Background: an optimization exercise with open tools, aiming at small area and a short achievable clock period. Do not read the settings as production practice.
At most, simulation tests tie the RTL to the original design; equivalence was not proved.
Not every run is shown, and edits may drop behaviour that the tests do not exercise.
The RTL of runs 5 to 7 was laid out without a check of its function.

### Worst path highlighted, run 1

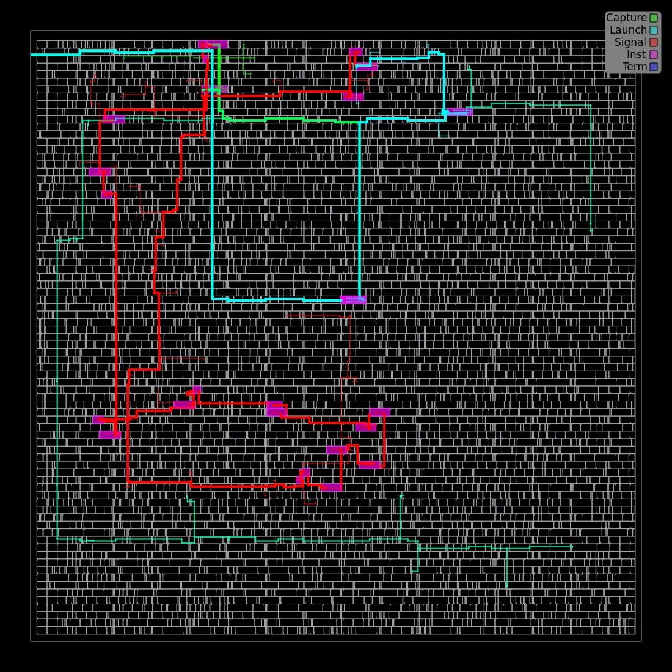
### Placement by cell class, run 1

Scale bar: 50 µm.
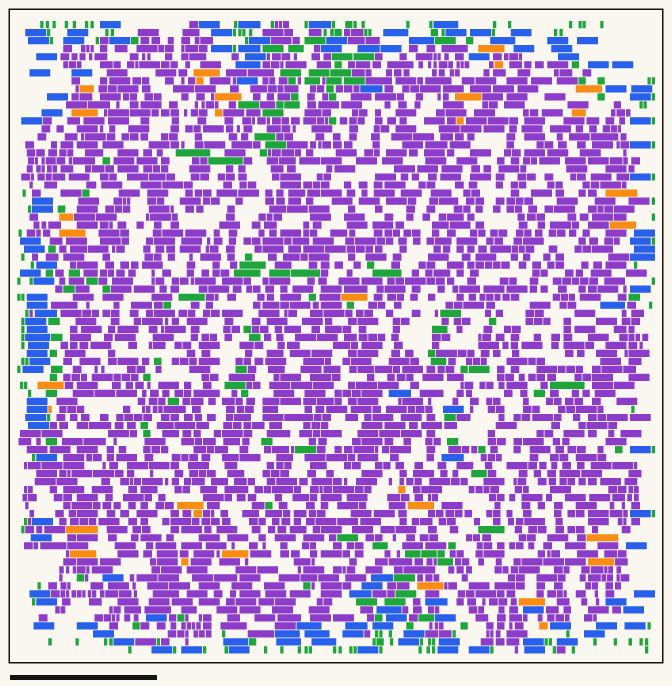
### Pin placement, run 1

Scale bar: 50 µm. Pins as bars across the die edge, other pins in gray.
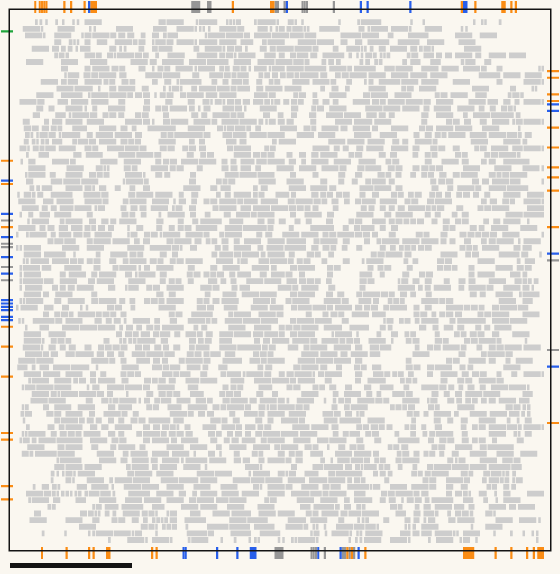
### Clock wires, drivers and flops, run 1

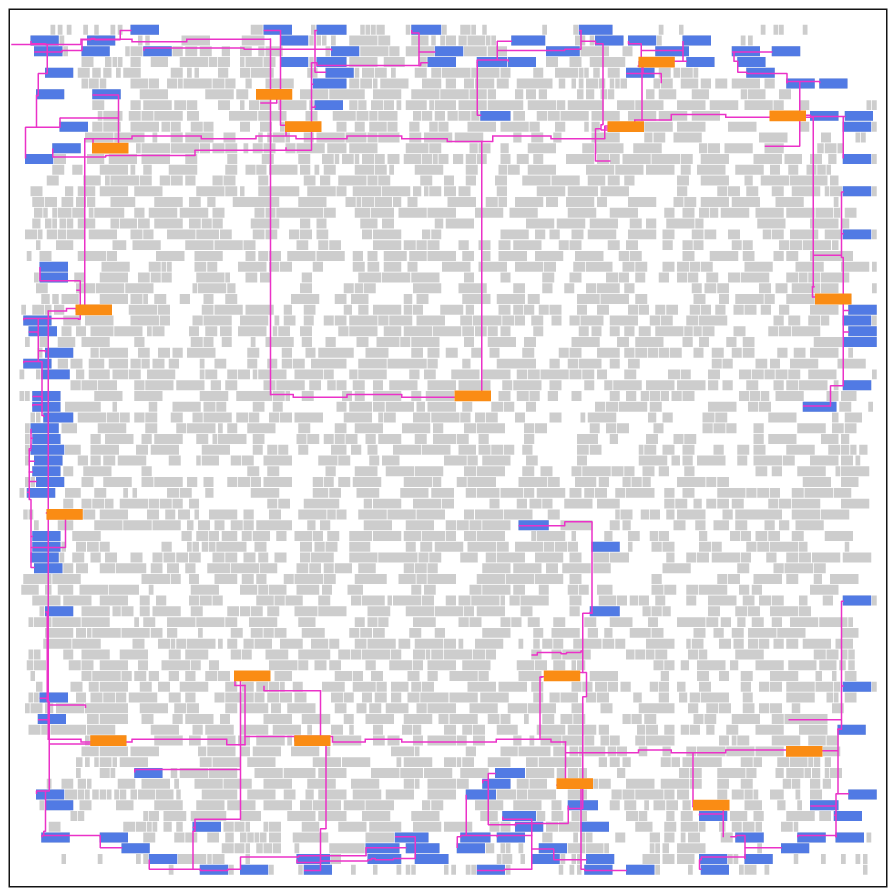
[design/flow/standard.sh]
#!/bin/bash
# synth_recipe.tcl (not shown) runs the flow's synth.tcl, then flattens the netlist and writes it again
# the make line also repeats each setting of config.mk as NAME=value (left out here)
make -C /OpenROAD-flow-scripts/flow DESIGN_CONFIG=/design/flow/config.mk WORK_HOME=/design/flow/orfs CLKGATE_MAP_FILE= SYNTH_SCRIPT=/design/flow/synth_recipe.tcl "${@:-finish}"
[design/flow/config.mk]
export PLATFORM = sky130hd
export DESIGN_NAME = dadda_32_reg
export DESIGN_NICKNAME = dadda_32_reg
export VERILOG_FILES = /design/flow/design.v
export SDC_FILE = /design/flow/constraint.sdc
export NUM_CORES = 4
export LEC_CHECK = 0
export CAP_MARGIN = 20
export CORE_MARGIN = 2
export CORE_UTILIZATION = 55
export SLEW_MARGIN = 20
export SYNTH_HIERARCHICAL = 1
export SYNTH_MINIMUM_KEEP_SIZE = 0
[design/flow/constraint.sdc]
create_clock -name core_clock -period 24.0 [get_ports {clk}]
set_input_delay 4.8000 -clock core_clock [delete_from_list [all_inputs] [get_ports {clk}]]
set_output_delay 4.8000 -clock core_clock [all_outputs]
set_load 0.01 [all_outputs]
[design/flow/flow/run.sh]
#!/bin/bash
# The standard layout, with timing repair aiming for a setup slack of
# 17.5 ns at the design's 24 ns clock, so that the achieved period shrinks,
# and the smallest buffer on each port.
bash standard.sh SETUP_SLACK_MARGIN=17.5 'BUFFER_PORTS_ARGS=-buffer_cell sky130_fd_sc_hd__buf_1' finish > standard.log 2>&1
[design/flow/design.v]
module dadda_32_reg(clk, A, B, Y);
    input clk;
    input [31:0] A;
    input [31:0] B;
    output reg [63:0] Y;
    reg [31:0] a_r, b_r;
    wire [63:0] p;
    dadda_32 mult(.A(a_r), .B(b_r), .Y(p));
    always @(posedge clk) begin
        a_r <= A;
        b_r <= B;
        Y   <= p;
    end
endmodule

module HA(a, b, Sum, Cout);
input a, b;
output Sum, Cout;
HA_sum s(.a(a), .b(b), .y(Sum));
HA_carry c(.a(a), .b(b), .y(Cout));
endmodule
module HA_sum(a, b, y);
input a, b;
output y;
assign y = ~(a ^ b);
endmodule
module HA_carry(a, b, y);
input a, b;
output y;
assign y = a | b;
endmodule
module csa_dadda(A,B,Cin,Y,Cout);
input A,B,Cin;
output Y,Cout;
assign Y = A^B^Cin;
assign Cout = (A&B)|(A&Cin)|(B&Cin);
endmodule
module dadda_32(A, B, Y);
    input [31:0] A;
    input [31:0] B;
    output wire [63:0] Y;
    wire one0;
    wire two0;
    wire neg0;
    wire bp_0_0;
    wire bp_0_1;
    wire bp_0_2;
    wire bp_0_3;
    wire bp_0_4;
    wire bp_0_5;
    wire bp_0_6;
    wire bp_0_7;
    wire bp_0_8;
    wire bp_0_9;
    wire bp_0_10;
    wire bp_0_11;
    wire bp_0_12;
    wire bp_0_13;
    wire bp_0_14;
    wire bp_0_15;
    wire bp_0_16;
    wire bp_0_17;
    wire bp_0_18;
    wire bp_0_19;
    wire bp_0_20;
    wire bp_0_21;
    wire bp_0_22;
    wire bp_0_23;
    wire bp_0_24;
    wire bp_0_25;
    wire bp_0_26;
    wire bp_0_27;
    wire bp_0_28;
    wire bp_0_29;
    wire bp_0_30;
    wire bp_0_31;
    wire bp_0_32;
    wire nn0;
    wire one1;
    wire two1;
    wire neg1;
    wire bp_1_0;
    wire bp_1_1;
    wire bp_1_2;
    wire bp_1_3;
    wire bp_1_4;
    wire bp_1_5;
    wire bp_1_6;
    wire bp_1_7;
    wire bp_1_8;
    wire bp_1_9;
    wire bp_1_10;
    wire bp_1_11;
    wire bp_1_12;
    wire bp_1_13;
    wire bp_1_14;
    wire bp_1_15;
    wire bp_1_16;
    wire bp_1_17;
    wire bp_1_18;
    wire bp_1_19;
    wire bp_1_20;
    wire bp_1_21;
    wire bp_1_22;
    wire bp_1_23;
    wire bp_1_24;
    wire bp_1_25;
    wire bp_1_26;
    wire bp_1_27;
    wire bp_1_28;
    wire bp_1_29;
    wire bp_1_30;
    wire bp_1_31;
    wire bp_1_32;
    wire nn1;
    wire one2;
    wire two2;
    wire neg2;
    wire bp_2_0;
    wire bp_2_1;
    wire bp_2_2;
    wire bp_2_3;
    wire bp_2_4;
    wire bp_2_5;
    wire bp_2_6;
    wire bp_2_7;
    wire bp_2_8;
    wire bp_2_9;
    wire bp_2_10;
    wire bp_2_11;
    wire bp_2_12;
    wire bp_2_13;
    wire bp_2_14;
    wire bp_2_15;
    wire bp_2_16;
    wire bp_2_17;
    wire bp_2_18;
    wire bp_2_19;
    wire bp_2_20;
    wire bp_2_21;
    wire bp_2_22;
    wire bp_2_23;
    wire bp_2_24;
    wire bp_2_25;
    wire bp_2_26;
    wire bp_2_27;
    wire bp_2_28;
    wire bp_2_29;
    wire bp_2_30;
    wire bp_2_31;
    wire bp_2_32;
    wire nn2;
    wire one3;
    wire two3;
    wire neg3;
    wire bp_3_0;
    wire bp_3_1;
    wire bp_3_2;
    wire bp_3_3;
    wire bp_3_4;
    wire bp_3_5;
    wire bp_3_6;
    wire bp_3_7;
    wire bp_3_8;
    wire bp_3_9;
    wire bp_3_10;
    wire bp_3_11;
    wire bp_3_12;
    wire bp_3_13;
    wire bp_3_14;
    wire bp_3_15;
    wire bp_3_16;
    wire bp_3_17;
    wire bp_3_18;
    wire bp_3_19;
    wire bp_3_20;
    wire bp_3_21;
    wire bp_3_22;
    wire bp_3_23;
    wire bp_3_24;
    wire bp_3_25;
    wire bp_3_26;
    wire bp_3_27;
    wire bp_3_28;
    wire bp_3_29;
    wire bp_3_30;
    wire bp_3_31;
    wire bp_3_32;
    wire nn3;
    wire one4;
    wire two4;
    wire neg4;
    wire bp_4_0;
    wire bp_4_1;
    wire bp_4_2;
    wire bp_4_3;
    wire bp_4_4;
    wire bp_4_5;
    wire bp_4_6;
    wire bp_4_7;
    wire bp_4_8;
    wire bp_4_9;
    wire bp_4_10;
    wire bp_4_11;
    wire bp_4_12;
    wire bp_4_13;
    wire bp_4_14;
    wire bp_4_15;
    wire bp_4_16;
    wire bp_4_17;
    wire bp_4_18;
    wire bp_4_19;
    wire bp_4_20;
    wire bp_4_21;
    wire bp_4_22;
    wire bp_4_23;
    wire bp_4_24;
    wire bp_4_25;
    wire bp_4_26;
    wire bp_4_27;
    wire bp_4_28;
    wire bp_4_29;
    wire bp_4_30;
    wire bp_4_31;
    wire bp_4_32;
    wire nn4;
    wire one5;
    wire two5;
    wire neg5;
    wire bp_5_0;
    wire bp_5_1;
    wire bp_5_2;
    wire bp_5_3;
    wire bp_5_4;
    wire bp_5_5;
    wire bp_5_6;
    wire bp_5_7;
    wire bp_5_8;
    wire bp_5_9;
    wire bp_5_10;
    wire bp_5_11;
    wire bp_5_12;
    wire bp_5_13;
    wire bp_5_14;
    wire bp_5_15;
    wire bp_5_16;
    wire bp_5_17;
    wire bp_5_18;
    wire bp_5_19;
    wire bp_5_20;
    wire bp_5_21;
    wire bp_5_22;
    wire bp_5_23;
    wire bp_5_24;
    wire bp_5_25;
    wire bp_5_26;
    wire bp_5_27;
    wire bp_5_28;
    wire bp_5_29;
    wire bp_5_30;
    wire bp_5_31;
    wire bp_5_32;
    wire nn5;
    wire one6;
    wire two6;
    wire neg6;
    wire bp_6_0;
    wire bp_6_1;
    wire bp_6_2;
    wire bp_6_3;
    wire bp_6_4;
    wire bp_6_5;
    wire bp_6_6;
    wire bp_6_7;
    wire bp_6_8;
    wire bp_6_9;
    wire bp_6_10;
    wire bp_6_11;
    wire bp_6_12;
    wire bp_6_13;
    wire bp_6_14;
    wire bp_6_15;
    wire bp_6_16;
    wire bp_6_17;
    wire bp_6_18;
    wire bp_6_19;
    wire bp_6_20;
    wire bp_6_21;
    wire bp_6_22;
    wire bp_6_23;
    wire bp_6_24;
    wire bp_6_25;
    wire bp_6_26;
    wire bp_6_27;
    wire bp_6_28;
    wire bp_6_29;
    wire bp_6_30;
    wire bp_6_31;
    wire bp_6_32;
    wire nn6;
    wire one7;
    wire two7;
    wire neg7;
    wire bp_7_0;
    wire bp_7_1;
    wire bp_7_2;
    wire bp_7_3;
    wire bp_7_4;
    wire bp_7_5;
    wire bp_7_6;
    wire bp_7_7;
    wire bp_7_8;
    wire bp_7_9;
    wire bp_7_10;
    wire bp_7_11;
    wire bp_7_12;
    wire bp_7_13;
    wire bp_7_14;
    wire bp_7_15;
    wire bp_7_16;
    wire bp_7_17;
    wire bp_7_18;
    wire bp_7_19;
    wire bp_7_20;
    wire bp_7_21;
    wire bp_7_22;
    wire bp_7_23;
    wire bp_7_24;
    wire bp_7_25;
    wire bp_7_26;
    wire bp_7_27;
    wire bp_7_28;
    wire bp_7_29;
    wire bp_7_30;
    wire bp_7_31;
    wire bp_7_32;
    wire nn7;
    wire one8;
    wire two8;
    wire neg8;
    wire bp_8_0;
    wire bp_8_1;
    wire bp_8_2;
    wire bp_8_3;
    wire bp_8_4;
    wire bp_8_5;
    wire bp_8_6;
    wire bp_8_7;
    wire bp_8_8;
    wire bp_8_9;
    wire bp_8_10;
    wire bp_8_11;
    wire bp_8_12;
    wire bp_8_13;
    wire bp_8_14;
    wire bp_8_15;
    wire bp_8_16;
    wire bp_8_17;
    wire bp_8_18;
    wire bp_8_19;
    wire bp_8_20;
    wire bp_8_21;
    wire bp_8_22;
    wire bp_8_23;
    wire bp_8_24;
    wire bp_8_25;
    wire bp_8_26;
    wire bp_8_27;
    wire bp_8_28;
    wire bp_8_29;
    wire bp_8_30;
    wire bp_8_31;
    wire bp_8_32;
    wire nn8;
    wire one9;
    wire two9;
    wire neg9;
    wire bp_9_0;
    wire bp_9_1;
    wire bp_9_2;
    wire bp_9_3;
    wire bp_9_4;
    wire bp_9_5;
    wire bp_9_6;
    wire bp_9_7;
    wire bp_9_8;
    wire bp_9_9;
    wire bp_9_10;
    wire bp_9_11;
    wire bp_9_12;
    wire bp_9_13;
    wire bp_9_14;
    wire bp_9_15;
    wire bp_9_16;
    wire bp_9_17;
    wire bp_9_18;
    wire bp_9_19;
    wire bp_9_20;
    wire bp_9_21;
    wire bp_9_22;
    wire bp_9_23;
    wire bp_9_24;
    wire bp_9_25;
    wire bp_9_26;
    wire bp_9_27;
    wire bp_9_28;
    wire bp_9_29;
    wire bp_9_30;
    wire bp_9_31;
    wire bp_9_32;
    wire nn9;
    wire one10;
    wire two10;
    wire neg10;
    wire bp_10_0;
    wire bp_10_1;
    wire bp_10_2;
    wire bp_10_3;
    wire bp_10_4;
    wire bp_10_5;
    wire bp_10_6;
    wire bp_10_7;
    wire bp_10_8;
    wire bp_10_9;
    wire bp_10_10;
    wire bp_10_11;
    wire bp_10_12;
    wire bp_10_13;
    wire bp_10_14;
    wire bp_10_15;
    wire bp_10_16;
    wire bp_10_17;
    wire bp_10_18;
    wire bp_10_19;
    wire bp_10_20;
    wire bp_10_21;
    wire bp_10_22;
    wire bp_10_23;
    wire bp_10_24;
    wire bp_10_25;
    wire bp_10_26;
    wire bp_10_27;
    wire bp_10_28;
    wire bp_10_29;
    wire bp_10_30;
    wire bp_10_31;
    wire bp_10_32;
    wire nn10;
    wire one11;
    wire two11;
    wire neg11;
    wire bp_11_0;
    wire bp_11_1;
    wire bp_11_2;
    wire bp_11_3;
    wire bp_11_4;
    wire bp_11_5;
    wire bp_11_6;
    wire bp_11_7;
    wire bp_11_8;
    wire bp_11_9;
    wire bp_11_10;
    wire bp_11_11;
    wire bp_11_12;
    wire bp_11_13;
    wire bp_11_14;
    wire bp_11_15;
    wire bp_11_16;
    wire bp_11_17;
    wire bp_11_18;
    wire bp_11_19;
    wire bp_11_20;
    wire bp_11_21;
    wire bp_11_22;
    wire bp_11_23;
    wire bp_11_24;
    wire bp_11_25;
    wire bp_11_26;
    wire bp_11_27;
    wire bp_11_28;
    wire bp_11_29;
    wire bp_11_30;
    wire bp_11_31;
    wire bp_11_32;
    wire nn11;
    wire one12;
    wire two12;
    wire neg12;
    wire bp_12_0;
    wire bp_12_1;
    wire bp_12_2;
    wire bp_12_3;
    wire bp_12_4;
    wire bp_12_5;
    wire bp_12_6;
    wire bp_12_7;
    wire bp_12_8;
    wire bp_12_9;
    wire bp_12_10;
    wire bp_12_11;
    wire bp_12_12;
    wire bp_12_13;
    wire bp_12_14;
    wire bp_12_15;
    wire bp_12_16;
    wire bp_12_17;
    wire bp_12_18;
    wire bp_12_19;
    wire bp_12_20;
    wire bp_12_21;
    wire bp_12_22;
    wire bp_12_23;
    wire bp_12_24;
    wire bp_12_25;
    wire bp_12_26;
    wire bp_12_27;
    wire bp_12_28;
    wire bp_12_29;
    wire bp_12_30;
    wire bp_12_31;
    wire bp_12_32;
    wire nn12;
    wire one13;
    wire two13;
    wire neg13;
    wire bp_13_0;
    wire bp_13_1;
    wire bp_13_2;
    wire bp_13_3;
    wire bp_13_4;
    wire bp_13_5;
    wire bp_13_6;
    wire bp_13_7;
    wire bp_13_8;
    wire bp_13_9;
    wire bp_13_10;
    wire bp_13_11;
    wire bp_13_12;
    wire bp_13_13;
    wire bp_13_14;
    wire bp_13_15;
    wire bp_13_16;
    wire bp_13_17;
    wire bp_13_18;
    wire bp_13_19;
    wire bp_13_20;
    wire bp_13_21;
    wire bp_13_22;
    wire bp_13_23;
    wire bp_13_24;
    wire bp_13_25;
    wire bp_13_26;
    wire bp_13_27;
    wire bp_13_28;
    wire bp_13_29;
    wire bp_13_30;
    wire bp_13_31;
    wire bp_13_32;
    wire nn13;
    wire one14;
    wire two14;
    wire neg14;
    wire bp_14_0;
    wire bp_14_1;
    wire bp_14_2;
    wire bp_14_3;
    wire bp_14_4;
    wire bp_14_5;
    wire bp_14_6;
    wire bp_14_7;
    wire bp_14_8;
    wire bp_14_9;
    wire bp_14_10;
    wire bp_14_11;
    wire bp_14_12;
    wire bp_14_13;
    wire bp_14_14;
    wire bp_14_15;
    wire bp_14_16;
    wire bp_14_17;
    wire bp_14_18;
    wire bp_14_19;
    wire bp_14_20;
    wire bp_14_21;
    wire bp_14_22;
    wire bp_14_23;
    wire bp_14_24;
    wire bp_14_25;
    wire bp_14_26;
    wire bp_14_27;
    wire bp_14_28;
    wire bp_14_29;
    wire bp_14_30;
    wire bp_14_31;
    wire bp_14_32;
    wire nn14;
    wire one15;
    wire two15;
    wire neg15;
    wire bp_15_0;
    wire bp_15_1;
    wire bp_15_2;
    wire bp_15_3;
    wire bp_15_4;
    wire bp_15_5;
    wire bp_15_6;
    wire bp_15_7;
    wire bp_15_8;
    wire bp_15_9;
    wire bp_15_10;
    wire bp_15_11;
    wire bp_15_12;
    wire bp_15_13;
    wire bp_15_14;
    wire bp_15_15;
    wire bp_15_16;
    wire bp_15_17;
    wire bp_15_18;
    wire bp_15_19;
    wire bp_15_20;
    wire bp_15_21;
    wire bp_15_22;
    wire bp_15_23;
    wire bp_15_24;
    wire bp_15_25;
    wire bp_15_26;
    wire bp_15_27;
    wire bp_15_28;
    wire bp_15_29;
    wire bp_15_30;
    wire bp_15_31;
    wire bp_15_32;
    wire nn15;
    wire pp_16_0;
    wire pp_16_1;
    wire pp_16_2;
    wire pp_16_3;
    wire pp_16_4;
    wire pp_16_5;
    wire pp_16_6;
    wire pp_16_7;
    wire pp_16_8;
    wire pp_16_9;
    wire pp_16_10;
    wire pp_16_11;
    wire pp_16_12;
    wire pp_16_13;
    wire pp_16_14;
    wire pp_16_15;
    wire pp_16_16;
    wire pp_16_17;
    wire pp_16_18;
    wire pp_16_19;
    wire pp_16_20;
    wire pp_16_21;
    wire pp_16_22;
    wire pp_16_23;
    wire pp_16_24;
    wire pp_16_25;
    wire pp_16_26;
    wire pp_16_27;
    wire pp_16_28;
    wire pp_16_29;
    wire pp_16_30;
    wire pp_16_31;
    wire s1;
    wire c2;
    wire s3;
    wire c4;
    wire s5;
    wire c6;
    wire s7;
    wire c8;
    wire s9;
    wire c10;
    wire s11;
    wire c12;
    wire s13;
    wire c14;
    wire s15;
    wire c16;
    wire s17;
    wire c18;
    wire s19;
    wire c20;
    wire s21;
    wire c22;
    wire s23;
    wire c24;
    wire s25;
    wire c26;
    wire s27;
    wire c28;
    wire s29;
    wire c30;
    wire s31;
    wire c32;
    wire s33;
    wire c34;
    wire s35;
    wire c36;
    wire s37;
    wire c38;
    wire s39;
    wire c40;
    wire s41;
    wire c42;
    wire s43;
    wire c44;
    wire s45;
    wire c46;
    wire s47;
    wire c48;
    wire s49;
    wire c50;
    wire s51;
    wire c52;
    wire s53;
    wire c54;
    wire s55;
    wire c56;
    wire s57;
    wire c58;
    wire s59;
    wire c60;
    wire s61;
    wire c62;
    wire s63;
    wire c64;
    wire s65;
    wire c66;
    wire s67;
    wire c68;
    wire s69;
    wire c70;
    wire s71;
    wire c72;
    wire s73;
    wire c74;
    wire s75;
    wire c76;
    wire s77;
    wire c78;
    wire s79;
    wire c80;
    wire s81;
    wire c82;
    wire s83;
    wire c84;
    wire s85;
    wire c86;
    wire s87;
    wire c88;
    wire s89;
    wire c90;
    wire s91;
    wire c92;
    wire s93;
    wire c94;
    wire s95;
    wire c96;
    wire s97;
    wire c98;
    wire s99;
    wire c100;
    wire s101;
    wire c102;
    wire s103;
    wire c104;
    wire s105;
    wire c106;
    wire s107;
    wire c108;
    wire s109;
    wire c110;
    wire s111;
    wire c112;
    wire s113;
    wire c114;
    wire s115;
    wire c116;
    wire s117;
    wire c118;
    wire s119;
    wire c120;
    wire s121;
    wire c122;
    wire s123;
    wire c124;
    wire s125;
    wire c126;
    wire s127;
    wire c128;
    wire s129;
    wire c130;
    wire s131;
    wire c132;
    wire s133;
    wire c134;
    wire s135;
    wire c136;
    wire s137;
    wire c138;
    wire s139;
    wire c140;
    wire s141;
    wire c142;
    wire s143;
    wire c144;
    wire s145;
    wire c146;
    wire s147;
    wire c148;
    wire s149;
    wire c150;
    wire s151;
    wire c152;
    wire s153;
    wire c154;
    wire s155;
    wire c156;
    wire s157;
    wire c158;
    wire s159;
    wire c160;
    wire s161;
    wire c162;
    wire s163;
    wire c164;
    wire s165;
    wire c166;
    wire s167;
    wire c168;
    wire s169;
    wire c170;
    wire s171;
    wire c172;
    wire s173;
    wire c174;
    wire s175;
    wire c176;
    wire s177;
    wire c178;
    wire s179;
    wire c180;
    wire s181;
    wire c182;
    wire s183;
    wire c184;
    wire s185;
    wire c186;
    wire s187;
    wire c188;
    wire s189;
    wire c190;
    wire s191;
    wire c192;
    wire s193;
    wire c194;
    wire s195;
    wire c196;
    wire s197;
    wire c198;
    wire s199;
    wire c200;
    wire s201;
    wire c202;
    wire s203;
    wire c204;
    wire s205;
    wire c206;
    wire s207;
    wire c208;
    wire s209;
    wire c210;
    wire s211;
    wire c212;
    wire s213;
    wire c214;
    wire s215;
    wire c216;
    wire s217;
    wire c218;
    wire s219;
    wire c220;
    wire s221;
    wire c222;
    wire s223;
    wire c224;
    wire s225;
    wire c226;
    wire s227;
    wire c228;
    wire s229;
    wire c230;
    wire s231;
    wire c232;
    wire s233;
    wire c234;
    wire s235;
    wire c236;
    wire s237;
    wire c238;
    wire s239;
    wire c240;
    wire s241;
    wire c242;
    wire s243;
    wire c244;
    wire s245;
    wire c246;
    wire s247;
    wire c248;
    wire s249;
    wire c250;
    wire s251;
    wire c252;
    wire s253;
    wire c254;
    wire s255;
    wire c256;
    wire s257;
    wire c258;
    wire s259;
    wire c260;
    wire s261;
    wire c262;
    wire s263;
    wire c264;
    wire s265;
    wire c266;
    wire s267;
    wire c268;
    wire s269;
    wire c270;
    wire s271;
    wire c272;
    wire s273;
    wire c274;
    wire s275;
    wire c276;
    wire s277;
    wire c278;
    wire s279;
    wire c280;
    wire s281;
    wire c282;
    wire s283;
    wire c284;
    wire s285;
    wire c286;
    wire s287;
    wire c288;
    wire s289;
    wire c290;
    wire s291;
    wire c292;
    wire s293;
    wire c294;
    wire s295;
    wire c296;
    wire s297;
    wire c298;
    wire s299;
    wire c300;
    wire s301;
    wire c302;
    wire s303;
    wire c304;
    wire s305;
    wire c306;
    wire s307;
    wire c308;
    wire s309;
    wire c310;
    wire s311;
    wire c312;
    wire s313;
    wire c314;
    wire s315;
    wire c316;
    wire s317;
    wire c318;
    wire s319;
    wire c320;
    wire s321;
    wire c322;
    wire s323;
    wire c324;
    wire s325;
    wire c326;
    wire s327;
    wire c328;
    wire s329;
    wire c330;
    wire s331;
    wire c332;
    wire s333;
    wire c334;
    wire s335;
    wire c336;
    wire s337;
    wire c338;
    wire s339;
    wire c340;
    wire s341;
    wire c342;
    wire s343;
    wire c344;
    wire s345;
    wire c346;
    wire s347;
    wire c348;
    wire s349;
    wire c350;
    wire s351;
    wire c352;
    wire s353;
    wire c354;
    wire s355;
    wire c356;
    wire s357;
    wire c358;
    wire s359;
    wire c360;
    wire s361;
    wire c362;
    wire s363;
    wire c364;
    wire s365;
    wire c366;
    wire s367;
    wire c368;
    wire s369;
    wire c370;
    wire s371;
    wire c372;
    wire s373;
    wire c374;
    wire s375;
    wire c376;
    wire s377;
    wire c378;
    wire s379;
    wire c380;
    wire s381;
    wire c382;
    wire s383;
    wire c384;
    wire s385;
    wire c386;
    wire s387;
    wire c388;
    wire s389;
    wire c390;
    wire s391;
    wire c392;
    wire s393;
    wire c394;
    wire s395;
    wire c396;
    wire s397;
    wire c398;
    wire s399;
    wire c400;
    wire s401;
    wire c402;
    wire s403;
    wire c404;
    wire s405;
    wire c406;
    wire s407;
    wire c408;
    wire s409;
    wire c410;
    wire s411;
    wire c412;
    wire s413;
    wire c414;
    wire s415;
    wire c416;
    wire s417;
    wire c418;
    wire s419;
    wire c420;
    wire s421;
    wire c422;
    wire s423;
    wire c424;
    wire s425;
    wire c426;
    wire s427;
    wire c428;
    wire s429;
    wire c430;
    wire s431;
    wire c432;
    wire s433;
    wire c434;
    wire s435;
    wire c436;
    wire s437;
    wire c438;
    wire s439;
    wire c440;
    wire s441;
    wire c442;
    wire s443;
    wire c444;
    wire s445;
    wire c446;
    wire s447;
    wire c448;
    wire s449;
    wire c450;
    wire s451;
    wire c452;
    wire s453;
    wire c454;
    wire s455;
    wire c456;
    wire s457;
    wire c458;
    wire s459;
    wire c460;
    wire s461;
    wire c462;
    wire s463;
    wire c464;
    wire s465;
    wire c466;
    wire s467;
    wire c468;
    wire s469;
    wire c470;
    wire s471;
    wire c472;
    wire s473;
    wire c474;
    wire s475;
    wire c476;
    wire s477;
    wire c478;
    wire s479;
    wire c480;
    wire s481;
    wire c482;
    wire s483;
    wire c484;
    wire s485;
    wire c486;
    wire s487;
    wire c488;
    wire s489;
    wire c490;
    wire s491;
    wire c492;
    wire s493;
    wire c494;
    wire s495;
    wire c496;
    wire s497;
    wire c498;
    wire s499;
    wire c500;
    wire s501;
    wire c502;
    wire s503;
    wire c504;
    wire s505;
    wire c506;
    wire s507;
    wire c508;
    wire s509;
    wire c510;
    wire s511;
    wire c512;
    wire s513;
    wire c514;
    wire s515;
    wire c516;
    wire s517;
    wire c518;
    wire s519;
    wire c520;
    wire s521;
    wire c522;
    wire s523;
    wire c524;
    wire s525;
    wire c526;
    wire s527;
    wire c528;
    wire s529;
    wire c530;
    wire s531;
    wire c532;
    wire s533;
    wire c534;
    wire s535;
    wire c536;
    wire s537;
    wire c538;
    wire s539;
    wire c540;
    wire s541;
    wire c542;
    wire s543;
    wire c544;
    wire s545;
    wire c546;
    wire s547;
    wire c548;
    wire s549;
    wire c550;
    wire s551;
    wire c552;
    wire s553;
    wire c554;
    wire s555;
    wire c556;
    wire s557;
    wire c558;
    wire s559;
    wire c560;
    wire s561;
    wire c562;
    wire s563;
    wire c564;
    wire s565;
    wire c566;
    wire s567;
    wire c568;
    wire s569;
    wire c570;
    wire s571;
    wire c572;
    wire s573;
    wire c574;
    wire s575;
    wire c576;
    wire s577;
    wire c578;
    wire s579;
    wire c580;
    wire s581;
    wire c582;
    wire s583;
    wire c584;
    wire s585;
    wire c586;
    wire s587;
    wire c588;
    wire s589;
    wire c590;
    wire s591;
    wire c592;
    wire s593;
    wire c594;
    wire s595;
    wire c596;
    wire s597;
    wire c598;
    wire s599;
    wire c600;
    wire s601;
    wire c602;
    wire s603;
    wire c604;
    wire s605;
    wire c606;
    wire s607;
    wire c608;
    wire s609;
    wire c610;
    wire s611;
    wire c612;
    wire s613;
    wire c614;
    wire s615;
    wire c616;
    wire s617;
    wire c618;
    wire s619;
    wire c620;
    wire s621;
    wire c622;
    wire s623;
    wire c624;
    wire s625;
    wire c626;
    wire s627;
    wire c628;
    wire s629;
    wire c630;
    wire s631;
    wire c632;
    wire s633;
    wire c634;
    wire s635;
    wire c636;
    wire s637;
    wire c638;
    wire s639;
    wire c640;
    wire s641;
    wire c642;
    wire s643;
    wire c644;
    wire s645;
    wire c646;
    wire s647;
    wire c648;
    wire s649;
    wire c650;
    wire s651;
    wire c652;
    wire s653;
    wire c654;
    wire s655;
    wire c656;
    wire s657;
    wire c658;
    wire s659;
    wire c660;
    wire s661;
    wire c662;
    wire s663;
    wire c664;
    wire s665;
    wire c666;
    wire s667;
    wire c668;
    wire s669;
    wire c670;
    wire s671;
    wire c672;
    wire s673;
    wire c674;
    wire s675;
    wire c676;
    wire s677;
    wire c678;
    wire s679;
    wire c680;
    wire s681;
    wire c682;
    wire s683;
    wire c684;
    wire s685;
    wire c686;
    wire s687;
    wire c688;
    wire s689;
    wire c690;
    wire s691;
    wire c692;
    wire s693;
    wire c694;
    wire s695;
    wire c696;
    wire s697;
    wire c698;
    wire s699;
    wire c700;
    wire s701;
    wire c702;
    wire s703;
    wire c704;
    wire s705;
    wire c706;
    wire s707;
    wire c708;
    wire s709;
    wire c710;
    wire s711;
    wire c712;
    wire s713;
    wire c714;
    wire s715;
    wire c716;
    wire s717;
    wire c718;
    wire s719;
    wire c720;
    wire s721;
    wire c722;
    wire s723;
    wire c724;
    wire s725;
    wire c726;
    wire s727;
    wire c728;
    wire s729;
    wire c730;
    wire s731;
    wire c732;
    wire s733;
    wire c734;
    wire s735;
    wire c736;
    wire s737;
    wire c738;
    wire s739;
    wire c740;
    wire s741;
    wire c742;
    wire s743;
    wire c744;
    wire s745;
    wire c746;
    wire s747;
    wire c748;
    wire s749;
    wire c750;
    wire s751;
    wire c752;
    wire s753;
    wire c754;
    wire s755;
    wire c756;
    wire s757;
    wire c758;
    wire s759;
    wire c760;
    wire s761;
    wire c762;
    wire s763;
    wire c764;
    wire s765;
    wire c766;
    wire s767;
    wire c768;
    wire s769;
    wire c770;
    wire s771;
    wire c772;
    wire s773;
    wire c774;
    wire s775;
    wire c776;
    wire s777;
    wire c778;
    wire s779;
    wire c780;
    wire s781;
    wire c782;
    wire s783;
    wire c784;
    wire s785;
    wire c786;
    wire s787;
    wire c788;
    wire s789;
    wire c790;
    wire s791;
    wire c792;
    wire s793;
    wire c794;
    wire s795;
    wire c796;
    wire s797;
    wire c798;
    wire s799;
    wire c800;
    wire s801;
    wire c802;
    wire s803;
    wire c804;
    wire s805;
    wire c806;
    wire s807;
    wire c808;
    wire s809;
    wire c810;
    wire s811;
    wire c812;
    wire s813;
    wire c814;
    wire s815;
    wire c816;
    wire s817;
    wire c818;
    wire s819;
    wire c820;
    wire s821;
    wire c822;
    wire s823;
    wire c824;
    wire s825;
    wire c826;
    wire s827;
    wire c828;
    wire s829;
    wire c830;
    wire s831;
    wire c832;
    wire s833;
    wire c834;
    wire s835;
    wire c836;
    wire s837;
    wire c838;
    wire s839;
    wire c840;
    wire s841;
    wire c842;
    wire s843;
    wire c844;
    wire s845;
    wire c846;
    wire s847;
    wire c848;
    wire s849;
    wire c850;
    wire s851;
    wire c852;
    wire s853;
    wire c854;
    wire s855;
    wire c856;
    wire s857;
    wire c858;
    wire s859;
    wire c860;
    wire s861;
    wire c862;
    wire s863;
    wire c864;
    wire s865;
    wire c866;
    wire s867;
    wire c868;
    wire s869;
    wire c870;
    wire s871;
    wire c872;
    wire s873;
    wire c874;
    wire s875;
    wire c876;
    wire s877;
    wire c878;
    wire s879;
    wire c880;
    wire s881;
    wire c882;
    wire s883;
    wire c884;
    wire s885;
    wire c886;
    wire s887;
    wire c888;
    wire s889;
    wire c890;
    wire s891;
    wire c892;
    wire s893;
    wire c894;
    wire s895;
    wire c896;
    wire s897;
    wire c898;
    wire s899;
    wire c900;
    wire s901;
    wire c902;
    wire s903;
    wire c904;
    wire s905;
    wire c906;
    wire s907;
    wire c908;
    wire s909;
    wire c910;
    wire s911;
    wire c912;
    wire s913;
    wire c914;
    wire s915;
    wire c916;
    wire s917;
    wire c918;
    wire s919;
    wire c920;
    wire s921;
    wire c922;
    wire s923;
    wire c924;
    wire s925;
    wire c926;
    wire s927;
    wire c928;
    wire s929;
    wire c930;
    wire s931;
    wire c932;
    wire s933;
    wire c934;
    wire s935;
    wire c936;
    wire s937;
    wire c938;
    wire s939;
    wire c940;
    wire s941;
    wire c942;
    wire s943;
    wire c944;
    wire s945;
    wire c946;
    wire s947;
    wire c948;
    wire s949;
    wire c950;
    wire s951;
    wire c952;
    wire s953;
    wire c954;
    wire s955;
    wire c956;
    wire s957;
    wire c958;
    wire s959;
    wire c960;
    wire s961;
    wire c962;
    wire s963;
    wire c964;
    wire s965;
    wire c966;
    wire s967;
    wire c968;
    wire s969;
    wire c970;
    wire s971;
    wire c972;
    wire s973;
    wire c974;
    wire s975;
    wire c976;
    wire s977;
    wire c978;
    wire s979;
    wire c980;
    wire s981;
    wire c982;
    wire s983;
    wire c984;
    wire s985;
    wire c986;
    wire s987;
    wire c988;
    wire s989;
    wire c990;
    wire s991;
    wire c992;
    wire s993;
    wire c994;
    wire s995;
    wire c996;
    wire s997;
    wire c998;
    wire s999;
    wire c1000;
    wire s1001;
    wire c1002;
    wire s1003;
    wire c1004;
    wire s1005;
    wire c1006;
    wire s1007;
    wire c1008;
    wire s1009;
    wire c1010;
    wire s1011;
    wire c1012;
    wire s1013;
    wire c1014;
    wire s1015;
    wire c1016;
    wire s1017;
    wire c1018;
    wire s1019;
    wire c1020;
    wire s1021;
    wire c1022;
    wire s1023;
    wire c1024;
    wire s1025;
    wire c1026;
    wire s1027;
    wire c1028;
    wire s1029;
    wire c1030;
    wire s1031;
    wire c1032;
    wire s1033;
    wire c1034;
    wire s1035;
    wire c1036;
    wire s1037;
    wire c1038;
    wire s1039;
    wire c1040;
    wire s1041;
    wire c1042;
    wire s1043;
    wire c1044;
    wire s1045;
    wire c1046;
    wire s1047;
    wire c1048;
    assign one0 = B[0] ^ 1'b0;
    assign two0 = (B[1] & ~B[0] & ~1'b0) | (~B[1] & B[0] & 1'b0);
    assign neg0 = B[1] & ~(B[0] & 1'b0);
    assign bp_0_0 = ~(((A[0] & one0) | (1'b0 & two0)) ^ neg0);
    assign bp_0_1 = ~(((A[1] & one0) | (A[0] & two0)) ^ neg0);
    assign bp_0_2 = ~(((A[2] & one0) | (A[1] & two0)) ^ neg0);
    assign bp_0_3 = ~(((A[3] & one0) | (A[2] & two0)) ^ neg0);
    assign bp_0_4 = ~(((A[4] & one0) | (A[3] & two0)) ^ neg0);
    assign bp_0_5 = ~(((A[5] & one0) | (A[4] & two0)) ^ neg0);
    assign bp_0_6 = ~(((A[6] & one0) | (A[5] & two0)) ^ neg0);
    assign bp_0_7 = ~(((A[7] & one0) | (A[6] & two0)) ^ neg0);
    assign bp_0_8 = ~(((A[8] & one0) | (A[7] & two0)) ^ neg0);
    assign bp_0_9 = ~(((A[9] & one0) | (A[8] & two0)) ^ neg0);
    assign bp_0_10 = ~(((A[10] & one0) | (A[9] & two0)) ^ neg0);
    assign bp_0_11 = ~(((A[11] & one0) | (A[10] & two0)) ^ neg0);
    assign bp_0_12 = ~(((A[12] & one0) | (A[11] & two0)) ^ neg0);
    assign bp_0_13 = ~(((A[13] & one0) | (A[12] & two0)) ^ neg0);
    assign bp_0_14 = ~(((A[14] & one0) | (A[13] & two0)) ^ neg0);
    assign bp_0_15 = ~(((A[15] & one0) | (A[14] & two0)) ^ neg0);
    assign bp_0_16 = ~(((A[16] & one0) | (A[15] & two0)) ^ neg0);
    assign bp_0_17 = ~(((A[17] & one0) | (A[16] & two0)) ^ neg0);
    assign bp_0_18 = ~(((A[18] & one0) | (A[17] & two0)) ^ neg0);
    assign bp_0_19 = ~(((A[19] & one0) | (A[18] & two0)) ^ neg0);
    assign bp_0_20 = ~(((A[20] & one0) | (A[19] & two0)) ^ neg0);
    assign bp_0_21 = ~(((A[21] & one0) | (A[20] & two0)) ^ neg0);
    assign bp_0_22 = ~(((A[22] & one0) | (A[21] & two0)) ^ neg0);
    assign bp_0_23 = ~(((A[23] & one0) | (A[22] & two0)) ^ neg0);
    assign bp_0_24 = ~(((A[24] & one0) | (A[23] & two0)) ^ neg0);
    assign bp_0_25 = ~(((A[25] & one0) | (A[24] & two0)) ^ neg0);
    assign bp_0_26 = ~(((A[26] & one0) | (A[25] & two0)) ^ neg0);
    assign bp_0_27 = ~(((A[27] & one0) | (A[26] & two0)) ^ neg0);
    assign bp_0_28 = ~(((A[28] & one0) | (A[27] & two0)) ^ neg0);
    assign bp_0_29 = ~(((A[29] & one0) | (A[28] & two0)) ^ neg0);
    assign bp_0_30 = ~(((A[30] & one0) | (A[29] & two0)) ^ neg0);
    assign bp_0_31 = ~(((A[31] & one0) | (A[30] & two0)) ^ neg0);
    assign bp_0_32 = ~(((1'b0 & one0) | (A[31] & two0)) ^ neg0);
    assign nn0 = ~neg0;
    assign one1 = B[2] ^ B[1];
    assign two1 = (B[3] & ~B[2] & ~B[1]) | (~B[3] & B[2] & B[1]);
    assign neg1 = B[3] & ~(B[2] & B[1]);
    assign bp_1_0 = ~(((A[0] & one1) | (1'b0 & two1)) ^ neg1);
    assign bp_1_1 = ~(((A[1] & one1) | (A[0] & two1)) ^ neg1);
    assign bp_1_2 = ~(((A[2] & one1) | (A[1] & two1)) ^ neg1);
    assign bp_1_3 = ~(((A[3] & one1) | (A[2] & two1)) ^ neg1);
    assign bp_1_4 = ~(((A[4] & one1) | (A[3] & two1)) ^ neg1);
    assign bp_1_5 = ~(((A[5] & one1) | (A[4] & two1)) ^ neg1);
    assign bp_1_6 = ~(((A[6] & one1) | (A[5] & two1)) ^ neg1);
    assign bp_1_7 = ~(((A[7] & one1) | (A[6] & two1)) ^ neg1);
    assign bp_1_8 = ~(((A[8] & one1) | (A[7] & two1)) ^ neg1);
    assign bp_1_9 = ~(((A[9] & one1) | (A[8] & two1)) ^ neg1);
    assign bp_1_10 = ~(((A[10] & one1) | (A[9] & two1)) ^ neg1);
    assign bp_1_11 = ~(((A[11] & one1) | (A[10] & two1)) ^ neg1);
    assign bp_1_12 = ~(((A[12] & one1) | (A[11] & two1)) ^ neg1);
    assign bp_1_13 = ~(((A[13] & one1) | (A[12] & two1)) ^ neg1);
    assign bp_1_14 = ~(((A[14] & one1) | (A[13] & two1)) ^ neg1);
    assign bp_1_15 = ~(((A[15] & one1) | (A[14] & two1)) ^ neg1);
    assign bp_1_16 = ~(((A[16] & one1) | (A[15] & two1)) ^ neg1);
    assign bp_1_17 = ~(((A[17] & one1) | (A[16] & two1)) ^ neg1);
    assign bp_1_18 = ~(((A[18] & one1) | (A[17] & two1)) ^ neg1);
    assign bp_1_19 = ~(((A[19] & one1) | (A[18] & two1)) ^ neg1);
    assign bp_1_20 = ~(((A[20] & one1) | (A[19] & two1)) ^ neg1);
    assign bp_1_21 = ~(((A[21] & one1) | (A[20] & two1)) ^ neg1);
    assign bp_1_22 = ~(((A[22] & one1) | (A[21] & two1)) ^ neg1);
    assign bp_1_23 = ~(((A[23] & one1) | (A[22] & two1)) ^ neg1);
    assign bp_1_24 = ~(((A[24] & one1) | (A[23] & two1)) ^ neg1);
    assign bp_1_25 = ~(((A[25] & one1) | (A[24] & two1)) ^ neg1);
    assign bp_1_26 = ~(((A[26] & one1) | (A[25] & two1)) ^ neg1);
    assign bp_1_27 = ~(((A[27] & one1) | (A[26] & two1)) ^ neg1);
    assign bp_1_28 = ~(((A[28] & one1) | (A[27] & two1)) ^ neg1);
    assign bp_1_29 = ~(((A[29] & one1) | (A[28] & two1)) ^ neg1);
    assign bp_1_30 = ~(((A[30] & one1) | (A[29] & two1)) ^ neg1);
    assign bp_1_31 = ~(((A[31] & one1) | (A[30] & two1)) ^ neg1);
    assign bp_1_32 = ~(((1'b0 & one1) | (A[31] & two1)) ^ neg1);
    assign nn1 = ~neg1;
    assign one2 = B[4] ^ B[3];
    assign two2 = (B[5] & ~B[4] & ~B[3]) | (~B[5] & B[4] & B[3]);
    assign neg2 = B[5] & ~(B[4] & B[3]);
    assign bp_2_0 = ~(((A[0] & one2) | (1'b0 & two2)) ^ neg2);
    assign bp_2_1 = ~(((A[1] & one2) | (A[0] & two2)) ^ neg2);
    assign bp_2_2 = ~(((A[2] & one2) | (A[1] & two2)) ^ neg2);
    assign bp_2_3 = ~(((A[3] & one2) | (A[2] & two2)) ^ neg2);
    assign bp_2_4 = ~(((A[4] & one2) | (A[3] & two2)) ^ neg2);
    assign bp_2_5 = ~(((A[5] & one2) | (A[4] & two2)) ^ neg2);
    assign bp_2_6 = ~(((A[6] & one2) | (A[5] & two2)) ^ neg2);
    assign bp_2_7 = ~(((A[7] & one2) | (A[6] & two2)) ^ neg2);
    assign bp_2_8 = ~(((A[8] & one2) | (A[7] & two2)) ^ neg2);
    assign bp_2_9 = ~(((A[9] & one2) | (A[8] & two2)) ^ neg2);
    assign bp_2_10 = ~(((A[10] & one2) | (A[9] & two2)) ^ neg2);
    assign bp_2_11 = ~(((A[11] & one2) | (A[10] & two2)) ^ neg2);
    assign bp_2_12 = ~(((A[12] & one2) | (A[11] & two2)) ^ neg2);
    assign bp_2_13 = ~(((A[13] & one2) | (A[12] & two2)) ^ neg2);
    assign bp_2_14 = ~(((A[14] & one2) | (A[13] & two2)) ^ neg2);
    assign bp_2_15 = ~(((A[15] & one2) | (A[14] & two2)) ^ neg2);
    assign bp_2_16 = ~(((A[16] & one2) | (A[15] & two2)) ^ neg2);
    assign bp_2_17 = ~(((A[17] & one2) | (A[16] & two2)) ^ neg2);
    assign bp_2_18 = ~(((A[18] & one2) | (A[17] & two2)) ^ neg2);
    assign bp_2_19 = ~(((A[19] & one2) | (A[18] & two2)) ^ neg2);
    assign bp_2_20 = ~(((A[20] & one2) | (A[19] & two2)) ^ neg2);
    assign bp_2_21 = ~(((A[21] & one2) | (A[20] & two2)) ^ neg2);
    assign bp_2_22 = ~(((A[22] & one2) | (A[21] & two2)) ^ neg2);
    assign bp_2_23 = ~(((A[23] & one2) | (A[22] & two2)) ^ neg2);
    assign bp_2_24 = ~(((A[24] & one2) | (A[23] & two2)) ^ neg2);
    assign bp_2_25 = ~(((A[25] & one2) | (A[24] & two2)) ^ neg2);
    assign bp_2_26 = ~(((A[26] & one2) | (A[25] & two2)) ^ neg2);
    assign bp_2_27 = ~(((A[27] & one2) | (A[26] & two2)) ^ neg2);
    assign bp_2_28 = ~(((A[28] & one2) | (A[27] & two2)) ^ neg2);
    assign bp_2_29 = ~(((A[29] & one2) | (A[28] & two2)) ^ neg2);
    assign bp_2_30 = ~(((A[30] & one2) | (A[29] & two2)) ^ neg2);
    assign bp_2_31 = ~(((A[31] & one2) | (A[30] & two2)) ^ neg2);
    assign bp_2_32 = ~(((1'b0 & one2) | (A[31] & two2)) ^ neg2);
    assign nn2 = ~neg2;
    assign one3 = B[6] ^ B[5];
    assign two3 = (B[7] & ~B[6] & ~B[5]) | (~B[7] & B[6] & B[5]);
    assign neg3 = B[7] & ~(B[6] & B[5]);
    assign bp_3_0 = ~(((A[0] & one3) | (1'b0 & two3)) ^ neg3);
    assign bp_3_1 = ~(((A[1] & one3) | (A[0] & two3)) ^ neg3);
    assign bp_3_2 = ~(((A[2] & one3) | (A[1] & two3)) ^ neg3);
    assign bp_3_3 = ~(((A[3] & one3) | (A[2] & two3)) ^ neg3);
    assign bp_3_4 = ~(((A[4] & one3) | (A[3] & two3)) ^ neg3);
    assign bp_3_5 = ~(((A[5] & one3) | (A[4] & two3)) ^ neg3);
    assign bp_3_6 = ~(((A[6] & one3) | (A[5] & two3)) ^ neg3);
    assign bp_3_7 = ~(((A[7] & one3) | (A[6] & two3)) ^ neg3);
    assign bp_3_8 = ~(((A[8] & one3) | (A[7] & two3)) ^ neg3);
    assign bp_3_9 = ~(((A[9] & one3) | (A[8] & two3)) ^ neg3);
    assign bp_3_10 = ~(((A[10] & one3) | (A[9] & two3)) ^ neg3);
    assign bp_3_11 = ~(((A[11] & one3) | (A[10] & two3)) ^ neg3);
    assign bp_3_12 = ~(((A[12] & one3) | (A[11] & two3)) ^ neg3);
    assign bp_3_13 = ~(((A[13] & one3) | (A[12] & two3)) ^ neg3);
    assign bp_3_14 = ~(((A[14] & one3) | (A[13] & two3)) ^ neg3);
    assign bp_3_15 = ~(((A[15] & one3) | (A[14] & two3)) ^ neg3);
    assign bp_3_16 = ~(((A[16] & one3) | (A[15] & two3)) ^ neg3);
    assign bp_3_17 = ~(((A[17] & one3) | (A[16] & two3)) ^ neg3);
    assign bp_3_18 = ~(((A[18] & one3) | (A[17] & two3)) ^ neg3);
    assign bp_3_19 = ~(((A[19] & one3) | (A[18] & two3)) ^ neg3);
    assign bp_3_20 = ~(((A[20] & one3) | (A[19] & two3)) ^ neg3);
    assign bp_3_21 = ~(((A[21] & one3) | (A[20] & two3)) ^ neg3);
    assign bp_3_22 = ~(((A[22] & one3) | (A[21] & two3)) ^ neg3);
    assign bp_3_23 = ~(((A[23] & one3) | (A[22] & two3)) ^ neg3);
    assign bp_3_24 = ~(((A[24] & one3) | (A[23] & two3)) ^ neg3);
    assign bp_3_25 = ~(((A[25] & one3) | (A[24] & two3)) ^ neg3);
    assign bp_3_26 = ~(((A[26] & one3) | (A[25] & two3)) ^ neg3);
    assign bp_3_27 = ~(((A[27] & one3) | (A[26] & two3)) ^ neg3);
    assign bp_3_28 = ~(((A[28] & one3) | (A[27] & two3)) ^ neg3);
    assign bp_3_29 = ~(((A[29] & one3) | (A[28] & two3)) ^ neg3);
    assign bp_3_30 = ~(((A[30] & one3) | (A[29] & two3)) ^ neg3);
    assign bp_3_31 = ~(((A[31] & one3) | (A[30] & two3)) ^ neg3);
    assign bp_3_32 = ~(((1'b0 & one3) | (A[31] & two3)) ^ neg3);
    assign nn3 = ~neg3;
    assign one4 = B[8] ^ B[7];
    assign two4 = (B[9] & ~B[8] & ~B[7]) | (~B[9] & B[8] & B[7]);
    assign neg4 = B[9] & ~(B[8] & B[7]);
    assign bp_4_0 = ~(((A[0] & one4) | (1'b0 & two4)) ^ neg4);
    assign bp_4_1 = ~(((A[1] & one4) | (A[0] & two4)) ^ neg4);
    assign bp_4_2 = ~(((A[2] & one4) | (A[1] & two4)) ^ neg4);
    assign bp_4_3 = ~(((A[3] & one4) | (A[2] & two4)) ^ neg4);
    assign bp_4_4 = ~(((A[4] & one4) | (A[3] & two4)) ^ neg4);
    assign bp_4_5 = ~(((A[5] & one4) | (A[4] & two4)) ^ neg4);
    assign bp_4_6 = ~(((A[6] & one4) | (A[5] & two4)) ^ neg4);
    assign bp_4_7 = ~(((A[7] & one4) | (A[6] & two4)) ^ neg4);
    assign bp_4_8 = ~(((A[8] & one4) | (A[7] & two4)) ^ neg4);
    assign bp_4_9 = ~(((A[9] & one4) | (A[8] & two4)) ^ neg4);
    assign bp_4_10 = ~(((A[10] & one4) | (A[9] & two4)) ^ neg4);
    assign bp_4_11 = ~(((A[11] & one4) | (A[10] & two4)) ^ neg4);
    assign bp_4_12 = ~(((A[12] & one4) | (A[11] & two4)) ^ neg4);
    assign bp_4_13 = ~(((A[13] & one4) | (A[12] & two4)) ^ neg4);
    assign bp_4_14 = ~(((A[14] & one4) | (A[13] & two4)) ^ neg4);
    assign bp_4_15 = ~(((A[15] & one4) | (A[14] & two4)) ^ neg4);
    assign bp_4_16 = ~(((A[16] & one4) | (A[15] & two4)) ^ neg4);
    assign bp_4_17 = ~(((A[17] & one4) | (A[16] & two4)) ^ neg4);
    assign bp_4_18 = ~(((A[18] & one4) | (A[17] & two4)) ^ neg4);
    assign bp_4_19 = ~(((A[19] & one4) | (A[18] & two4)) ^ neg4);
    assign bp_4_20 = ~(((A[20] & one4) | (A[19] & two4)) ^ neg4);
    assign bp_4_21 = ~(((A[21] & one4) | (A[20] & two4)) ^ neg4);
    assign bp_4_22 = ~(((A[22] & one4) | (A[21] & two4)) ^ neg4);
    assign bp_4_23 = ~(((A[23] & one4) | (A[22] & two4)) ^ neg4);
    assign bp_4_24 = ~(((A[24] & one4) | (A[23] & two4)) ^ neg4);
    assign bp_4_25 = ~(((A[25] & one4) | (A[24] & two4)) ^ neg4);
    assign bp_4_26 = ~(((A[26] & one4) | (A[25] & two4)) ^ neg4);
    assign bp_4_27 = ~(((A[27] & one4) | (A[26] & two4)) ^ neg4);
    assign bp_4_28 = ~(((A[28] & one4) | (A[27] & two4)) ^ neg4);
    assign bp_4_29 = ~(((A[29] & one4) | (A[28] & two4)) ^ neg4);
    assign bp_4_30 = ~(((A[30] & one4) | (A[29] & two4)) ^ neg4);
    assign bp_4_31 = ~(((A[31] & one4) | (A[30] & two4)) ^ neg4);
    assign bp_4_32 = ~(((1'b0 & one4) | (A[31] & two4)) ^ neg4);
    assign nn4 = ~neg4;
    assign one5 = B[10] ^ B[9];
    assign two5 = (B[11] & ~B[10] & ~B[9]) | (~B[11] & B[10] & B[9]);
    assign neg5 = B[11] & ~(B[10] & B[9]);
    assign bp_5_0 = ~(((A[0] & one5) | (1'b0 & two5)) ^ neg5);
    assign bp_5_1 = ~(((A[1] & one5) | (A[0] & two5)) ^ neg5);
    assign bp_5_2 = ~(((A[2] & one5) | (A[1] & two5)) ^ neg5);
    assign bp_5_3 = ~(((A[3] & one5) | (A[2] & two5)) ^ neg5);
    assign bp_5_4 = ~(((A[4] & one5) | (A[3] & two5)) ^ neg5);
    assign bp_5_5 = ~(((A[5] & one5) | (A[4] & two5)) ^ neg5);
    assign bp_5_6 = ~(((A[6] & one5) | (A[5] & two5)) ^ neg5);
    assign bp_5_7 = ~(((A[7] & one5) | (A[6] & two5)) ^ neg5);
    assign bp_5_8 = ~(((A[8] & one5) | (A[7] & two5)) ^ neg5);
    assign bp_5_9 = ~(((A[9] & one5) | (A[8] & two5)) ^ neg5);
    assign bp_5_10 = ~(((A[10] & one5) | (A[9] & two5)) ^ neg5);
    assign bp_5_11 = ~(((A[11] & one5) | (A[10] & two5)) ^ neg5);
    assign bp_5_12 = ~(((A[12] & one5) | (A[11] & two5)) ^ neg5);
    assign bp_5_13 = ~(((A[13] & one5) | (A[12] & two5)) ^ neg5);
    assign bp_5_14 = ~(((A[14] & one5) | (A[13] & two5)) ^ neg5);
    assign bp_5_15 = ~(((A[15] & one5) | (A[14] & two5)) ^ neg5);
    assign bp_5_16 = ~(((A[16] & one5) | (A[15] & two5)) ^ neg5);
    assign bp_5_17 = ~(((A[17] & one5) | (A[16] & two5)) ^ neg5);
    assign bp_5_18 = ~(((A[18] & one5) | (A[17] & two5)) ^ neg5);
    assign bp_5_19 = ~(((A[19] & one5) | (A[18] & two5)) ^ neg5);
    assign bp_5_20 = ~(((A[20] & one5) | (A[19] & two5)) ^ neg5);
    assign bp_5_21 = ~(((A[21] & one5) | (A[20] & two5)) ^ neg5);
    assign bp_5_22 = ~(((A[22] & one5) | (A[21] & two5)) ^ neg5);
    assign bp_5_23 = ~(((A[23] & one5) | (A[22] & two5)) ^ neg5);
    assign bp_5_24 = ~(((A[24] & one5) | (A[23] & two5)) ^ neg5);
    assign bp_5_25 = ~(((A[25] & one5) | (A[24] & two5)) ^ neg5);
    assign bp_5_26 = ~(((A[26] & one5) | (A[25] & two5)) ^ neg5);
    assign bp_5_27 = ~(((A[27] & one5) | (A[26] & two5)) ^ neg5);
    assign bp_5_28 = ~(((A[28] & one5) | (A[27] & two5)) ^ neg5);
    assign bp_5_29 = ~(((A[29] & one5) | (A[28] & two5)) ^ neg5);
    assign bp_5_30 = ~(((A[30] & one5) | (A[29] & two5)) ^ neg5);
    assign bp_5_31 = ~(((A[31] & one5) | (A[30] & two5)) ^ neg5);
    assign bp_5_32 = ~(((1'b0 & one5) | (A[31] & two5)) ^ neg5);
    assign nn5 = ~neg5;
    assign one6 = B[12] ^ B[11];
    assign two6 = (B[13] & ~B[12] & ~B[11]) | (~B[13] & B[12] & B[11]);
    assign neg6 = B[13] & ~(B[12] & B[11]);
    assign bp_6_0 = ~(((A[0] & one6) | (1'b0 & two6)) ^ neg6);
    assign bp_6_1 = ~(((A[1] & one6) | (A[0] & two6)) ^ neg6);
    assign bp_6_2 = ~(((A[2] & one6) | (A[1] & two6)) ^ neg6);
    assign bp_6_3 = ~(((A[3] & one6) | (A[2] & two6)) ^ neg6);
    assign bp_6_4 = ~(((A[4] & one6) | (A[3] & two6)) ^ neg6);
    assign bp_6_5 = ~(((A[5] & one6) | (A[4] & two6)) ^ neg6);
    assign bp_6_6 = ~(((A[6] & one6) | (A[5] & two6)) ^ neg6);
    assign bp_6_7 = ~(((A[7] & one6) | (A[6] & two6)) ^ neg6);
    assign bp_6_8 = ~(((A[8] & one6) | (A[7] & two6)) ^ neg6);
    assign bp_6_9 = ~(((A[9] & one6) | (A[8] & two6)) ^ neg6);
    assign bp_6_10 = ~(((A[10] & one6) | (A[9] & two6)) ^ neg6);
    assign bp_6_11 = ~(((A[11] & one6) | (A[10] & two6)) ^ neg6);
    assign bp_6_12 = ~(((A[12] & one6) | (A[11] & two6)) ^ neg6);
    assign bp_6_13 = ~(((A[13] & one6) | (A[12] & two6)) ^ neg6);
    assign bp_6_14 = ~(((A[14] & one6) | (A[13] & two6)) ^ neg6);
    assign bp_6_15 = ~(((A[15] & one6) | (A[14] & two6)) ^ neg6);
    assign bp_6_16 = ~(((A[16] & one6) | (A[15] & two6)) ^ neg6);
    assign bp_6_17 = ~(((A[17] & one6) | (A[16] & two6)) ^ neg6);
    assign bp_6_18 = ~(((A[18] & one6) | (A[17] & two6)) ^ neg6);
    assign bp_6_19 = ~(((A[19] & one6) | (A[18] & two6)) ^ neg6);
    assign bp_6_20 = ~(((A[20] & one6) | (A[19] & two6)) ^ neg6);
    assign bp_6_21 = ~(((A[21] & one6) | (A[20] & two6)) ^ neg6);
    assign bp_6_22 = ~(((A[22] & one6) | (A[21] & two6)) ^ neg6);
    assign bp_6_23 = ~(((A[23] & one6) | (A[22] & two6)) ^ neg6);
    assign bp_6_24 = ~(((A[24] & one6) | (A[23] & two6)) ^ neg6);
    assign bp_6_25 = ~(((A[25] & one6) | (A[24] & two6)) ^ neg6);
    assign bp_6_26 = ~(((A[26] & one6) | (A[25] & two6)) ^ neg6);
    assign bp_6_27 = ~(((A[27] & one6) | (A[26] & two6)) ^ neg6);
    assign bp_6_28 = ~(((A[28] & one6) | (A[27] & two6)) ^ neg6);
    assign bp_6_29 = ~(((A[29] & one6) | (A[28] & two6)) ^ neg6);
    assign bp_6_30 = ~(((A[30] & one6) | (A[29] & two6)) ^ neg6);
    assign bp_6_31 = ~(((A[31] & one6) | (A[30] & two6)) ^ neg6);
    assign bp_6_32 = ~(((1'b0 & one6) | (A[31] & two6)) ^ neg6);
    assign nn6 = ~neg6;
    assign one7 = B[14] ^ B[13];
    assign two7 = (B[15] & ~B[14] & ~B[13]) | (~B[15] & B[14] & B[13]);
    assign neg7 = B[15] & ~(B[14] & B[13]);
    assign bp_7_0 = ~(((A[0] & one7) | (1'b0 & two7)) ^ neg7);
    assign bp_7_1 = ~(((A[1] & one7) | (A[0] & two7)) ^ neg7);
    assign bp_7_2 = ~(((A[2] & one7) | (A[1] & two7)) ^ neg7);
    assign bp_7_3 = ~(((A[3] & one7) | (A[2] & two7)) ^ neg7);
    assign bp_7_4 = ~(((A[4] & one7) | (A[3] & two7)) ^ neg7);
    assign bp_7_5 = ~(((A[5] & one7) | (A[4] & two7)) ^ neg7);
    assign bp_7_6 = ~(((A[6] & one7) | (A[5] & two7)) ^ neg7);
    assign bp_7_7 = ~(((A[7] & one7) | (A[6] & two7)) ^ neg7);
    assign bp_7_8 = ~(((A[8] & one7) | (A[7] & two7)) ^ neg7);
    assign bp_7_9 = ~(((A[9] & one7) | (A[8] & two7)) ^ neg7);
    assign bp_7_10 = ~(((A[10] & one7) | (A[9] & two7)) ^ neg7);
    assign bp_7_11 = ~(((A[11] & one7) | (A[10] & two7)) ^ neg7);
    assign bp_7_12 = ~(((A[12] & one7) | (A[11] & two7)) ^ neg7);
    assign bp_7_13 = ~(((A[13] & one7) | (A[12] & two7)) ^ neg7);
    assign bp_7_14 = ~(((A[14] & one7) | (A[13] & two7)) ^ neg7);
    assign bp_7_15 = ~(((A[15] & one7) | (A[14] & two7)) ^ neg7);
    assign bp_7_16 = ~(((A[16] & one7) | (A[15] & two7)) ^ neg7);
    assign bp_7_17 = ~(((A[17] & one7) | (A[16] & two7)) ^ neg7);
    assign bp_7_18 = ~(((A[18] & one7) | (A[17] & two7)) ^ neg7);
    assign bp_7_19 = ~(((A[19] & one7) | (A[18] & two7)) ^ neg7);
    assign bp_7_20 = ~(((A[20] & one7) | (A[19] & two7)) ^ neg7);
    assign bp_7_21 = ~(((A[21] & one7) | (A[20] & two7)) ^ neg7);
    assign bp_7_22 = ~(((A[22] & one7) | (A[21] & two7)) ^ neg7);
    assign bp_7_23 = ~(((A[23] & one7) | (A[22] & two7)) ^ neg7);
    assign bp_7_24 = ~(((A[24] & one7) | (A[23] & two7)) ^ neg7);
    assign bp_7_25 = ~(((A[25] & one7) | (A[24] & two7)) ^ neg7);
    assign bp_7_26 = ~(((A[26] & one7) | (A[25] & two7)) ^ neg7);
    assign bp_7_27 = ~(((A[27] & one7) | (A[26] & two7)) ^ neg7);
    assign bp_7_28 = ~(((A[28] & one7) | (A[27] & two7)) ^ neg7);
    assign bp_7_29 = ~(((A[29] & one7) | (A[28] & two7)) ^ neg7);
    assign bp_7_30 = ~(((A[30] & one7) | (A[29] & two7)) ^ neg7);
    assign bp_7_31 = ~(((A[31] & one7) | (A[30] & two7)) ^ neg7);
    assign bp_7_32 = ~(((1'b0 & one7) | (A[31] & two7)) ^ neg7);
    assign nn7 = ~neg7;
    assign one8 = B[16] ^ B[15];
    assign two8 = (B[17] & ~B[16] & ~B[15]) | (~B[17] & B[16] & B[15]);
    assign neg8 = B[17] & ~(B[16] & B[15]);
    assign bp_8_0 = ~(((A[0] & one8) | (1'b0 & two8)) ^ neg8);
    assign bp_8_1 = ~(((A[1] & one8) | (A[0] & two8)) ^ neg8);
    assign bp_8_2 = ~(((A[2] & one8) | (A[1] & two8)) ^ neg8);
    assign bp_8_3 = ~(((A[3] & one8) | (A[2] & two8)) ^ neg8);
    assign bp_8_4 = ~(((A[4] & one8) | (A[3] & two8)) ^ neg8);
    assign bp_8_5 = ~(((A[5] & one8) | (A[4] & two8)) ^ neg8);
    assign bp_8_6 = ~(((A[6] & one8) | (A[5] & two8)) ^ neg8);
    assign bp_8_7 = ~(((A[7] & one8) | (A[6] & two8)) ^ neg8);
    assign bp_8_8 = ~(((A[8] & one8) | (A[7] & two8)) ^ neg8);
    assign bp_8_9 = ~(((A[9] & one8) | (A[8] & two8)) ^ neg8);
    assign bp_8_10 = ~(((A[10] & one8) | (A[9] & two8)) ^ neg8);
    assign bp_8_11 = ~(((A[11] & one8) | (A[10] & two8)) ^ neg8);
    assign bp_8_12 = ~(((A[12] & one8) | (A[11] & two8)) ^ neg8);
    assign bp_8_13 = ~(((A[13] & one8) | (A[12] & two8)) ^ neg8);
    assign bp_8_14 = ~(((A[14] & one8) | (A[13] & two8)) ^ neg8);
    assign bp_8_15 = ~(((A[15] & one8) | (A[14] & two8)) ^ neg8);
    assign bp_8_16 = ~(((A[16] & one8) | (A[15] & two8)) ^ neg8);
    assign bp_8_17 = ~(((A[17] & one8) | (A[16] & two8)) ^ neg8);
    assign bp_8_18 = ~(((A[18] & one8) | (A[17] & two8)) ^ neg8);
    assign bp_8_19 = ~(((A[19] & one8) | (A[18] & two8)) ^ neg8);
    assign bp_8_20 = ~(((A[20] & one8) | (A[19] & two8)) ^ neg8);
    assign bp_8_21 = ~(((A[21] & one8) | (A[20] & two8)) ^ neg8);
    assign bp_8_22 = ~(((A[22] & one8) | (A[21] & two8)) ^ neg8);
    assign bp_8_23 = ~(((A[23] & one8) | (A[22] & two8)) ^ neg8);
    assign bp_8_24 = ~(((A[24] & one8) | (A[23] & two8)) ^ neg8);
    assign bp_8_25 = ~(((A[25] & one8) | (A[24] & two8)) ^ neg8);
    assign bp_8_26 = ~(((A[26] & one8) | (A[25] & two8)) ^ neg8);
    assign bp_8_27 = ~(((A[27] & one8) | (A[26] & two8)) ^ neg8);
    assign bp_8_28 = ~(((A[28] & one8) | (A[27] & two8)) ^ neg8);
    assign bp_8_29 = ~(((A[29] & one8) | (A[28] & two8)) ^ neg8);
    assign bp_8_30 = ~(((A[30] & one8) | (A[29] & two8)) ^ neg8);
    assign bp_8_31 = ~(((A[31] & one8) | (A[30] & two8)) ^ neg8);
    assign bp_8_32 = ~(((1'b0 & one8) | (A[31] & two8)) ^ neg8);
    assign nn8 = ~neg8;
    assign one9 = B[18] ^ B[17];
    assign two9 = (B[19] & ~B[18] & ~B[17]) | (~B[19] & B[18] & B[17]);
    assign neg9 = B[19] & ~(B[18] & B[17]);
    assign bp_9_0 = ~(((A[0] & one9) | (1'b0 & two9)) ^ neg9);
    assign bp_9_1 = ~(((A[1] & one9) | (A[0] & two9)) ^ neg9);
    assign bp_9_2 = ~(((A[2] & one9) | (A[1] & two9)) ^ neg9);
    assign bp_9_3 = ~(((A[3] & one9) | (A[2] & two9)) ^ neg9);
    assign bp_9_4 = ~(((A[4] & one9) | (A[3] & two9)) ^ neg9);
    assign bp_9_5 = ~(((A[5] & one9) | (A[4] & two9)) ^ neg9);
    assign bp_9_6 = ~(((A[6] & one9) | (A[5] & two9)) ^ neg9);
    assign bp_9_7 = ~(((A[7] & one9) | (A[6] & two9)) ^ neg9);
    assign bp_9_8 = ~(((A[8] & one9) | (A[7] & two9)) ^ neg9);
    assign bp_9_9 = ~(((A[9] & one9) | (A[8] & two9)) ^ neg9);
    assign bp_9_10 = ~(((A[10] & one9) | (A[9] & two9)) ^ neg9);
    assign bp_9_11 = ~(((A[11] & one9) | (A[10] & two9)) ^ neg9);
    assign bp_9_12 = ~(((A[12] & one9) | (A[11] & two9)) ^ neg9);
    assign bp_9_13 = ~(((A[13] & one9) | (A[12] & two9)) ^ neg9);
    assign bp_9_14 = ~(((A[14] & one9) | (A[13] & two9)) ^ neg9);
    assign bp_9_15 = ~(((A[15] & one9) | (A[14] & two9)) ^ neg9);
    assign bp_9_16 = ~(((A[16] & one9) | (A[15] & two9)) ^ neg9);
    assign bp_9_17 = ~(((A[17] & one9) | (A[16] & two9)) ^ neg9);
    assign bp_9_18 = ~(((A[18] & one9) | (A[17] & two9)) ^ neg9);
    assign bp_9_19 = ~(((A[19] & one9) | (A[18] & two9)) ^ neg9);
    assign bp_9_20 = ~(((A[20] & one9) | (A[19] & two9)) ^ neg9);
    assign bp_9_21 = ~(((A[21] & one9) | (A[20] & two9)) ^ neg9);
    assign bp_9_22 = ~(((A[22] & one9) | (A[21] & two9)) ^ neg9);
    assign bp_9_23 = ~(((A[23] & one9) | (A[22] & two9)) ^ neg9);
    assign bp_9_24 = ~(((A[24] & one9) | (A[23] & two9)) ^ neg9);
    assign bp_9_25 = ~(((A[25] & one9) | (A[24] & two9)) ^ neg9);
    assign bp_9_26 = ~(((A[26] & one9) | (A[25] & two9)) ^ neg9);
    assign bp_9_27 = ~(((A[27] & one9) | (A[26] & two9)) ^ neg9);
    assign bp_9_28 = ~(((A[28] & one9) | (A[27] & two9)) ^ neg9);
    assign bp_9_29 = ~(((A[29] & one9) | (A[28] & two9)) ^ neg9);
    assign bp_9_30 = ~(((A[30] & one9) | (A[29] & two9)) ^ neg9);
    assign bp_9_31 = ~(((A[31] & one9) | (A[30] & two9)) ^ neg9);
    assign bp_9_32 = ~(((1'b0 & one9) | (A[31] & two9)) ^ neg9);
    assign nn9 = ~neg9;
    assign one10 = B[20] ^ B[19];
    assign two10 = (B[21] & ~B[20] & ~B[19]) | (~B[21] & B[20] & B[19]);
    assign neg10 = B[21] & ~(B[20] & B[19]);
    assign bp_10_0 = ~(((A[0] & one10) | (1'b0 & two10)) ^ neg10);
    assign bp_10_1 = ~(((A[1] & one10) | (A[0] & two10)) ^ neg10);
    assign bp_10_2 = ~(((A[2] & one10) | (A[1] & two10)) ^ neg10);
    assign bp_10_3 = ~(((A[3] & one10) | (A[2] & two10)) ^ neg10);
    assign bp_10_4 = ~(((A[4] & one10) | (A[3] & two10)) ^ neg10);
    assign bp_10_5 = ~(((A[5] & one10) | (A[4] & two10)) ^ neg10);
    assign bp_10_6 = ~(((A[6] & one10) | (A[5] & two10)) ^ neg10);
    assign bp_10_7 = ~(((A[7] & one10) | (A[6] & two10)) ^ neg10);
    assign bp_10_8 = ~(((A[8] & one10) | (A[7] & two10)) ^ neg10);
    assign bp_10_9 = ~(((A[9] & one10) | (A[8] & two10)) ^ neg10);
    assign bp_10_10 = ~(((A[10] & one10) | (A[9] & two10)) ^ neg10);
    assign bp_10_11 = ~(((A[11] & one10) | (A[10] & two10)) ^ neg10);
    assign bp_10_12 = ~(((A[12] & one10) | (A[11] & two10)) ^ neg10);
    assign bp_10_13 = ~(((A[13] & one10) | (A[12] & two10)) ^ neg10);
    assign bp_10_14 = ~(((A[14] & one10) | (A[13] & two10)) ^ neg10);
    assign bp_10_15 = ~(((A[15] & one10) | (A[14] & two10)) ^ neg10);
    assign bp_10_16 = ~(((A[16] & one10) | (A[15] & two10)) ^ neg10);
    assign bp_10_17 = ~(((A[17] & one10) | (A[16] & two10)) ^ neg10);
    assign bp_10_18 = ~(((A[18] & one10) | (A[17] & two10)) ^ neg10);
    assign bp_10_19 = ~(((A[19] & one10) | (A[18] & two10)) ^ neg10);
    assign bp_10_20 = ~(((A[20] & one10) | (A[19] & two10)) ^ neg10);
    assign bp_10_21 = ~(((A[21] & one10) | (A[20] & two10)) ^ neg10);
    assign bp_10_22 = ~(((A[22] & one10) | (A[21] & two10)) ^ neg10);
    assign bp_10_23 = ~(((A[23] & one10) | (A[22] & two10)) ^ neg10);
    assign bp_10_24 = ~(((A[24] & one10) | (A[23] & two10)) ^ neg10);
    assign bp_10_25 = ~(((A[25] & one10) | (A[24] & two10)) ^ neg10);
    assign bp_10_26 = ~(((A[26] & one10) | (A[25] & two10)) ^ neg10);
    assign bp_10_27 = ~(((A[27] & one10) | (A[26] & two10)) ^ neg10);
    assign bp_10_28 = ~(((A[28] & one10) | (A[27] & two10)) ^ neg10);
    assign bp_10_29 = ~(((A[29] & one10) | (A[28] & two10)) ^ neg10);
    assign bp_10_30 = ~(((A[30] & one10) | (A[29] & two10)) ^ neg10);
    assign bp_10_31 = ~(((A[31] & one10) | (A[30] & two10)) ^ neg10);
    assign bp_10_32 = ~(((1'b0 & one10) | (A[31] & two10)) ^ neg10);
    assign nn10 = ~neg10;
    assign one11 = B[22] ^ B[21];
    assign two11 = (B[23] & ~B[22] & ~B[21]) | (~B[23] & B[22] & B[21]);
    assign neg11 = B[23] & ~(B[22] & B[21]);
    assign bp_11_0 = ~(((A[0] & one11) | (1'b0 & two11)) ^ neg11);
    assign bp_11_1 = ~(((A[1] & one11) | (A[0] & two11)) ^ neg11);
    assign bp_11_2 = ~(((A[2] & one11) | (A[1] & two11)) ^ neg11);
    assign bp_11_3 = ~(((A[3] & one11) | (A[2] & two11)) ^ neg11);
    assign bp_11_4 = ~(((A[4] & one11) | (A[3] & two11)) ^ neg11);
    assign bp_11_5 = ~(((A[5] & one11) | (A[4] & two11)) ^ neg11);
    assign bp_11_6 = ~(((A[6] & one11) | (A[5] & two11)) ^ neg11);
    assign bp_11_7 = ~(((A[7] & one11) | (A[6] & two11)) ^ neg11);
    assign bp_11_8 = ~(((A[8] & one11) | (A[7] & two11)) ^ neg11);
    assign bp_11_9 = ~(((A[9] & one11) | (A[8] & two11)) ^ neg11);
    assign bp_11_10 = ~(((A[10] & one11) | (A[9] & two11)) ^ neg11);
    assign bp_11_11 = ~(((A[11] & one11) | (A[10] & two11)) ^ neg11);
    assign bp_11_12 = ~(((A[12] & one11) | (A[11] & two11)) ^ neg11);
    assign bp_11_13 = ~(((A[13] & one11) | (A[12] & two11)) ^ neg11);
    assign bp_11_14 = ~(((A[14] & one11) | (A[13] & two11)) ^ neg11);
    assign bp_11_15 = ~(((A[15] & one11) | (A[14] & two11)) ^ neg11);
    assign bp_11_16 = ~(((A[16] & one11) | (A[15] & two11)) ^ neg11);
    assign bp_11_17 = ~(((A[17] & one11) | (A[16] & two11)) ^ neg11);
    assign bp_11_18 = ~(((A[18] & one11) | (A[17] & two11)) ^ neg11);
    assign bp_11_19 = ~(((A[19] & one11) | (A[18] & two11)) ^ neg11);
    assign bp_11_20 = ~(((A[20] & one11) | (A[19] & two11)) ^ neg11);
    assign bp_11_21 = ~(((A[21] & one11) | (A[20] & two11)) ^ neg11);
    assign bp_11_22 = ~(((A[22] & one11) | (A[21] & two11)) ^ neg11);
    assign bp_11_23 = ~(((A[23] & one11) | (A[22] & two11)) ^ neg11);
    assign bp_11_24 = ~(((A[24] & one11) | (A[23] & two11)) ^ neg11);
    assign bp_11_25 = ~(((A[25] & one11) | (A[24] & two11)) ^ neg11);
    assign bp_11_26 = ~(((A[26] & one11) | (A[25] & two11)) ^ neg11);
    assign bp_11_27 = ~(((A[27] & one11) | (A[26] & two11)) ^ neg11);
    assign bp_11_28 = ~(((A[28] & one11) | (A[27] & two11)) ^ neg11);
    assign bp_11_29 = ~(((A[29] & one11) | (A[28] & two11)) ^ neg11);
    assign bp_11_30 = ~(((A[30] & one11) | (A[29] & two11)) ^ neg11);
    assign bp_11_31 = ~(((A[31] & one11) | (A[30] & two11)) ^ neg11);
    assign bp_11_32 = ~(((1'b0 & one11) | (A[31] & two11)) ^ neg11);
    assign nn11 = ~neg11;
    assign one12 = B[24] ^ B[23];
    assign two12 = (B[25] & ~B[24] & ~B[23]) | (~B[25] & B[24] & B[23]);
    assign neg12 = B[25] & ~(B[24] & B[23]);
    assign bp_12_0 = ~(((A[0] & one12) | (1'b0 & two12)) ^ neg12);
    assign bp_12_1 = ~(((A[1] & one12) | (A[0] & two12)) ^ neg12);
    assign bp_12_2 = ~(((A[2] & one12) | (A[1] & two12)) ^ neg12);
    assign bp_12_3 = ~(((A[3] & one12) | (A[2] & two12)) ^ neg12);
    assign bp_12_4 = ~(((A[4] & one12) | (A[3] & two12)) ^ neg12);
    assign bp_12_5 = ~(((A[5] & one12) | (A[4] & two12)) ^ neg12);
    assign bp_12_6 = ~(((A[6] & one12) | (A[5] & two12)) ^ neg12);
    assign bp_12_7 = ~(((A[7] & one12) | (A[6] & two12)) ^ neg12);
    assign bp_12_8 = ~(((A[8] & one12) | (A[7] & two12)) ^ neg12);
    assign bp_12_9 = ~(((A[9] & one12) | (A[8] & two12)) ^ neg12);
    assign bp_12_10 = ~(((A[10] & one12) | (A[9] & two12)) ^ neg12);
    assign bp_12_11 = ~(((A[11] & one12) | (A[10] & two12)) ^ neg12);
    assign bp_12_12 = ~(((A[12] & one12) | (A[11] & two12)) ^ neg12);
    assign bp_12_13 = ~(((A[13] & one12) | (A[12] & two12)) ^ neg12);
    assign bp_12_14 = ~(((A[14] & one12) | (A[13] & two12)) ^ neg12);
    assign bp_12_15 = ~(((A[15] & one12) | (A[14] & two12)) ^ neg12);
    assign bp_12_16 = ~(((A[16] & one12) | (A[15] & two12)) ^ neg12);
    assign bp_12_17 = ~(((A[17] & one12) | (A[16] & two12)) ^ neg12);
    assign bp_12_18 = ~(((A[18] & one12) | (A[17] & two12)) ^ neg12);
    assign bp_12_19 = ~(((A[19] & one12) | (A[18] & two12)) ^ neg12);
    assign bp_12_20 = ~(((A[20] & one12) | (A[19] & two12)) ^ neg12);
    assign bp_12_21 = ~(((A[21] & one12) | (A[20] & two12)) ^ neg12);
    assign bp_12_22 = ~(((A[22] & one12) | (A[21] & two12)) ^ neg12);
    assign bp_12_23 = ~(((A[23] & one12) | (A[22] & two12)) ^ neg12);
    assign bp_12_24 = ~(((A[24] & one12) | (A[23] & two12)) ^ neg12);
    assign bp_12_25 = ~(((A[25] & one12) | (A[24] & two12)) ^ neg12);
    assign bp_12_26 = ~(((A[26] & one12) | (A[25] & two12)) ^ neg12);
    assign bp_12_27 = ~(((A[27] & one12) | (A[26] & two12)) ^ neg12);
    assign bp_12_28 = ~(((A[28] & one12) | (A[27] & two12)) ^ neg12);
    assign bp_12_29 = ~(((A[29] & one12) | (A[28] & two12)) ^ neg12);
    assign bp_12_30 = ~(((A[30] & one12) | (A[29] & two12)) ^ neg12);
    assign bp_12_31 = ~(((A[31] & one12) | (A[30] & two12)) ^ neg12);
    assign bp_12_32 = ~(((1'b0 & one12) | (A[31] & two12)) ^ neg12);
    assign nn12 = ~neg12;
    assign one13 = B[26] ^ B[25];
    assign two13 = (B[27] & ~B[26] & ~B[25]) | (~B[27] & B[26] & B[25]);
    assign neg13 = B[27] & ~(B[26] & B[25]);
    assign bp_13_0 = ~(((A[0] & one13) | (1'b0 & two13)) ^ neg13);
    assign bp_13_1 = ~(((A[1] & one13) | (A[0] & two13)) ^ neg13);
    assign bp_13_2 = ~(((A[2] & one13) | (A[1] & two13)) ^ neg13);
    assign bp_13_3 = ~(((A[3] & one13) | (A[2] & two13)) ^ neg13);
    assign bp_13_4 = ~(((A[4] & one13) | (A[3] & two13)) ^ neg13);
    assign bp_13_5 = ~(((A[5] & one13) | (A[4] & two13)) ^ neg13);
    assign bp_13_6 = ~(((A[6] & one13) | (A[5] & two13)) ^ neg13);
    assign bp_13_7 = ~(((A[7] & one13) | (A[6] & two13)) ^ neg13);
    assign bp_13_8 = ~(((A[8] & one13) | (A[7] & two13)) ^ neg13);
    assign bp_13_9 = ~(((A[9] & one13) | (A[8] & two13)) ^ neg13);
    assign bp_13_10 = ~(((A[10] & one13) | (A[9] & two13)) ^ neg13);
    assign bp_13_11 = ~(((A[11] & one13) | (A[10] & two13)) ^ neg13);
    assign bp_13_12 = ~(((A[12] & one13) | (A[11] & two13)) ^ neg13);
    assign bp_13_13 = ~(((A[13] & one13) | (A[12] & two13)) ^ neg13);
    assign bp_13_14 = ~(((A[14] & one13) | (A[13] & two13)) ^ neg13);
    assign bp_13_15 = ~(((A[15] & one13) | (A[14] & two13)) ^ neg13);
    assign bp_13_16 = ~(((A[16] & one13) | (A[15] & two13)) ^ neg13);
    assign bp_13_17 = ~(((A[17] & one13) | (A[16] & two13)) ^ neg13);
    assign bp_13_18 = ~(((A[18] & one13) | (A[17] & two13)) ^ neg13);
    assign bp_13_19 = ~(((A[19] & one13) | (A[18] & two13)) ^ neg13);
    assign bp_13_20 = ~(((A[20] & one13) | (A[19] & two13)) ^ neg13);
    assign bp_13_21 = ~(((A[21] & one13) | (A[20] & two13)) ^ neg13);
    assign bp_13_22 = ~(((A[22] & one13) | (A[21] & two13)) ^ neg13);
    assign bp_13_23 = ~(((A[23] & one13) | (A[22] & two13)) ^ neg13);
    assign bp_13_24 = ~(((A[24] & one13) | (A[23] & two13)) ^ neg13);
    assign bp_13_25 = ~(((A[25] & one13) | (A[24] & two13)) ^ neg13);
    assign bp_13_26 = ~(((A[26] & one13) | (A[25] & two13)) ^ neg13);
    assign bp_13_27 = ~(((A[27] & one13) | (A[26] & two13)) ^ neg13);
    assign bp_13_28 = ~(((A[28] & one13) | (A[27] & two13)) ^ neg13);
    assign bp_13_29 = ~(((A[29] & one13) | (A[28] & two13)) ^ neg13);
    assign bp_13_30 = ~(((A[30] & one13) | (A[29] & two13)) ^ neg13);
    assign bp_13_31 = ~(((A[31] & one13) | (A[30] & two13)) ^ neg13);
    assign bp_13_32 = ~(((1'b0 & one13) | (A[31] & two13)) ^ neg13);
    assign nn13 = ~neg13;
    assign one14 = B[28] ^ B[27];
    assign two14 = (B[29] & ~B[28] & ~B[27]) | (~B[29] & B[28] & B[27]);
    assign neg14 = B[29] & ~(B[28] & B[27]);
    assign bp_14_0 = ~(((A[0] & one14) | (1'b0 & two14)) ^ neg14);
    assign bp_14_1 = ~(((A[1] & one14) | (A[0] & two14)) ^ neg14);
    assign bp_14_2 = ~(((A[2] & one14) | (A[1] & two14)) ^ neg14);
    assign bp_14_3 = ~(((A[3] & one14) | (A[2] & two14)) ^ neg14);
    assign bp_14_4 = ~(((A[4] & one14) | (A[3] & two14)) ^ neg14);
    assign bp_14_5 = ~(((A[5] & one14) | (A[4] & two14)) ^ neg14);
    assign bp_14_6 = ~(((A[6] & one14) | (A[5] & two14)) ^ neg14);
    assign bp_14_7 = ~(((A[7] & one14) | (A[6] & two14)) ^ neg14);
    assign bp_14_8 = ~(((A[8] & one14) | (A[7] & two14)) ^ neg14);
    assign bp_14_9 = ~(((A[9] & one14) | (A[8] & two14)) ^ neg14);
    assign bp_14_10 = ~(((A[10] & one14) | (A[9] & two14)) ^ neg14);
    assign bp_14_11 = ~(((A[11] & one14) | (A[10] & two14)) ^ neg14);
    assign bp_14_12 = ~(((A[12] & one14) | (A[11] & two14)) ^ neg14);
    assign bp_14_13 = ~(((A[13] & one14) | (A[12] & two14)) ^ neg14);
    assign bp_14_14 = ~(((A[14] & one14) | (A[13] & two14)) ^ neg14);
    assign bp_14_15 = ~(((A[15] & one14) | (A[14] & two14)) ^ neg14);
    assign bp_14_16 = ~(((A[16] & one14) | (A[15] & two14)) ^ neg14);
    assign bp_14_17 = ~(((A[17] & one14) | (A[16] & two14)) ^ neg14);
    assign bp_14_18 = ~(((A[18] & one14) | (A[17] & two14)) ^ neg14);
    assign bp_14_19 = ~(((A[19] & one14) | (A[18] & two14)) ^ neg14);
    assign bp_14_20 = ~(((A[20] & one14) | (A[19] & two14)) ^ neg14);
    assign bp_14_21 = ~(((A[21] & one14) | (A[20] & two14)) ^ neg14);
    assign bp_14_22 = ~(((A[22] & one14) | (A[21] & two14)) ^ neg14);
    assign bp_14_23 = ~(((A[23] & one14) | (A[22] & two14)) ^ neg14);
    assign bp_14_24 = ~(((A[24] & one14) | (A[23] & two14)) ^ neg14);
    assign bp_14_25 = ~(((A[25] & one14) | (A[24] & two14)) ^ neg14);
    assign bp_14_26 = ~(((A[26] & one14) | (A[25] & two14)) ^ neg14);
    assign bp_14_27 = ~(((A[27] & one14) | (A[26] & two14)) ^ neg14);
    assign bp_14_28 = ~(((A[28] & one14) | (A[27] & two14)) ^ neg14);
    assign bp_14_29 = ~(((A[29] & one14) | (A[28] & two14)) ^ neg14);
    assign bp_14_30 = ~(((A[30] & one14) | (A[29] & two14)) ^ neg14);
    assign bp_14_31 = ~(((A[31] & one14) | (A[30] & two14)) ^ neg14);
    assign bp_14_32 = ~(((1'b0 & one14) | (A[31] & two14)) ^ neg14);
    assign nn14 = ~neg14;
    assign one15 = B[30] ^ B[29];
    assign two15 = (B[31] & ~B[30] & ~B[29]) | (~B[31] & B[30] & B[29]);
    assign neg15 = B[31] & ~(B[30] & B[29]);
    assign bp_15_0 = ~(((A[0] & one15) | (1'b0 & two15)) ^ neg15);
    assign bp_15_1 = ~(((A[1] & one15) | (A[0] & two15)) ^ neg15);
    assign bp_15_2 = ~(((A[2] & one15) | (A[1] & two15)) ^ neg15);
    assign bp_15_3 = ~(((A[3] & one15) | (A[2] & two15)) ^ neg15);
    assign bp_15_4 = ~(((A[4] & one15) | (A[3] & two15)) ^ neg15);
    assign bp_15_5 = ~(((A[5] & one15) | (A[4] & two15)) ^ neg15);
    assign bp_15_6 = ~(((A[6] & one15) | (A[5] & two15)) ^ neg15);
    assign bp_15_7 = ~(((A[7] & one15) | (A[6] & two15)) ^ neg15);
    assign bp_15_8 = ~(((A[8] & one15) | (A[7] & two15)) ^ neg15);
    assign bp_15_9 = ~(((A[9] & one15) | (A[8] & two15)) ^ neg15);
    assign bp_15_10 = ~(((A[10] & one15) | (A[9] & two15)) ^ neg15);
    assign bp_15_11 = ~(((A[11] & one15) | (A[10] & two15)) ^ neg15);
    assign bp_15_12 = ~(((A[12] & one15) | (A[11] & two15)) ^ neg15);
    assign bp_15_13 = ~(((A[13] & one15) | (A[12] & two15)) ^ neg15);
    assign bp_15_14 = ~(((A[14] & one15) | (A[13] & two15)) ^ neg15);
    assign bp_15_15 = ~(((A[15] & one15) | (A[14] & two15)) ^ neg15);
    assign bp_15_16 = ~(((A[16] & one15) | (A[15] & two15)) ^ neg15);
    assign bp_15_17 = ~(((A[17] & one15) | (A[16] & two15)) ^ neg15);
    assign bp_15_18 = ~(((A[18] & one15) | (A[17] & two15)) ^ neg15);
    assign bp_15_19 = ~(((A[19] & one15) | (A[18] & two15)) ^ neg15);
    assign bp_15_20 = ~(((A[20] & one15) | (A[19] & two15)) ^ neg15);
    assign bp_15_21 = ~(((A[21] & one15) | (A[20] & two15)) ^ neg15);
    assign bp_15_22 = ~(((A[22] & one15) | (A[21] & two15)) ^ neg15);
    assign bp_15_23 = ~(((A[23] & one15) | (A[22] & two15)) ^ neg15);
    assign bp_15_24 = ~(((A[24] & one15) | (A[23] & two15)) ^ neg15);
    assign bp_15_25 = ~(((A[25] & one15) | (A[24] & two15)) ^ neg15);
    assign bp_15_26 = ~(((A[26] & one15) | (A[25] & two15)) ^ neg15);
    assign bp_15_27 = ~(((A[27] & one15) | (A[26] & two15)) ^ neg15);
    assign bp_15_28 = ~(((A[28] & one15) | (A[27] & two15)) ^ neg15);
    assign bp_15_29 = ~(((A[29] & one15) | (A[28] & two15)) ^ neg15);
    assign bp_15_30 = ~(((A[30] & one15) | (A[29] & two15)) ^ neg15);
    assign bp_15_31 = ~(((A[31] & one15) | (A[30] & two15)) ^ neg15);
    assign bp_15_32 = ~(((1'b0 & one15) | (A[31] & two15)) ^ neg15);
    assign nn15 = ~neg15;
    assign pp_16_0 = ~(A[0] & B[31]);
    assign pp_16_1 = ~(A[1] & B[31]);
    assign pp_16_2 = ~(A[2] & B[31]);
    assign pp_16_3 = ~(A[3] & B[31]);
    assign pp_16_4 = ~(A[4] & B[31]);
    assign pp_16_5 = ~(A[5] & B[31]);
    assign pp_16_6 = ~(A[6] & B[31]);
    assign pp_16_7 = ~(A[7] & B[31]);
    assign pp_16_8 = ~(A[8] & B[31]);
    assign pp_16_9 = ~(A[9] & B[31]);
    assign pp_16_10 = ~(A[10] & B[31]);
    assign pp_16_11 = ~(A[11] & B[31]);
    assign pp_16_12 = ~(A[12] & B[31]);
    assign pp_16_13 = ~(A[13] & B[31]);
    assign pp_16_14 = ~(A[14] & B[31]);
    assign pp_16_15 = ~(A[15] & B[31]);
    assign pp_16_16 = ~(A[16] & B[31]);
    assign pp_16_17 = ~(A[17] & B[31]);
    assign pp_16_18 = ~(A[18] & B[31]);
    assign pp_16_19 = ~(A[19] & B[31]);
    assign pp_16_20 = ~(A[20] & B[31]);
    assign pp_16_21 = ~(A[21] & B[31]);
    assign pp_16_22 = ~(A[22] & B[31]);
    assign pp_16_23 = ~(A[23] & B[31]);
    assign pp_16_24 = ~(A[24] & B[31]);
    assign pp_16_25 = ~(A[25] & B[31]);
    assign pp_16_26 = ~(A[26] & B[31]);
    assign pp_16_27 = ~(A[27] & B[31]);
    assign pp_16_28 = ~(A[28] & B[31]);
    assign pp_16_29 = ~(A[29] & B[31]);
    assign pp_16_30 = ~(A[30] & B[31]);
    assign pp_16_31 = ~(A[31] & B[31]);
    csa_dadda fa0 (.A(nn12), .B(bp_0_24), .Cin(bp_10_4), .Y(s1), .Cout(c2));
    csa_dadda fa1 (.A(bp_0_25), .B(bp_10_5), .Cin(bp_11_3), .Y(s3), .Cout(c4));
    csa_dadda fa2 (.A(nn13), .B(bp_0_26), .Cin(bp_10_6), .Y(s5), .Cout(c6));
    csa_dadda fa3 (.A(bp_11_4), .B(bp_12_2), .Cin(bp_13_0), .Y(s7), .Cout(c8));
    csa_dadda fa4 (.A(bp_0_27), .B(bp_10_7), .Cin(bp_11_5), .Y(s9), .Cout(c10));
    csa_dadda fa5 (.A(bp_12_3), .B(bp_13_1), .Cin(bp_1_25), .Y(s11), .Cout(c12));
    csa_dadda fa6 (.A(nn14), .B(bp_0_28), .Cin(bp_10_8), .Y(s13), .Cout(c14));
    csa_dadda fa7 (.A(bp_11_6), .B(bp_12_4), .Cin(bp_13_2), .Y(s15), .Cout(c16));
    csa_dadda fa8 (.A(bp_14_0), .B(bp_1_26), .Cin(bp_2_24), .Y(s17), .Cout(c18));
    csa_dadda fa9 (.A(bp_0_29), .B(bp_10_9), .Cin(bp_11_7), .Y(s19), .Cout(c20));
    csa_dadda fa10 (.A(bp_12_5), .B(bp_13_3), .Cin(bp_14_1), .Y(s21), .Cout(c22));
    csa_dadda fa11 (.A(bp_1_27), .B(bp_2_25), .Cin(bp_3_23), .Y(s23), .Cout(c24));
    csa_dadda fa12 (.A(nn15), .B(bp_0_30), .Cin(bp_10_10), .Y(s25), .Cout(c26));
    csa_dadda fa13 (.A(bp_11_8), .B(bp_12_6), .Cin(bp_13_4), .Y(s27), .Cout(c28));
    csa_dadda fa14 (.A(bp_14_2), .B(bp_15_0), .Cin(bp_1_28), .Y(s29), .Cout(c30));
    csa_dadda fa15 (.A(bp_2_26), .B(bp_3_24), .Cin(bp_4_22), .Y(s31), .Cout(c32));
    csa_dadda fa16 (.A(bp_0_31), .B(bp_10_11), .Cin(bp_11_9), .Y(s33), .Cout(c34));
    csa_dadda fa17 (.A(bp_12_7), .B(bp_13_5), .Cin(bp_14_3), .Y(s35), .Cout(c36));
    csa_dadda fa18 (.A(bp_15_1), .B(bp_1_29), .Cin(bp_2_27), .Y(s37), .Cout(c38));
    csa_dadda fa19 (.A(bp_3_25), .B(bp_4_23), .Cin(bp_5_21), .Y(s39), .Cout(c40));
    csa_dadda fa20 (.A(pp_16_0), .B(bp_0_32), .Cin(bp_10_12), .Y(s41), .Cout(c42));
    csa_dadda fa21 (.A(bp_11_10), .B(bp_12_8), .Cin(bp_13_6), .Y(s43), .Cout(c44));
    csa_dadda fa22 (.A(bp_14_4), .B(bp_15_2), .Cin(bp_1_30), .Y(s45), .Cout(c46));
    csa_dadda fa23 (.A(bp_2_28), .B(bp_3_26), .Cin(bp_4_24), .Y(s47), .Cout(c48));
    csa_dadda fa24 (.A(pp_16_1), .B(nn0), .Cin(bp_10_13), .Y(s49), .Cout(c50));
    csa_dadda fa25 (.A(bp_11_11), .B(bp_12_9), .Cin(bp_13_7), .Y(s51), .Cout(c52));
    csa_dadda fa26 (.A(bp_14_5), .B(bp_15_3), .Cin(bp_1_31), .Y(s53), .Cout(c54));
    csa_dadda fa27 (.A(bp_2_29), .B(bp_3_27), .Cin(bp_4_25), .Y(s55), .Cout(c56));
    csa_dadda fa28 (.A(pp_16_2), .B(nn0), .Cin(bp_10_14), .Y(s57), .Cout(c58));
    csa_dadda fa29 (.A(bp_11_12), .B(bp_12_10), .Cin(bp_13_8), .Y(s59), .Cout(c60));
    csa_dadda fa30 (.A(bp_14_6), .B(bp_15_4), .Cin(bp_1_32), .Y(s61), .Cout(c62));
    csa_dadda fa31 (.A(bp_2_30), .B(bp_3_28), .Cin(bp_4_26), .Y(s63), .Cout(c64));
    csa_dadda fa32 (.A(pp_16_3), .B(neg0), .Cin(neg1), .Y(s65), .Cout(c66));
    csa_dadda fa33 (.A(bp_10_15), .B(bp_11_13), .Cin(bp_12_11), .Y(s67), .Cout(c68));
    csa_dadda fa34 (.A(bp_13_9), .B(bp_14_7), .Cin(bp_15_5), .Y(s69), .Cout(c70));
    csa_dadda fa35 (.A(bp_2_31), .B(bp_3_29), .Cin(bp_4_27), .Y(s71), .Cout(c72));
    csa_dadda fa36 (.A(1'b0), .B(pp_16_4), .Cin(bp_10_16), .Y(s73), .Cout(c74));
    csa_dadda fa37 (.A(bp_11_14), .B(bp_12_12), .Cin(bp_13_10), .Y(s75), .Cout(c76));
    csa_dadda fa38 (.A(bp_14_8), .B(bp_15_6), .Cin(bp_2_32), .Y(s77), .Cout(c78));
    csa_dadda fa39 (.A(bp_3_30), .B(bp_4_28), .Cin(bp_5_26), .Y(s79), .Cout(c80));
    csa_dadda fa40 (.A(pp_16_5), .B(neg2), .Cin(bp_10_17), .Y(s81), .Cout(c82));
    csa_dadda fa41 (.A(bp_11_15), .B(bp_12_13), .Cin(bp_13_11), .Y(s83), .Cout(c84));
    csa_dadda fa42 (.A(bp_14_9), .B(bp_15_7), .Cin(bp_3_31), .Y(s85), .Cout(c86));
    csa_dadda fa43 (.A(1'b0), .B(pp_16_6), .Cin(bp_10_18), .Y(s87), .Cout(c88));
    csa_dadda fa44 (.A(bp_11_16), .B(bp_12_14), .Cin(bp_13_12), .Y(s89), .Cout(c90));
    csa_dadda fa45 (.A(bp_14_10), .B(bp_15_8), .Cin(bp_3_32), .Y(s91), .Cout(c92));
    csa_dadda fa46 (.A(pp_16_7), .B(neg3), .Cin(bp_10_19), .Y(s93), .Cout(c94));
    csa_dadda fa47 (.A(bp_11_17), .B(bp_12_15), .Cin(bp_13_13), .Y(s95), .Cout(c96));
    csa_dadda fa48 (.A(1'b0), .B(pp_16_8), .Cin(bp_10_20), .Y(s97), .Cout(c98));
    csa_dadda fa49 (.A(bp_11_18), .B(bp_12_16), .Cin(bp_13_14), .Y(s99), .Cout(c100));
    csa_dadda fa50 (.A(pp_16_9), .B(neg4), .Cin(bp_10_21), .Y(s101), .Cout(c102));
    csa_dadda fa51 (.A(1'b0), .B(pp_16_10), .Cin(bp_10_22), .Y(s103), .Cout(c104));
    csa_dadda fa52 (.A(nn8), .B(bp_0_16), .Cin(bp_1_14), .Y(s105), .Cout(c106));
    csa_dadda fa53 (.A(bp_0_17), .B(bp_1_15), .Cin(bp_2_13), .Y(s107), .Cout(c108));
    csa_dadda fa54 (.A(nn9), .B(bp_0_18), .Cin(bp_1_16), .Y(s109), .Cout(c110));
    csa_dadda fa55 (.A(bp_2_14), .B(bp_3_12), .Cin(bp_4_10), .Y(s111), .Cout(c112));
    csa_dadda fa56 (.A(bp_0_19), .B(bp_1_17), .Cin(bp_2_15), .Y(s113), .Cout(c114));
    csa_dadda fa57 (.A(bp_3_13), .B(bp_4_11), .Cin(bp_5_9), .Y(s115), .Cout(c116));
    csa_dadda fa58 (.A(nn10), .B(bp_0_20), .Cin(bp_10_0), .Y(s117), .Cout(c118));
    csa_dadda fa59 (.A(bp_1_18), .B(bp_2_16), .Cin(bp_3_14), .Y(s119), .Cout(c120));
    csa_dadda fa60 (.A(bp_4_12), .B(bp_5_10), .Cin(bp_6_8), .Y(s121), .Cout(c122));
    csa_dadda fa61 (.A(bp_0_21), .B(bp_10_1), .Cin(bp_1_19), .Y(s123), .Cout(c124));
    csa_dadda fa62 (.A(bp_2_17), .B(bp_3_15), .Cin(bp_4_13), .Y(s125), .Cout(c126));
    csa_dadda fa63 (.A(bp_5_11), .B(bp_6_9), .Cin(bp_7_7), .Y(s127), .Cout(c128));
    csa_dadda fa64 (.A(nn11), .B(bp_0_22), .Cin(bp_10_2), .Y(s129), .Cout(c130));
    csa_dadda fa65 (.A(bp_11_0), .B(bp_1_20), .Cin(bp_2_18), .Y(s131), .Cout(c132));
    csa_dadda fa66 (.A(bp_3_16), .B(bp_4_14), .Cin(bp_5_12), .Y(s133), .Cout(c134));
    csa_dadda fa67 (.A(bp_6_10), .B(bp_7_8), .Cin(bp_8_6), .Y(s135), .Cout(c136));
    csa_dadda fa68 (.A(bp_0_23), .B(bp_10_3), .Cin(bp_11_1), .Y(s137), .Cout(c138));
    csa_dadda fa69 (.A(bp_1_21), .B(bp_2_19), .Cin(bp_3_17), .Y(s139), .Cout(c140));
    csa_dadda fa70 (.A(bp_4_15), .B(bp_5_13), .Cin(bp_6_11), .Y(s141), .Cout(c142));
    csa_dadda fa71 (.A(bp_7_9), .B(bp_8_7), .Cin(bp_9_5), .Y(s143), .Cout(c144));
    csa_dadda fa72 (.A(bp_11_2), .B(bp_12_0), .Cin(bp_1_22), .Y(s145), .Cout(c146));
    csa_dadda fa73 (.A(bp_2_20), .B(bp_3_18), .Cin(bp_4_16), .Y(s147), .Cout(c148));
    csa_dadda fa74 (.A(bp_5_14), .B(bp_6_12), .Cin(bp_7_10), .Y(s149), .Cout(c150));
    csa_dadda fa75 (.A(bp_8_8), .B(bp_9_6), .Cin(s1), .Y(s151), .Cout(c152));
    csa_dadda fa76 (.A(bp_12_1), .B(bp_1_23), .Cin(bp_2_21), .Y(s153), .Cout(c154));
    csa_dadda fa77 (.A(bp_3_19), .B(bp_4_17), .Cin(bp_5_15), .Y(s155), .Cout(c156));
    csa_dadda fa78 (.A(bp_6_13), .B(bp_7_11), .Cin(bp_8_9), .Y(s157), .Cout(c158));
    csa_dadda fa79 (.A(bp_9_7), .B(c2), .Cin(s3), .Y(s159), .Cout(c160));
    csa_dadda fa80 (.A(bp_1_24), .B(bp_2_22), .Cin(bp_3_20), .Y(s161), .Cout(c162));
    csa_dadda fa81 (.A(bp_4_18), .B(bp_5_16), .Cin(bp_6_14), .Y(s163), .Cout(c164));
    csa_dadda fa82 (.A(bp_7_12), .B(bp_8_10), .Cin(bp_9_8), .Y(s165), .Cout(c166));
    csa_dadda fa83 (.A(c4), .B(s5), .Cin(s7), .Y(s167), .Cout(c168));
    csa_dadda fa84 (.A(bp_2_23), .B(bp_3_21), .Cin(bp_4_19), .Y(s169), .Cout(c170));
    csa_dadda fa85 (.A(bp_5_17), .B(bp_6_15), .Cin(bp_7_13), .Y(s171), .Cout(c172));
    csa_dadda fa86 (.A(bp_8_11), .B(bp_9_9), .Cin(c6), .Y(s173), .Cout(c174));
    csa_dadda fa87 (.A(c8), .B(s11), .Cin(s9), .Y(s175), .Cout(c176));
    csa_dadda fa88 (.A(bp_3_22), .B(bp_4_20), .Cin(bp_5_18), .Y(s177), .Cout(c178));
    csa_dadda fa89 (.A(bp_6_16), .B(bp_7_14), .Cin(bp_8_12), .Y(s179), .Cout(c180));
    csa_dadda fa90 (.A(bp_9_10), .B(c10), .Cin(c12), .Y(s181), .Cout(c182));
    csa_dadda fa91 (.A(s13), .B(s15), .Cin(s17), .Y(s183), .Cout(c184));
    csa_dadda fa92 (.A(bp_4_21), .B(bp_5_19), .Cin(bp_6_17), .Y(s185), .Cout(c186));
    csa_dadda fa93 (.A(bp_7_15), .B(bp_8_13), .Cin(bp_9_11), .Y(s187), .Cout(c188));
    csa_dadda fa94 (.A(c14), .B(c16), .Cin(c18), .Y(s189), .Cout(c190));
    csa_dadda fa95 (.A(s19), .B(s21), .Cin(s23), .Y(s191), .Cout(c192));
    csa_dadda fa96 (.A(bp_5_20), .B(bp_6_18), .Cin(bp_7_16), .Y(s193), .Cout(c194));
    csa_dadda fa97 (.A(bp_8_14), .B(bp_9_12), .Cin(c20), .Y(s195), .Cout(c196));
    csa_dadda fa98 (.A(c22), .B(c24), .Cin(s25), .Y(s197), .Cout(c198));
    csa_dadda fa99 (.A(s27), .B(s29), .Cin(s31), .Y(s199), .Cout(c200));
    csa_dadda fa100 (.A(bp_6_19), .B(bp_7_17), .Cin(bp_8_15), .Y(s201), .Cout(c202));
    csa_dadda fa101 (.A(bp_9_13), .B(c26), .Cin(c28), .Y(s203), .Cout(c204));
    csa_dadda fa102 (.A(c30), .B(c32), .Cin(s33), .Y(s205), .Cout(c206));
    csa_dadda fa103 (.A(s35), .B(s37), .Cin(s39), .Y(s207), .Cout(c208));
    csa_dadda fa104 (.A(bp_5_22), .B(bp_6_20), .Cin(bp_7_18), .Y(s209), .Cout(c210));
    csa_dadda fa105 (.A(bp_8_16), .B(bp_9_14), .Cin(c34), .Y(s211), .Cout(c212));
    csa_dadda fa106 (.A(c36), .B(c38), .Cin(c40), .Y(s213), .Cout(c214));
    csa_dadda fa107 (.A(s41), .B(s43), .Cin(s45), .Y(s215), .Cout(c216));
    csa_dadda fa108 (.A(bp_5_23), .B(bp_6_21), .Cin(bp_7_19), .Y(s217), .Cout(c218));
    csa_dadda fa109 (.A(bp_8_17), .B(bp_9_15), .Cin(c42), .Y(s219), .Cout(c220));
    csa_dadda fa110 (.A(c44), .B(c46), .Cin(c48), .Y(s221), .Cout(c222));
    csa_dadda fa111 (.A(s49), .B(s51), .Cin(s53), .Y(s223), .Cout(c224));
    csa_dadda fa112 (.A(bp_5_24), .B(bp_6_22), .Cin(bp_7_20), .Y(s225), .Cout(c226));
    csa_dadda fa113 (.A(bp_8_18), .B(bp_9_16), .Cin(c50), .Y(s227), .Cout(c228));
    csa_dadda fa114 (.A(c52), .B(c54), .Cin(c56), .Y(s229), .Cout(c230));
    csa_dadda fa115 (.A(s57), .B(s59), .Cin(s61), .Y(s231), .Cout(c232));
    csa_dadda fa116 (.A(bp_5_25), .B(bp_6_23), .Cin(bp_7_21), .Y(s233), .Cout(c234));
    csa_dadda fa117 (.A(bp_8_19), .B(bp_9_17), .Cin(s65), .Y(s235), .Cout(c236));
    csa_dadda fa118 (.A(c58), .B(c60), .Cin(c62), .Y(s237), .Cout(c238));
    csa_dadda fa119 (.A(c64), .B(s67), .Cin(s69), .Y(s239), .Cout(c240));
    csa_dadda fa120 (.A(bp_6_24), .B(bp_7_22), .Cin(bp_8_20), .Y(s241), .Cout(c242));
    csa_dadda fa121 (.A(bp_9_18), .B(c66), .Cin(c68), .Y(s243), .Cout(c244));
    csa_dadda fa122 (.A(c70), .B(c72), .Cin(s73), .Y(s245), .Cout(c246));
    csa_dadda fa123 (.A(s75), .B(s77), .Cin(s79), .Y(s247), .Cout(c248));
    csa_dadda fa124 (.A(bp_4_29), .B(bp_5_27), .Cin(bp_6_25), .Y(s249), .Cout(c250));
    csa_dadda fa125 (.A(bp_7_23), .B(bp_8_21), .Cin(bp_9_19), .Y(s251), .Cout(c252));
    csa_dadda fa126 (.A(c74), .B(c76), .Cin(c78), .Y(s253), .Cout(c254));
    csa_dadda fa127 (.A(c80), .B(s81), .Cin(s83), .Y(s255), .Cout(c256));
    csa_dadda fa128 (.A(bp_4_30), .B(bp_5_28), .Cin(bp_6_26), .Y(s257), .Cout(c258));
    csa_dadda fa129 (.A(bp_7_24), .B(bp_8_22), .Cin(bp_9_20), .Y(s259), .Cout(c260));
    csa_dadda fa130 (.A(c82), .B(c84), .Cin(c86), .Y(s261), .Cout(c262));
    csa_dadda fa131 (.A(s87), .B(s89), .Cin(s91), .Y(s263), .Cout(c264));
    csa_dadda fa132 (.A(bp_14_11), .B(bp_15_9), .Cin(bp_4_31), .Y(s265), .Cout(c266));
    csa_dadda fa133 (.A(bp_5_29), .B(bp_6_27), .Cin(bp_7_25), .Y(s267), .Cout(c268));
    csa_dadda fa134 (.A(bp_8_23), .B(bp_9_21), .Cin(c88), .Y(s269), .Cout(c270));
    csa_dadda fa135 (.A(c90), .B(c92), .Cin(s93), .Y(s271), .Cout(c272));
    csa_dadda fa136 (.A(bp_14_12), .B(bp_15_10), .Cin(bp_4_32), .Y(s273), .Cout(c274));
    csa_dadda fa137 (.A(bp_5_30), .B(bp_6_28), .Cin(bp_7_26), .Y(s275), .Cout(c276));
    csa_dadda fa138 (.A(bp_8_24), .B(bp_9_22), .Cin(c94), .Y(s277), .Cout(c278));
    csa_dadda fa139 (.A(c96), .B(s97), .Cin(s99), .Y(s279), .Cout(c280));
    csa_dadda fa140 (.A(bp_11_19), .B(bp_12_17), .Cin(bp_13_15), .Y(s281), .Cout(c282));
    csa_dadda fa141 (.A(bp_14_13), .B(bp_15_11), .Cin(bp_5_31), .Y(s283), .Cout(c284));
    csa_dadda fa142 (.A(bp_6_29), .B(bp_7_27), .Cin(bp_8_25), .Y(s285), .Cout(c286));
    csa_dadda fa143 (.A(bp_9_23), .B(c100), .Cin(c98), .Y(s287), .Cout(c288));
    csa_dadda fa144 (.A(bp_11_20), .B(bp_12_18), .Cin(bp_13_16), .Y(s289), .Cout(c290));
    csa_dadda fa145 (.A(bp_14_14), .B(bp_15_12), .Cin(bp_5_32), .Y(s291), .Cout(c292));
    csa_dadda fa146 (.A(bp_6_30), .B(bp_7_28), .Cin(bp_8_26), .Y(s293), .Cout(c294));
    csa_dadda fa147 (.A(bp_9_24), .B(c102), .Cin(s103), .Y(s295), .Cout(c296));
    csa_dadda fa148 (.A(pp_16_11), .B(neg5), .Cin(bp_10_23), .Y(s297), .Cout(c298));
    csa_dadda fa149 (.A(bp_11_21), .B(bp_12_19), .Cin(bp_13_17), .Y(s299), .Cout(c300));
    csa_dadda fa150 (.A(bp_14_15), .B(bp_15_13), .Cin(bp_6_31), .Y(s301), .Cout(c302));
    csa_dadda fa151 (.A(bp_7_29), .B(bp_8_27), .Cin(bp_9_25), .Y(s303), .Cout(c304));
    csa_dadda fa152 (.A(1'b0), .B(pp_16_12), .Cin(bp_10_24), .Y(s305), .Cout(c306));
    csa_dadda fa153 (.A(bp_11_22), .B(bp_12_20), .Cin(bp_13_18), .Y(s307), .Cout(c308));
    csa_dadda fa154 (.A(bp_14_16), .B(bp_15_14), .Cin(bp_6_32), .Y(s309), .Cout(c310));
    csa_dadda fa155 (.A(bp_7_30), .B(bp_8_28), .Cin(bp_9_26), .Y(s311), .Cout(c312));
    csa_dadda fa156 (.A(pp_16_13), .B(neg6), .Cin(bp_10_25), .Y(s313), .Cout(c314));
    csa_dadda fa157 (.A(bp_11_23), .B(bp_12_21), .Cin(bp_13_19), .Y(s315), .Cout(c316));
    csa_dadda fa158 (.A(bp_14_17), .B(bp_15_15), .Cin(bp_7_31), .Y(s317), .Cout(c318));
    csa_dadda fa159 (.A(1'b0), .B(pp_16_14), .Cin(bp_10_26), .Y(s319), .Cout(c320));
    csa_dadda fa160 (.A(bp_11_24), .B(bp_12_22), .Cin(bp_13_20), .Y(s321), .Cout(c322));
    csa_dadda fa161 (.A(bp_14_18), .B(bp_15_16), .Cin(bp_7_32), .Y(s323), .Cout(c324));
    csa_dadda fa162 (.A(pp_16_15), .B(neg7), .Cin(bp_10_27), .Y(s325), .Cout(c326));
    csa_dadda fa163 (.A(bp_11_25), .B(bp_12_23), .Cin(bp_13_21), .Y(s327), .Cout(c328));
    csa_dadda fa164 (.A(1'b0), .B(pp_16_16), .Cin(bp_10_28), .Y(s329), .Cout(c330));
    csa_dadda fa165 (.A(bp_11_26), .B(bp_12_24), .Cin(bp_13_22), .Y(s331), .Cout(c332));
    csa_dadda fa166 (.A(pp_16_17), .B(neg8), .Cin(bp_10_29), .Y(s333), .Cout(c334));
    csa_dadda fa167 (.A(1'b0), .B(pp_16_18), .Cin(bp_10_30), .Y(s335), .Cout(c336));
    csa_dadda fa168 (.A(nn5), .B(bp_0_10), .Cin(bp_1_8), .Y(s337), .Cout(c338));
    csa_dadda fa169 (.A(bp_0_11), .B(bp_1_9), .Cin(bp_2_7), .Y(s339), .Cout(c340));
    csa_dadda fa170 (.A(nn6), .B(bp_0_12), .Cin(bp_1_10), .Y(s341), .Cout(c342));
    csa_dadda fa171 (.A(bp_2_8), .B(bp_3_6), .Cin(bp_4_4), .Y(s343), .Cout(c344));
    csa_dadda fa172 (.A(bp_0_13), .B(bp_1_11), .Cin(bp_2_9), .Y(s345), .Cout(c346));
    csa_dadda fa173 (.A(bp_3_7), .B(bp_4_5), .Cin(bp_5_3), .Y(s347), .Cout(c348));
    csa_dadda fa174 (.A(nn7), .B(bp_0_14), .Cin(bp_1_12), .Y(s349), .Cout(c350));
    csa_dadda fa175 (.A(bp_2_10), .B(bp_3_8), .Cin(bp_4_6), .Y(s351), .Cout(c352));
    csa_dadda fa176 (.A(bp_5_4), .B(bp_6_2), .Cin(bp_7_0), .Y(s353), .Cout(c354));
    csa_dadda fa177 (.A(bp_0_15), .B(bp_1_13), .Cin(bp_2_11), .Y(s355), .Cout(c356));
    csa_dadda fa178 (.A(bp_3_9), .B(bp_4_7), .Cin(bp_5_5), .Y(s357), .Cout(c358));
    HA ha0 (.a(bp_6_3), .b(bp_7_1), .Sum(s359), .Cout(c360));
    csa_dadda fa179 (.A(bp_2_12), .B(bp_3_10), .Cin(bp_4_8), .Y(s361), .Cout(c362));
    csa_dadda fa180 (.A(bp_5_6), .B(bp_6_4), .Cin(bp_7_2), .Y(s363), .Cout(c364));
    HA ha1 (.a(bp_8_0), .b(s105), .Sum(s365), .Cout(c366));
    csa_dadda fa181 (.A(bp_3_11), .B(bp_4_9), .Cin(bp_5_7), .Y(s367), .Cout(c368));
    csa_dadda fa182 (.A(bp_6_5), .B(bp_7_3), .Cin(bp_8_1), .Y(s369), .Cout(c370));
    HA ha2 (.a(c106), .b(s107), .Sum(s371), .Cout(c372));
    csa_dadda fa183 (.A(bp_5_8), .B(bp_6_6), .Cin(bp_7_4), .Y(s373), .Cout(c374));
    csa_dadda fa184 (.A(bp_8_2), .B(bp_9_0), .Cin(c108), .Y(s375), .Cout(c376));
    HA ha3 (.a(s109), .b(s111), .Sum(s377), .Cout(c378));
    csa_dadda fa185 (.A(bp_6_7), .B(bp_7_5), .Cin(bp_8_3), .Y(s379), .Cout(c380));
    csa_dadda fa186 (.A(bp_9_1), .B(c110), .Cin(c112), .Y(s381), .Cout(c382));
    HA ha4 (.a(s113), .b(s115), .Sum(s383), .Cout(c384));
    csa_dadda fa187 (.A(bp_7_6), .B(bp_8_4), .Cin(bp_9_2), .Y(s385), .Cout(c386));
    csa_dadda fa188 (.A(c114), .B(c116), .Cin(s117), .Y(s387), .Cout(c388));
    HA ha5 (.a(s119), .b(s121), .Sum(s389), .Cout(c390));
    csa_dadda fa189 (.A(bp_8_5), .B(bp_9_3), .Cin(c118), .Y(s391), .Cout(c392));
    csa_dadda fa190 (.A(c120), .B(c122), .Cin(s123), .Y(s393), .Cout(c394));
    HA ha6 (.a(s125), .b(s127), .Sum(s395), .Cout(c396));
    csa_dadda fa191 (.A(bp_9_4), .B(c124), .Cin(c126), .Y(s397), .Cout(c398));
    csa_dadda fa192 (.A(c128), .B(s129), .Cin(s131), .Y(s399), .Cout(c400));
    HA ha7 (.a(s133), .b(s135), .Sum(s401), .Cout(c402));
    csa_dadda fa193 (.A(c130), .B(c132), .Cin(c134), .Y(s403), .Cout(c404));
    csa_dadda fa194 (.A(c136), .B(s137), .Cin(s139), .Y(s405), .Cout(c406));
    HA ha8 (.a(s141), .b(s143), .Sum(s407), .Cout(c408));
    csa_dadda fa195 (.A(c138), .B(c140), .Cin(c142), .Y(s409), .Cout(c410));
    csa_dadda fa196 (.A(c144), .B(s145), .Cin(s147), .Y(s411), .Cout(c412));
    HA ha9 (.a(s149), .b(s151), .Sum(s413), .Cout(c414));
    csa_dadda fa197 (.A(c146), .B(c148), .Cin(c150), .Y(s415), .Cout(c416));
    csa_dadda fa198 (.A(s153), .B(s155), .Cin(s157), .Y(s417), .Cout(c418));
    HA ha10 (.a(c152), .b(s159), .Sum(s419), .Cout(c420));
    csa_dadda fa199 (.A(c154), .B(c156), .Cin(c158), .Y(s421), .Cout(c422));
    csa_dadda fa200 (.A(s161), .B(s163), .Cin(s165), .Y(s423), .Cout(c424));
    HA ha11 (.a(c160), .b(s167), .Sum(s425), .Cout(c426));
    csa_dadda fa201 (.A(c162), .B(c164), .Cin(c166), .Y(s427), .Cout(c428));
    csa_dadda fa202 (.A(s169), .B(s171), .Cin(c168), .Y(s429), .Cout(c430));
    HA ha12 (.a(s173), .b(s175), .Sum(s431), .Cout(c432));
    csa_dadda fa203 (.A(c170), .B(c172), .Cin(s177), .Y(s433), .Cout(c434));
    csa_dadda fa204 (.A(s179), .B(c174), .Cin(c176), .Y(s435), .Cout(c436));
    HA ha13 (.a(s181), .b(s183), .Sum(s437), .Cout(c438));
    csa_dadda fa205 (.A(c178), .B(c180), .Cin(s185), .Y(s439), .Cout(c440));
    csa_dadda fa206 (.A(s187), .B(c182), .Cin(c184), .Y(s441), .Cout(c442));
    HA ha14 (.a(s189), .b(s191), .Sum(s443), .Cout(c444));
    csa_dadda fa207 (.A(c186), .B(c188), .Cin(s193), .Y(s445), .Cout(c446));
    csa_dadda fa208 (.A(c190), .B(c192), .Cin(s195), .Y(s447), .Cout(c448));
    HA ha15 (.a(s197), .b(s199), .Sum(s449), .Cout(c450));
    csa_dadda fa209 (.A(c194), .B(s201), .Cin(c196), .Y(s451), .Cout(c452));
    csa_dadda fa210 (.A(c198), .B(c200), .Cin(s203), .Y(s453), .Cout(c454));
    HA ha16 (.a(s205), .b(s207), .Sum(s455), .Cout(c456));
    csa_dadda fa211 (.A(c202), .B(s209), .Cin(s47), .Y(s457), .Cout(c458));
    csa_dadda fa212 (.A(c204), .B(c206), .Cin(c208), .Y(s459), .Cout(c460));
    csa_dadda fa213 (.A(s211), .B(s213), .Cin(s215), .Y(s461), .Cout(c462));
    csa_dadda fa214 (.A(c210), .B(s217), .Cin(s55), .Y(s463), .Cout(c464));
    csa_dadda fa215 (.A(c212), .B(c214), .Cin(c216), .Y(s465), .Cout(c466));
    csa_dadda fa216 (.A(s219), .B(s221), .Cin(s223), .Y(s467), .Cout(c468));
    csa_dadda fa217 (.A(c218), .B(s225), .Cin(s63), .Y(s469), .Cout(c470));
    csa_dadda fa218 (.A(c220), .B(c222), .Cin(c224), .Y(s471), .Cout(c472));
    csa_dadda fa219 (.A(s227), .B(s229), .Cin(s231), .Y(s473), .Cout(c474));
    csa_dadda fa220 (.A(c226), .B(s233), .Cin(s71), .Y(s475), .Cout(c476));
    csa_dadda fa221 (.A(s235), .B(c228), .Cin(c230), .Y(s477), .Cout(c478));
    csa_dadda fa222 (.A(c232), .B(s237), .Cin(s239), .Y(s479), .Cout(c480));
    csa_dadda fa223 (.A(c234), .B(s241), .Cin(c236), .Y(s481), .Cout(c482));
    csa_dadda fa224 (.A(c238), .B(c240), .Cin(s243), .Y(s483), .Cout(c484));
    HA ha17 (.a(s245), .b(s247), .Sum(s485), .Cout(c486));
    csa_dadda fa225 (.A(c242), .B(s249), .Cin(s251), .Y(s487), .Cout(c488));
    csa_dadda fa226 (.A(s85), .B(c244), .Cin(c246), .Y(s489), .Cout(c490));
    csa_dadda fa227 (.A(c248), .B(s253), .Cin(s255), .Y(s491), .Cout(c492));
    csa_dadda fa228 (.A(c250), .B(c252), .Cin(s257), .Y(s493), .Cout(c494));
    csa_dadda fa229 (.A(s259), .B(c254), .Cin(c256), .Y(s495), .Cout(c496));
    HA ha18 (.a(s261), .b(s263), .Sum(s497), .Cout(c498));
    csa_dadda fa230 (.A(c258), .B(c260), .Cin(s265), .Y(s499), .Cout(c500));
    csa_dadda fa231 (.A(s267), .B(s95), .Cin(c262), .Y(s501), .Cout(c502));
    csa_dadda fa232 (.A(c264), .B(s269), .Cin(s271), .Y(s503), .Cout(c504));
    csa_dadda fa233 (.A(c266), .B(c268), .Cin(s273), .Y(s505), .Cout(c506));
    csa_dadda fa234 (.A(s275), .B(c270), .Cin(c272), .Y(s507), .Cout(c508));
    HA ha19 (.a(s277), .b(s279), .Sum(s509), .Cout(c510));
    csa_dadda fa235 (.A(c274), .B(c276), .Cin(s101), .Y(s511), .Cout(c512));
    csa_dadda fa236 (.A(s281), .B(s283), .Cin(s285), .Y(s513), .Cout(c514));
    csa_dadda fa237 (.A(c278), .B(c280), .Cin(s287), .Y(s515), .Cout(c516));
    csa_dadda fa238 (.A(c282), .B(c284), .Cin(c286), .Y(s517), .Cout(c518));
    csa_dadda fa239 (.A(s289), .B(s291), .Cin(s293), .Y(s519), .Cout(c520));
    HA ha20 (.a(c288), .b(s295), .Sum(s521), .Cout(c522));
    csa_dadda fa240 (.A(c104), .B(c290), .Cin(c292), .Y(s523), .Cout(c524));
    csa_dadda fa241 (.A(c294), .B(s297), .Cin(s299), .Y(s525), .Cout(c526));
    csa_dadda fa242 (.A(s301), .B(s303), .Cin(c296), .Y(s527), .Cout(c528));
    csa_dadda fa243 (.A(c298), .B(c300), .Cin(c302), .Y(s529), .Cout(c530));
    csa_dadda fa244 (.A(c304), .B(s305), .Cin(s307), .Y(s531), .Cout(c532));
    HA ha21 (.a(s309), .b(s311), .Sum(s533), .Cout(c534));
    csa_dadda fa245 (.A(bp_8_29), .B(bp_9_27), .Cin(c306), .Y(s535), .Cout(c536));
    csa_dadda fa246 (.A(c308), .B(c310), .Cin(c312), .Y(s537), .Cout(c538));
    csa_dadda fa247 (.A(s313), .B(s315), .Cin(s317), .Y(s539), .Cout(c540));
    csa_dadda fa248 (.A(bp_8_30), .B(bp_9_28), .Cin(c314), .Y(s541), .Cout(c542));
    csa_dadda fa249 (.A(c316), .B(c318), .Cin(s319), .Y(s543), .Cout(c544));
    HA ha22 (.a(s321), .b(s323), .Sum(s545), .Cout(c546));
    csa_dadda fa250 (.A(bp_14_19), .B(bp_15_17), .Cin(bp_8_31), .Y(s547), .Cout(c548));
    csa_dadda fa251 (.A(bp_9_29), .B(c320), .Cin(c322), .Y(s549), .Cout(c550));
    csa_dadda fa252 (.A(c324), .B(s325), .Cin(s327), .Y(s551), .Cout(c552));
    csa_dadda fa253 (.A(bp_14_20), .B(bp_15_18), .Cin(bp_8_32), .Y(s553), .Cout(c554));
    csa_dadda fa254 (.A(bp_9_30), .B(c326), .Cin(c328), .Y(s555), .Cout(c556));
    HA ha23 (.a(s329), .b(s331), .Sum(s557), .Cout(c558));
    csa_dadda fa255 (.A(bp_11_27), .B(bp_12_25), .Cin(bp_13_23), .Y(s559), .Cout(c560));
    csa_dadda fa256 (.A(bp_14_21), .B(bp_15_19), .Cin(bp_9_31), .Y(s561), .Cout(c562));
    csa_dadda fa257 (.A(c330), .B(c332), .Cin(s333), .Y(s563), .Cout(c564));
    csa_dadda fa258 (.A(bp_11_28), .B(bp_12_26), .Cin(bp_13_24), .Y(s565), .Cout(c566));
    csa_dadda fa259 (.A(bp_14_22), .B(bp_15_20), .Cin(bp_9_32), .Y(s567), .Cout(c568));
    HA ha24 (.a(c334), .b(s335), .Sum(s569), .Cout(c570));
    csa_dadda fa260 (.A(pp_16_19), .B(neg9), .Cin(bp_10_31), .Y(s571), .Cout(c572));
    csa_dadda fa261 (.A(bp_11_29), .B(bp_12_27), .Cin(bp_13_25), .Y(s573), .Cout(c574));
    csa_dadda fa262 (.A(bp_14_23), .B(bp_15_21), .Cin(c336), .Y(s575), .Cout(c576));
    csa_dadda fa263 (.A(1'b0), .B(pp_16_20), .Cin(bp_10_32), .Y(s577), .Cout(c578));
    csa_dadda fa264 (.A(bp_11_30), .B(bp_12_28), .Cin(bp_13_26), .Y(s579), .Cout(c580));
    HA ha25 (.a(bp_14_24), .b(bp_15_22), .Sum(s581), .Cout(c582));
    csa_dadda fa265 (.A(pp_16_21), .B(neg10), .Cin(bp_11_31), .Y(s583), .Cout(c584));
    csa_dadda fa266 (.A(bp_12_29), .B(bp_13_27), .Cin(bp_14_25), .Y(s585), .Cout(c586));
    csa_dadda fa267 (.A(1'b0), .B(pp_16_22), .Cin(bp_11_32), .Y(s587), .Cout(c588));
    csa_dadda fa268 (.A(bp_12_30), .B(bp_13_28), .Cin(bp_14_26), .Y(s589), .Cout(c590));
    csa_dadda fa269 (.A(pp_16_23), .B(neg11), .Cin(bp_12_31), .Y(s591), .Cout(c592));
    csa_dadda fa270 (.A(1'b0), .B(pp_16_24), .Cin(bp_12_32), .Y(s593), .Cout(c594));
    csa_dadda fa271 (.A(nn3), .B(bp_0_6), .Cin(bp_1_4), .Y(s595), .Cout(c596));
    csa_dadda fa272 (.A(bp_0_7), .B(bp_1_5), .Cin(bp_2_3), .Y(s597), .Cout(c598));
    csa_dadda fa273 (.A(nn4), .B(bp_0_8), .Cin(bp_1_6), .Y(s599), .Cout(c600));
    csa_dadda fa274 (.A(bp_2_4), .B(bp_3_2), .Cin(bp_4_0), .Y(s601), .Cout(c602));
    csa_dadda fa275 (.A(bp_0_9), .B(bp_1_7), .Cin(bp_2_5), .Y(s603), .Cout(c604));
    HA ha26 (.a(bp_3_3), .b(bp_4_1), .Sum(s605), .Cout(c606));
    csa_dadda fa276 (.A(bp_2_6), .B(bp_3_4), .Cin(bp_4_2), .Y(s607), .Cout(c608));
    HA ha27 (.a(bp_5_0), .b(s337), .Sum(s609), .Cout(c610));
    csa_dadda fa277 (.A(bp_3_5), .B(bp_4_3), .Cin(bp_5_1), .Y(s611), .Cout(c612));
    HA ha28 (.a(c338), .b(s339), .Sum(s613), .Cout(c614));
    csa_dadda fa278 (.A(bp_5_2), .B(bp_6_0), .Cin(c340), .Y(s615), .Cout(c616));
    HA ha29 (.a(s341), .b(s343), .Sum(s617), .Cout(c618));
    csa_dadda fa279 (.A(bp_6_1), .B(c342), .Cin(c344), .Y(s619), .Cout(c620));
    HA ha30 (.a(s345), .b(s347), .Sum(s621), .Cout(c622));
    csa_dadda fa280 (.A(c346), .B(c348), .Cin(s349), .Y(s623), .Cout(c624));
    HA ha31 (.a(s351), .b(s353), .Sum(s625), .Cout(c626));
    csa_dadda fa281 (.A(s359), .B(c350), .Cin(c352), .Y(s627), .Cout(c628));
    csa_dadda fa282 (.A(c354), .B(s355), .Cin(s357), .Y(s629), .Cout(c630));
    csa_dadda fa283 (.A(c360), .B(c356), .Cin(c358), .Y(s631), .Cout(c632));
    csa_dadda fa284 (.A(s361), .B(s363), .Cin(s365), .Y(s633), .Cout(c634));
    csa_dadda fa285 (.A(c362), .B(c364), .Cin(s367), .Y(s635), .Cout(c636));
    csa_dadda fa286 (.A(s369), .B(c366), .Cin(s371), .Y(s637), .Cout(c638));
    csa_dadda fa287 (.A(c368), .B(c370), .Cin(s373), .Y(s639), .Cout(c640));
    csa_dadda fa288 (.A(c372), .B(s377), .Cin(s375), .Y(s641), .Cout(c642));
    csa_dadda fa289 (.A(c374), .B(s379), .Cin(c378), .Y(s643), .Cout(c644));
    csa_dadda fa290 (.A(s383), .B(c376), .Cin(s381), .Y(s645), .Cout(c646));
    csa_dadda fa291 (.A(c380), .B(s385), .Cin(c384), .Y(s647), .Cout(c648));
    csa_dadda fa292 (.A(s389), .B(c382), .Cin(s387), .Y(s649), .Cout(c650));
    csa_dadda fa293 (.A(c386), .B(c390), .Cin(s395), .Y(s651), .Cout(c652));
    csa_dadda fa294 (.A(c388), .B(s391), .Cin(s393), .Y(s653), .Cout(c654));
    csa_dadda fa295 (.A(c396), .B(s401), .Cin(c392), .Y(s655), .Cout(c656));
    csa_dadda fa296 (.A(c394), .B(s397), .Cin(s399), .Y(s657), .Cout(c658));
    csa_dadda fa297 (.A(c402), .B(s407), .Cin(c398), .Y(s659), .Cout(c660));
    csa_dadda fa298 (.A(c400), .B(s403), .Cin(s405), .Y(s661), .Cout(c662));
    csa_dadda fa299 (.A(c408), .B(c404), .Cin(c406), .Y(s663), .Cout(c664));
    csa_dadda fa300 (.A(s409), .B(s411), .Cin(s413), .Y(s665), .Cout(c666));
    csa_dadda fa301 (.A(c410), .B(c412), .Cin(s415), .Y(s667), .Cout(c668));
    csa_dadda fa302 (.A(s417), .B(c414), .Cin(s419), .Y(s669), .Cout(c670));
    csa_dadda fa303 (.A(c416), .B(c418), .Cin(s421), .Y(s671), .Cout(c672));
    csa_dadda fa304 (.A(s423), .B(c420), .Cin(s425), .Y(s673), .Cout(c674));
    csa_dadda fa305 (.A(c422), .B(c424), .Cin(s427), .Y(s675), .Cout(c676));
    csa_dadda fa306 (.A(c426), .B(s431), .Cin(s429), .Y(s677), .Cout(c678));
    csa_dadda fa307 (.A(c428), .B(s433), .Cin(c432), .Y(s679), .Cout(c680));
    csa_dadda fa308 (.A(s437), .B(c430), .Cin(s435), .Y(s681), .Cout(c682));
    csa_dadda fa309 (.A(c434), .B(s439), .Cin(c438), .Y(s683), .Cout(c684));
    csa_dadda fa310 (.A(s443), .B(c436), .Cin(s441), .Y(s685), .Cout(c686));
    csa_dadda fa311 (.A(c440), .B(s445), .Cin(c444), .Y(s687), .Cout(c688));
    csa_dadda fa312 (.A(s449), .B(c442), .Cin(s447), .Y(s689), .Cout(c690));
    csa_dadda fa313 (.A(c446), .B(c450), .Cin(s455), .Y(s691), .Cout(c692));
    csa_dadda fa314 (.A(c448), .B(s451), .Cin(s453), .Y(s693), .Cout(c694));
    csa_dadda fa315 (.A(s457), .B(c456), .Cin(c452), .Y(s695), .Cout(c696));
    csa_dadda fa316 (.A(c454), .B(s459), .Cin(s461), .Y(s697), .Cout(c698));
    csa_dadda fa317 (.A(c458), .B(s463), .Cin(c460), .Y(s699), .Cout(c700));
    csa_dadda fa318 (.A(c462), .B(s465), .Cin(s467), .Y(s701), .Cout(c702));
    csa_dadda fa319 (.A(c464), .B(s469), .Cin(c466), .Y(s703), .Cout(c704));
    csa_dadda fa320 (.A(c468), .B(s471), .Cin(s473), .Y(s705), .Cout(c706));
    csa_dadda fa321 (.A(c470), .B(s475), .Cin(c472), .Y(s707), .Cout(c708));
    csa_dadda fa322 (.A(s477), .B(c474), .Cin(s479), .Y(s709), .Cout(c710));
    csa_dadda fa323 (.A(c476), .B(s481), .Cin(s485), .Y(s711), .Cout(c712));
    csa_dadda fa324 (.A(c478), .B(c480), .Cin(s483), .Y(s713), .Cout(c714));
    csa_dadda fa325 (.A(s487), .B(c482), .Cin(c486), .Y(s715), .Cout(c716));
    csa_dadda fa326 (.A(c484), .B(s489), .Cin(s491), .Y(s717), .Cout(c718));
    csa_dadda fa327 (.A(c488), .B(s493), .Cin(s497), .Y(s719), .Cout(c720));
    csa_dadda fa328 (.A(c490), .B(c492), .Cin(s495), .Y(s721), .Cout(c722));
    csa_dadda fa329 (.A(c494), .B(s499), .Cin(c498), .Y(s723), .Cout(c724));
    csa_dadda fa330 (.A(c496), .B(s501), .Cin(s503), .Y(s725), .Cout(c726));
    csa_dadda fa331 (.A(c500), .B(s505), .Cin(s509), .Y(s727), .Cout(c728));
    csa_dadda fa332 (.A(c502), .B(c504), .Cin(s507), .Y(s729), .Cout(c730));
    csa_dadda fa333 (.A(c506), .B(s511), .Cin(s513), .Y(s731), .Cout(c732));
    csa_dadda fa334 (.A(c510), .B(c508), .Cin(s515), .Y(s733), .Cout(c734));
    csa_dadda fa335 (.A(c512), .B(c514), .Cin(s517), .Y(s735), .Cout(c736));
    csa_dadda fa336 (.A(s519), .B(s521), .Cin(c516), .Y(s737), .Cout(c738));
    csa_dadda fa337 (.A(c518), .B(c520), .Cin(s523), .Y(s739), .Cout(c740));
    csa_dadda fa338 (.A(s525), .B(c522), .Cin(s527), .Y(s741), .Cout(c742));
    csa_dadda fa339 (.A(s533), .B(c524), .Cin(c526), .Y(s743), .Cout(c744));
    csa_dadda fa340 (.A(s529), .B(s531), .Cin(c528), .Y(s745), .Cout(c746));
    csa_dadda fa341 (.A(c534), .B(c530), .Cin(c532), .Y(s747), .Cout(c748));
    csa_dadda fa342 (.A(s535), .B(s537), .Cin(s539), .Y(s749), .Cout(c750));
    csa_dadda fa343 (.A(s545), .B(c536), .Cin(c538), .Y(s751), .Cout(c752));
    csa_dadda fa344 (.A(c540), .B(s541), .Cin(s543), .Y(s753), .Cout(c754));
    csa_dadda fa345 (.A(s547), .B(c546), .Cin(c542), .Y(s755), .Cout(c756));
    csa_dadda fa346 (.A(c544), .B(s549), .Cin(s551), .Y(s757), .Cout(c758));
    csa_dadda fa347 (.A(c548), .B(s553), .Cin(s557), .Y(s759), .Cout(c760));
    csa_dadda fa348 (.A(c550), .B(c552), .Cin(s555), .Y(s761), .Cout(c762));
    csa_dadda fa349 (.A(c554), .B(s559), .Cin(s561), .Y(s763), .Cout(c764));
    csa_dadda fa350 (.A(c558), .B(c556), .Cin(s563), .Y(s765), .Cout(c766));
    csa_dadda fa351 (.A(c560), .B(c562), .Cin(s565), .Y(s767), .Cout(c768));
    csa_dadda fa352 (.A(s567), .B(s569), .Cin(c564), .Y(s769), .Cout(c770));
    csa_dadda fa353 (.A(c566), .B(c568), .Cin(s571), .Y(s771), .Cout(c772));
    csa_dadda fa354 (.A(s573), .B(c570), .Cin(s575), .Y(s773), .Cout(c774));
    csa_dadda fa355 (.A(s581), .B(c572), .Cin(c574), .Y(s775), .Cout(c776));
    csa_dadda fa356 (.A(s577), .B(s579), .Cin(c576), .Y(s777), .Cout(c778));
    csa_dadda fa357 (.A(bp_15_23), .B(c582), .Cin(c578), .Y(s779), .Cout(c780));
    csa_dadda fa358 (.A(c580), .B(s583), .Cin(s585), .Y(s781), .Cout(c782));
    csa_dadda fa359 (.A(bp_15_24), .B(c584), .Cin(c586), .Y(s783), .Cout(c784));
    HA ha32 (.a(s587), .b(s589), .Sum(s785), .Cout(c786));
    csa_dadda fa360 (.A(bp_13_29), .B(bp_14_27), .Cin(bp_15_25), .Y(s787), .Cout(c788));
    csa_dadda fa361 (.A(c588), .B(c590), .Cin(s591), .Y(s789), .Cout(c790));
    csa_dadda fa362 (.A(bp_13_30), .B(bp_14_28), .Cin(bp_15_26), .Y(s791), .Cout(c792));
    HA ha33 (.a(c592), .b(s593), .Sum(s793), .Cout(c794));
    csa_dadda fa363 (.A(pp_16_25), .B(neg12), .Cin(bp_13_31), .Y(s795), .Cout(c796));
    csa_dadda fa364 (.A(bp_14_29), .B(bp_15_27), .Cin(c594), .Y(s797), .Cout(c798));
    csa_dadda fa365 (.A(1'b0), .B(pp_16_26), .Cin(bp_13_32), .Y(s799), .Cout(c800));
    HA ha34 (.a(bp_14_30), .b(bp_15_28), .Sum(s801), .Cout(c802));
    csa_dadda fa366 (.A(pp_16_27), .B(neg13), .Cin(bp_14_31), .Y(s803), .Cout(c804));
    csa_dadda fa367 (.A(1'b0), .B(pp_16_28), .Cin(bp_14_32), .Y(s805), .Cout(c806));
    csa_dadda fa368 (.A(nn2), .B(bp_0_4), .Cin(bp_1_2), .Y(s807), .Cout(c808));
    csa_dadda fa369 (.A(bp_0_5), .B(bp_1_3), .Cin(bp_2_1), .Y(s809), .Cout(c810));
    csa_dadda fa370 (.A(bp_2_2), .B(bp_3_0), .Cin(s595), .Y(s811), .Cout(c812));
    csa_dadda fa371 (.A(bp_3_1), .B(c596), .Cin(s597), .Y(s813), .Cout(c814));
    csa_dadda fa372 (.A(c598), .B(s599), .Cin(s601), .Y(s815), .Cout(c816));
    csa_dadda fa373 (.A(s605), .B(c600), .Cin(c602), .Y(s817), .Cout(c818));
    csa_dadda fa374 (.A(c606), .B(c604), .Cin(s607), .Y(s819), .Cout(c820));
    csa_dadda fa375 (.A(c608), .B(s611), .Cin(c610), .Y(s821), .Cout(c822));
    csa_dadda fa376 (.A(c612), .B(c614), .Cin(s617), .Y(s823), .Cout(c824));
    csa_dadda fa377 (.A(c618), .B(s621), .Cin(c616), .Y(s825), .Cout(c826));
    csa_dadda fa378 (.A(c622), .B(s625), .Cin(c620), .Y(s827), .Cout(c828));
    csa_dadda fa379 (.A(c626), .B(c624), .Cin(s627), .Y(s829), .Cout(c830));
    csa_dadda fa380 (.A(c628), .B(c630), .Cin(s631), .Y(s831), .Cout(c832));
    csa_dadda fa381 (.A(c632), .B(s635), .Cin(c634), .Y(s833), .Cout(c834));
    csa_dadda fa382 (.A(c636), .B(s639), .Cin(c638), .Y(s835), .Cout(c836));
    csa_dadda fa383 (.A(c640), .B(s643), .Cin(c642), .Y(s837), .Cout(c838));
    csa_dadda fa384 (.A(c644), .B(s647), .Cin(c646), .Y(s839), .Cout(c840));
    csa_dadda fa385 (.A(c648), .B(s651), .Cin(c650), .Y(s841), .Cout(c842));
    csa_dadda fa386 (.A(c652), .B(s655), .Cin(c654), .Y(s843), .Cout(c844));
    csa_dadda fa387 (.A(c656), .B(s659), .Cin(c658), .Y(s845), .Cout(c846));
    csa_dadda fa388 (.A(c660), .B(c662), .Cin(s663), .Y(s847), .Cout(c848));
    csa_dadda fa389 (.A(c664), .B(s667), .Cin(c666), .Y(s849), .Cout(c850));
    csa_dadda fa390 (.A(c668), .B(s671), .Cin(c670), .Y(s851), .Cout(c852));
    csa_dadda fa391 (.A(c672), .B(s675), .Cin(c674), .Y(s853), .Cout(c854));
    csa_dadda fa392 (.A(c676), .B(s679), .Cin(c678), .Y(s855), .Cout(c856));
    csa_dadda fa393 (.A(c680), .B(s683), .Cin(c682), .Y(s857), .Cout(c858));
    csa_dadda fa394 (.A(c684), .B(s687), .Cin(c686), .Y(s859), .Cout(c860));
    csa_dadda fa395 (.A(c688), .B(s691), .Cin(c690), .Y(s861), .Cout(c862));
    csa_dadda fa396 (.A(c692), .B(s695), .Cin(c694), .Y(s863), .Cout(c864));
    csa_dadda fa397 (.A(c696), .B(s699), .Cin(c698), .Y(s865), .Cout(c866));
    csa_dadda fa398 (.A(c700), .B(s703), .Cin(c702), .Y(s867), .Cout(c868));
    csa_dadda fa399 (.A(c704), .B(s707), .Cin(c706), .Y(s869), .Cout(c870));
    csa_dadda fa400 (.A(s711), .B(c708), .Cin(c710), .Y(s871), .Cout(c872));
    csa_dadda fa401 (.A(s715), .B(c712), .Cin(c714), .Y(s873), .Cout(c874));
    csa_dadda fa402 (.A(c716), .B(s719), .Cin(c718), .Y(s875), .Cout(c876));
    csa_dadda fa403 (.A(s723), .B(c720), .Cin(c722), .Y(s877), .Cout(c878));
    csa_dadda fa404 (.A(c724), .B(s727), .Cin(c726), .Y(s879), .Cout(c880));
    csa_dadda fa405 (.A(s731), .B(c728), .Cin(c730), .Y(s881), .Cout(c882));
    csa_dadda fa406 (.A(c732), .B(s735), .Cin(c734), .Y(s883), .Cout(c884));
    csa_dadda fa407 (.A(c736), .B(s739), .Cin(c738), .Y(s885), .Cout(c886));
    csa_dadda fa408 (.A(c740), .B(s743), .Cin(c742), .Y(s887), .Cout(c888));
    csa_dadda fa409 (.A(c744), .B(s747), .Cin(s749), .Y(s889), .Cout(c890));
    csa_dadda fa410 (.A(c748), .B(s751), .Cin(c750), .Y(s891), .Cout(c892));
    csa_dadda fa411 (.A(c752), .B(s755), .Cin(c754), .Y(s893), .Cout(c894));
    csa_dadda fa412 (.A(s759), .B(c756), .Cin(c758), .Y(s895), .Cout(c896));
    csa_dadda fa413 (.A(s763), .B(c760), .Cin(c762), .Y(s897), .Cout(c898));
    csa_dadda fa414 (.A(c764), .B(s767), .Cin(c766), .Y(s899), .Cout(c900));
    csa_dadda fa415 (.A(c768), .B(s771), .Cin(c770), .Y(s901), .Cout(c902));
    csa_dadda fa416 (.A(c772), .B(s775), .Cin(c774), .Y(s903), .Cout(c904));
    csa_dadda fa417 (.A(c776), .B(s779), .Cin(s781), .Y(s905), .Cout(c906));
    csa_dadda fa418 (.A(s785), .B(c780), .Cin(c782), .Y(s907), .Cout(c908));
    csa_dadda fa419 (.A(s787), .B(c786), .Cin(c784), .Y(s909), .Cout(c910));
    csa_dadda fa420 (.A(c788), .B(s791), .Cin(s793), .Y(s911), .Cout(c912));
    csa_dadda fa421 (.A(c792), .B(s795), .Cin(c794), .Y(s913), .Cout(c914));
    csa_dadda fa422 (.A(s801), .B(c796), .Cin(s799), .Y(s915), .Cout(c916));
    csa_dadda fa423 (.A(bp_15_29), .B(c802), .Cin(c800), .Y(s917), .Cout(c918));
    csa_dadda fa424 (.A(bp_15_30), .B(c804), .Cin(s805), .Y(s919), .Cout(c920));
    csa_dadda fa425 (.A(pp_16_29), .B(neg14), .Cin(bp_15_31), .Y(s921), .Cout(c922));
    csa_dadda fa426 (.A(1'b0), .B(pp_16_30), .Cin(bp_15_32), .Y(s923), .Cout(c924));
    csa_dadda fa427 (.A(nn1), .B(bp_0_2), .Cin(bp_1_0), .Y(s925), .Cout(c926));
    HA ha35 (.a(bp_0_3), .b(bp_1_1), .Sum(s927), .Cout(c928));
    HA ha36 (.a(bp_2_0), .b(s807), .Sum(s929), .Cout(c930));
    HA ha37 (.a(c808), .b(s809), .Sum(s931), .Cout(c932));
    HA ha38 (.a(c810), .b(s811), .Sum(s933), .Cout(c934));
    HA ha39 (.a(c812), .b(s813), .Sum(s935), .Cout(c936));
    HA ha40 (.a(c814), .b(s815), .Sum(s937), .Cout(c938));
    csa_dadda fa428 (.A(s603), .B(c816), .Cin(s817), .Y(s939), .Cout(c940));
    csa_dadda fa429 (.A(s609), .B(c818), .Cin(s819), .Y(s941), .Cout(c942));
    csa_dadda fa430 (.A(s613), .B(c820), .Cin(s821), .Y(s943), .Cout(c944));
    csa_dadda fa431 (.A(s615), .B(c822), .Cin(s823), .Y(s945), .Cout(c946));
    csa_dadda fa432 (.A(s619), .B(c824), .Cin(s825), .Y(s947), .Cout(c948));
    csa_dadda fa433 (.A(s623), .B(c826), .Cin(s827), .Y(s949), .Cout(c950));
    csa_dadda fa434 (.A(s629), .B(c828), .Cin(s829), .Y(s951), .Cout(c952));
    csa_dadda fa435 (.A(s633), .B(c830), .Cin(s831), .Y(s953), .Cout(c954));
    csa_dadda fa436 (.A(s637), .B(c832), .Cin(s833), .Y(s955), .Cout(c956));
    csa_dadda fa437 (.A(s641), .B(c834), .Cin(s835), .Y(s957), .Cout(c958));
    csa_dadda fa438 (.A(s645), .B(c836), .Cin(s837), .Y(s959), .Cout(c960));
    csa_dadda fa439 (.A(s649), .B(c838), .Cin(s839), .Y(s961), .Cout(c962));
    csa_dadda fa440 (.A(s653), .B(c840), .Cin(s841), .Y(s963), .Cout(c964));
    csa_dadda fa441 (.A(s657), .B(c842), .Cin(s843), .Y(s965), .Cout(c966));
    csa_dadda fa442 (.A(s661), .B(c844), .Cin(s845), .Y(s967), .Cout(c968));
    csa_dadda fa443 (.A(s665), .B(c846), .Cin(s847), .Y(s969), .Cout(c970));
    csa_dadda fa444 (.A(s669), .B(c848), .Cin(s849), .Y(s971), .Cout(c972));
    csa_dadda fa445 (.A(s673), .B(c850), .Cin(s851), .Y(s973), .Cout(c974));
    csa_dadda fa446 (.A(s677), .B(c852), .Cin(s853), .Y(s975), .Cout(c976));
    csa_dadda fa447 (.A(s681), .B(c854), .Cin(s855), .Y(s977), .Cout(c978));
    csa_dadda fa448 (.A(s685), .B(c856), .Cin(s857), .Y(s979), .Cout(c980));
    csa_dadda fa449 (.A(s689), .B(c858), .Cin(s859), .Y(s981), .Cout(c982));
    csa_dadda fa450 (.A(s693), .B(c860), .Cin(s861), .Y(s983), .Cout(c984));
    csa_dadda fa451 (.A(s697), .B(c862), .Cin(s863), .Y(s985), .Cout(c986));
    csa_dadda fa452 (.A(s701), .B(c864), .Cin(s865), .Y(s987), .Cout(c988));
    csa_dadda fa453 (.A(s705), .B(c866), .Cin(s867), .Y(s989), .Cout(c990));
    csa_dadda fa454 (.A(s709), .B(c868), .Cin(s869), .Y(s991), .Cout(c992));
    csa_dadda fa455 (.A(s713), .B(c870), .Cin(s871), .Y(s993), .Cout(c994));
    csa_dadda fa456 (.A(s717), .B(c872), .Cin(s873), .Y(s995), .Cout(c996));
    csa_dadda fa457 (.A(s721), .B(c874), .Cin(s875), .Y(s997), .Cout(c998));
    csa_dadda fa458 (.A(s725), .B(c876), .Cin(s877), .Y(s999), .Cout(c1000));
    csa_dadda fa459 (.A(s729), .B(c878), .Cin(s879), .Y(s1001), .Cout(c1002));
    csa_dadda fa460 (.A(s733), .B(c880), .Cin(s881), .Y(s1003), .Cout(c1004));
    csa_dadda fa461 (.A(s737), .B(c882), .Cin(s883), .Y(s1005), .Cout(c1006));
    csa_dadda fa462 (.A(s741), .B(c884), .Cin(s885), .Y(s1007), .Cout(c1008));
    csa_dadda fa463 (.A(s745), .B(c886), .Cin(s887), .Y(s1009), .Cout(c1010));
    csa_dadda fa464 (.A(c746), .B(s889), .Cin(c888), .Y(s1011), .Cout(c1012));
    csa_dadda fa465 (.A(s753), .B(c890), .Cin(s891), .Y(s1013), .Cout(c1014));
    csa_dadda fa466 (.A(s757), .B(c892), .Cin(s893), .Y(s1015), .Cout(c1016));
    csa_dadda fa467 (.A(s761), .B(c894), .Cin(s895), .Y(s1017), .Cout(c1018));
    csa_dadda fa468 (.A(s765), .B(c896), .Cin(s897), .Y(s1019), .Cout(c1020));
    csa_dadda fa469 (.A(s769), .B(c898), .Cin(s899), .Y(s1021), .Cout(c1022));
    csa_dadda fa470 (.A(s773), .B(c900), .Cin(s901), .Y(s1023), .Cout(c1024));
    csa_dadda fa471 (.A(s777), .B(c902), .Cin(s903), .Y(s1025), .Cout(c1026));
    csa_dadda fa472 (.A(c778), .B(s905), .Cin(c904), .Y(s1027), .Cout(c1028));
    csa_dadda fa473 (.A(s783), .B(c906), .Cin(s907), .Y(s1029), .Cout(c1030));
    csa_dadda fa474 (.A(s789), .B(c908), .Cin(s909), .Y(s1031), .Cout(c1032));
    csa_dadda fa475 (.A(c790), .B(s911), .Cin(c910), .Y(s1033), .Cout(c1034));
    csa_dadda fa476 (.A(s797), .B(s913), .Cin(c912), .Y(s1035), .Cout(c1036));
    csa_dadda fa477 (.A(c798), .B(s915), .Cin(c914), .Y(s1037), .Cout(c1038));
    csa_dadda fa478 (.A(s803), .B(c916), .Cin(s917), .Y(s1039), .Cout(c1040));
    HA ha41 (.a(c918), .b(s919), .Sum(s1041), .Cout(c1042));
    csa_dadda fa479 (.A(c806), .B(s921), .Cin(c920), .Y(s1043), .Cout(c1044));
    HA ha42 (.a(c922), .b(s923), .Sum(s1045), .Cout(c1046));
    csa_dadda fa480 (.A(pp_16_31), .B(neg15), .Cin(c924), .Y(s1047), .Cout(c1048));
    wire [63:0] nx, ny;
    assign nx[0] = nn0;
    assign ny[0] = bp_0_0;
    assign nx[1] = bp_0_1;
    assign ny[1] = 1'b1;
    assign nx[2] = s925;
    assign ny[2] = 1'b1;
    assign nx[3] = s927;
    assign ny[3] = c926;
    assign nx[4] = c928;
    assign ny[4] = s929;
    assign nx[5] = c930;
    assign ny[5] = s931;
    assign nx[6] = c932;
    assign ny[6] = s933;
    assign nx[7] = c934;
    assign ny[7] = s935;
    assign nx[8] = c936;
    assign ny[8] = s937;
    assign nx[9] = c938;
    assign ny[9] = s939;
    assign nx[10] = c940;
    assign ny[10] = s941;
    assign nx[11] = c942;
    assign ny[11] = s943;
    assign nx[12] = c944;
    assign ny[12] = s945;
    assign nx[13] = c946;
    assign ny[13] = s947;
    assign nx[14] = c948;
    assign ny[14] = s949;
    assign nx[15] = c950;
    assign ny[15] = s951;
    assign nx[16] = c952;
    assign ny[16] = s953;
    assign nx[17] = c954;
    assign ny[17] = s955;
    assign nx[18] = c956;
    assign ny[18] = s957;
    assign nx[19] = c958;
    assign ny[19] = s959;
    assign nx[20] = c960;
    assign ny[20] = s961;
    assign nx[21] = c962;
    assign ny[21] = s963;
    assign nx[22] = c964;
    assign ny[22] = s965;
    assign nx[23] = c966;
    assign ny[23] = s967;
    assign nx[24] = c968;
    assign ny[24] = s969;
    assign nx[25] = c970;
    assign ny[25] = s971;
    assign nx[26] = c972;
    assign ny[26] = s973;
    assign nx[27] = c974;
    assign ny[27] = s975;
    assign nx[28] = c976;
    assign ny[28] = s977;
    assign nx[29] = c978;
    assign ny[29] = s979;
    assign nx[30] = c980;
    assign ny[30] = s981;
    assign nx[31] = c982;
    assign ny[31] = s983;
    assign nx[32] = c984;
    assign ny[32] = s985;
    assign nx[33] = c986;
    assign ny[33] = s987;
    assign nx[34] = c988;
    assign ny[34] = s989;
    assign nx[35] = c990;
    assign ny[35] = s991;
    assign nx[36] = c992;
    assign ny[36] = s993;
    assign nx[37] = c994;
    assign ny[37] = s995;
    assign nx[38] = c996;
    assign ny[38] = s997;
    assign nx[39] = c998;
    assign ny[39] = s999;
    assign nx[40] = c1000;
    assign ny[40] = s1001;
    assign nx[41] = c1002;
    assign ny[41] = s1003;
    assign nx[42] = c1004;
    assign ny[42] = s1005;
    assign nx[43] = c1006;
    assign ny[43] = s1007;
    assign nx[44] = c1008;
    assign ny[44] = s1009;
    assign nx[45] = c1010;
    assign ny[45] = s1011;
    assign nx[46] = s1013;
    assign ny[46] = c1012;
    assign nx[47] = c1014;
    assign ny[47] = s1015;
    assign nx[48] = c1016;
    assign ny[48] = s1017;
    assign nx[49] = c1018;
    assign ny[49] = s1019;
    assign nx[50] = c1020;
    assign ny[50] = s1021;
    assign nx[51] = c1022;
    assign ny[51] = s1023;
    assign nx[52] = c1024;
    assign ny[52] = s1025;
    assign nx[53] = c1026;
    assign ny[53] = s1027;
    assign nx[54] = s1029;
    assign ny[54] = c1028;
    assign nx[55] = c1030;
    assign ny[55] = s1031;
    assign nx[56] = c1032;
    assign ny[56] = s1033;
    assign nx[57] = s1035;
    assign ny[57] = c1034;
    assign nx[58] = s1037;
    assign ny[58] = c1036;
    assign nx[59] = s1039;
    assign ny[59] = c1038;
    assign nx[60] = s1041;
    assign ny[60] = c1040;
    assign nx[61] = c1042;
    assign ny[61] = s1043;
    assign nx[62] = s1045;
    assign ny[62] = c1044;
    assign nx[63] = c1046;
    assign ny[63] = s1047;
    wire [63:0] g0, p0;
    assign g0 = nx & ny;
    assign p0 = nx ^ ny;
    wire gc0; assign gc0 = g0[0] | p0[0];
    wire gg1; assign gg1 = g0[1] | (p0[1] & gc0);
    wire gg2; assign gg2 = g0[3] | (p0[3] & g0[2]);
    wire pg2; assign pg2 = p0[3] & p0[2];
    wire gg3; assign gg3 = g0[5] | (p0[5] & g0[4]);
    wire pg3; assign pg3 = p0[5] & p0[4];
    wire gg4; assign gg4 = g0[7] | (p0[7] & g0[6]);
    wire pg4; assign pg4 = p0[7] & p0[6];
    wire gg5; assign gg5 = g0[9] | (p0[9] & g0[8]);
    wire pg5; assign pg5 = p0[9] & p0[8];
    wire gg6; assign gg6 = g0[11] | (p0[11] & g0[10]);
    wire pg6; assign pg6 = p0[11] & p0[10];
    wire gg7; assign gg7 = g0[13] | (p0[13] & g0[12]);
    wire pg7; assign pg7 = p0[13] & p0[12];
    wire gg8; assign gg8 = g0[15] | (p0[15] & g0[14]);
    wire pg8; assign pg8 = p0[15] & p0[14];
    wire gg9; assign gg9 = g0[17] | (p0[17] & g0[16]);
    wire pg9; assign pg9 = p0[17] & p0[16];
    wire gg10; assign gg10 = g0[19] | (p0[19] & g0[18]);
    wire pg10; assign pg10 = p0[19] & p0[18];
    wire gg11; assign gg11 = g0[21] | (p0[21] & g0[20]);
    wire pg11; assign pg11 = p0[21] & p0[20];
    wire gg12; assign gg12 = g0[23] | (p0[23] & g0[22]);
    wire pg12; assign pg12 = p0[23] & p0[22];
    wire gg13; assign gg13 = g0[25] | (p0[25] & g0[24]);
    wire pg13; assign pg13 = p0[25] & p0[24];
    wire gg14; assign gg14 = g0[27] | (p0[27] & g0[26]);
    wire pg14; assign pg14 = p0[27] & p0[26];
    wire gg15; assign gg15 = g0[29] | (p0[29] & g0[28]);
    wire pg15; assign pg15 = p0[29] & p0[28];
    wire gg16; assign gg16 = g0[31] | (p0[31] & g0[30]);
    wire pg16; assign pg16 = p0[31] & p0[30];
    wire gg17; assign gg17 = g0[33] | (p0[33] & g0[32]);
    wire pg17; assign pg17 = p0[33] & p0[32];
    wire gg18; assign gg18 = g0[35] | (p0[35] & g0[34]);
    wire pg18; assign pg18 = p0[35] & p0[34];
    wire gg19; assign gg19 = g0[37] | (p0[37] & g0[36]);
    wire pg19; assign pg19 = p0[37] & p0[36];
    wire gg20; assign gg20 = g0[39] | (p0[39] & g0[38]);
    wire pg20; assign pg20 = p0[39] & p0[38];
    wire gg21; assign gg21 = g0[41] | (p0[41] & g0[40]);
    wire pg21; assign pg21 = p0[41] & p0[40];
    wire gg22; assign gg22 = g0[43] | (p0[43] & g0[42]);
    wire pg22; assign pg22 = p0[43] & p0[42];
    wire gg23; assign gg23 = g0[45] | (p0[45] & g0[44]);
    wire pg23; assign pg23 = p0[45] & p0[44];
    wire gg24; assign gg24 = g0[47] | (p0[47] & g0[46]);
    wire pg24; assign pg24 = p0[47] & p0[46];
    wire gg25; assign gg25 = g0[49] | (p0[49] & g0[48]);
    wire pg25; assign pg25 = p0[49] & p0[48];
    wire gg26; assign gg26 = g0[51] | (p0[51] & g0[50]);
    wire pg26; assign pg26 = p0[51] & p0[50];
    wire gg27; assign gg27 = g0[53] | (p0[53] & g0[52]);
    wire pg27; assign pg27 = p0[53] & p0[52];
    wire gg28; assign gg28 = g0[55] | (p0[55] & g0[54]);
    wire pg28; assign pg28 = p0[55] & p0[54];
    wire gg29; assign gg29 = g0[57] | (p0[57] & g0[56]);
    wire pg29; assign pg29 = p0[57] & p0[56];
    wire gg30; assign gg30 = g0[59] | (p0[59] & g0[58]);
    wire pg30; assign pg30 = p0[59] & p0[58];
    wire gg31; assign gg31 = g0[61] | (p0[61] & g0[60]);
    wire pg31; assign pg31 = p0[61] & p0[60];
    wire gg32; assign gg32 = g0[63] | (p0[63] & g0[62]);
    wire pg32; assign pg32 = p0[63] & p0[62];
    wire gg33; assign gg33 = g0[2] | (p0[2] & gg1);
    wire gg34; assign gg34 = gg2 | (pg2 & gg1);
    wire gg35; assign gg35 = g0[6] | (p0[6] & gg3);
    wire pg35; assign pg35 = p0[6] & pg3;
    wire gg36; assign gg36 = gg4 | (pg4 & gg3);
    wire pg36; assign pg36 = pg4 & pg3;
    wire gg37; assign gg37 = g0[10] | (p0[10] & gg5);
    wire pg37; assign pg37 = p0[10] & pg5;
    wire gg38; assign gg38 = gg6 | (pg6 & gg5);
    wire pg38; assign pg38 = pg6 & pg5;
    wire gg39; assign gg39 = g0[14] | (p0[14] & gg7);
    wire pg39; assign pg39 = p0[14] & pg7;
    wire gg40; assign gg40 = gg8 | (pg8 & gg7);
    wire pg40; assign pg40 = pg8 & pg7;
    wire gg41; assign gg41 = g0[18] | (p0[18] & gg9);
    wire pg41; assign pg41 = p0[18] & pg9;
    wire gg42; assign gg42 = gg10 | (pg10 & gg9);
    wire pg42; assign pg42 = pg10 & pg9;
    wire gg43; assign gg43 = g0[22] | (p0[22] & gg11);
    wire pg43; assign pg43 = p0[22] & pg11;
    wire gg44; assign gg44 = gg12 | (pg12 & gg11);
    wire pg44; assign pg44 = pg12 & pg11;
    wire gg45; assign gg45 = g0[26] | (p0[26] & gg13);
    wire pg45; assign pg45 = p0[26] & pg13;
    wire gg46; assign gg46 = gg14 | (pg14 & gg13);
    wire pg46; assign pg46 = pg14 & pg13;
    wire gg47; assign gg47 = g0[30] | (p0[30] & gg15);
    wire pg47; assign pg47 = p0[30] & pg15;
    wire gg48; assign gg48 = gg16 | (pg16 & gg15);
    wire pg48; assign pg48 = pg16 & pg15;
    wire gg49; assign gg49 = g0[34] | (p0[34] & gg17);
    wire pg49; assign pg49 = p0[34] & pg17;
    wire gg50; assign gg50 = gg18 | (pg18 & gg17);
    wire pg50; assign pg50 = pg18 & pg17;
    wire gg51; assign gg51 = g0[38] | (p0[38] & gg19);
    wire pg51; assign pg51 = p0[38] & pg19;
    wire gg52; assign gg52 = gg20 | (pg20 & gg19);
    wire pg52; assign pg52 = pg20 & pg19;
    wire gg53; assign gg53 = g0[42] | (p0[42] & gg21);
    wire pg53; assign pg53 = p0[42] & pg21;
    wire gg54; assign gg54 = gg22 | (pg22 & gg21);
    wire pg54; assign pg54 = pg22 & pg21;
    wire gg55; assign gg55 = g0[46] | (p0[46] & gg23);
    wire pg55; assign pg55 = p0[46] & pg23;
    wire gg56; assign gg56 = gg24 | (pg24 & gg23);
    wire pg56; assign pg56 = pg24 & pg23;
    wire gg57; assign gg57 = g0[50] | (p0[50] & gg25);
    wire pg57; assign pg57 = p0[50] & pg25;
    wire gg58; assign gg58 = gg26 | (pg26 & gg25);
    wire pg58; assign pg58 = pg26 & pg25;
    wire gg59; assign gg59 = g0[54] | (p0[54] & gg27);
    wire pg59; assign pg59 = p0[54] & pg27;
    wire gg60; assign gg60 = gg28 | (pg28 & gg27);
    wire pg60; assign pg60 = pg28 & pg27;
    wire gg61; assign gg61 = g0[58] | (p0[58] & gg29);
    wire pg61; assign pg61 = p0[58] & pg29;
    wire gg62; assign gg62 = gg30 | (pg30 & gg29);
    wire pg62; assign pg62 = pg30 & pg29;
    wire gg63; assign gg63 = g0[62] | (p0[62] & gg31);
    wire pg63; assign pg63 = p0[62] & pg31;
    wire gg64; assign gg64 = gg32 | (pg32 & gg31);
    wire pg64; assign pg64 = pg32 & pg31;
    wire gg65; assign gg65 = g0[4] | (p0[4] & gg34);
    wire gg66; assign gg66 = gg3 | (pg3 & gg34);
    wire gg67; assign gg67 = gg35 | (pg35 & gg34);
    wire gg68; assign gg68 = gg36 | (pg36 & gg34);
    wire gg69; assign gg69 = g0[12] | (p0[12] & gg38);
    wire pg69; assign pg69 = p0[12] & pg38;
    wire gg70; assign gg70 = gg7 | (pg7 & gg38);
    wire pg70; assign pg70 = pg7 & pg38;
    wire gg71; assign gg71 = gg39 | (pg39 & gg38);
    wire pg71; assign pg71 = pg39 & pg38;
    wire gg72; assign gg72 = gg40 | (pg40 & gg38);
    wire pg72; assign pg72 = pg40 & pg38;
    wire gg73; assign gg73 = g0[20] | (p0[20] & gg42);
    wire pg73; assign pg73 = p0[20] & pg42;
    wire gg74; assign gg74 = gg11 | (pg11 & gg42);
    wire pg74; assign pg74 = pg11 & pg42;
    wire gg75; assign gg75 = gg43 | (pg43 & gg42);
    wire pg75; assign pg75 = pg43 & pg42;
    wire gg76; assign gg76 = gg44 | (pg44 & gg42);
    wire pg76; assign pg76 = pg44 & pg42;
    wire gg77; assign gg77 = g0[28] | (p0[28] & gg46);
    wire pg77; assign pg77 = p0[28] & pg46;
    wire gg78; assign gg78 = gg15 | (pg15 & gg46);
    wire pg78; assign pg78 = pg15 & pg46;
    wire gg79; assign gg79 = gg47 | (pg47 & gg46);
    wire pg79; assign pg79 = pg47 & pg46;
    wire gg80; assign gg80 = gg48 | (pg48 & gg46);
    wire pg80; assign pg80 = pg48 & pg46;
    wire gg81; assign gg81 = g0[36] | (p0[36] & gg50);
    wire pg81; assign pg81 = p0[36] & pg50;
    wire gg82; assign gg82 = gg19 | (pg19 & gg50);
    wire pg82; assign pg82 = pg19 & pg50;
    wire gg83; assign gg83 = gg51 | (pg51 & gg50);
    wire pg83; assign pg83 = pg51 & pg50;
    wire gg84; assign gg84 = gg52 | (pg52 & gg50);
    wire pg84; assign pg84 = pg52 & pg50;
    wire gg85; assign gg85 = g0[44] | (p0[44] & gg54);
    wire pg85; assign pg85 = p0[44] & pg54;
    wire gg86; assign gg86 = gg23 | (pg23 & gg54);
    wire pg86; assign pg86 = pg23 & pg54;
    wire gg87; assign gg87 = gg55 | (pg55 & gg54);
    wire pg87; assign pg87 = pg55 & pg54;
    wire gg88; assign gg88 = gg56 | (pg56 & gg54);
    wire pg88; assign pg88 = pg56 & pg54;
    wire gg89; assign gg89 = g0[52] | (p0[52] & gg58);
    wire pg89; assign pg89 = p0[52] & pg58;
    wire gg90; assign gg90 = gg27 | (pg27 & gg58);
    wire pg90; assign pg90 = pg27 & pg58;
    wire gg91; assign gg91 = gg59 | (pg59 & gg58);
    wire pg91; assign pg91 = pg59 & pg58;
    wire gg92; assign gg92 = gg60 | (pg60 & gg58);
    wire pg92; assign pg92 = pg60 & pg58;
    wire gg93; assign gg93 = g0[60] | (p0[60] & gg62);
    wire pg93; assign pg93 = p0[60] & pg62;
    wire gg94; assign gg94 = gg31 | (pg31 & gg62);
    wire pg94; assign pg94 = pg31 & pg62;
    wire gg95; assign gg95 = gg63 | (pg63 & gg62);
    wire pg95; assign pg95 = pg63 & pg62;
    wire gg96; assign gg96 = gg64 | (pg64 & gg62);
    wire pg96; assign pg96 = pg64 & pg62;
    wire gg97; assign gg97 = g0[8] | (p0[8] & gg68);
    wire gg98; assign gg98 = gg5 | (pg5 & gg68);
    wire gg99; assign gg99 = gg37 | (pg37 & gg68);
    wire gg100; assign gg100 = gg38 | (pg38 & gg68);
    wire gg101; assign gg101 = gg69 | (pg69 & gg68);
    wire gg102; assign gg102 = gg70 | (pg70 & gg68);
    wire gg103; assign gg103 = gg71 | (pg71 & gg68);
    wire gg104; assign gg104 = gg72 | (pg72 & gg68);
    wire gg105; assign gg105 = g0[24] | (p0[24] & gg76);
    wire pg105; assign pg105 = p0[24] & pg76;
    wire gg106; assign gg106 = gg13 | (pg13 & gg76);
    wire pg106; assign pg106 = pg13 & pg76;
    wire gg107; assign gg107 = gg45 | (pg45 & gg76);
    wire pg107; assign pg107 = pg45 & pg76;
    wire gg108; assign gg108 = gg46 | (pg46 & gg76);
    wire pg108; assign pg108 = pg46 & pg76;
    wire gg109; assign gg109 = gg77 | (pg77 & gg76);
    wire pg109; assign pg109 = pg77 & pg76;
    wire gg110; assign gg110 = gg78 | (pg78 & gg76);
    wire pg110; assign pg110 = pg78 & pg76;
    wire gg111; assign gg111 = gg79 | (pg79 & gg76);
    wire pg111; assign pg111 = pg79 & pg76;
    wire gg112; assign gg112 = gg80 | (pg80 & gg76);
    wire pg112; assign pg112 = pg80 & pg76;
    wire gg113; assign gg113 = g0[40] | (p0[40] & gg84);
    wire pg113; assign pg113 = p0[40] & pg84;
    wire gg114; assign gg114 = gg21 | (pg21 & gg84);
    wire pg114; assign pg114 = pg21 & pg84;
    wire gg115; assign gg115 = gg53 | (pg53 & gg84);
    wire pg115; assign pg115 = pg53 & pg84;
    wire gg116; assign gg116 = gg54 | (pg54 & gg84);
    wire pg116; assign pg116 = pg54 & pg84;
    wire gg117; assign gg117 = gg85 | (pg85 & gg84);
    wire pg117; assign pg117 = pg85 & pg84;
    wire gg118; assign gg118 = gg86 | (pg86 & gg84);
    wire pg118; assign pg118 = pg86 & pg84;
    wire gg119; assign gg119 = gg87 | (pg87 & gg84);
    wire pg119; assign pg119 = pg87 & pg84;
    wire gg120; assign gg120 = gg88 | (pg88 & gg84);
    wire pg120; assign pg120 = pg88 & pg84;
    wire gg121; assign gg121 = g0[56] | (p0[56] & gg92);
    wire pg121; assign pg121 = p0[56] & pg92;
    wire gg122; assign gg122 = gg29 | (pg29 & gg92);
    wire pg122; assign pg122 = pg29 & pg92;
    wire gg123; assign gg123 = gg61 | (pg61 & gg92);
    wire pg123; assign pg123 = pg61 & pg92;
    wire gg124; assign gg124 = gg62 | (pg62 & gg92);
    wire pg124; assign pg124 = pg62 & pg92;
    wire gg125; assign gg125 = gg93 | (pg93 & gg92);
    wire pg125; assign pg125 = pg93 & pg92;
    wire gg126; assign gg126 = gg94 | (pg94 & gg92);
    wire pg126; assign pg126 = pg94 & pg92;
    wire gg127; assign gg127 = gg95 | (pg95 & gg92);
    wire pg127; assign pg127 = pg95 & pg92;
    wire gg128; assign gg128 = gg96 | (pg96 & gg92);
    wire pg128; assign pg128 = pg96 & pg92;
    wire gg129; assign gg129 = g0[16] | (p0[16] & gg104);
    wire gg130; assign gg130 = gg9 | (pg9 & gg104);
    wire gg131; assign gg131 = gg41 | (pg41 & gg104);
    wire gg132; assign gg132 = gg42 | (pg42 & gg104);
    wire gg133; assign gg133 = gg73 | (pg73 & gg104);
    wire gg134; assign gg134 = gg74 | (pg74 & gg104);
    wire gg135; assign gg135 = gg75 | (pg75 & gg104);
    wire gg136; assign gg136 = gg76 | (pg76 & gg104);
    wire gg137; assign gg137 = gg105 | (pg105 & gg104);
    wire gg138; assign gg138 = gg106 | (pg106 & gg104);
    wire gg139; assign gg139 = gg107 | (pg107 & gg104);
    wire gg140; assign gg140 = gg108 | (pg108 & gg104);
    wire gg141; assign gg141 = gg109 | (pg109 & gg104);
    wire gg142; assign gg142 = gg110 | (pg110 & gg104);
    wire gg143; assign gg143 = gg111 | (pg111 & gg104);
    wire gg144; assign gg144 = gg112 | (pg112 & gg104);
    wire gg145; assign gg145 = g0[48] | (p0[48] & gg120);
    wire pg145; assign pg145 = p0[48] & pg120;
    wire gg146; assign gg146 = gg25 | (pg25 & gg120);
    wire pg146; assign pg146 = pg25 & pg120;
    wire gg147; assign gg147 = gg57 | (pg57 & gg120);
    wire pg147; assign pg147 = pg57 & pg120;
    wire gg148; assign gg148 = gg58 | (pg58 & gg120);
    wire pg148; assign pg148 = pg58 & pg120;
    wire gg149; assign gg149 = gg89 | (pg89 & gg120);
    wire pg149; assign pg149 = pg89 & pg120;
    wire gg150; assign gg150 = gg90 | (pg90 & gg120);
    wire pg150; assign pg150 = pg90 & pg120;
    wire gg151; assign gg151 = gg91 | (pg91 & gg120);
    wire pg151; assign pg151 = pg91 & pg120;
    wire gg152; assign gg152 = gg92 | (pg92 & gg120);
    wire pg152; assign pg152 = pg92 & pg120;
    wire gg153; assign gg153 = gg121 | (pg121 & gg120);
    wire pg153; assign pg153 = pg121 & pg120;
    wire gg154; assign gg154 = gg122 | (pg122 & gg120);
    wire pg154; assign pg154 = pg122 & pg120;
    wire gg155; assign gg155 = gg123 | (pg123 & gg120);
    wire pg155; assign pg155 = pg123 & pg120;
    wire gg156; assign gg156 = gg124 | (pg124 & gg120);
    wire pg156; assign pg156 = pg124 & pg120;
    wire gg157; assign gg157 = gg125 | (pg125 & gg120);
    wire pg157; assign pg157 = pg125 & pg120;
    wire gg158; assign gg158 = gg126 | (pg126 & gg120);
    wire pg158; assign pg158 = pg126 & pg120;
    wire gg159; assign gg159 = gg127 | (pg127 & gg120);
    wire pg159; assign pg159 = pg127 & pg120;
    wire gg160; assign gg160 = gg128 | (pg128 & gg120);
    wire pg160; assign pg160 = pg128 & pg120;
    wire gg161; assign gg161 = g0[32] | (p0[32] & gg144);
    wire gg162; assign gg162 = gg17 | (pg17 & gg144);
    wire gg163; assign gg163 = gg49 | (pg49 & gg144);
    wire gg164; assign gg164 = gg50 | (pg50 & gg144);
    wire gg165; assign gg165 = gg81 | (pg81 & gg144);
    wire gg166; assign gg166 = gg82 | (pg82 & gg144);
    wire gg167; assign gg167 = gg83 | (pg83 & gg144);
    wire gg168; assign gg168 = gg84 | (pg84 & gg144);
    wire gg169; assign gg169 = gg113 | (pg113 & gg144);
    wire gg170; assign gg170 = gg114 | (pg114 & gg144);
    wire gg171; assign gg171 = gg115 | (pg115 & gg144);
    wire gg172; assign gg172 = gg116 | (pg116 & gg144);
    wire gg173; assign gg173 = gg117 | (pg117 & gg144);
    wire gg174; assign gg174 = gg118 | (pg118 & gg144);
    wire gg175; assign gg175 = gg119 | (pg119 & gg144);
    wire gg176; assign gg176 = gg120 | (pg120 & gg144);
    wire gg177; assign gg177 = gg145 | (pg145 & gg144);
    wire gg178; assign gg178 = gg146 | (pg146 & gg144);
    wire gg179; assign gg179 = gg147 | (pg147 & gg144);
    wire gg180; assign gg180 = gg148 | (pg148 & gg144);
    wire gg181; assign gg181 = gg149 | (pg149 & gg144);
    wire gg182; assign gg182 = gg150 | (pg150 & gg144);
    wire gg183; assign gg183 = gg151 | (pg151 & gg144);
    wire gg184; assign gg184 = gg152 | (pg152 & gg144);
    wire gg185; assign gg185 = gg153 | (pg153 & gg144);
    wire gg186; assign gg186 = gg154 | (pg154 & gg144);
    wire gg187; assign gg187 = gg155 | (pg155 & gg144);
    wire gg188; assign gg188 = gg156 | (pg156 & gg144);
    wire gg189; assign gg189 = gg157 | (pg157 & gg144);
    wire gg190; assign gg190 = gg158 | (pg158 & gg144);
    wire gg191; assign gg191 = gg159 | (pg159 & gg144);
    wire gg192; assign gg192 = gg160 | (pg160 & gg144);
    wire [63:0] cc;
    assign cc[0] = gc0;
    assign cc[1] = gg1;
    assign cc[2] = gg33;
    assign cc[3] = gg34;
    assign cc[4] = gg65;
    assign cc[5] = gg66;
    assign cc[6] = gg67;
    assign cc[7] = gg68;
    assign cc[8] = gg97;
    assign cc[9] = gg98;
    assign cc[10] = gg99;
    assign cc[11] = gg100;
    assign cc[12] = gg101;
    assign cc[13] = gg102;
    assign cc[14] = gg103;
    assign cc[15] = gg104;
    assign cc[16] = gg129;
    assign cc[17] = gg130;
    assign cc[18] = gg131;
    assign cc[19] = gg132;
    assign cc[20] = gg133;
    assign cc[21] = gg134;
    assign cc[22] = gg135;
    assign cc[23] = gg136;
    assign cc[24] = gg137;
    assign cc[25] = gg138;
    assign cc[26] = gg139;
    assign cc[27] = gg140;
    assign cc[28] = gg141;
    assign cc[29] = gg142;
    assign cc[30] = gg143;
    assign cc[31] = gg144;
    assign cc[32] = gg161;
    assign cc[33] = gg162;
    assign cc[34] = gg163;
    assign cc[35] = gg164;
    assign cc[36] = gg165;
    assign cc[37] = gg166;
    assign cc[38] = gg167;
    assign cc[39] = gg168;
    assign cc[40] = gg169;
    assign cc[41] = gg170;
    assign cc[42] = gg171;
    assign cc[43] = gg172;
    assign cc[44] = gg173;
    assign cc[45] = gg174;
    assign cc[46] = gg175;
    assign cc[47] = gg176;
    assign cc[48] = gg177;
    assign cc[49] = gg178;
    assign cc[50] = gg179;
    assign cc[51] = gg180;
    assign cc[52] = gg181;
    assign cc[53] = gg182;
    assign cc[54] = gg183;
    assign cc[55] = gg184;
    assign cc[56] = gg185;
    assign cc[57] = gg186;
    assign cc[58] = gg187;
    assign cc[59] = gg188;
    assign cc[60] = gg189;
    assign cc[61] = gg190;
    assign cc[62] = gg191;
    assign cc[63] = gg192;
    assign Y = ~(p0 ^ {cc[62:0], 1'b1});
endmodule
==> run summary, run 1 <==
* Grt ovf at 0
* Nets at 3157
* Largest regs: Y: 64 flops, a_r: 32 flops, b_r: 32 flops
* Setup Viol. Count Final at 0
* Flops & latches, synth at 128
* Met2 wire len at 41500 µm
* Crit. Startpoint: b_r[29]
* Cells after Synth at 2541
* Most flop-heavy register: Y
* DIE AREA at 0.0489 mm²
* Number of global-route vias before repair at 22.6k
* Buf+Inv Stages, Crit Path at 1
* Met2 GRT Util at 57.7%
* Fin crit share at 26.8%
* M1 WL at 34100 µm
* Residual DRC at 0
* Slew @ Worst Pin at 0.749 ns
* Post-detailed-routing wire length at 91500 µm
* Fmax at 0.156 GHz
* Async SR Flop Fraction at 0%
* Area Growth Syn to Fin at 13.4%
* Crit start category: flip-flop
* HPWL after detailed placement at 58600 µm
* Num CTS Buffers at 17
* Crit-path cells: ha_1 > buf_12 > a22oi_1 > xnor2_1 > fa_1 > fa_1 > fa_1 > fa_1 > fa_1 > fa_1 > ha_2 > a21o_1 > a31oi_4 > or4_4 > o211ai_4 > nand3_2 > o211ai_4 > o41a_4 > a21oi_1 > xor2_1
* Busiest grt layer: met2
* Reg2reg end: Y[62]
* Dpl cell area at 0.0268 mm²
* Post-Synth Adder-Cell Area at 41.2%
* EDFF count, synth at 0
* Largest register FFs at 64
* Synth cell types at 63
* RR Startpoint: b_r[29]
* Share of cells above drive strength 1 at 13.7%
* Outcome: complete, no violations
* Largest net degree at the start of global routing at 66
* GR Layer Usage met1 at 48.8%
* Crit-path max cell delay at 0.57 ns
* RSZ-0062 raised after global routing: yes
* Setup WS post-layout at 17.57 ns
* Worst-path fanout max at 32
* Syn avg cell area at 10.2 µm²
* Largest family of logic cells by synthesized area: adder cells
* Clock tree buffer depth at 2
* Post-synthesis xor/xnor area fraction at 19.9%
* Met3 usage at 10.5%
* Leading cell type in the layout, fill and taps excluded: xnor2_1
* Pins Over Slew Limit at 0
* HP Class: reg -> reg
* Wire length on met3 at 11000 µm
* Clock root cell: clkbuf_16
* CTS tree: done
* Arr. time, crit path at 6.80 ns
* Clk pin slew, worst setup/hold paths at 0.06 ns
* Pre-CTS WS at 16.53 ns
* Hold Slack at 0.576 ns
* Post-Syn Area at 0.0260 mm²
* DP Cell Count at 3072
* Worst path top cell family by delay: adder cells
* FF-to-FF path depth at 20
* Hold Path End: Y[0]
* Initial antenna violation count at 1
* Worst Setup EP: Y[62]
* GPL Wtd Cong at 0.896
* WS Path Type: reg -> reg
* # diodes at 0
* DR top layer: met5
* DR vias at 21.3k
* Hold Crit Start: b_r[1]
* Hold Path Cell Cnt at 1
* Pre-antenna DRT Iters at 6
* Max-Cap Viols at 0
* WP depth at 20
* Max_slew headroom at 50.1%
* Final setup TNS at 0 ns
* Initial core utilization at 55.7%
* Predominant post-synthesis flop cell: dfxtp_1
* CP Capture Type: flip-flop
* Top-level port count at 129
* Total global-route track usage at 37.5%
* Synth Area in Simple Gates at 5.90%
* First-pass GRT wire length at 138000 µm
* Complex-gate fraction of the synthesized area at 18.5%
* Register area share after synthesis at 9.87%
* DRT iter0 DRCs at 2731
* Most frequent cells in the layout: xnor2_1, fa_1, a22oi_1, buf_1, dfxtp_1
* Worst endpoint required time at 24.37 ns
* Synth Warn # at 7
* Cell mode on critical path: fa_1
* Wirelength per Cell at 29.1 µm
* Mux cell area share after synthesis at 0%
* Routed vias/inst at 6.76
* CTS H-tree lvls at 4
* Routed Antenna Nets at 0
* TritonCTS Sinks at 128
* Reg2reg setup slack at 17.57 ns
* Final Hold Viols at 0
* Slowest CP cell: or4_4
Back to the opening pictures, 'Worst path highlighted':
min Tclk post-route: 6.43 ns
fin cells: 3149
final core occ: 63.2%

Back to the opening pictures, 'Placement by cell class':
other buffers and delay cells -> green  # cells 241
flops -> blue  # cells 128
clock drivers and dummy loads -> orange  # cells 32
combinational and other logic -> purple  # cells 2141
standard-cell rows: 79
area of the core: 0.0466 mm²
final instance area: 0.0294 mm²

Back to the opening pictures, 'Pin placement':
`Y` -> orange  # pins 64, direction output, edge 23 bottom, 20 top, 11 right, 10 left
`A` -> blue  # pins 32, direction input, edge 11 left, 10 bottom, 7 top, 4 right
`clk` -> green  # pins 1, direction input, edge left
port bufs: 128
Die H: 221 µm
die width: 221 µm

Back to the opening pictures, 'Clock wires, drivers and flops':
flip-flops -> blue  # count 128
clock wires -> magenta  # length 2590 µm
clock drivers -> orange  # count 17
routed clock nets = 18
flops lie = widely spread
Layout Skew: 0.0249 ns
clk latency of the worst-skew pair: 0.50 ns

## run 1: synthesized netlist by cell type (all sizes together) (2+ instances only)
library cell    n  area [µm²]
and4            3        26.3
xnor2         553        4840
buf            56         210
fa            485        9710
o211a           2        20.0
a21oi          37         204
or2            48         303
xor2           37         324
o311ai          2        17.5
o211ai          5        52.6
nand4           7        50.1
a311oi          2        17.5
ha             78         976
o21a            2        15.0
nor3           11        55.1
and3            5        31.3
nand3b         15         113
a21o           10        75.1
nand2          89         334
a41oi           2        25.0
clkbuf        229         860
o21ai          38         198
nand2b         19         119
a22oi         466        3500
nor2           19        71.3
nand3           8        40.0
o31ai           3        27.5
inv            36         135
nor2b          48         300
a31o            3        35.0
nor4            5        37.5
and2            2        12.5
dfxtp         128        2560
a211oi         34         260
a31oi          36         225
a21boi          3        26.3
o21bai          4        30.0
## run 1: final cells by class
class	count	area [µm²]
inverter	37	193
clock inverter	11	154
fill	3842	17100
sequential	128	2630
multi-input combinational	2104	23300
clock buffer	21	470
tap	607	759
timing repair buffer	241	1950
## run 1: timing repair
item,CTS,global route
endpoints found under the setup margin,35,30
hold endpoints to repair,0,0
cloned,3,4
hold buffers,0,0
resized for setup,171,152
buffers inserted,18,20
pin swaps,13,21
==> run 2, diff against run 1 <==
--- a/design/flow/config.mk
+++ b/design/flow/config.mk
@@ -9,4 +9,5 @@
 export CORE_MARGIN = 2
 export CORE_UTILIZATION = 55
+export CTS_BUF_LIST = sky130_fd_sc_hd__clkbuf_4 sky130_fd_sc_hd__clkbuf_8
 export SLEW_MARGIN = 20
 export SYNTH_HIERARCHICAL = 1
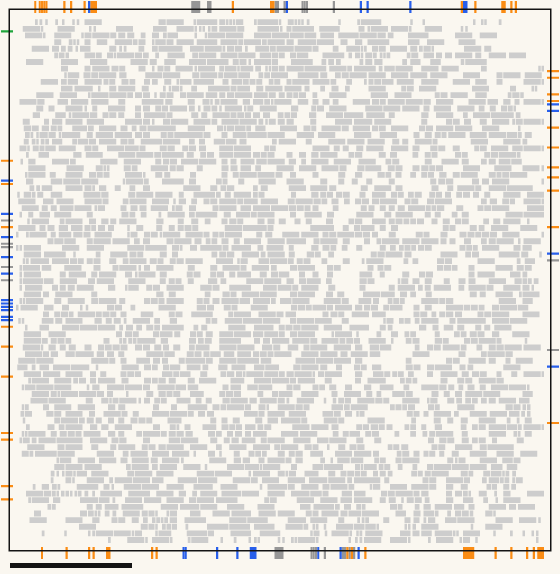
*Pin placement, run 2*
Scale bar: 50 µm. Pins as bars across the die edge, other pins in gray.
`clk` -> green  # pins 1, direction input, edge left
`Y` -> orange  # pins 64, direction output, edge 23 bottom, 20 top, 11 right, 10 left
`A` -> blue  # pins 32, direction input, edge 11 left, 10 bottom, 7 top, 4 right

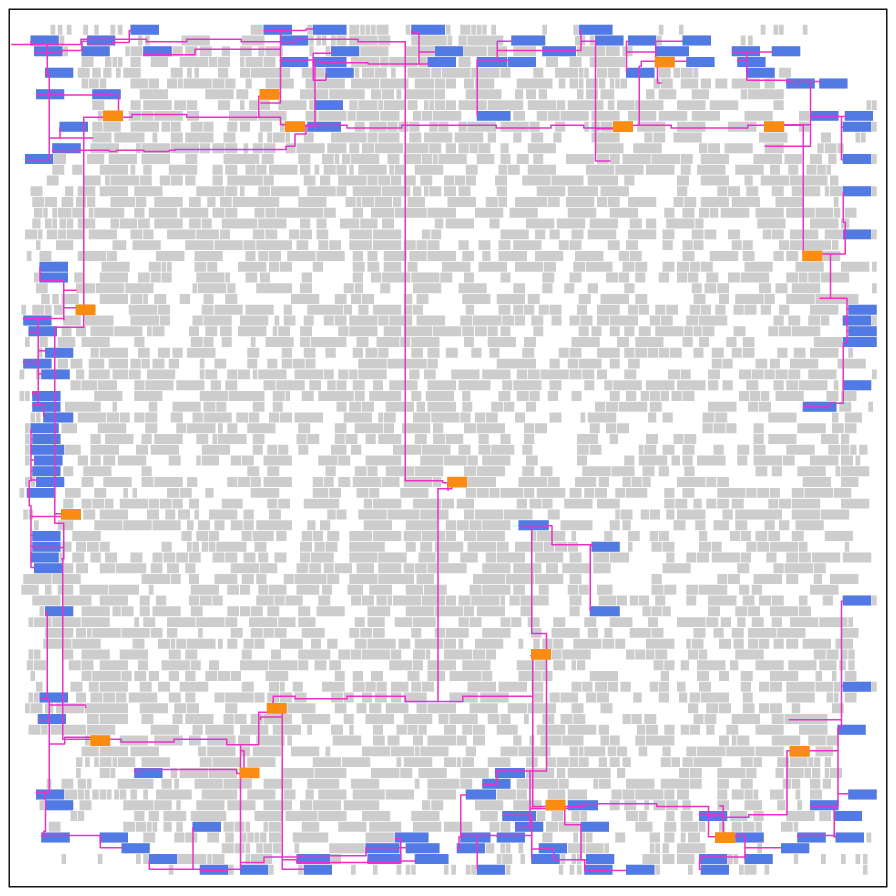
*Clock wires, drivers and flops, run 2*
clock wires -> magenta  # length 2580 µm
flip-flops -> blue  # count 128
clock drivers -> orange  # count 17
flops lie = widely spread
Layout Skew: 0.0338 ns
clk latency of the worst-skew pair: 0.58 ns

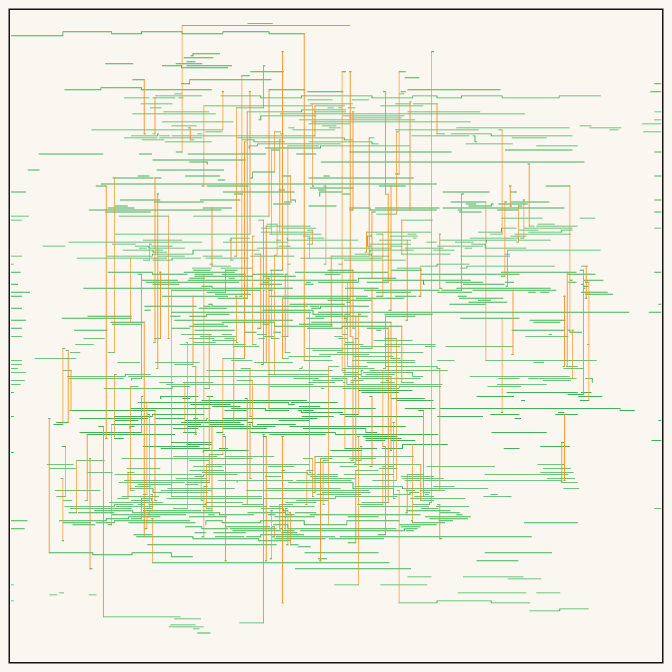
*Metal layers overlaid, run 2*
Two of the layers only.
metal 4 -> orange  # wire length 5310 µm
metal 3 -> green  # wire length 10800 µm
DR vias: 21.5k
post-detailed-routing wire length: 93200 µm

==> run 2 against run 1 <==
Via count grew 1.2%. Fmax fell by 0.87%. Global-route usage is essentially flat. First-iteration DRC count grew 7.8%. Final cell count is 0.79% higher. Count of clock-buffer cells in the layout did not move. Design area increased by 1.1%. Die area unchanged. Hold slack lost 0.0011 ns. Critical endpoint unchanged. Highest routed layer is now met4.
==> run summary, run 2 <==
* Worst-path fanout max at 11
* EDFF count, synth at 0
* Complex-gate fraction of the synthesized area at 18.5%
* TritonCTS Sinks at 128
* Buf+Inv Stages, Crit Path at 2
* CP Capture Type: flip-flop
* Cell mode on critical path: fa_1
* Residual DRC at 0
* Fillers at 3767
* Initial core utilization at 55.7%
* Wirelength per Cell at 29.4 µm
* Min Tclk post-route at 6.49 ns
* Standard-cell rows at 79
* Area of the core at 0.0466 mm²
* Synth Area in Simple Gates at 5.90%
* Crit-path cells: nand2b_1 > o21ai_4 > buf_4 > buf_8 > a22oi_1 > xnor2_1 > fa_1 > fa_1 > fa_1 > fa_1 > fa_1 > fa_2 > ha_4 > a21o_1 > a31oi_4 > or4_4 > o211ai_4 > nand3_2 > o211ai_4 > o41a_4 > a21oi_1 > xor2_1
* Num CTS Buffers at 17
* Syn avg cell area at 10.2 µm²
* First-pass GRT wire length at 138000 µm
* Final setup TNS at 0 ns
* Routed vias/inst at 6.79
* Most flop-heavy register: Y
* Dpl cell area at 0.0268 mm²
* Final core occ at 63.9%
* Die H at 221 µm
* Fin crit share at 27.0%
* Synth area leaders: fa_1, xnor2_1, a22oi_1
* Most frequent cells in the layout: xnor2_1, fa_1, a22oi_1, buf_1, dfxtp_1
* Register area at 0.00264 mm²
* Final Hold Viols at 0
* Largest regs: Y: 64 flops, a_r: 32 flops, b_r: 32 flops
* Hold Slack at 0.575 ns
* Footprint of the multi-input gates at 0.0234 mm²
* DRT iter0 DRCs at 2945
* Post-CTS Setup Repair Bufs at 18
* Clk pin slew, worst setup/hold paths at 0.10 ns
* Synth cell types at 63
* Pins Over Slew Limit at 0
* Setup Viol. Count Final at 0
* Synth top area share at 37.4%
* Grt ovf at 0
* Mux cell area share after synthesis at 0%
* Leading cell type in the layout, fill and taps excluded: xnor2_1
* Arr. time, crit path at 6.95 ns
* Clock root cell: clkbuf_8
* Nets at 3181
* Max-Cap Viols at 0
* Largest area contributor in the netlist: fa_1
* Slew @ Worst Pin at 0.714 ns
* HP Class: reg -> reg
* Fin cells at 3174
* Pre-antenna DRT Iters at 9
* Die width at 221 µm
* DIE AREA at 0.0489 mm²
* Total global-route track usage at 37.5%
* RSZ-0062 raised after global routing: no
* Port bufs at 128
* DP Cell Count at 3072
* Flops & latches, synth at 128
* Pre-CTS WS at 16.53 ns
* Synth Warn # at 7
* GPL Wtd Cong at 0.896
* Fmax at 0.154 GHz
* Commonest cells post-synth: xnor2_1, fa_1, a22oi_1
* CTS tree: done
* Crit-path max cell delay at 0.56 ns
* Share of cells above drive strength 1 at 15.3%
* Cells after Synth at 2541
* Largest family of logic cells by synthesized area: adder cells
* CTS H-tree lvls at 4
* Post-synthesis xor/xnor area fraction at 19.9%
* Max_slew headroom at 52.4%
* Most frequent cell after synthesis: xnor2_1
* WS Path Type: reg -> reg
* Post-Syn Area at 0.0260 mm²
* Top-level port count at 129
* Worst path top cell family by delay: adder cells
* Hold buffer count at cts at 0
* Initial antenna violation count at 1
* Number of global-route vias before repair at 22.5k
* Largest register FFs at 64
* Routed Antenna Nets at 0
* Final instance area at 0.0297 mm²
* Crit start category: flip-flop
* Worst endpoint required time at 24.46 ns
* Register area share after synthesis at 9.87%
* Area Growth Syn to Fin at 14.6%
* HPWL after detailed placement at 58600 µm
* Slowest CP cell: or4_4
* Clock tree buffer depth at 2
* Outcome: complete, no violations
* Post-Synth Adder-Cell Area at 41.2%
* Reg2reg setup slack at 17.51 ns
* Async SR Flop Fraction at 0%
* Predominant post-synthesis flop cell: dfxtp_1
* Setup WS post-layout at 17.51 ns
* Post-cts sizing count at 171
* Largest net degree at the start of global routing at 66
## run 2: final timing paths
path                            startpoint     to  cells after the start
worst min-delay path                b_r[1]   Y[0]                      1
worst min register to register      b_r[1]   Y[0]                      1
worst max register to register     b_r[20]  Y[62]                     22
worst max-delay path               b_r[20]  Y[62]                     22
## run 2: per-module statistics from Yosys (local to each module, per instance), excerpt
module	area, µm²	cells inside
HA_carry	6.26	1
HA_sum	8.76	1
csa_dadda	20.0	1
dadda_32	13100	1846
dadda_32_reg	2560	128
## run 2: final cells by class
type / instances / area share [%]
timing repair buffer: 265 / 7.74
antenna: 1 / 0.00841
clock buffer: 21 / 0.951
multi-input combinational: 2104 / 78.7
inverter: 37 / 0.656
clock inverter: 11 / 0.517
tap: 607 / 2.55
sequential: 128 / 8.89
## run 2: routing by layer
layer | track usage [%] | part of all wire [%]
met2 | 57.5 | 45
met5 | 0.489 | 0
met3 | 9.83 | 12
met4 | 17.6 | 5.7
met1 | 49.7 | 37
==> run 3, diff against run 2 <==
--- a/design/flow/config.mk
+++ b/design/flow/config.mk
@@ -8,6 +8,6 @@
 export CAP_MARGIN = 20
 export CORE_MARGIN = 2
-export CORE_UTILIZATION = 55
-export CTS_BUF_LIST = sky130_fd_sc_hd__clkbuf_4 sky130_fd_sc_hd__clkbuf_8
+export CORE_UTILIZATION = 70
+export PLACE_DENSITY = 0.8
 export SLEW_MARGIN = 20
 export SYNTH_HIERARCHICAL = 1
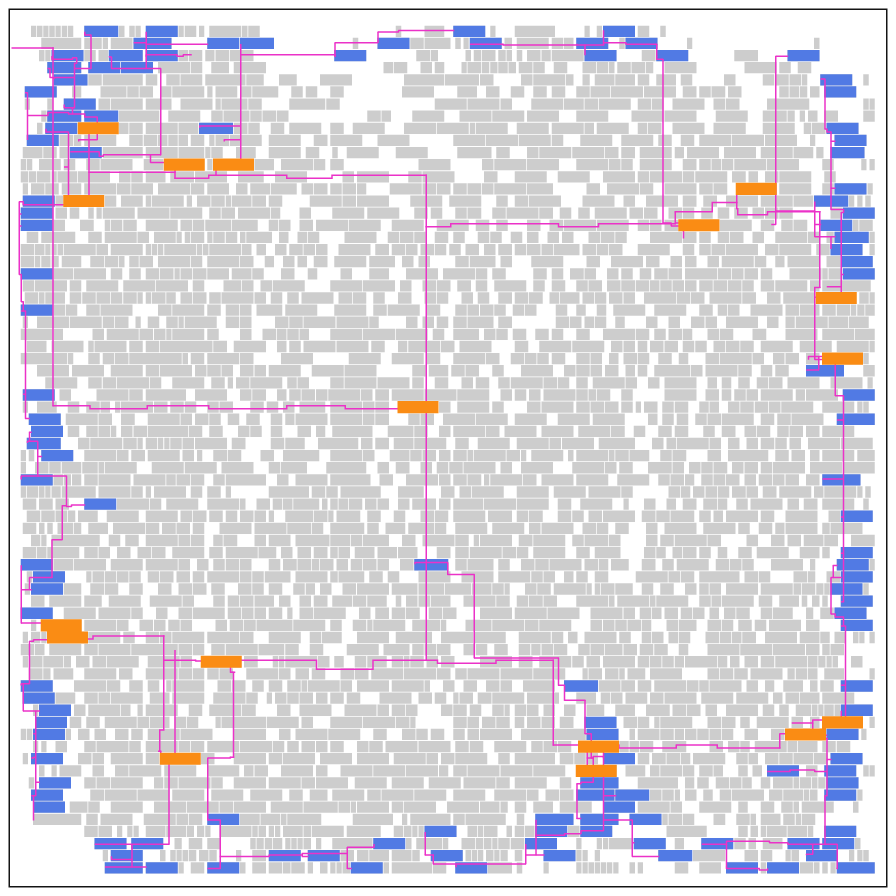
*Clock wires, drivers and flops, run 3*
clock wires -> magenta  # length 2180 µm
clock drivers -> orange  # count 17
flip-flops -> blue  # count 128
routed clock nets = 18
Layout Skew: 0.00917 ns
clk latency of the worst-skew pair: 0.48 ns

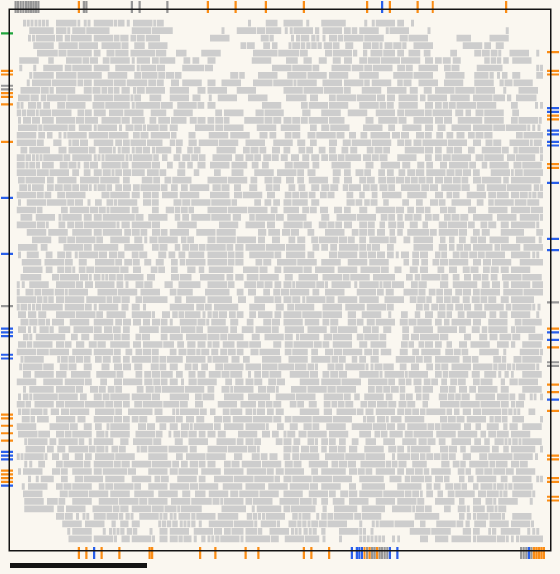
*Pin placement, run 3*
Scale bar: 50 µm. Pins as bars across the die edge, other pins in gray.
`A` -> blue  # pins 32, direction input, edge 12 right, 11 left, 8 bottom, 1 top
`Y` -> orange  # pins 64, direction output, edge 21 bottom, 18 right, 15 left, 10 top
`clk` -> green  # pins 1, direction input, edge left
all pins by edge = 40 bottom, 33 right, 30 left, 26 top
Die H: 197 µm
die width: 197 µm

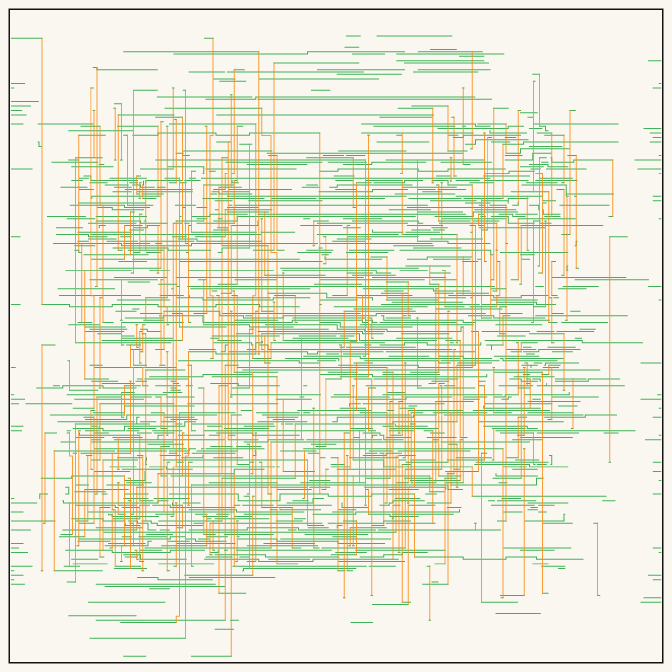
*Metal layers overlaid, run 3*
Two of the layers only.
metal 4 -> orange  # wire length 7910 µm
metal 3 -> green  # wire length 14100 µm
post-detailed-routing wire length: 89700 µm
Wirelength per Cell: 29.9 µm
total global-route track usage: 45.8%
DR vias: 22.2k

==> run 3 against run 2 <==
Clock skew down 0.025 ns. Global-route usage grew 8.3 points. Count of clock-buffer cells in the layout fell by 4. Highest routed layer is now met5. Still clean. Synthesized cell count is the same.
==> run summary, run 3 <==
* Largest regs: Y: 64 flops, a_r: 32 flops, b_r: 32 flops
* Largest family of logic cells by synthesized area: adder cells
* Syn avg cell area at 10.2 µm²
* Busiest grt layer: met2
* Largest register FFs at 64
* Area of the core at 0.0365 mm²
* Crit-path cells: ha_1 > nor2b_4 > inv_2 > buf_8 > xnor2_1 > fa_1 > fa_1 > fa_1 > fa_1 > fa_1 > fa_1 > ha_4 > a21o_1 > a31oi_4 > or4_4 > o211ai_4 > nand3_2 > o211ai_4 > a21o_1 > a21oi_1 > xor2_1
* Residual DRC at 0
* Arr. time, crit path at 6.84 ns
* RSZ-0062 raised after global routing: yes
* Initial core utilization at 71.1%
* GR Layer Usage met1 at 54.2%
* Area Growth Syn to Fin at 12.0%
* Standard-cell rows at 70
* HPWL after detailed placement at 55600 µm
* Fin crit share at 27.0%
* Post-Synth Adder-Cell Area at 41.2%
* Nets at 3148
* DIE AREA at 0.0386 mm²
* Top-level port count at 129
* Synth Area in Simple Gates at 5.90%
* Setup WS post-layout at 17.51 ns
* Outcome: complete, no violations
* Pins Over Slew Limit at 0
* CP Capture Type: flip-flop
* Slowest CP cell: or4_4
* Worst endpoint required time at 24.35 ns
* Met2 wire len at 38900 µm
* Synth cell types at 63
* DR top layer: met5
* Worst-path fanout max at 33
* Fmax at 0.154 GHz
* Most flop-heavy register: Y
* First-pass GRT wire length at 132000 µm
* Crit start category: flip-flop
* Dpl cell area at 0.0266 mm²
* CTS H-tree lvls at 4
* Synth top area share at 37.4%
* Largest area contributor in the netlist: fa_1
* Synth Warn # at 7
* Slew @ Worst Pin at 0.674 ns
* Clk pin slew, worst setup/hold paths at 0.06 ns
* Buf+Inv Stages, Crit Path at 2
* EDFF count, synth at 0
* Met3 usage at 16.6%
* Hold buffer count at cts at 0
* Final core occ at 79.6%
* Routed vias/inst at 7.40
* Port bufs at 128
* Predominant post-synthesis flop cell: dfxtp_1
* Most frequent cell after synthesis: xnor2_1
* Pre-antenna DRT Iters at 12
* Number of global-route vias before repair at 23.5k
* WP depth at 21
* Clock root cell: clkbuf_16
* Hold Path Cell Cnt at 2
* CTS tree: done
* Routed Antenna Nets at 0
* Cells after Synth at 2541
* Clock tree buffer depth at 2
* Final Hold Viols at 0
* Synth area leaders: fa_1, xnor2_1, a22oi_1
* Max_slew headroom at 55.1%
* Pre-CTS WS at 16.13 ns
* Most frequent cells in the layout: xnor2_1, fa_1, a22oi_1, buf_1, dfxtp_1
* Complex-gate fraction of the synthesized area at 18.5%
* Reg2reg setup slack at 17.51 ns
* Post-Syn Area at 0.0260 mm²
* Async SR Flop Fraction at 0%
* Setup Viol. Count Final at 0
* DRT iter0 DRCs at 3393
* Grt ovf at 0
* Initial antenna violation count at 1
* Post-synthesis xor/xnor area fraction at 19.9%
* Min Tclk post-route at 6.49 ns
* Largest net degree at the start of global routing at 63
* Mux cell area share after synthesis at 0%
* FF-to-FF path depth at 21
* Share of cells above drive strength 1 at 12.7%
* Met2 GRT Util at 69.1%
* Cell mode on critical path: fa_1
* Leading cell type in the layout, fill and taps excluded: xnor2_1
* Num CTS Buffers at 17
* TritonCTS Sinks at 128
* Final instance area at 0.0291 mm²
* Flops & latches, synth at 128
* Max-Cap Viols at 0
* Crit-path max cell delay at 0.56 ns
* GPL Wtd Cong at 1.00
* Register area share after synthesis at 9.87%
* Hold Slack at 0.696 ns
* DP Cell Count at 2933
* Final setup TNS at 0 ns
* WS Path Type: reg -> reg
* Wire length on met3 at 14100 µm
* HP Class: reg -> reg
* M1 WL at 28800 µm
* Fin cells at 3001
* Commonest cells post-synth: xnor2_1, fa_1, a22oi_1
* Worst path top cell family by delay: adder cells
[run 3: final cells by class]
cell class | instances | area, µm²
sequential | 128 | 2620
tap | 468 | 586
antenna | 1 | 2.50
timing repair buffer | 232 | 1890
clock inverter | 14 | 179
multi-input combinational | 2104 | 23200
clock buffer | 17 | 425
inverter | 37 | 186
fill | 2270 | 7460
[run 3: timing repair]
action | in CTS | in global routing
endpoints found under the setup margin | 35 | 30
gates cloned | 2 | 7
buffers inserted | 6 | 21
pin swaps | 7 | 25
endpoints found under the hold margin | 0 | 0
resized for setup | 142 | 162
[run 3: worst paths after layout]
| path | from | to |
|---|---|---|
| min | b_r[1] | Y[0] |
| max reg2reg | b_r[29] | Y[59] |
| min reg2reg | b_r[1] | Y[0] |
| max | b_r[29] | Y[59] |
[run 3: Yosys stat by module (local to each module, per instance), a selection]
module        flip-flops and latches  area (µm²)  cells  copies in the design
dadda_32_reg                     128        2560    128                     1
HA_carry                           0        6.26      1                    43
dadda_32                           0       13100   1846                     1
csa_dadda                          0        20.0      1                   481
HA_sum                             0        8.76      1                    43
==> run 4, diff against run 3 <==
==> design/flow/flow/run.sh (replaced) <==
#!/bin/bash
# The standard layout, with timing repair aiming for a setup slack of
# 17.5 ns at the design's 24 ns clock, so that the achieved period shrinks,
# the smallest buffer on each port, and a light load in ABC's mapping so that
# the single-gate modules map to the smallest cells (timing repair sizes them).
bash standard.sh SETUP_SLACK_MARGIN=17.5 'BUFFER_PORTS_ARGS=-buffer_cell sky130_fd_sc_hd__buf_1' ABC_LOAD_IN_FF=1 finish > standard.log 2>&1
--- a/design/flow/config.mk
+++ b/design/flow/config.mk
@@ -8,6 +8,5 @@
 export CAP_MARGIN = 20
 export CORE_MARGIN = 2
-export CORE_UTILIZATION = 70
-export PLACE_DENSITY = 0.8
+export CORE_UTILIZATION = 55
 export SLEW_MARGIN = 20
 export SYNTH_HIERARCHICAL = 1
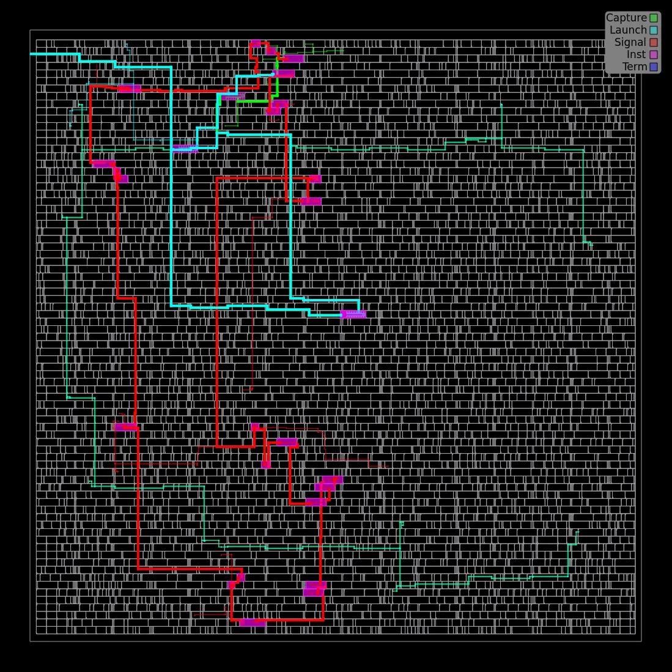
*Worst path highlighted, run 4*
Setup WS post-layout: 17.61 ns
fin cells: 3190
final core occ: 65.0%

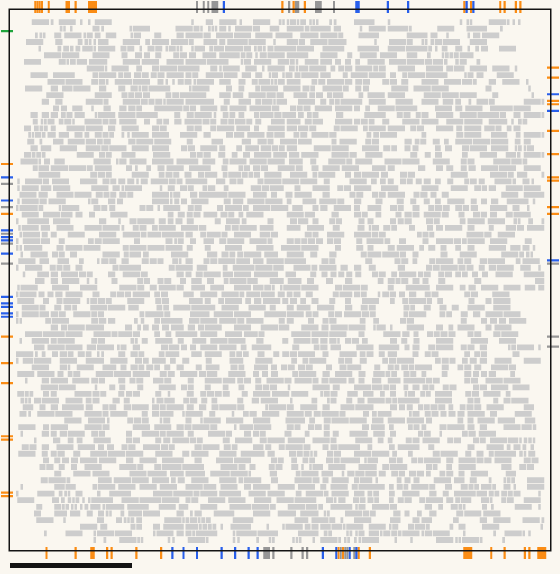
*Pin placement, run 4*
Scale bar: 50 µm. Pins as bars across the die edge, other pins in gray.
`A` -> blue  # pins 32, direction input, edge 11 bottom, 11 left, 7 top, 3 right
`clk` -> green  # pins 1, direction input, edge left
`Y` -> orange  # pins 64, direction output, edge 24 bottom, 21 top, 10 right, 9 left
all pins by edge = 46 bottom, 41 top, 26 left, 16 right
die width: 221 µm
Die H: 221 µm

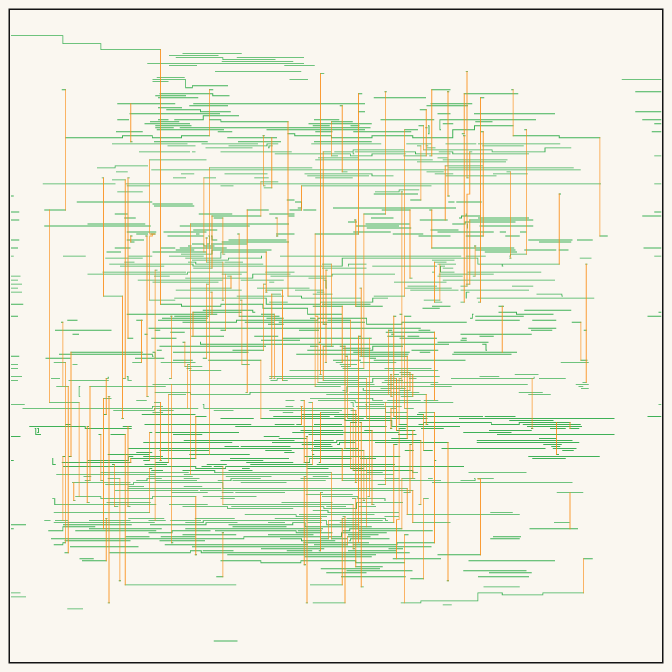
*Metal layers overlaid, run 4*
Two of the layers only.
metal 3 -> green  # wire length 11900 µm
metal 4 -> orange  # wire length 4810 µm
post-detailed-routing wire length: 94200 µm
DR vias: 21.6k
Wirelength per Cell: 29.5 µm
total global-route track usage: 37.6%

==> run 4 against run 3 <==
Area after synthesis about the same. Largest cell class unchanged. Count of clock-buffer cells in the layout grew 2. Wire length grew 5.0%.
==> run summary, run 4 <==
* Syn avg cell area at 10.2 µm²
* Num CTS Buffers at 17
* Min Tclk post-route at 6.39 ns
* Worst path top cell family by delay: adder cells
* Synth cell types at 62
* Top-level port count at 129
* Crit-path max cell delay at 0.54 ns
* Pre-CTS WS at 16.39 ns
* Cells after Synth at 2541
* Post-cts sizing count at 194
* Hold Crit Start: b_r[1]
* Largest net degree at the start of global routing at 64
* Dpl cell area at 0.0267 mm²
* Clock tree buffer depth at 2
* Predominant post-synthesis flop cell: dfxtp_1
* Outcome: complete, no violations
* Leading cell type in the layout, fill and taps excluded: xnor2_1
* Flip-flop and latch count at 128
* Area of the core at 0.0466 mm²
* Worst endpoint required time at 24.39 ns
* CTS tree: done
* Port bufs at 128
* Fin crit share at 26.6%
* Hold buffer count at cts at 0
* GR Layer Usage met1 at 48.7%
* Largest regs: Y: 64 flops, a_r: 32 flops, b_r: 32 flops
* Fmax at 0.156 GHz
* EDFF count, synth at 0
* WS Path Type: reg -> reg
* M1 WL at 34100 µm
* Non-clock buffers at 280
* Initial core utilization at 55.7%
* Layout inverter count without the clock tree at 38
* Area Growth Syn to Fin at 16.7%
* TritonCTS Sinks at 128
* Routed Antenna Nets at 0
* Synth area leaders: fa_1, xnor2_1, a22oi_1
* Arr. time, crit path at 6.78 ns
* Multi-input gate share of total cell area at 77.8%
* RSZ-0062 raised after global routing: yes
* Synth top area share at 37.4%
* Busiest grt layer: met2
* Buf+Inv Stages, Crit Path at 3
* Largest area contributor in the netlist: fa_1
* HPWL after detailed placement at 58100 µm
* Nets at 3198
* Hold Path End: Y[0]
* Layout Skew at 0.0125 ns
* Worst-path fanout max at 5
* HP Class: reg -> reg
* Fraction of area in registers at 8.74%
* First-pass GRT wire length at 139000 µm
* Reg2reg end: Y[62]
* Most frequent cells in the layout: xnor2_1, fa_1, a22oi_1, buf_1, dfxtp_1
* Share of cells above drive strength 1 at 16.7%
* Wire length on met3 at 11900 µm
* Clk pin slew, worst setup/hold paths at 0.07 ns
* Most frequent cell after synthesis: xnor2_1
* Max_slew headroom at 55.2%
* NonClk Buf Share at 8.34%
* DRT iter0 DRCs at 2620
* CP Capture Type: flip-flop
* Met2 GRT Util at 58.1%
* Worst Setup EP: Y[62]
* Final setup TNS at 0 ns
* Met3 usage at 11.0%
* Slew @ Worst Pin at 0.672 ns
[run 4: cell types whose count changed in the layout (fill, tap and decap cells not counted), sizes merged]
cell      change
buf          +42
bufinv        -1
clkbuf        +7
bufbuf        +1
clkinvlp      +1
o21ai         +1
diode         -1
[run 4: modules after synthesis (local to each module, per instance), a selection]
module,cells,area [µm²]
dadda_32,1846,13100
dadda_32_reg,128,2560
csa_dadda,1,20.0
HA_sum,1,8.76
HA_carry,1,6.26
[run 4: per-stage QoR]
step           hold slack [ns]  utilization (%)
6_report                 0.577             65.0
5_1_grt                  0.595             65.0
4_1_cts                  0.543             61.1
3_5_place_dp             0.640             57.4
3_3_place_gp             0.645             57.4
2_1_floorplan            0.632                -
[run 4: kinds of logic after synthesis]
kind of cell	after synthesis	share of synthesized area, %
compound gates	653	18.4
xor+xnor	590	19.9
fa+ha+maj	563	41.2
buf+inv	322	4.66
simple gates	284	5.90
flops	128	9.88
other cells	1	0.0145
==> run 5: too many edits to list; what changed since run 4 <==
design/flow/design.v: 3382 -> 2981 lines; modules unchanged: 2
  HA: edited, 6 -> 5 lines
  dadda_32: edited, 3345 -> 2955 lines
  removed: HA_sum, HA_carry
==> module HA as of run 5 <==
module HA(a, b, Sum, Cout);
input a, b;
output Sum, Cout;
csa_dadda fa(.A(a), .B(b), .Cin(1'b1), .Y(Sum), .Cout(Cout));
endmodule
==> design/flow/flow/run.sh (replaced) <==
#!/bin/bash
# The standard layout, with timing repair aiming for a setup slack of
# 17.5 ns at the design's 24 ns clock, so that the achieved period shrinks.
bash standard.sh SETUP_SLACK_MARGIN=17.5 finish > standard.log 2>&1
--- a/design/flow/config.mk
+++ b/design/flow/config.mk
@@ -8,5 +8,5 @@
 export CAP_MARGIN = 20
 export CORE_MARGIN = 2
-export CORE_UTILIZATION = 55
+export CORE_UTILIZATION = 40
 export SLEW_MARGIN = 20
 export SYNTH_HIERARCHICAL = 1
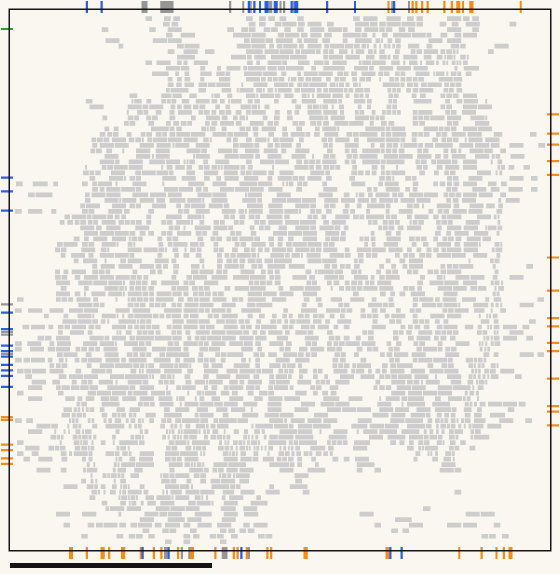
*Pin placement, run 5*
Scale bar: 100 µm. Pins as bars across the die edge, other pins in gray.
`Y` -> orange  # pins 64, direction output, edge 30 bottom, 15 right, 13 top, 6 left
`clk` -> green  # pins 1, direction input, edge left
`A` -> blue  # pins 32, direction input, edge 15 top, 12 left, 5 bottom
Die H: 267 µm
die width: 267 µm

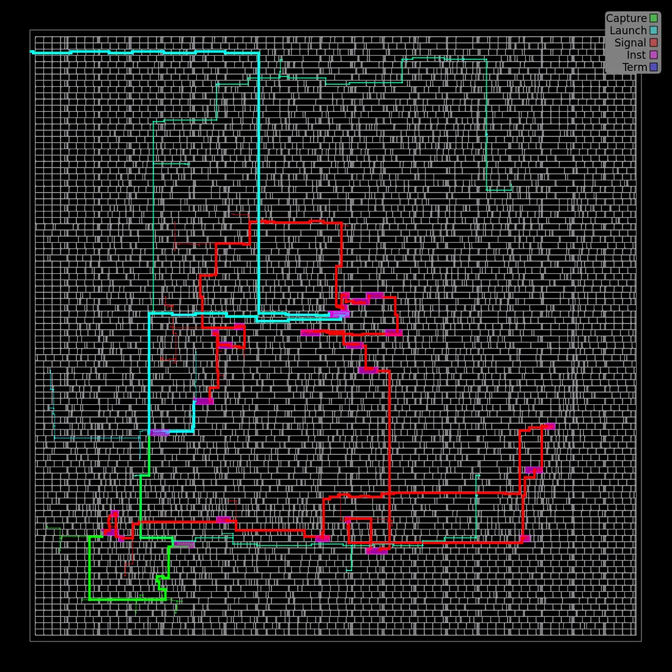
*Worst path highlighted, run 5*
fin cells: 3678
final core occ: 48.3%
final setup TNS: 0 ns

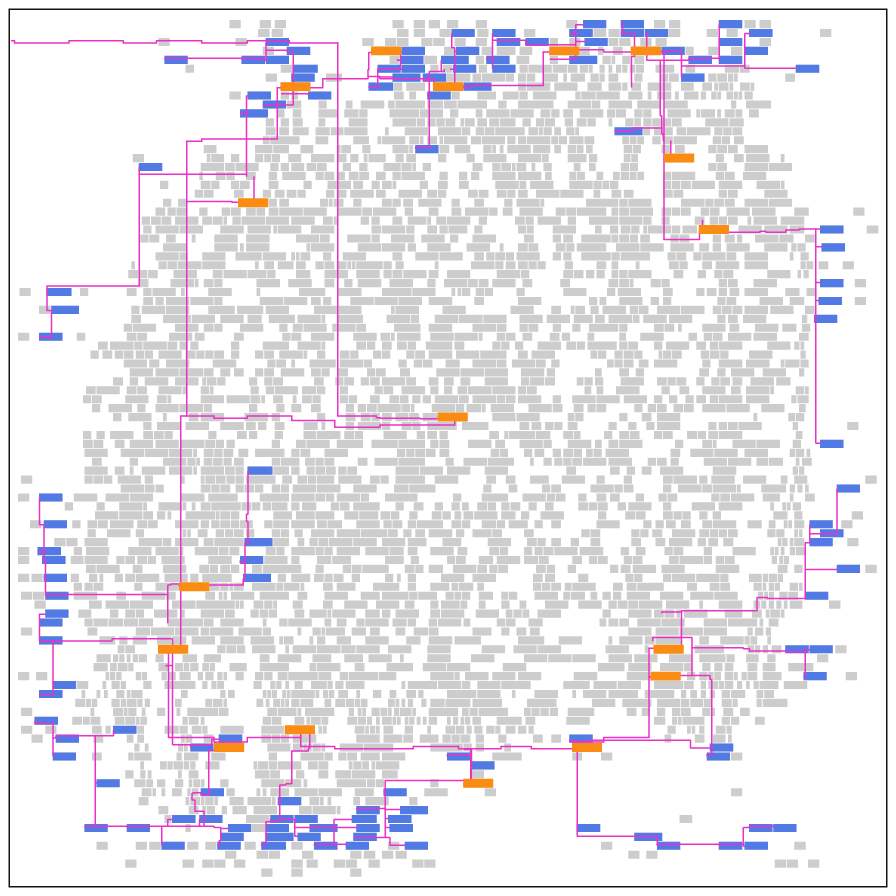
*Clock wires, drivers and flops, run 5*
clock drivers -> orange  # count 17
clock wires -> magenta  # length 2710 µm
flip-flops -> blue  # count 128
flops lie = widely spread
clk latency of the worst-skew pair: 0.50 ns

==> run 5 against run 4 <==
Area after synthesis is 6.5% higher. Clock skew up 0.0070 ns. Synthesized cell count is 8.5% higher. Final cell count up 15%. Hold slack gained 0.090 ns. Design area increased by 9.1%. Wire length is 14% higher.
==> run summary, run 5 <==
* Share of cells above drive strength 1 at 16.6%
* Most frequent cells in the layout: xnor2_1, fa_1, a22oi_1, clkdlybuf4s50_1, nand2_1
* Synth top area share at 38.0%
* Setup WS post-layout at 17.48 ns
* DR vias at 23.6k
* DP Cell Count at 3548
* M1 WL at 37400 µm
* Flops & latches, synth at 128
* CP Capture Type: flip-flop
* Top-level port count at 129
* Crit. Startpoint: b_r[21]
* GPL Wtd Cong at 0.945
* Largest area contributor in the netlist: fa_1
* WP depth at 20
* Slowest CP cell: fa_1
* Leading cell kind: multi-input gates
* Register area at 0.00262 mm²
* Max-Cap Viols at 0
* Commonest cells post-synth: fa_1, xnor2_1, a22oi_1
* Largest regs: Y: 64 flops, a_r: 32 flops, b_r: 32 flops
* Largest net degree at the start of global routing at 63
* Hold Path Cell Cnt at 2
* CTS H-tree lvls at 4
* DIE AREA at 0.0712 mm²
* Hold Slack at 0.667 ns
* WS Path Type: reg -> reg
* Dpl cell area at 0.0295 mm²
* Clock tree buffer depth at 2
* Most flop-heavy register: Y
* Area of the core at 0.0685 mm²
* Post-Syn Area at 0.0276 mm²
* Slew @ Worst Pin at 0.696 ns
* Final instance area at 0.0330 mm²
* Post-detailed-routing wire length at 107000 µm
* Routed Antenna Nets at 0
* Crit start category: flip-flop
* Clock buf count at 18
* # diodes at 1
* Worst endpoint required time at 24.40 ns
* NonClk Buf Share at 10.6%
* Multi-input gate share of total cell area at 75.8%
* Pins Over Slew Limit at 0
* Num CTS Buffers at 17
* Standard-cell rows at 96
* Grt ovf at 0
* Flip-flop and latch count at 128
* Non-clock buffers at 302
* Clock root cell: clkbuf_16
* Final Hold Viols at 0
* Wire length on met3 at 12600 µm
* Met3 usage at 8.06%
* Clock-cell share at 1.75%
* Reg2reg setup slack at 17.48 ns
* RR Startpoint: b_r[21]
* Min Tclk post-route at 6.52 ns
* HP Class: reg -> reg
* Cell mode on critical path: fa_1
* Area Growth Syn to Fin at 19.6%
* Total global-route track usage at 29.0%
* Met2 GRT Util at 46.7%
* Arr. time, crit path at 6.92 ns
* Largest register FFs at 64
* Async SR Flop Fraction at 0%
* CTS tree: done
* Buf+Inv Stages, Crit Path at 2
* DRT iter0 DRCs at 2994
* FF-to-FF path depth at 20
* Residual DRC at 0
* Pre-CTS WS at 15.99 ns
* Met2 wire len at 49400 µm
* Hold Crit Start: b_r[1]
* Pre-antenna DRT Iters at 6
* Leading cell type in the layout, fill and taps excluded: xnor2_1
* Predominant post-synthesis flop cell: dfxtp_1
* First-pass GRT wire length at 154000 µm
* Max_slew headroom at 53.1%
* RSZ-0062 raised after global routing: yes
* Busiest grt layer: met2
* Clk pin slew, worst setup/hold paths at 0.07 ns
* Syn avg cell area at 10.0 µm²
* Fmax at 0.153 GHz
* Routed vias/inst at 6.41
* Port bufs at 128
* Hold Path End: Y[0]
* Cells after Synth at 2757
* Outcome: complete, no violations
* Layout Skew at 0.0195 ns
* Synth area leaders: fa_1, xnor2_1, a22oi_1
* HPWL after detailed placement at 68000 µm
* Worst path top cell family by delay: adder cells
* Fillers at 6189
* Synth Warn # at 7
* Most frequent cell after synthesis: fa_1
* Crit-path max cell delay at 0.59 ns
* DR top layer: met4
* Number of global-route vias before repair at 24.9k
* Worst Setup EP: Y[54]
* Tapcells at 882
* GR Layer Usage met1 at 34.5%
* Synth cell types at 82
* Worst-path fanout max at 19
* Footprint of the multi-input gates at 0.0250 mm²
* Layout inverter count without the clock tree at 39
* Reg2reg end: Y[54]
* #MultiIn Comb at 2294
* Initial antenna violation count at 1
* Setup Viol. Count Final at 0
* Crit-path cells: nand3b_1 > o21ai_4 > buf_6 > a22oi_1 > xnor2_1 > fa_1 > fa_1 > fa_1 > fa_2 > fa_1 > fa_2 > ha_4 > nand4_1 > or3_4 > a211oi_4 > buf_6 > o21ai_4 > a21oi_4 > nor2_2 > o311ai_1
* Fin crit share at 27.2%
* Nets at 3448
* Fraction of area in registers at 7.93%
* Initial core utilization at 40.3%
* Register area share after synthesis at 9.28%
* TritonCTS Sinks at 128
* EDFF count, synth at 0
* Wirelength per Cell at 29.1 µm
[run 5: cell types whose count changed after synthesis, sizes merged, moves of 8 or more]
cell	before	now
a21o	10	45
a21oi	37	79
buf	51	73
conb	1	44
fa	485	524
nand2	89	119
nand3	8	16
nand4	7	17
nor2	19	31
o21ai	38	55
o21bai	4	16
or2	48	0
xnor2	553	523
[run 5: timing repair]
item                                    4_1_cts  5_1_grt
resized for setup                           190      221
hold buffers                                  0        0
pin swaps                                    19       77
setup buffers                                15       61
cloned                                        2       19
endpoints found under the setup margin       37       28
[run 5: logic make-up (layout without fill, tap and decap cells)]
kind of cell	count (synthesis)	after routing	synth area share (%)
compound gates	776	776	20.3
xor+xnor	554	554	17.6
fa+ha+maj	601	601	41.5
buf+inv	348	373	5.03
flops	128	128	9.28
mux	2	2	0.0725
other cells	44	58	0.598
simple gates	304	304	5.70
## Run 6: large edit since run 5, in outline
design/flow/design.v: 2981 -> 3629 lines; modules unchanged: 3
  dadda_32: edited, 2955 -> 3603 lines
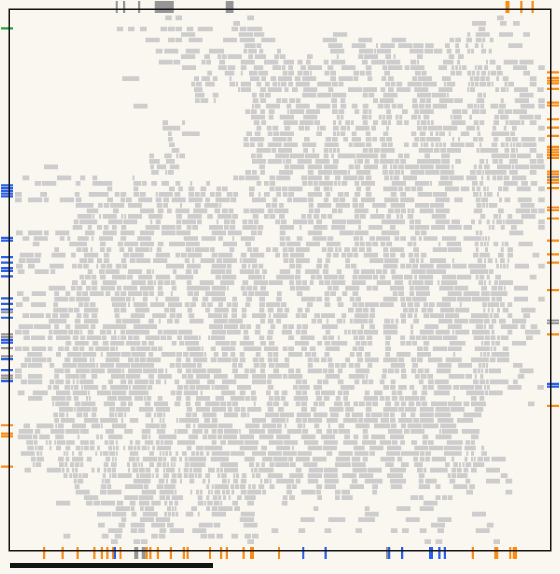
*Pin placement, run 6*
Scale bar: 100 µm. Pins as bars across the die edge, other pins in gray.
`clk` -> green  # pins 1, direction input, edge left
`A` -> blue  # pins 32, direction input, edge 21 left, 9 bottom, 2 right
`Y` -> orange  # pins 64, direction output, edge 29 right, 27 bottom, 4 top, 4 left
all pins by edge = 41 bottom, 34 right, 33 left, 21 top
Die H: 266 µm
die width: 266 µm

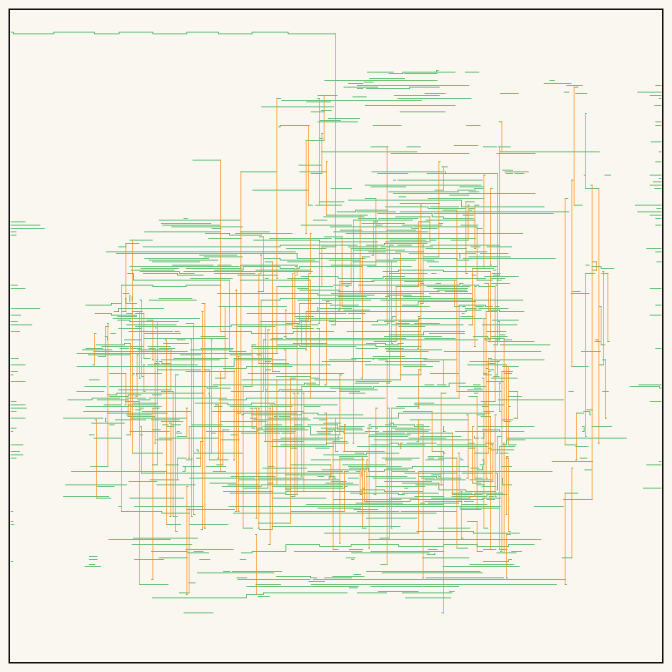
*Metal layers overlaid, run 6*
Two of the layers only.
metal 4 -> orange  # wire length 7290 µm
metal 3 -> green  # wire length 13900 µm
Wirelength per Cell: 29.2 µm
post-detailed-routing wire length: 108000 µm

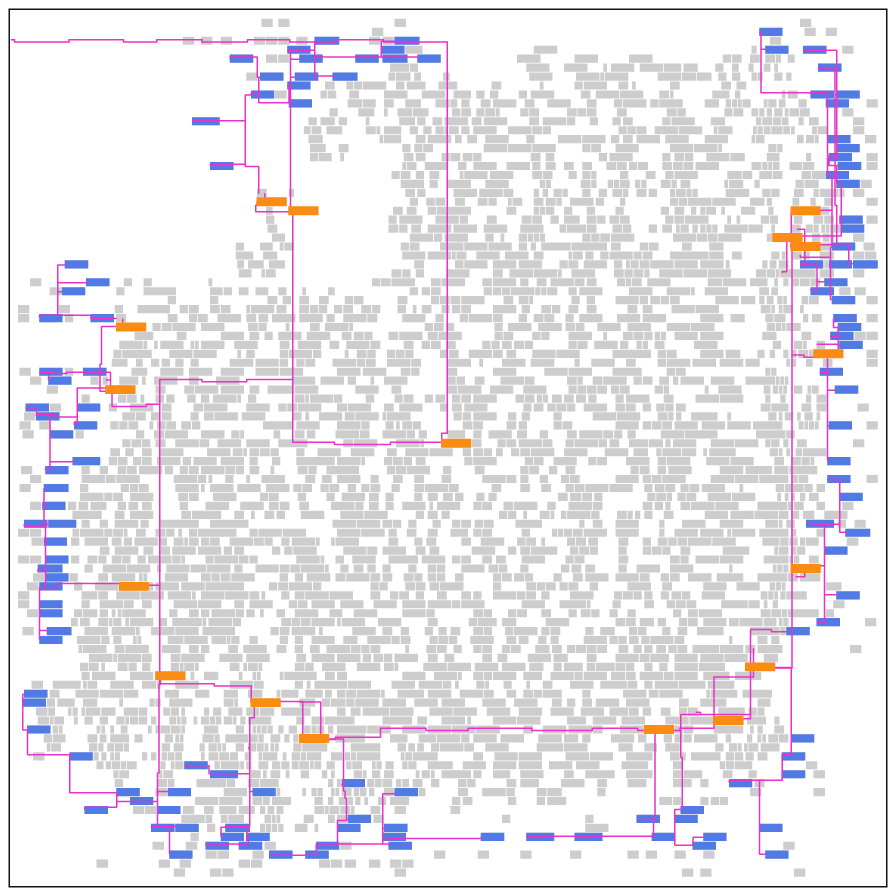
*Clock wires, drivers and flops, run 6*
clock drivers -> orange  # count 17
clock wires -> magenta  # length 2670 µm
flip-flops -> blue  # count 128
flops lie = widely spread
routed clock nets = 18
Layout Skew: 0.0257 ns
clk latency of the worst-skew pair: 0.51 ns

==> run 6 against run 5 <==
Wire length grew 0.59%. Largest cell class unchanged. Utilization decreased by 0.36 points. Design area is 0.92% lower. Area after synthesis decreased by 0.28%. Final cell count up 0.16%. Still clean. First-iteration DRC count increased by 4.1%. Critical path depth is 1 lower. Hold slack better by 0.31 ns.
==> run summary, run 6 <==
* Routed Antenna Nets at 0
* Max-Cap Viols at 0
* Share of cells above drive strength 1 at 15.1%
* RSZ-0062 raised after global routing: yes
* Fin crit share at 27.4%
* Most frequent cells in the layout: xnor2_1, fa_1, a22oi_1, clkdlybuf4s50_1, nand2_1
* Post-cts sizing count at 221
* Standard-cell rows at 96
* Dpl cell area at 0.0295 mm²
* Syn avg cell area at 9.91 µm²
* Clock buf count at 19
* Synth top area share at 38.1%
* Worst path top cell family by delay: adder cells
* Hold buffer count at cts at 0
* Largest regs: Y: 64 flops, a_r: 32 flops, b_r: 32 flops
* Port bufs at 128
* TritonCTS Sinks at 128
* DP Cell Count at 3578
* Post-CTS Setup Repair Bufs at 18
* #MultiIn Comb at 2316
* Final instance area at 0.0327 mm²
* Flip-flop and latch count at 128
* Final core occ at 47.9%
* HP Class: reg -> reg
* Worst endpoint required time at 24.37 ns
* Buf+Inv Stages, Crit Path at 1
* Flops & latches, synth at 128
* Clock-cell share at 1.74%
* DRT iter0 DRCs at 3116
* NonClk Buf Share at 9.95%
* Initial antenna violation count at 0
* CP Capture Type: flip-flop
* Num CTS Buffers at 17
* Outcome: complete, no violations
* Slew @ Worst Pin at 0.881 ns
* Pre-antenna DRT Iters at 8
* Synth cell types at 79
* Cell mode on critical path: fa_1
* Initial core utilization at 40.3%
* Leading cell kind: multi-input gates
* Clock root cell: clkbuf_16
* HPWL after detailed placement at 68300 µm
* Largest area contributor in the netlist: fa_1
* DIE AREA at 0.0710 mm²
* Top-level port count at 129
* WS Path Type: reg -> reg
* Setup WS post-layout at 17.41 ns
* Tapcells at 882
* Fraction of area in registers at 7.95%
* Area Growth Syn to Fin at 18.8%
* First-pass GRT wire length at 158000 µm
* Min Tclk post-route at 6.59 ns
* Fmax at 0.152 GHz
* Crit-path cells: ha_4 > nor2b_4 > inv_4 > xnor2_1 > fa_1 > fa_1 > fa_1 > fa_2 > fa_1 > fa_1 > ha_4 > a21oi_4 > o21bai_1 > a21o_1 > a311oi_2 > o22ai_2 > a31oi_4 > nor2_1 > or4_1
* Residual DRC at 0
* Largest register FFs at 64
* Predominant post-synthesis flop cell: dfxtp_1
* Max_slew headroom at 40.7%
* Total global-route track usage at 30.0%
* Worst-path fanout max at 16
* Clock tree buffer depth at 2
* Crit start category: flip-flop
* Clk pin slew, worst setup/hold paths at 0.07 ns
* Async SR Flop Fraction at 0%
* Non-clock buffers at 283
* Most frequent cell after synthesis: fa_1
* CTS tree: done
* Synth area leaders: fa_1, xnor2_1, a22oi_1
* Routed vias/inst at 6.46
* Multi-input gate share of total cell area at 76.3%
* Post-Syn Area at 0.0275 mm²
* Crit-path max cell delay at 0.57 ns
* Most flop-heavy register: Y
* Hold Slack at 0.973 ns
* Footprint of the multi-input gates at 0.0250 mm²
* Arr. time, crit path at 6.96 ns
* CTS H-tree lvls at 4
* # diodes at 1
* Grt ovf at 0
* Number of global-route vias before repair at 25.1k
* Nets at 3454
* Cells after Synth at 2780
* Largest net degree at the start of global routing at 66
* EDFF count, synth at 0
* Final Hold Viols at 0
* Area of the core at 0.0683 mm²
* Register area at 0.00260 mm²
* DR vias at 23.8k
* Pins Over Slew Limit at 0
* Slowest CP cell: fa_1
* Register area share after synthesis at 9.30%
* Fillers at 6173
* GPL Wtd Cong at 0.902
* Setup Viol. Count Final at 0
* Commonest cells post-synth: fa_1, xnor2_1, a22oi_1
* Layout inverter count without the clock tree at 42
* Synth Warn # at 7
* Fin cells at 3684
* Final setup TNS at 0 ns
* Pre-CTS WS at 15.15 ns
-- run 6: changes by cell type after synthesis, moves of 6 or more --
| cell | delta |
|---|---|
| a21o_1 | -14 |
| a31oi_1 | -29 |
| xnor2_1 | -10 |
| nor2b_1 | -28 |
| xor2_1 | +35 |
| nor2_1 | +6 |
| a211oi_1 | -24 |
| o21ai_0 | +6 |
| a21oi_1 | +26 |
| nor3_1 | +41 |
-- run 6: per-layer routing --
layer	vias up	routed length, µm	global-route usage [%]
met2	1889	48100	46.6
li1	9508	-	-
met4	0	7290	17.7
met1	11900	38400	37.6
met5	-	0	0
met3	484	13900	7.88
-- run 6: cell families after synthesis --
group | Yosys count | synth area share, %
xor gates and xnor gates | 579 | 18.4
muxes | 3 | 0.114
DFF | 128 | 9.30
and+or+nand+nor | 333 | 6.06
AOI/OAI and AO/OA | 743 | 19.1
adders and majority gates | 601 | 41.6
other | 44 | 0.600
buffers and inverters | 349 | 4.85
-- run 6: final timing paths --
kind	startpoint	endpoint	slack, ns	depth (start not counted)
worst max-delay path	b_r[27]	Y[61]	17.41	19
worst min-delay path	b_r[1]	Y[0]	0.97	3
worst max register to register	b_r[27]	Y[61]	17.41	19
worst min register to register	b_r[1]	Y[0]	0.97	3
==> run 7: too many edits to list; what changed since run 6 <==
design/flow/design.v: 3629 -> 3364 lines; modules unchanged: 2
  HA: edited, 5 -> 6 lines
  HA_sum: new, 5 lines
  HA_carry: new, 5 lines
  dadda_32: edited, 3603 -> 3327 lines
==> module HA_carry as of run 7 <==
module HA_carry(a, b, y);
input a, b;
output y;
assign y = a | b;
endmodule
==> module HA_sum as of run 7 <==
module HA_sum(a, b, y);
input a, b;
output y;
assign y = ~(a ^ b);
endmodule
==> module HA as of run 7 <==
module HA(a, b, Sum, Cout);
input a, b;
output Sum, Cout;
HA_sum s(.a(a), .b(b), .y(Sum));
HA_carry c(.a(a), .b(b), .y(Cout));
endmodule
==> design/flow/flow/run.sh (replaced) <==
#!/bin/bash
# The standard layout, with timing repair aiming for a setup slack of
# 17.5 ns at the design's 24 ns clock, so that the achieved period shrinks,
# and the smallest buffer on each port.
bash standard.sh SETUP_SLACK_MARGIN=17.5 'BUFFER_PORTS_ARGS=-buffer_cell sky130_fd_sc_hd__buf_1' finish > standard.log 2>&1
--- a/design/flow/config.mk
+++ b/design/flow/config.mk
@@ -8,5 +8,5 @@
 export CAP_MARGIN = 20
 export CORE_MARGIN = 2
-export CORE_UTILIZATION = 40
+export CORE_UTILIZATION = 55
 export SLEW_MARGIN = 20
 export SYNTH_HIERARCHICAL = 1
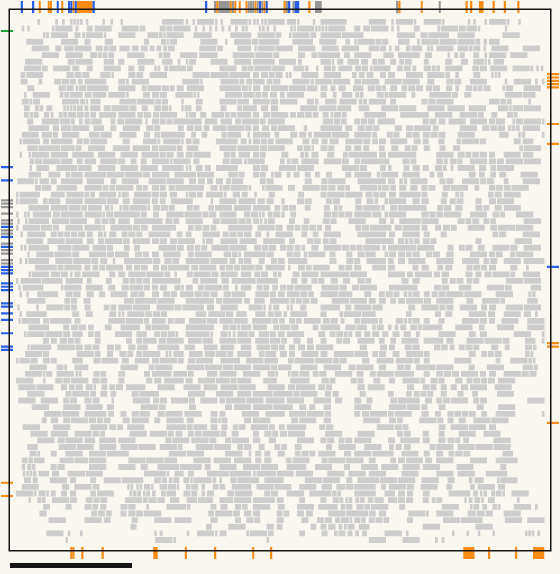
*Pin placement, run 7*
Scale bar: 50 µm. Pins as bars across the die edge, other pins in gray.
`A` -> blue  # pins 32, direction input, edge 18 left, 13 top, 1 right
`clk` -> green  # pins 1, direction input, edge left
`Y` -> orange  # pins 64, direction output, edge 30 top, 22 bottom, 10 right, 2 left
all pins by edge = 62 top, 34 left, 22 bottom, 11 right
die width: 221 µm
Die H: 221 µm

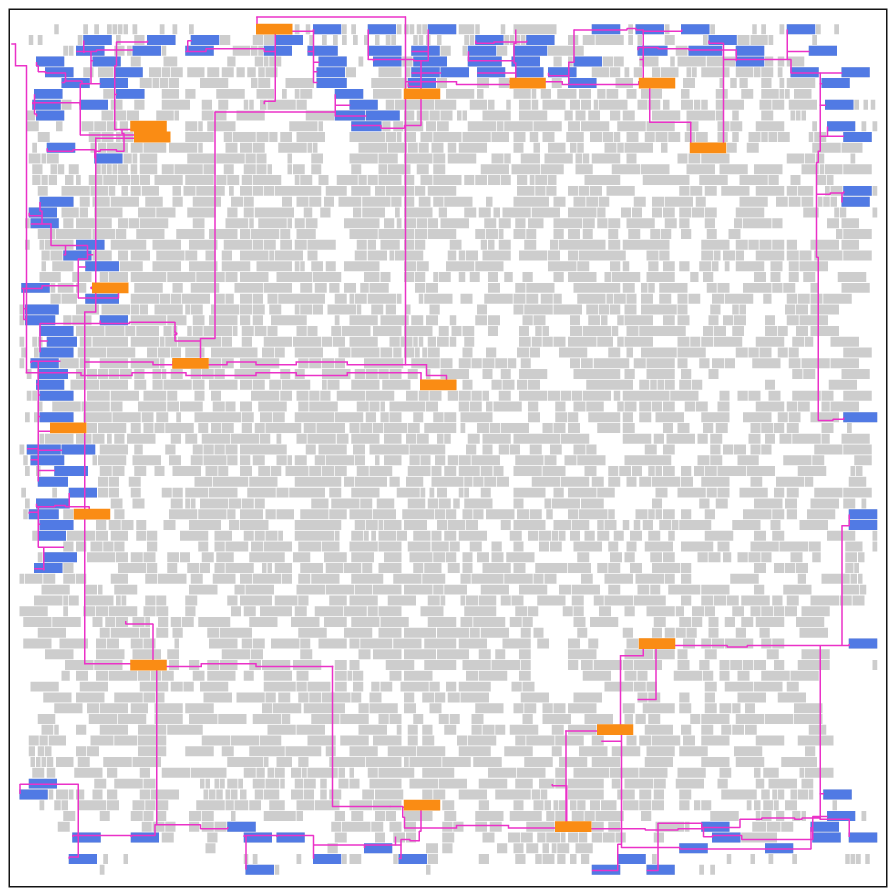
*Clock wires, drivers and flops, run 7*
clock drivers -> orange  # count 17
clock wires -> magenta  # length 2600 µm
flip-flops -> blue  # count 128
routed clock nets = 18
Layout Skew: 0.0283 ns

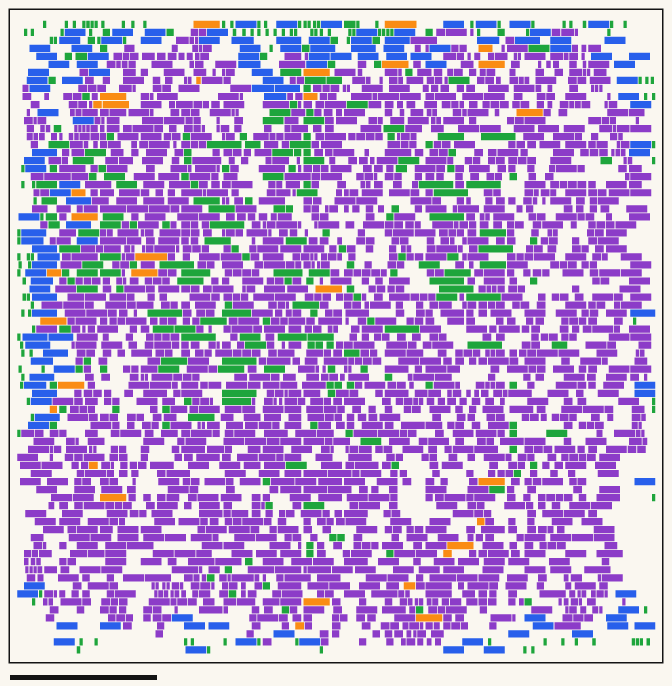
*Placement by cell class, run 7*
Scale bar: 50 µm.
clock drivers and dummy loads -> orange  # cells 31
combinational and other logic -> purple  # cells 2148
other buffers and delay cells -> green  # cells 337
flops -> blue  # cells 128
fraction of area in registers: 8.49%
final core occ: 67.2%
final instance area: 0.0313 mm²

==> run 7 against run 6 <==
Area after synthesis fell by 5.9%. Synthesized cell count fell by 8.5%. Fmax rose by 0.22%. Via count fell by 4.5%. Die area fell by 31%. Design area fell by 4.4%. Flip-flop and latch count did not move. Sequential share of layout area rose by 0.55 points. Final cell count fell by 12%. Highest routed layer is now met5.
==> run summary, run 7 <==
* Busiest grt layer: met2
* Hold Path End: Y[0]
* #MultiIn Comb at 2093
* Worst-path fanout max at 6
* DRT iter0 DRCs at 3465
* Synth cell types at 57
* CTS H-tree lvls at 4
* Clock buf count at 21
* Residual DRC at 0
* Synth Warn # at 7
* Wirelength per Cell at 31.8 µm
* Register area share after synthesis at 9.89%
* Met2 wire len at 45300 µm
* Outcome: complete, no violations
* # diodes at 0
* Cells after Synth at 2543
* Largest regs: Y: 64 flops, a_r: 32 flops, b_r: 32 flops
* Most frequent cell after synthesis: xnor2_1
* Flops & latches, synth at 128
* Clock root cell: clkbuf_16
* Leading cell kind: multi-input gates
* Max-Cap Viols at 0
* GR Layer Usage met1 at 49.6%
* Crit-path cells: ha_4 > buf_12 > buf_4 > a22oi_1 > xnor2_1 > fa_1 > fa_1 > or2_1 > fa_1 > fa_1 > fa_1 > ha_4 > inv_2 > or3_4 > or3_4 > a211o_4 > a21oi_2 > or2_4 > a311oi_2 > a211o_1
* EDFF count, synth at 0
* Total global-route track usage at 40.9%
* Arr. time, crit path at 6.95 ns
* Worst endpoint required time at 24.38 ns
* Reg2reg end: Y[55]
* Nets at 3267
* HPWL after detailed placement at 59700 µm
* Register area at 0.00266 mm²
* Synth top area share at 38.2%
* DR top layer: met5
* Slew @ Worst Pin at 0.716 ns
* Met3 usage at 13.8%
* Syn avg cell area at 10.2 µm²
* Crit. Startpoint: b_r[19]
* Initial core utilization at 55.7%
* Pre-CTS WS at 16.28 ns
* Layout inverter count without the clock tree at 55
* Worst Setup EP: Y[55]
* CP Capture Type: flip-flop
* Hold buffer count at cts at 0
* RR Startpoint: b_r[19]
* Share of cells above drive strength 1 at 19.0%
* Fillers at 3502
* Min Tclk post-route at 6.57 ns
* Tapcells at 607
* RSZ-0062 raised after global routing: yes
* Num CTS Buffers at 17
* First-pass GRT wire length at 148000 µm
* Port bufs at 128
* Routed vias/inst at 6.99
* Pins Over Slew Limit at 0
* Clock-cell share at 1.94%
* Buf+Inv Stages, Crit Path at 3
* Predominant post-synthesis flop cell: dfxtp_1
* Commonest cells post-synth: xnor2_1, fa_1, a22oi_1
* Post-detailed-routing wire length at 103000 µm
* DP Cell Count at 3080
* Number of global-route vias before repair at 23.7k
* Pre-antenna DRT Iters at 7
-- run 7: changes by cell type in the layout (fill, tap and decap cells not counted), moves of 21 or more --
cell and change:
buf_1 +128, clkdlybuf4s50_1 -128, conb_1 -43, fa_1 -41
or2_1 +41, nand2_1 -34, a21oi_1 -31, buf_4 +25
xnor2_2 +21
-- run 7: worst register-to-register path, delay by kind of cell (launching register included) --
| family | cells | cell delay, ns |
|---|---|---|
| flip-flops | 1 | 0.40 |
| XOR/XNOR | 1 | 0.18 |
| AND/OR/NAND/NOR | 4 | 1.21 |
| adder cells (fa/ha/maj) | 7 | 3.06 |
| buffers and inverters | 3 | 0.39 |
| AO/OA/AOI/OAI | 5 | 1.23 |
-- run 7: kinds of logic after synthesis --
kind of cell | synth area share [%]
other | 0.0145
AO/OA/AOI/OAI | 17.1
multiplexers | 0.0772
XOR/XNOR | 20.6
AND/OR/NAND/NOR | 5.71
adder cells (fa/ha/maj) | 41.8
flip-flops | 9.89
buffers and inverters | 4.85
-- run 7: what timing repair did --
action                                  CTS  global route
pin swaps                                34            79
setup buffers                            44            60
gates resized for setup                 288           142
cloned                                   21            15
endpoints found under the setup margin   42            32

[afterwards: timing with drivers on the ports]
How much do the figures lean on ideal ports? The routed layouts below were timed once more, with nothing changed but the port constraints. Step 1 (the two cells are an assumption about what drives the block):
set clk [get_ports {clk}]
set_driving_cell -lib_cell sky130_fd_sc_hd__clkbuf_16 $clk
set_driving_cell -lib_cell sky130_fd_sc_hd__buf_2 [delete_from_list [all_inputs] $clk]
Step 2 moves the port delays by t, midway between the first and last clock arrival at a register: inputs arrive t later, outputs are due t later. That takes back most of the time a late clock gives input paths. a / b / c = ideal ports / drivers / drivers and shift; a / b = the first two.
| run | t, ns | setup WS [ns] | hold WS [ns] | worst setup path after step 2 | latest minus earliest clock arrival (ns) |
|---|---|---|---|---|---|
| run 1 | 0.548 | 17.570 / 17.570 / 17.570 | 0.576 / 0.576 / 0.576 | register to register | 0.025 / 0.025 |
| run 2 | 0.615 | 17.513 / 17.513 / 17.513 | 0.575 / 0.575 / 0.575 | register to register | 0.044 / 0.043 |
| run 3 | 0.528 | 17.513 / 17.513 / 17.513 | 0.696 / 0.696 / 0.696 | register to register | 0.010 / 0.009 |
| run 4 | 0.561 | 17.608 / 17.608 / 17.608 | 0.577 / 0.577 / 0.577 | register to register | 0.013 / 0.013 |
| run 5 | 0.554 | 17.482 / 17.482 / 17.482 | 0.667 / 0.667 / 0.667 | register to register | 0.020 / 0.020 |
| run 6 | 0.555 | 17.414 / 17.414 / 17.414 | 0.973 / 0.973 / 0.973 | register to register | 0.025 / 0.025 |
| run 7 | 0.554 | 17.428 / 17.428 / 17.428 | 0.875 / 0.875 / 0.875 | register to register | 0.029 / 0.028 |
After both steps every run listed still meets setup and hold.
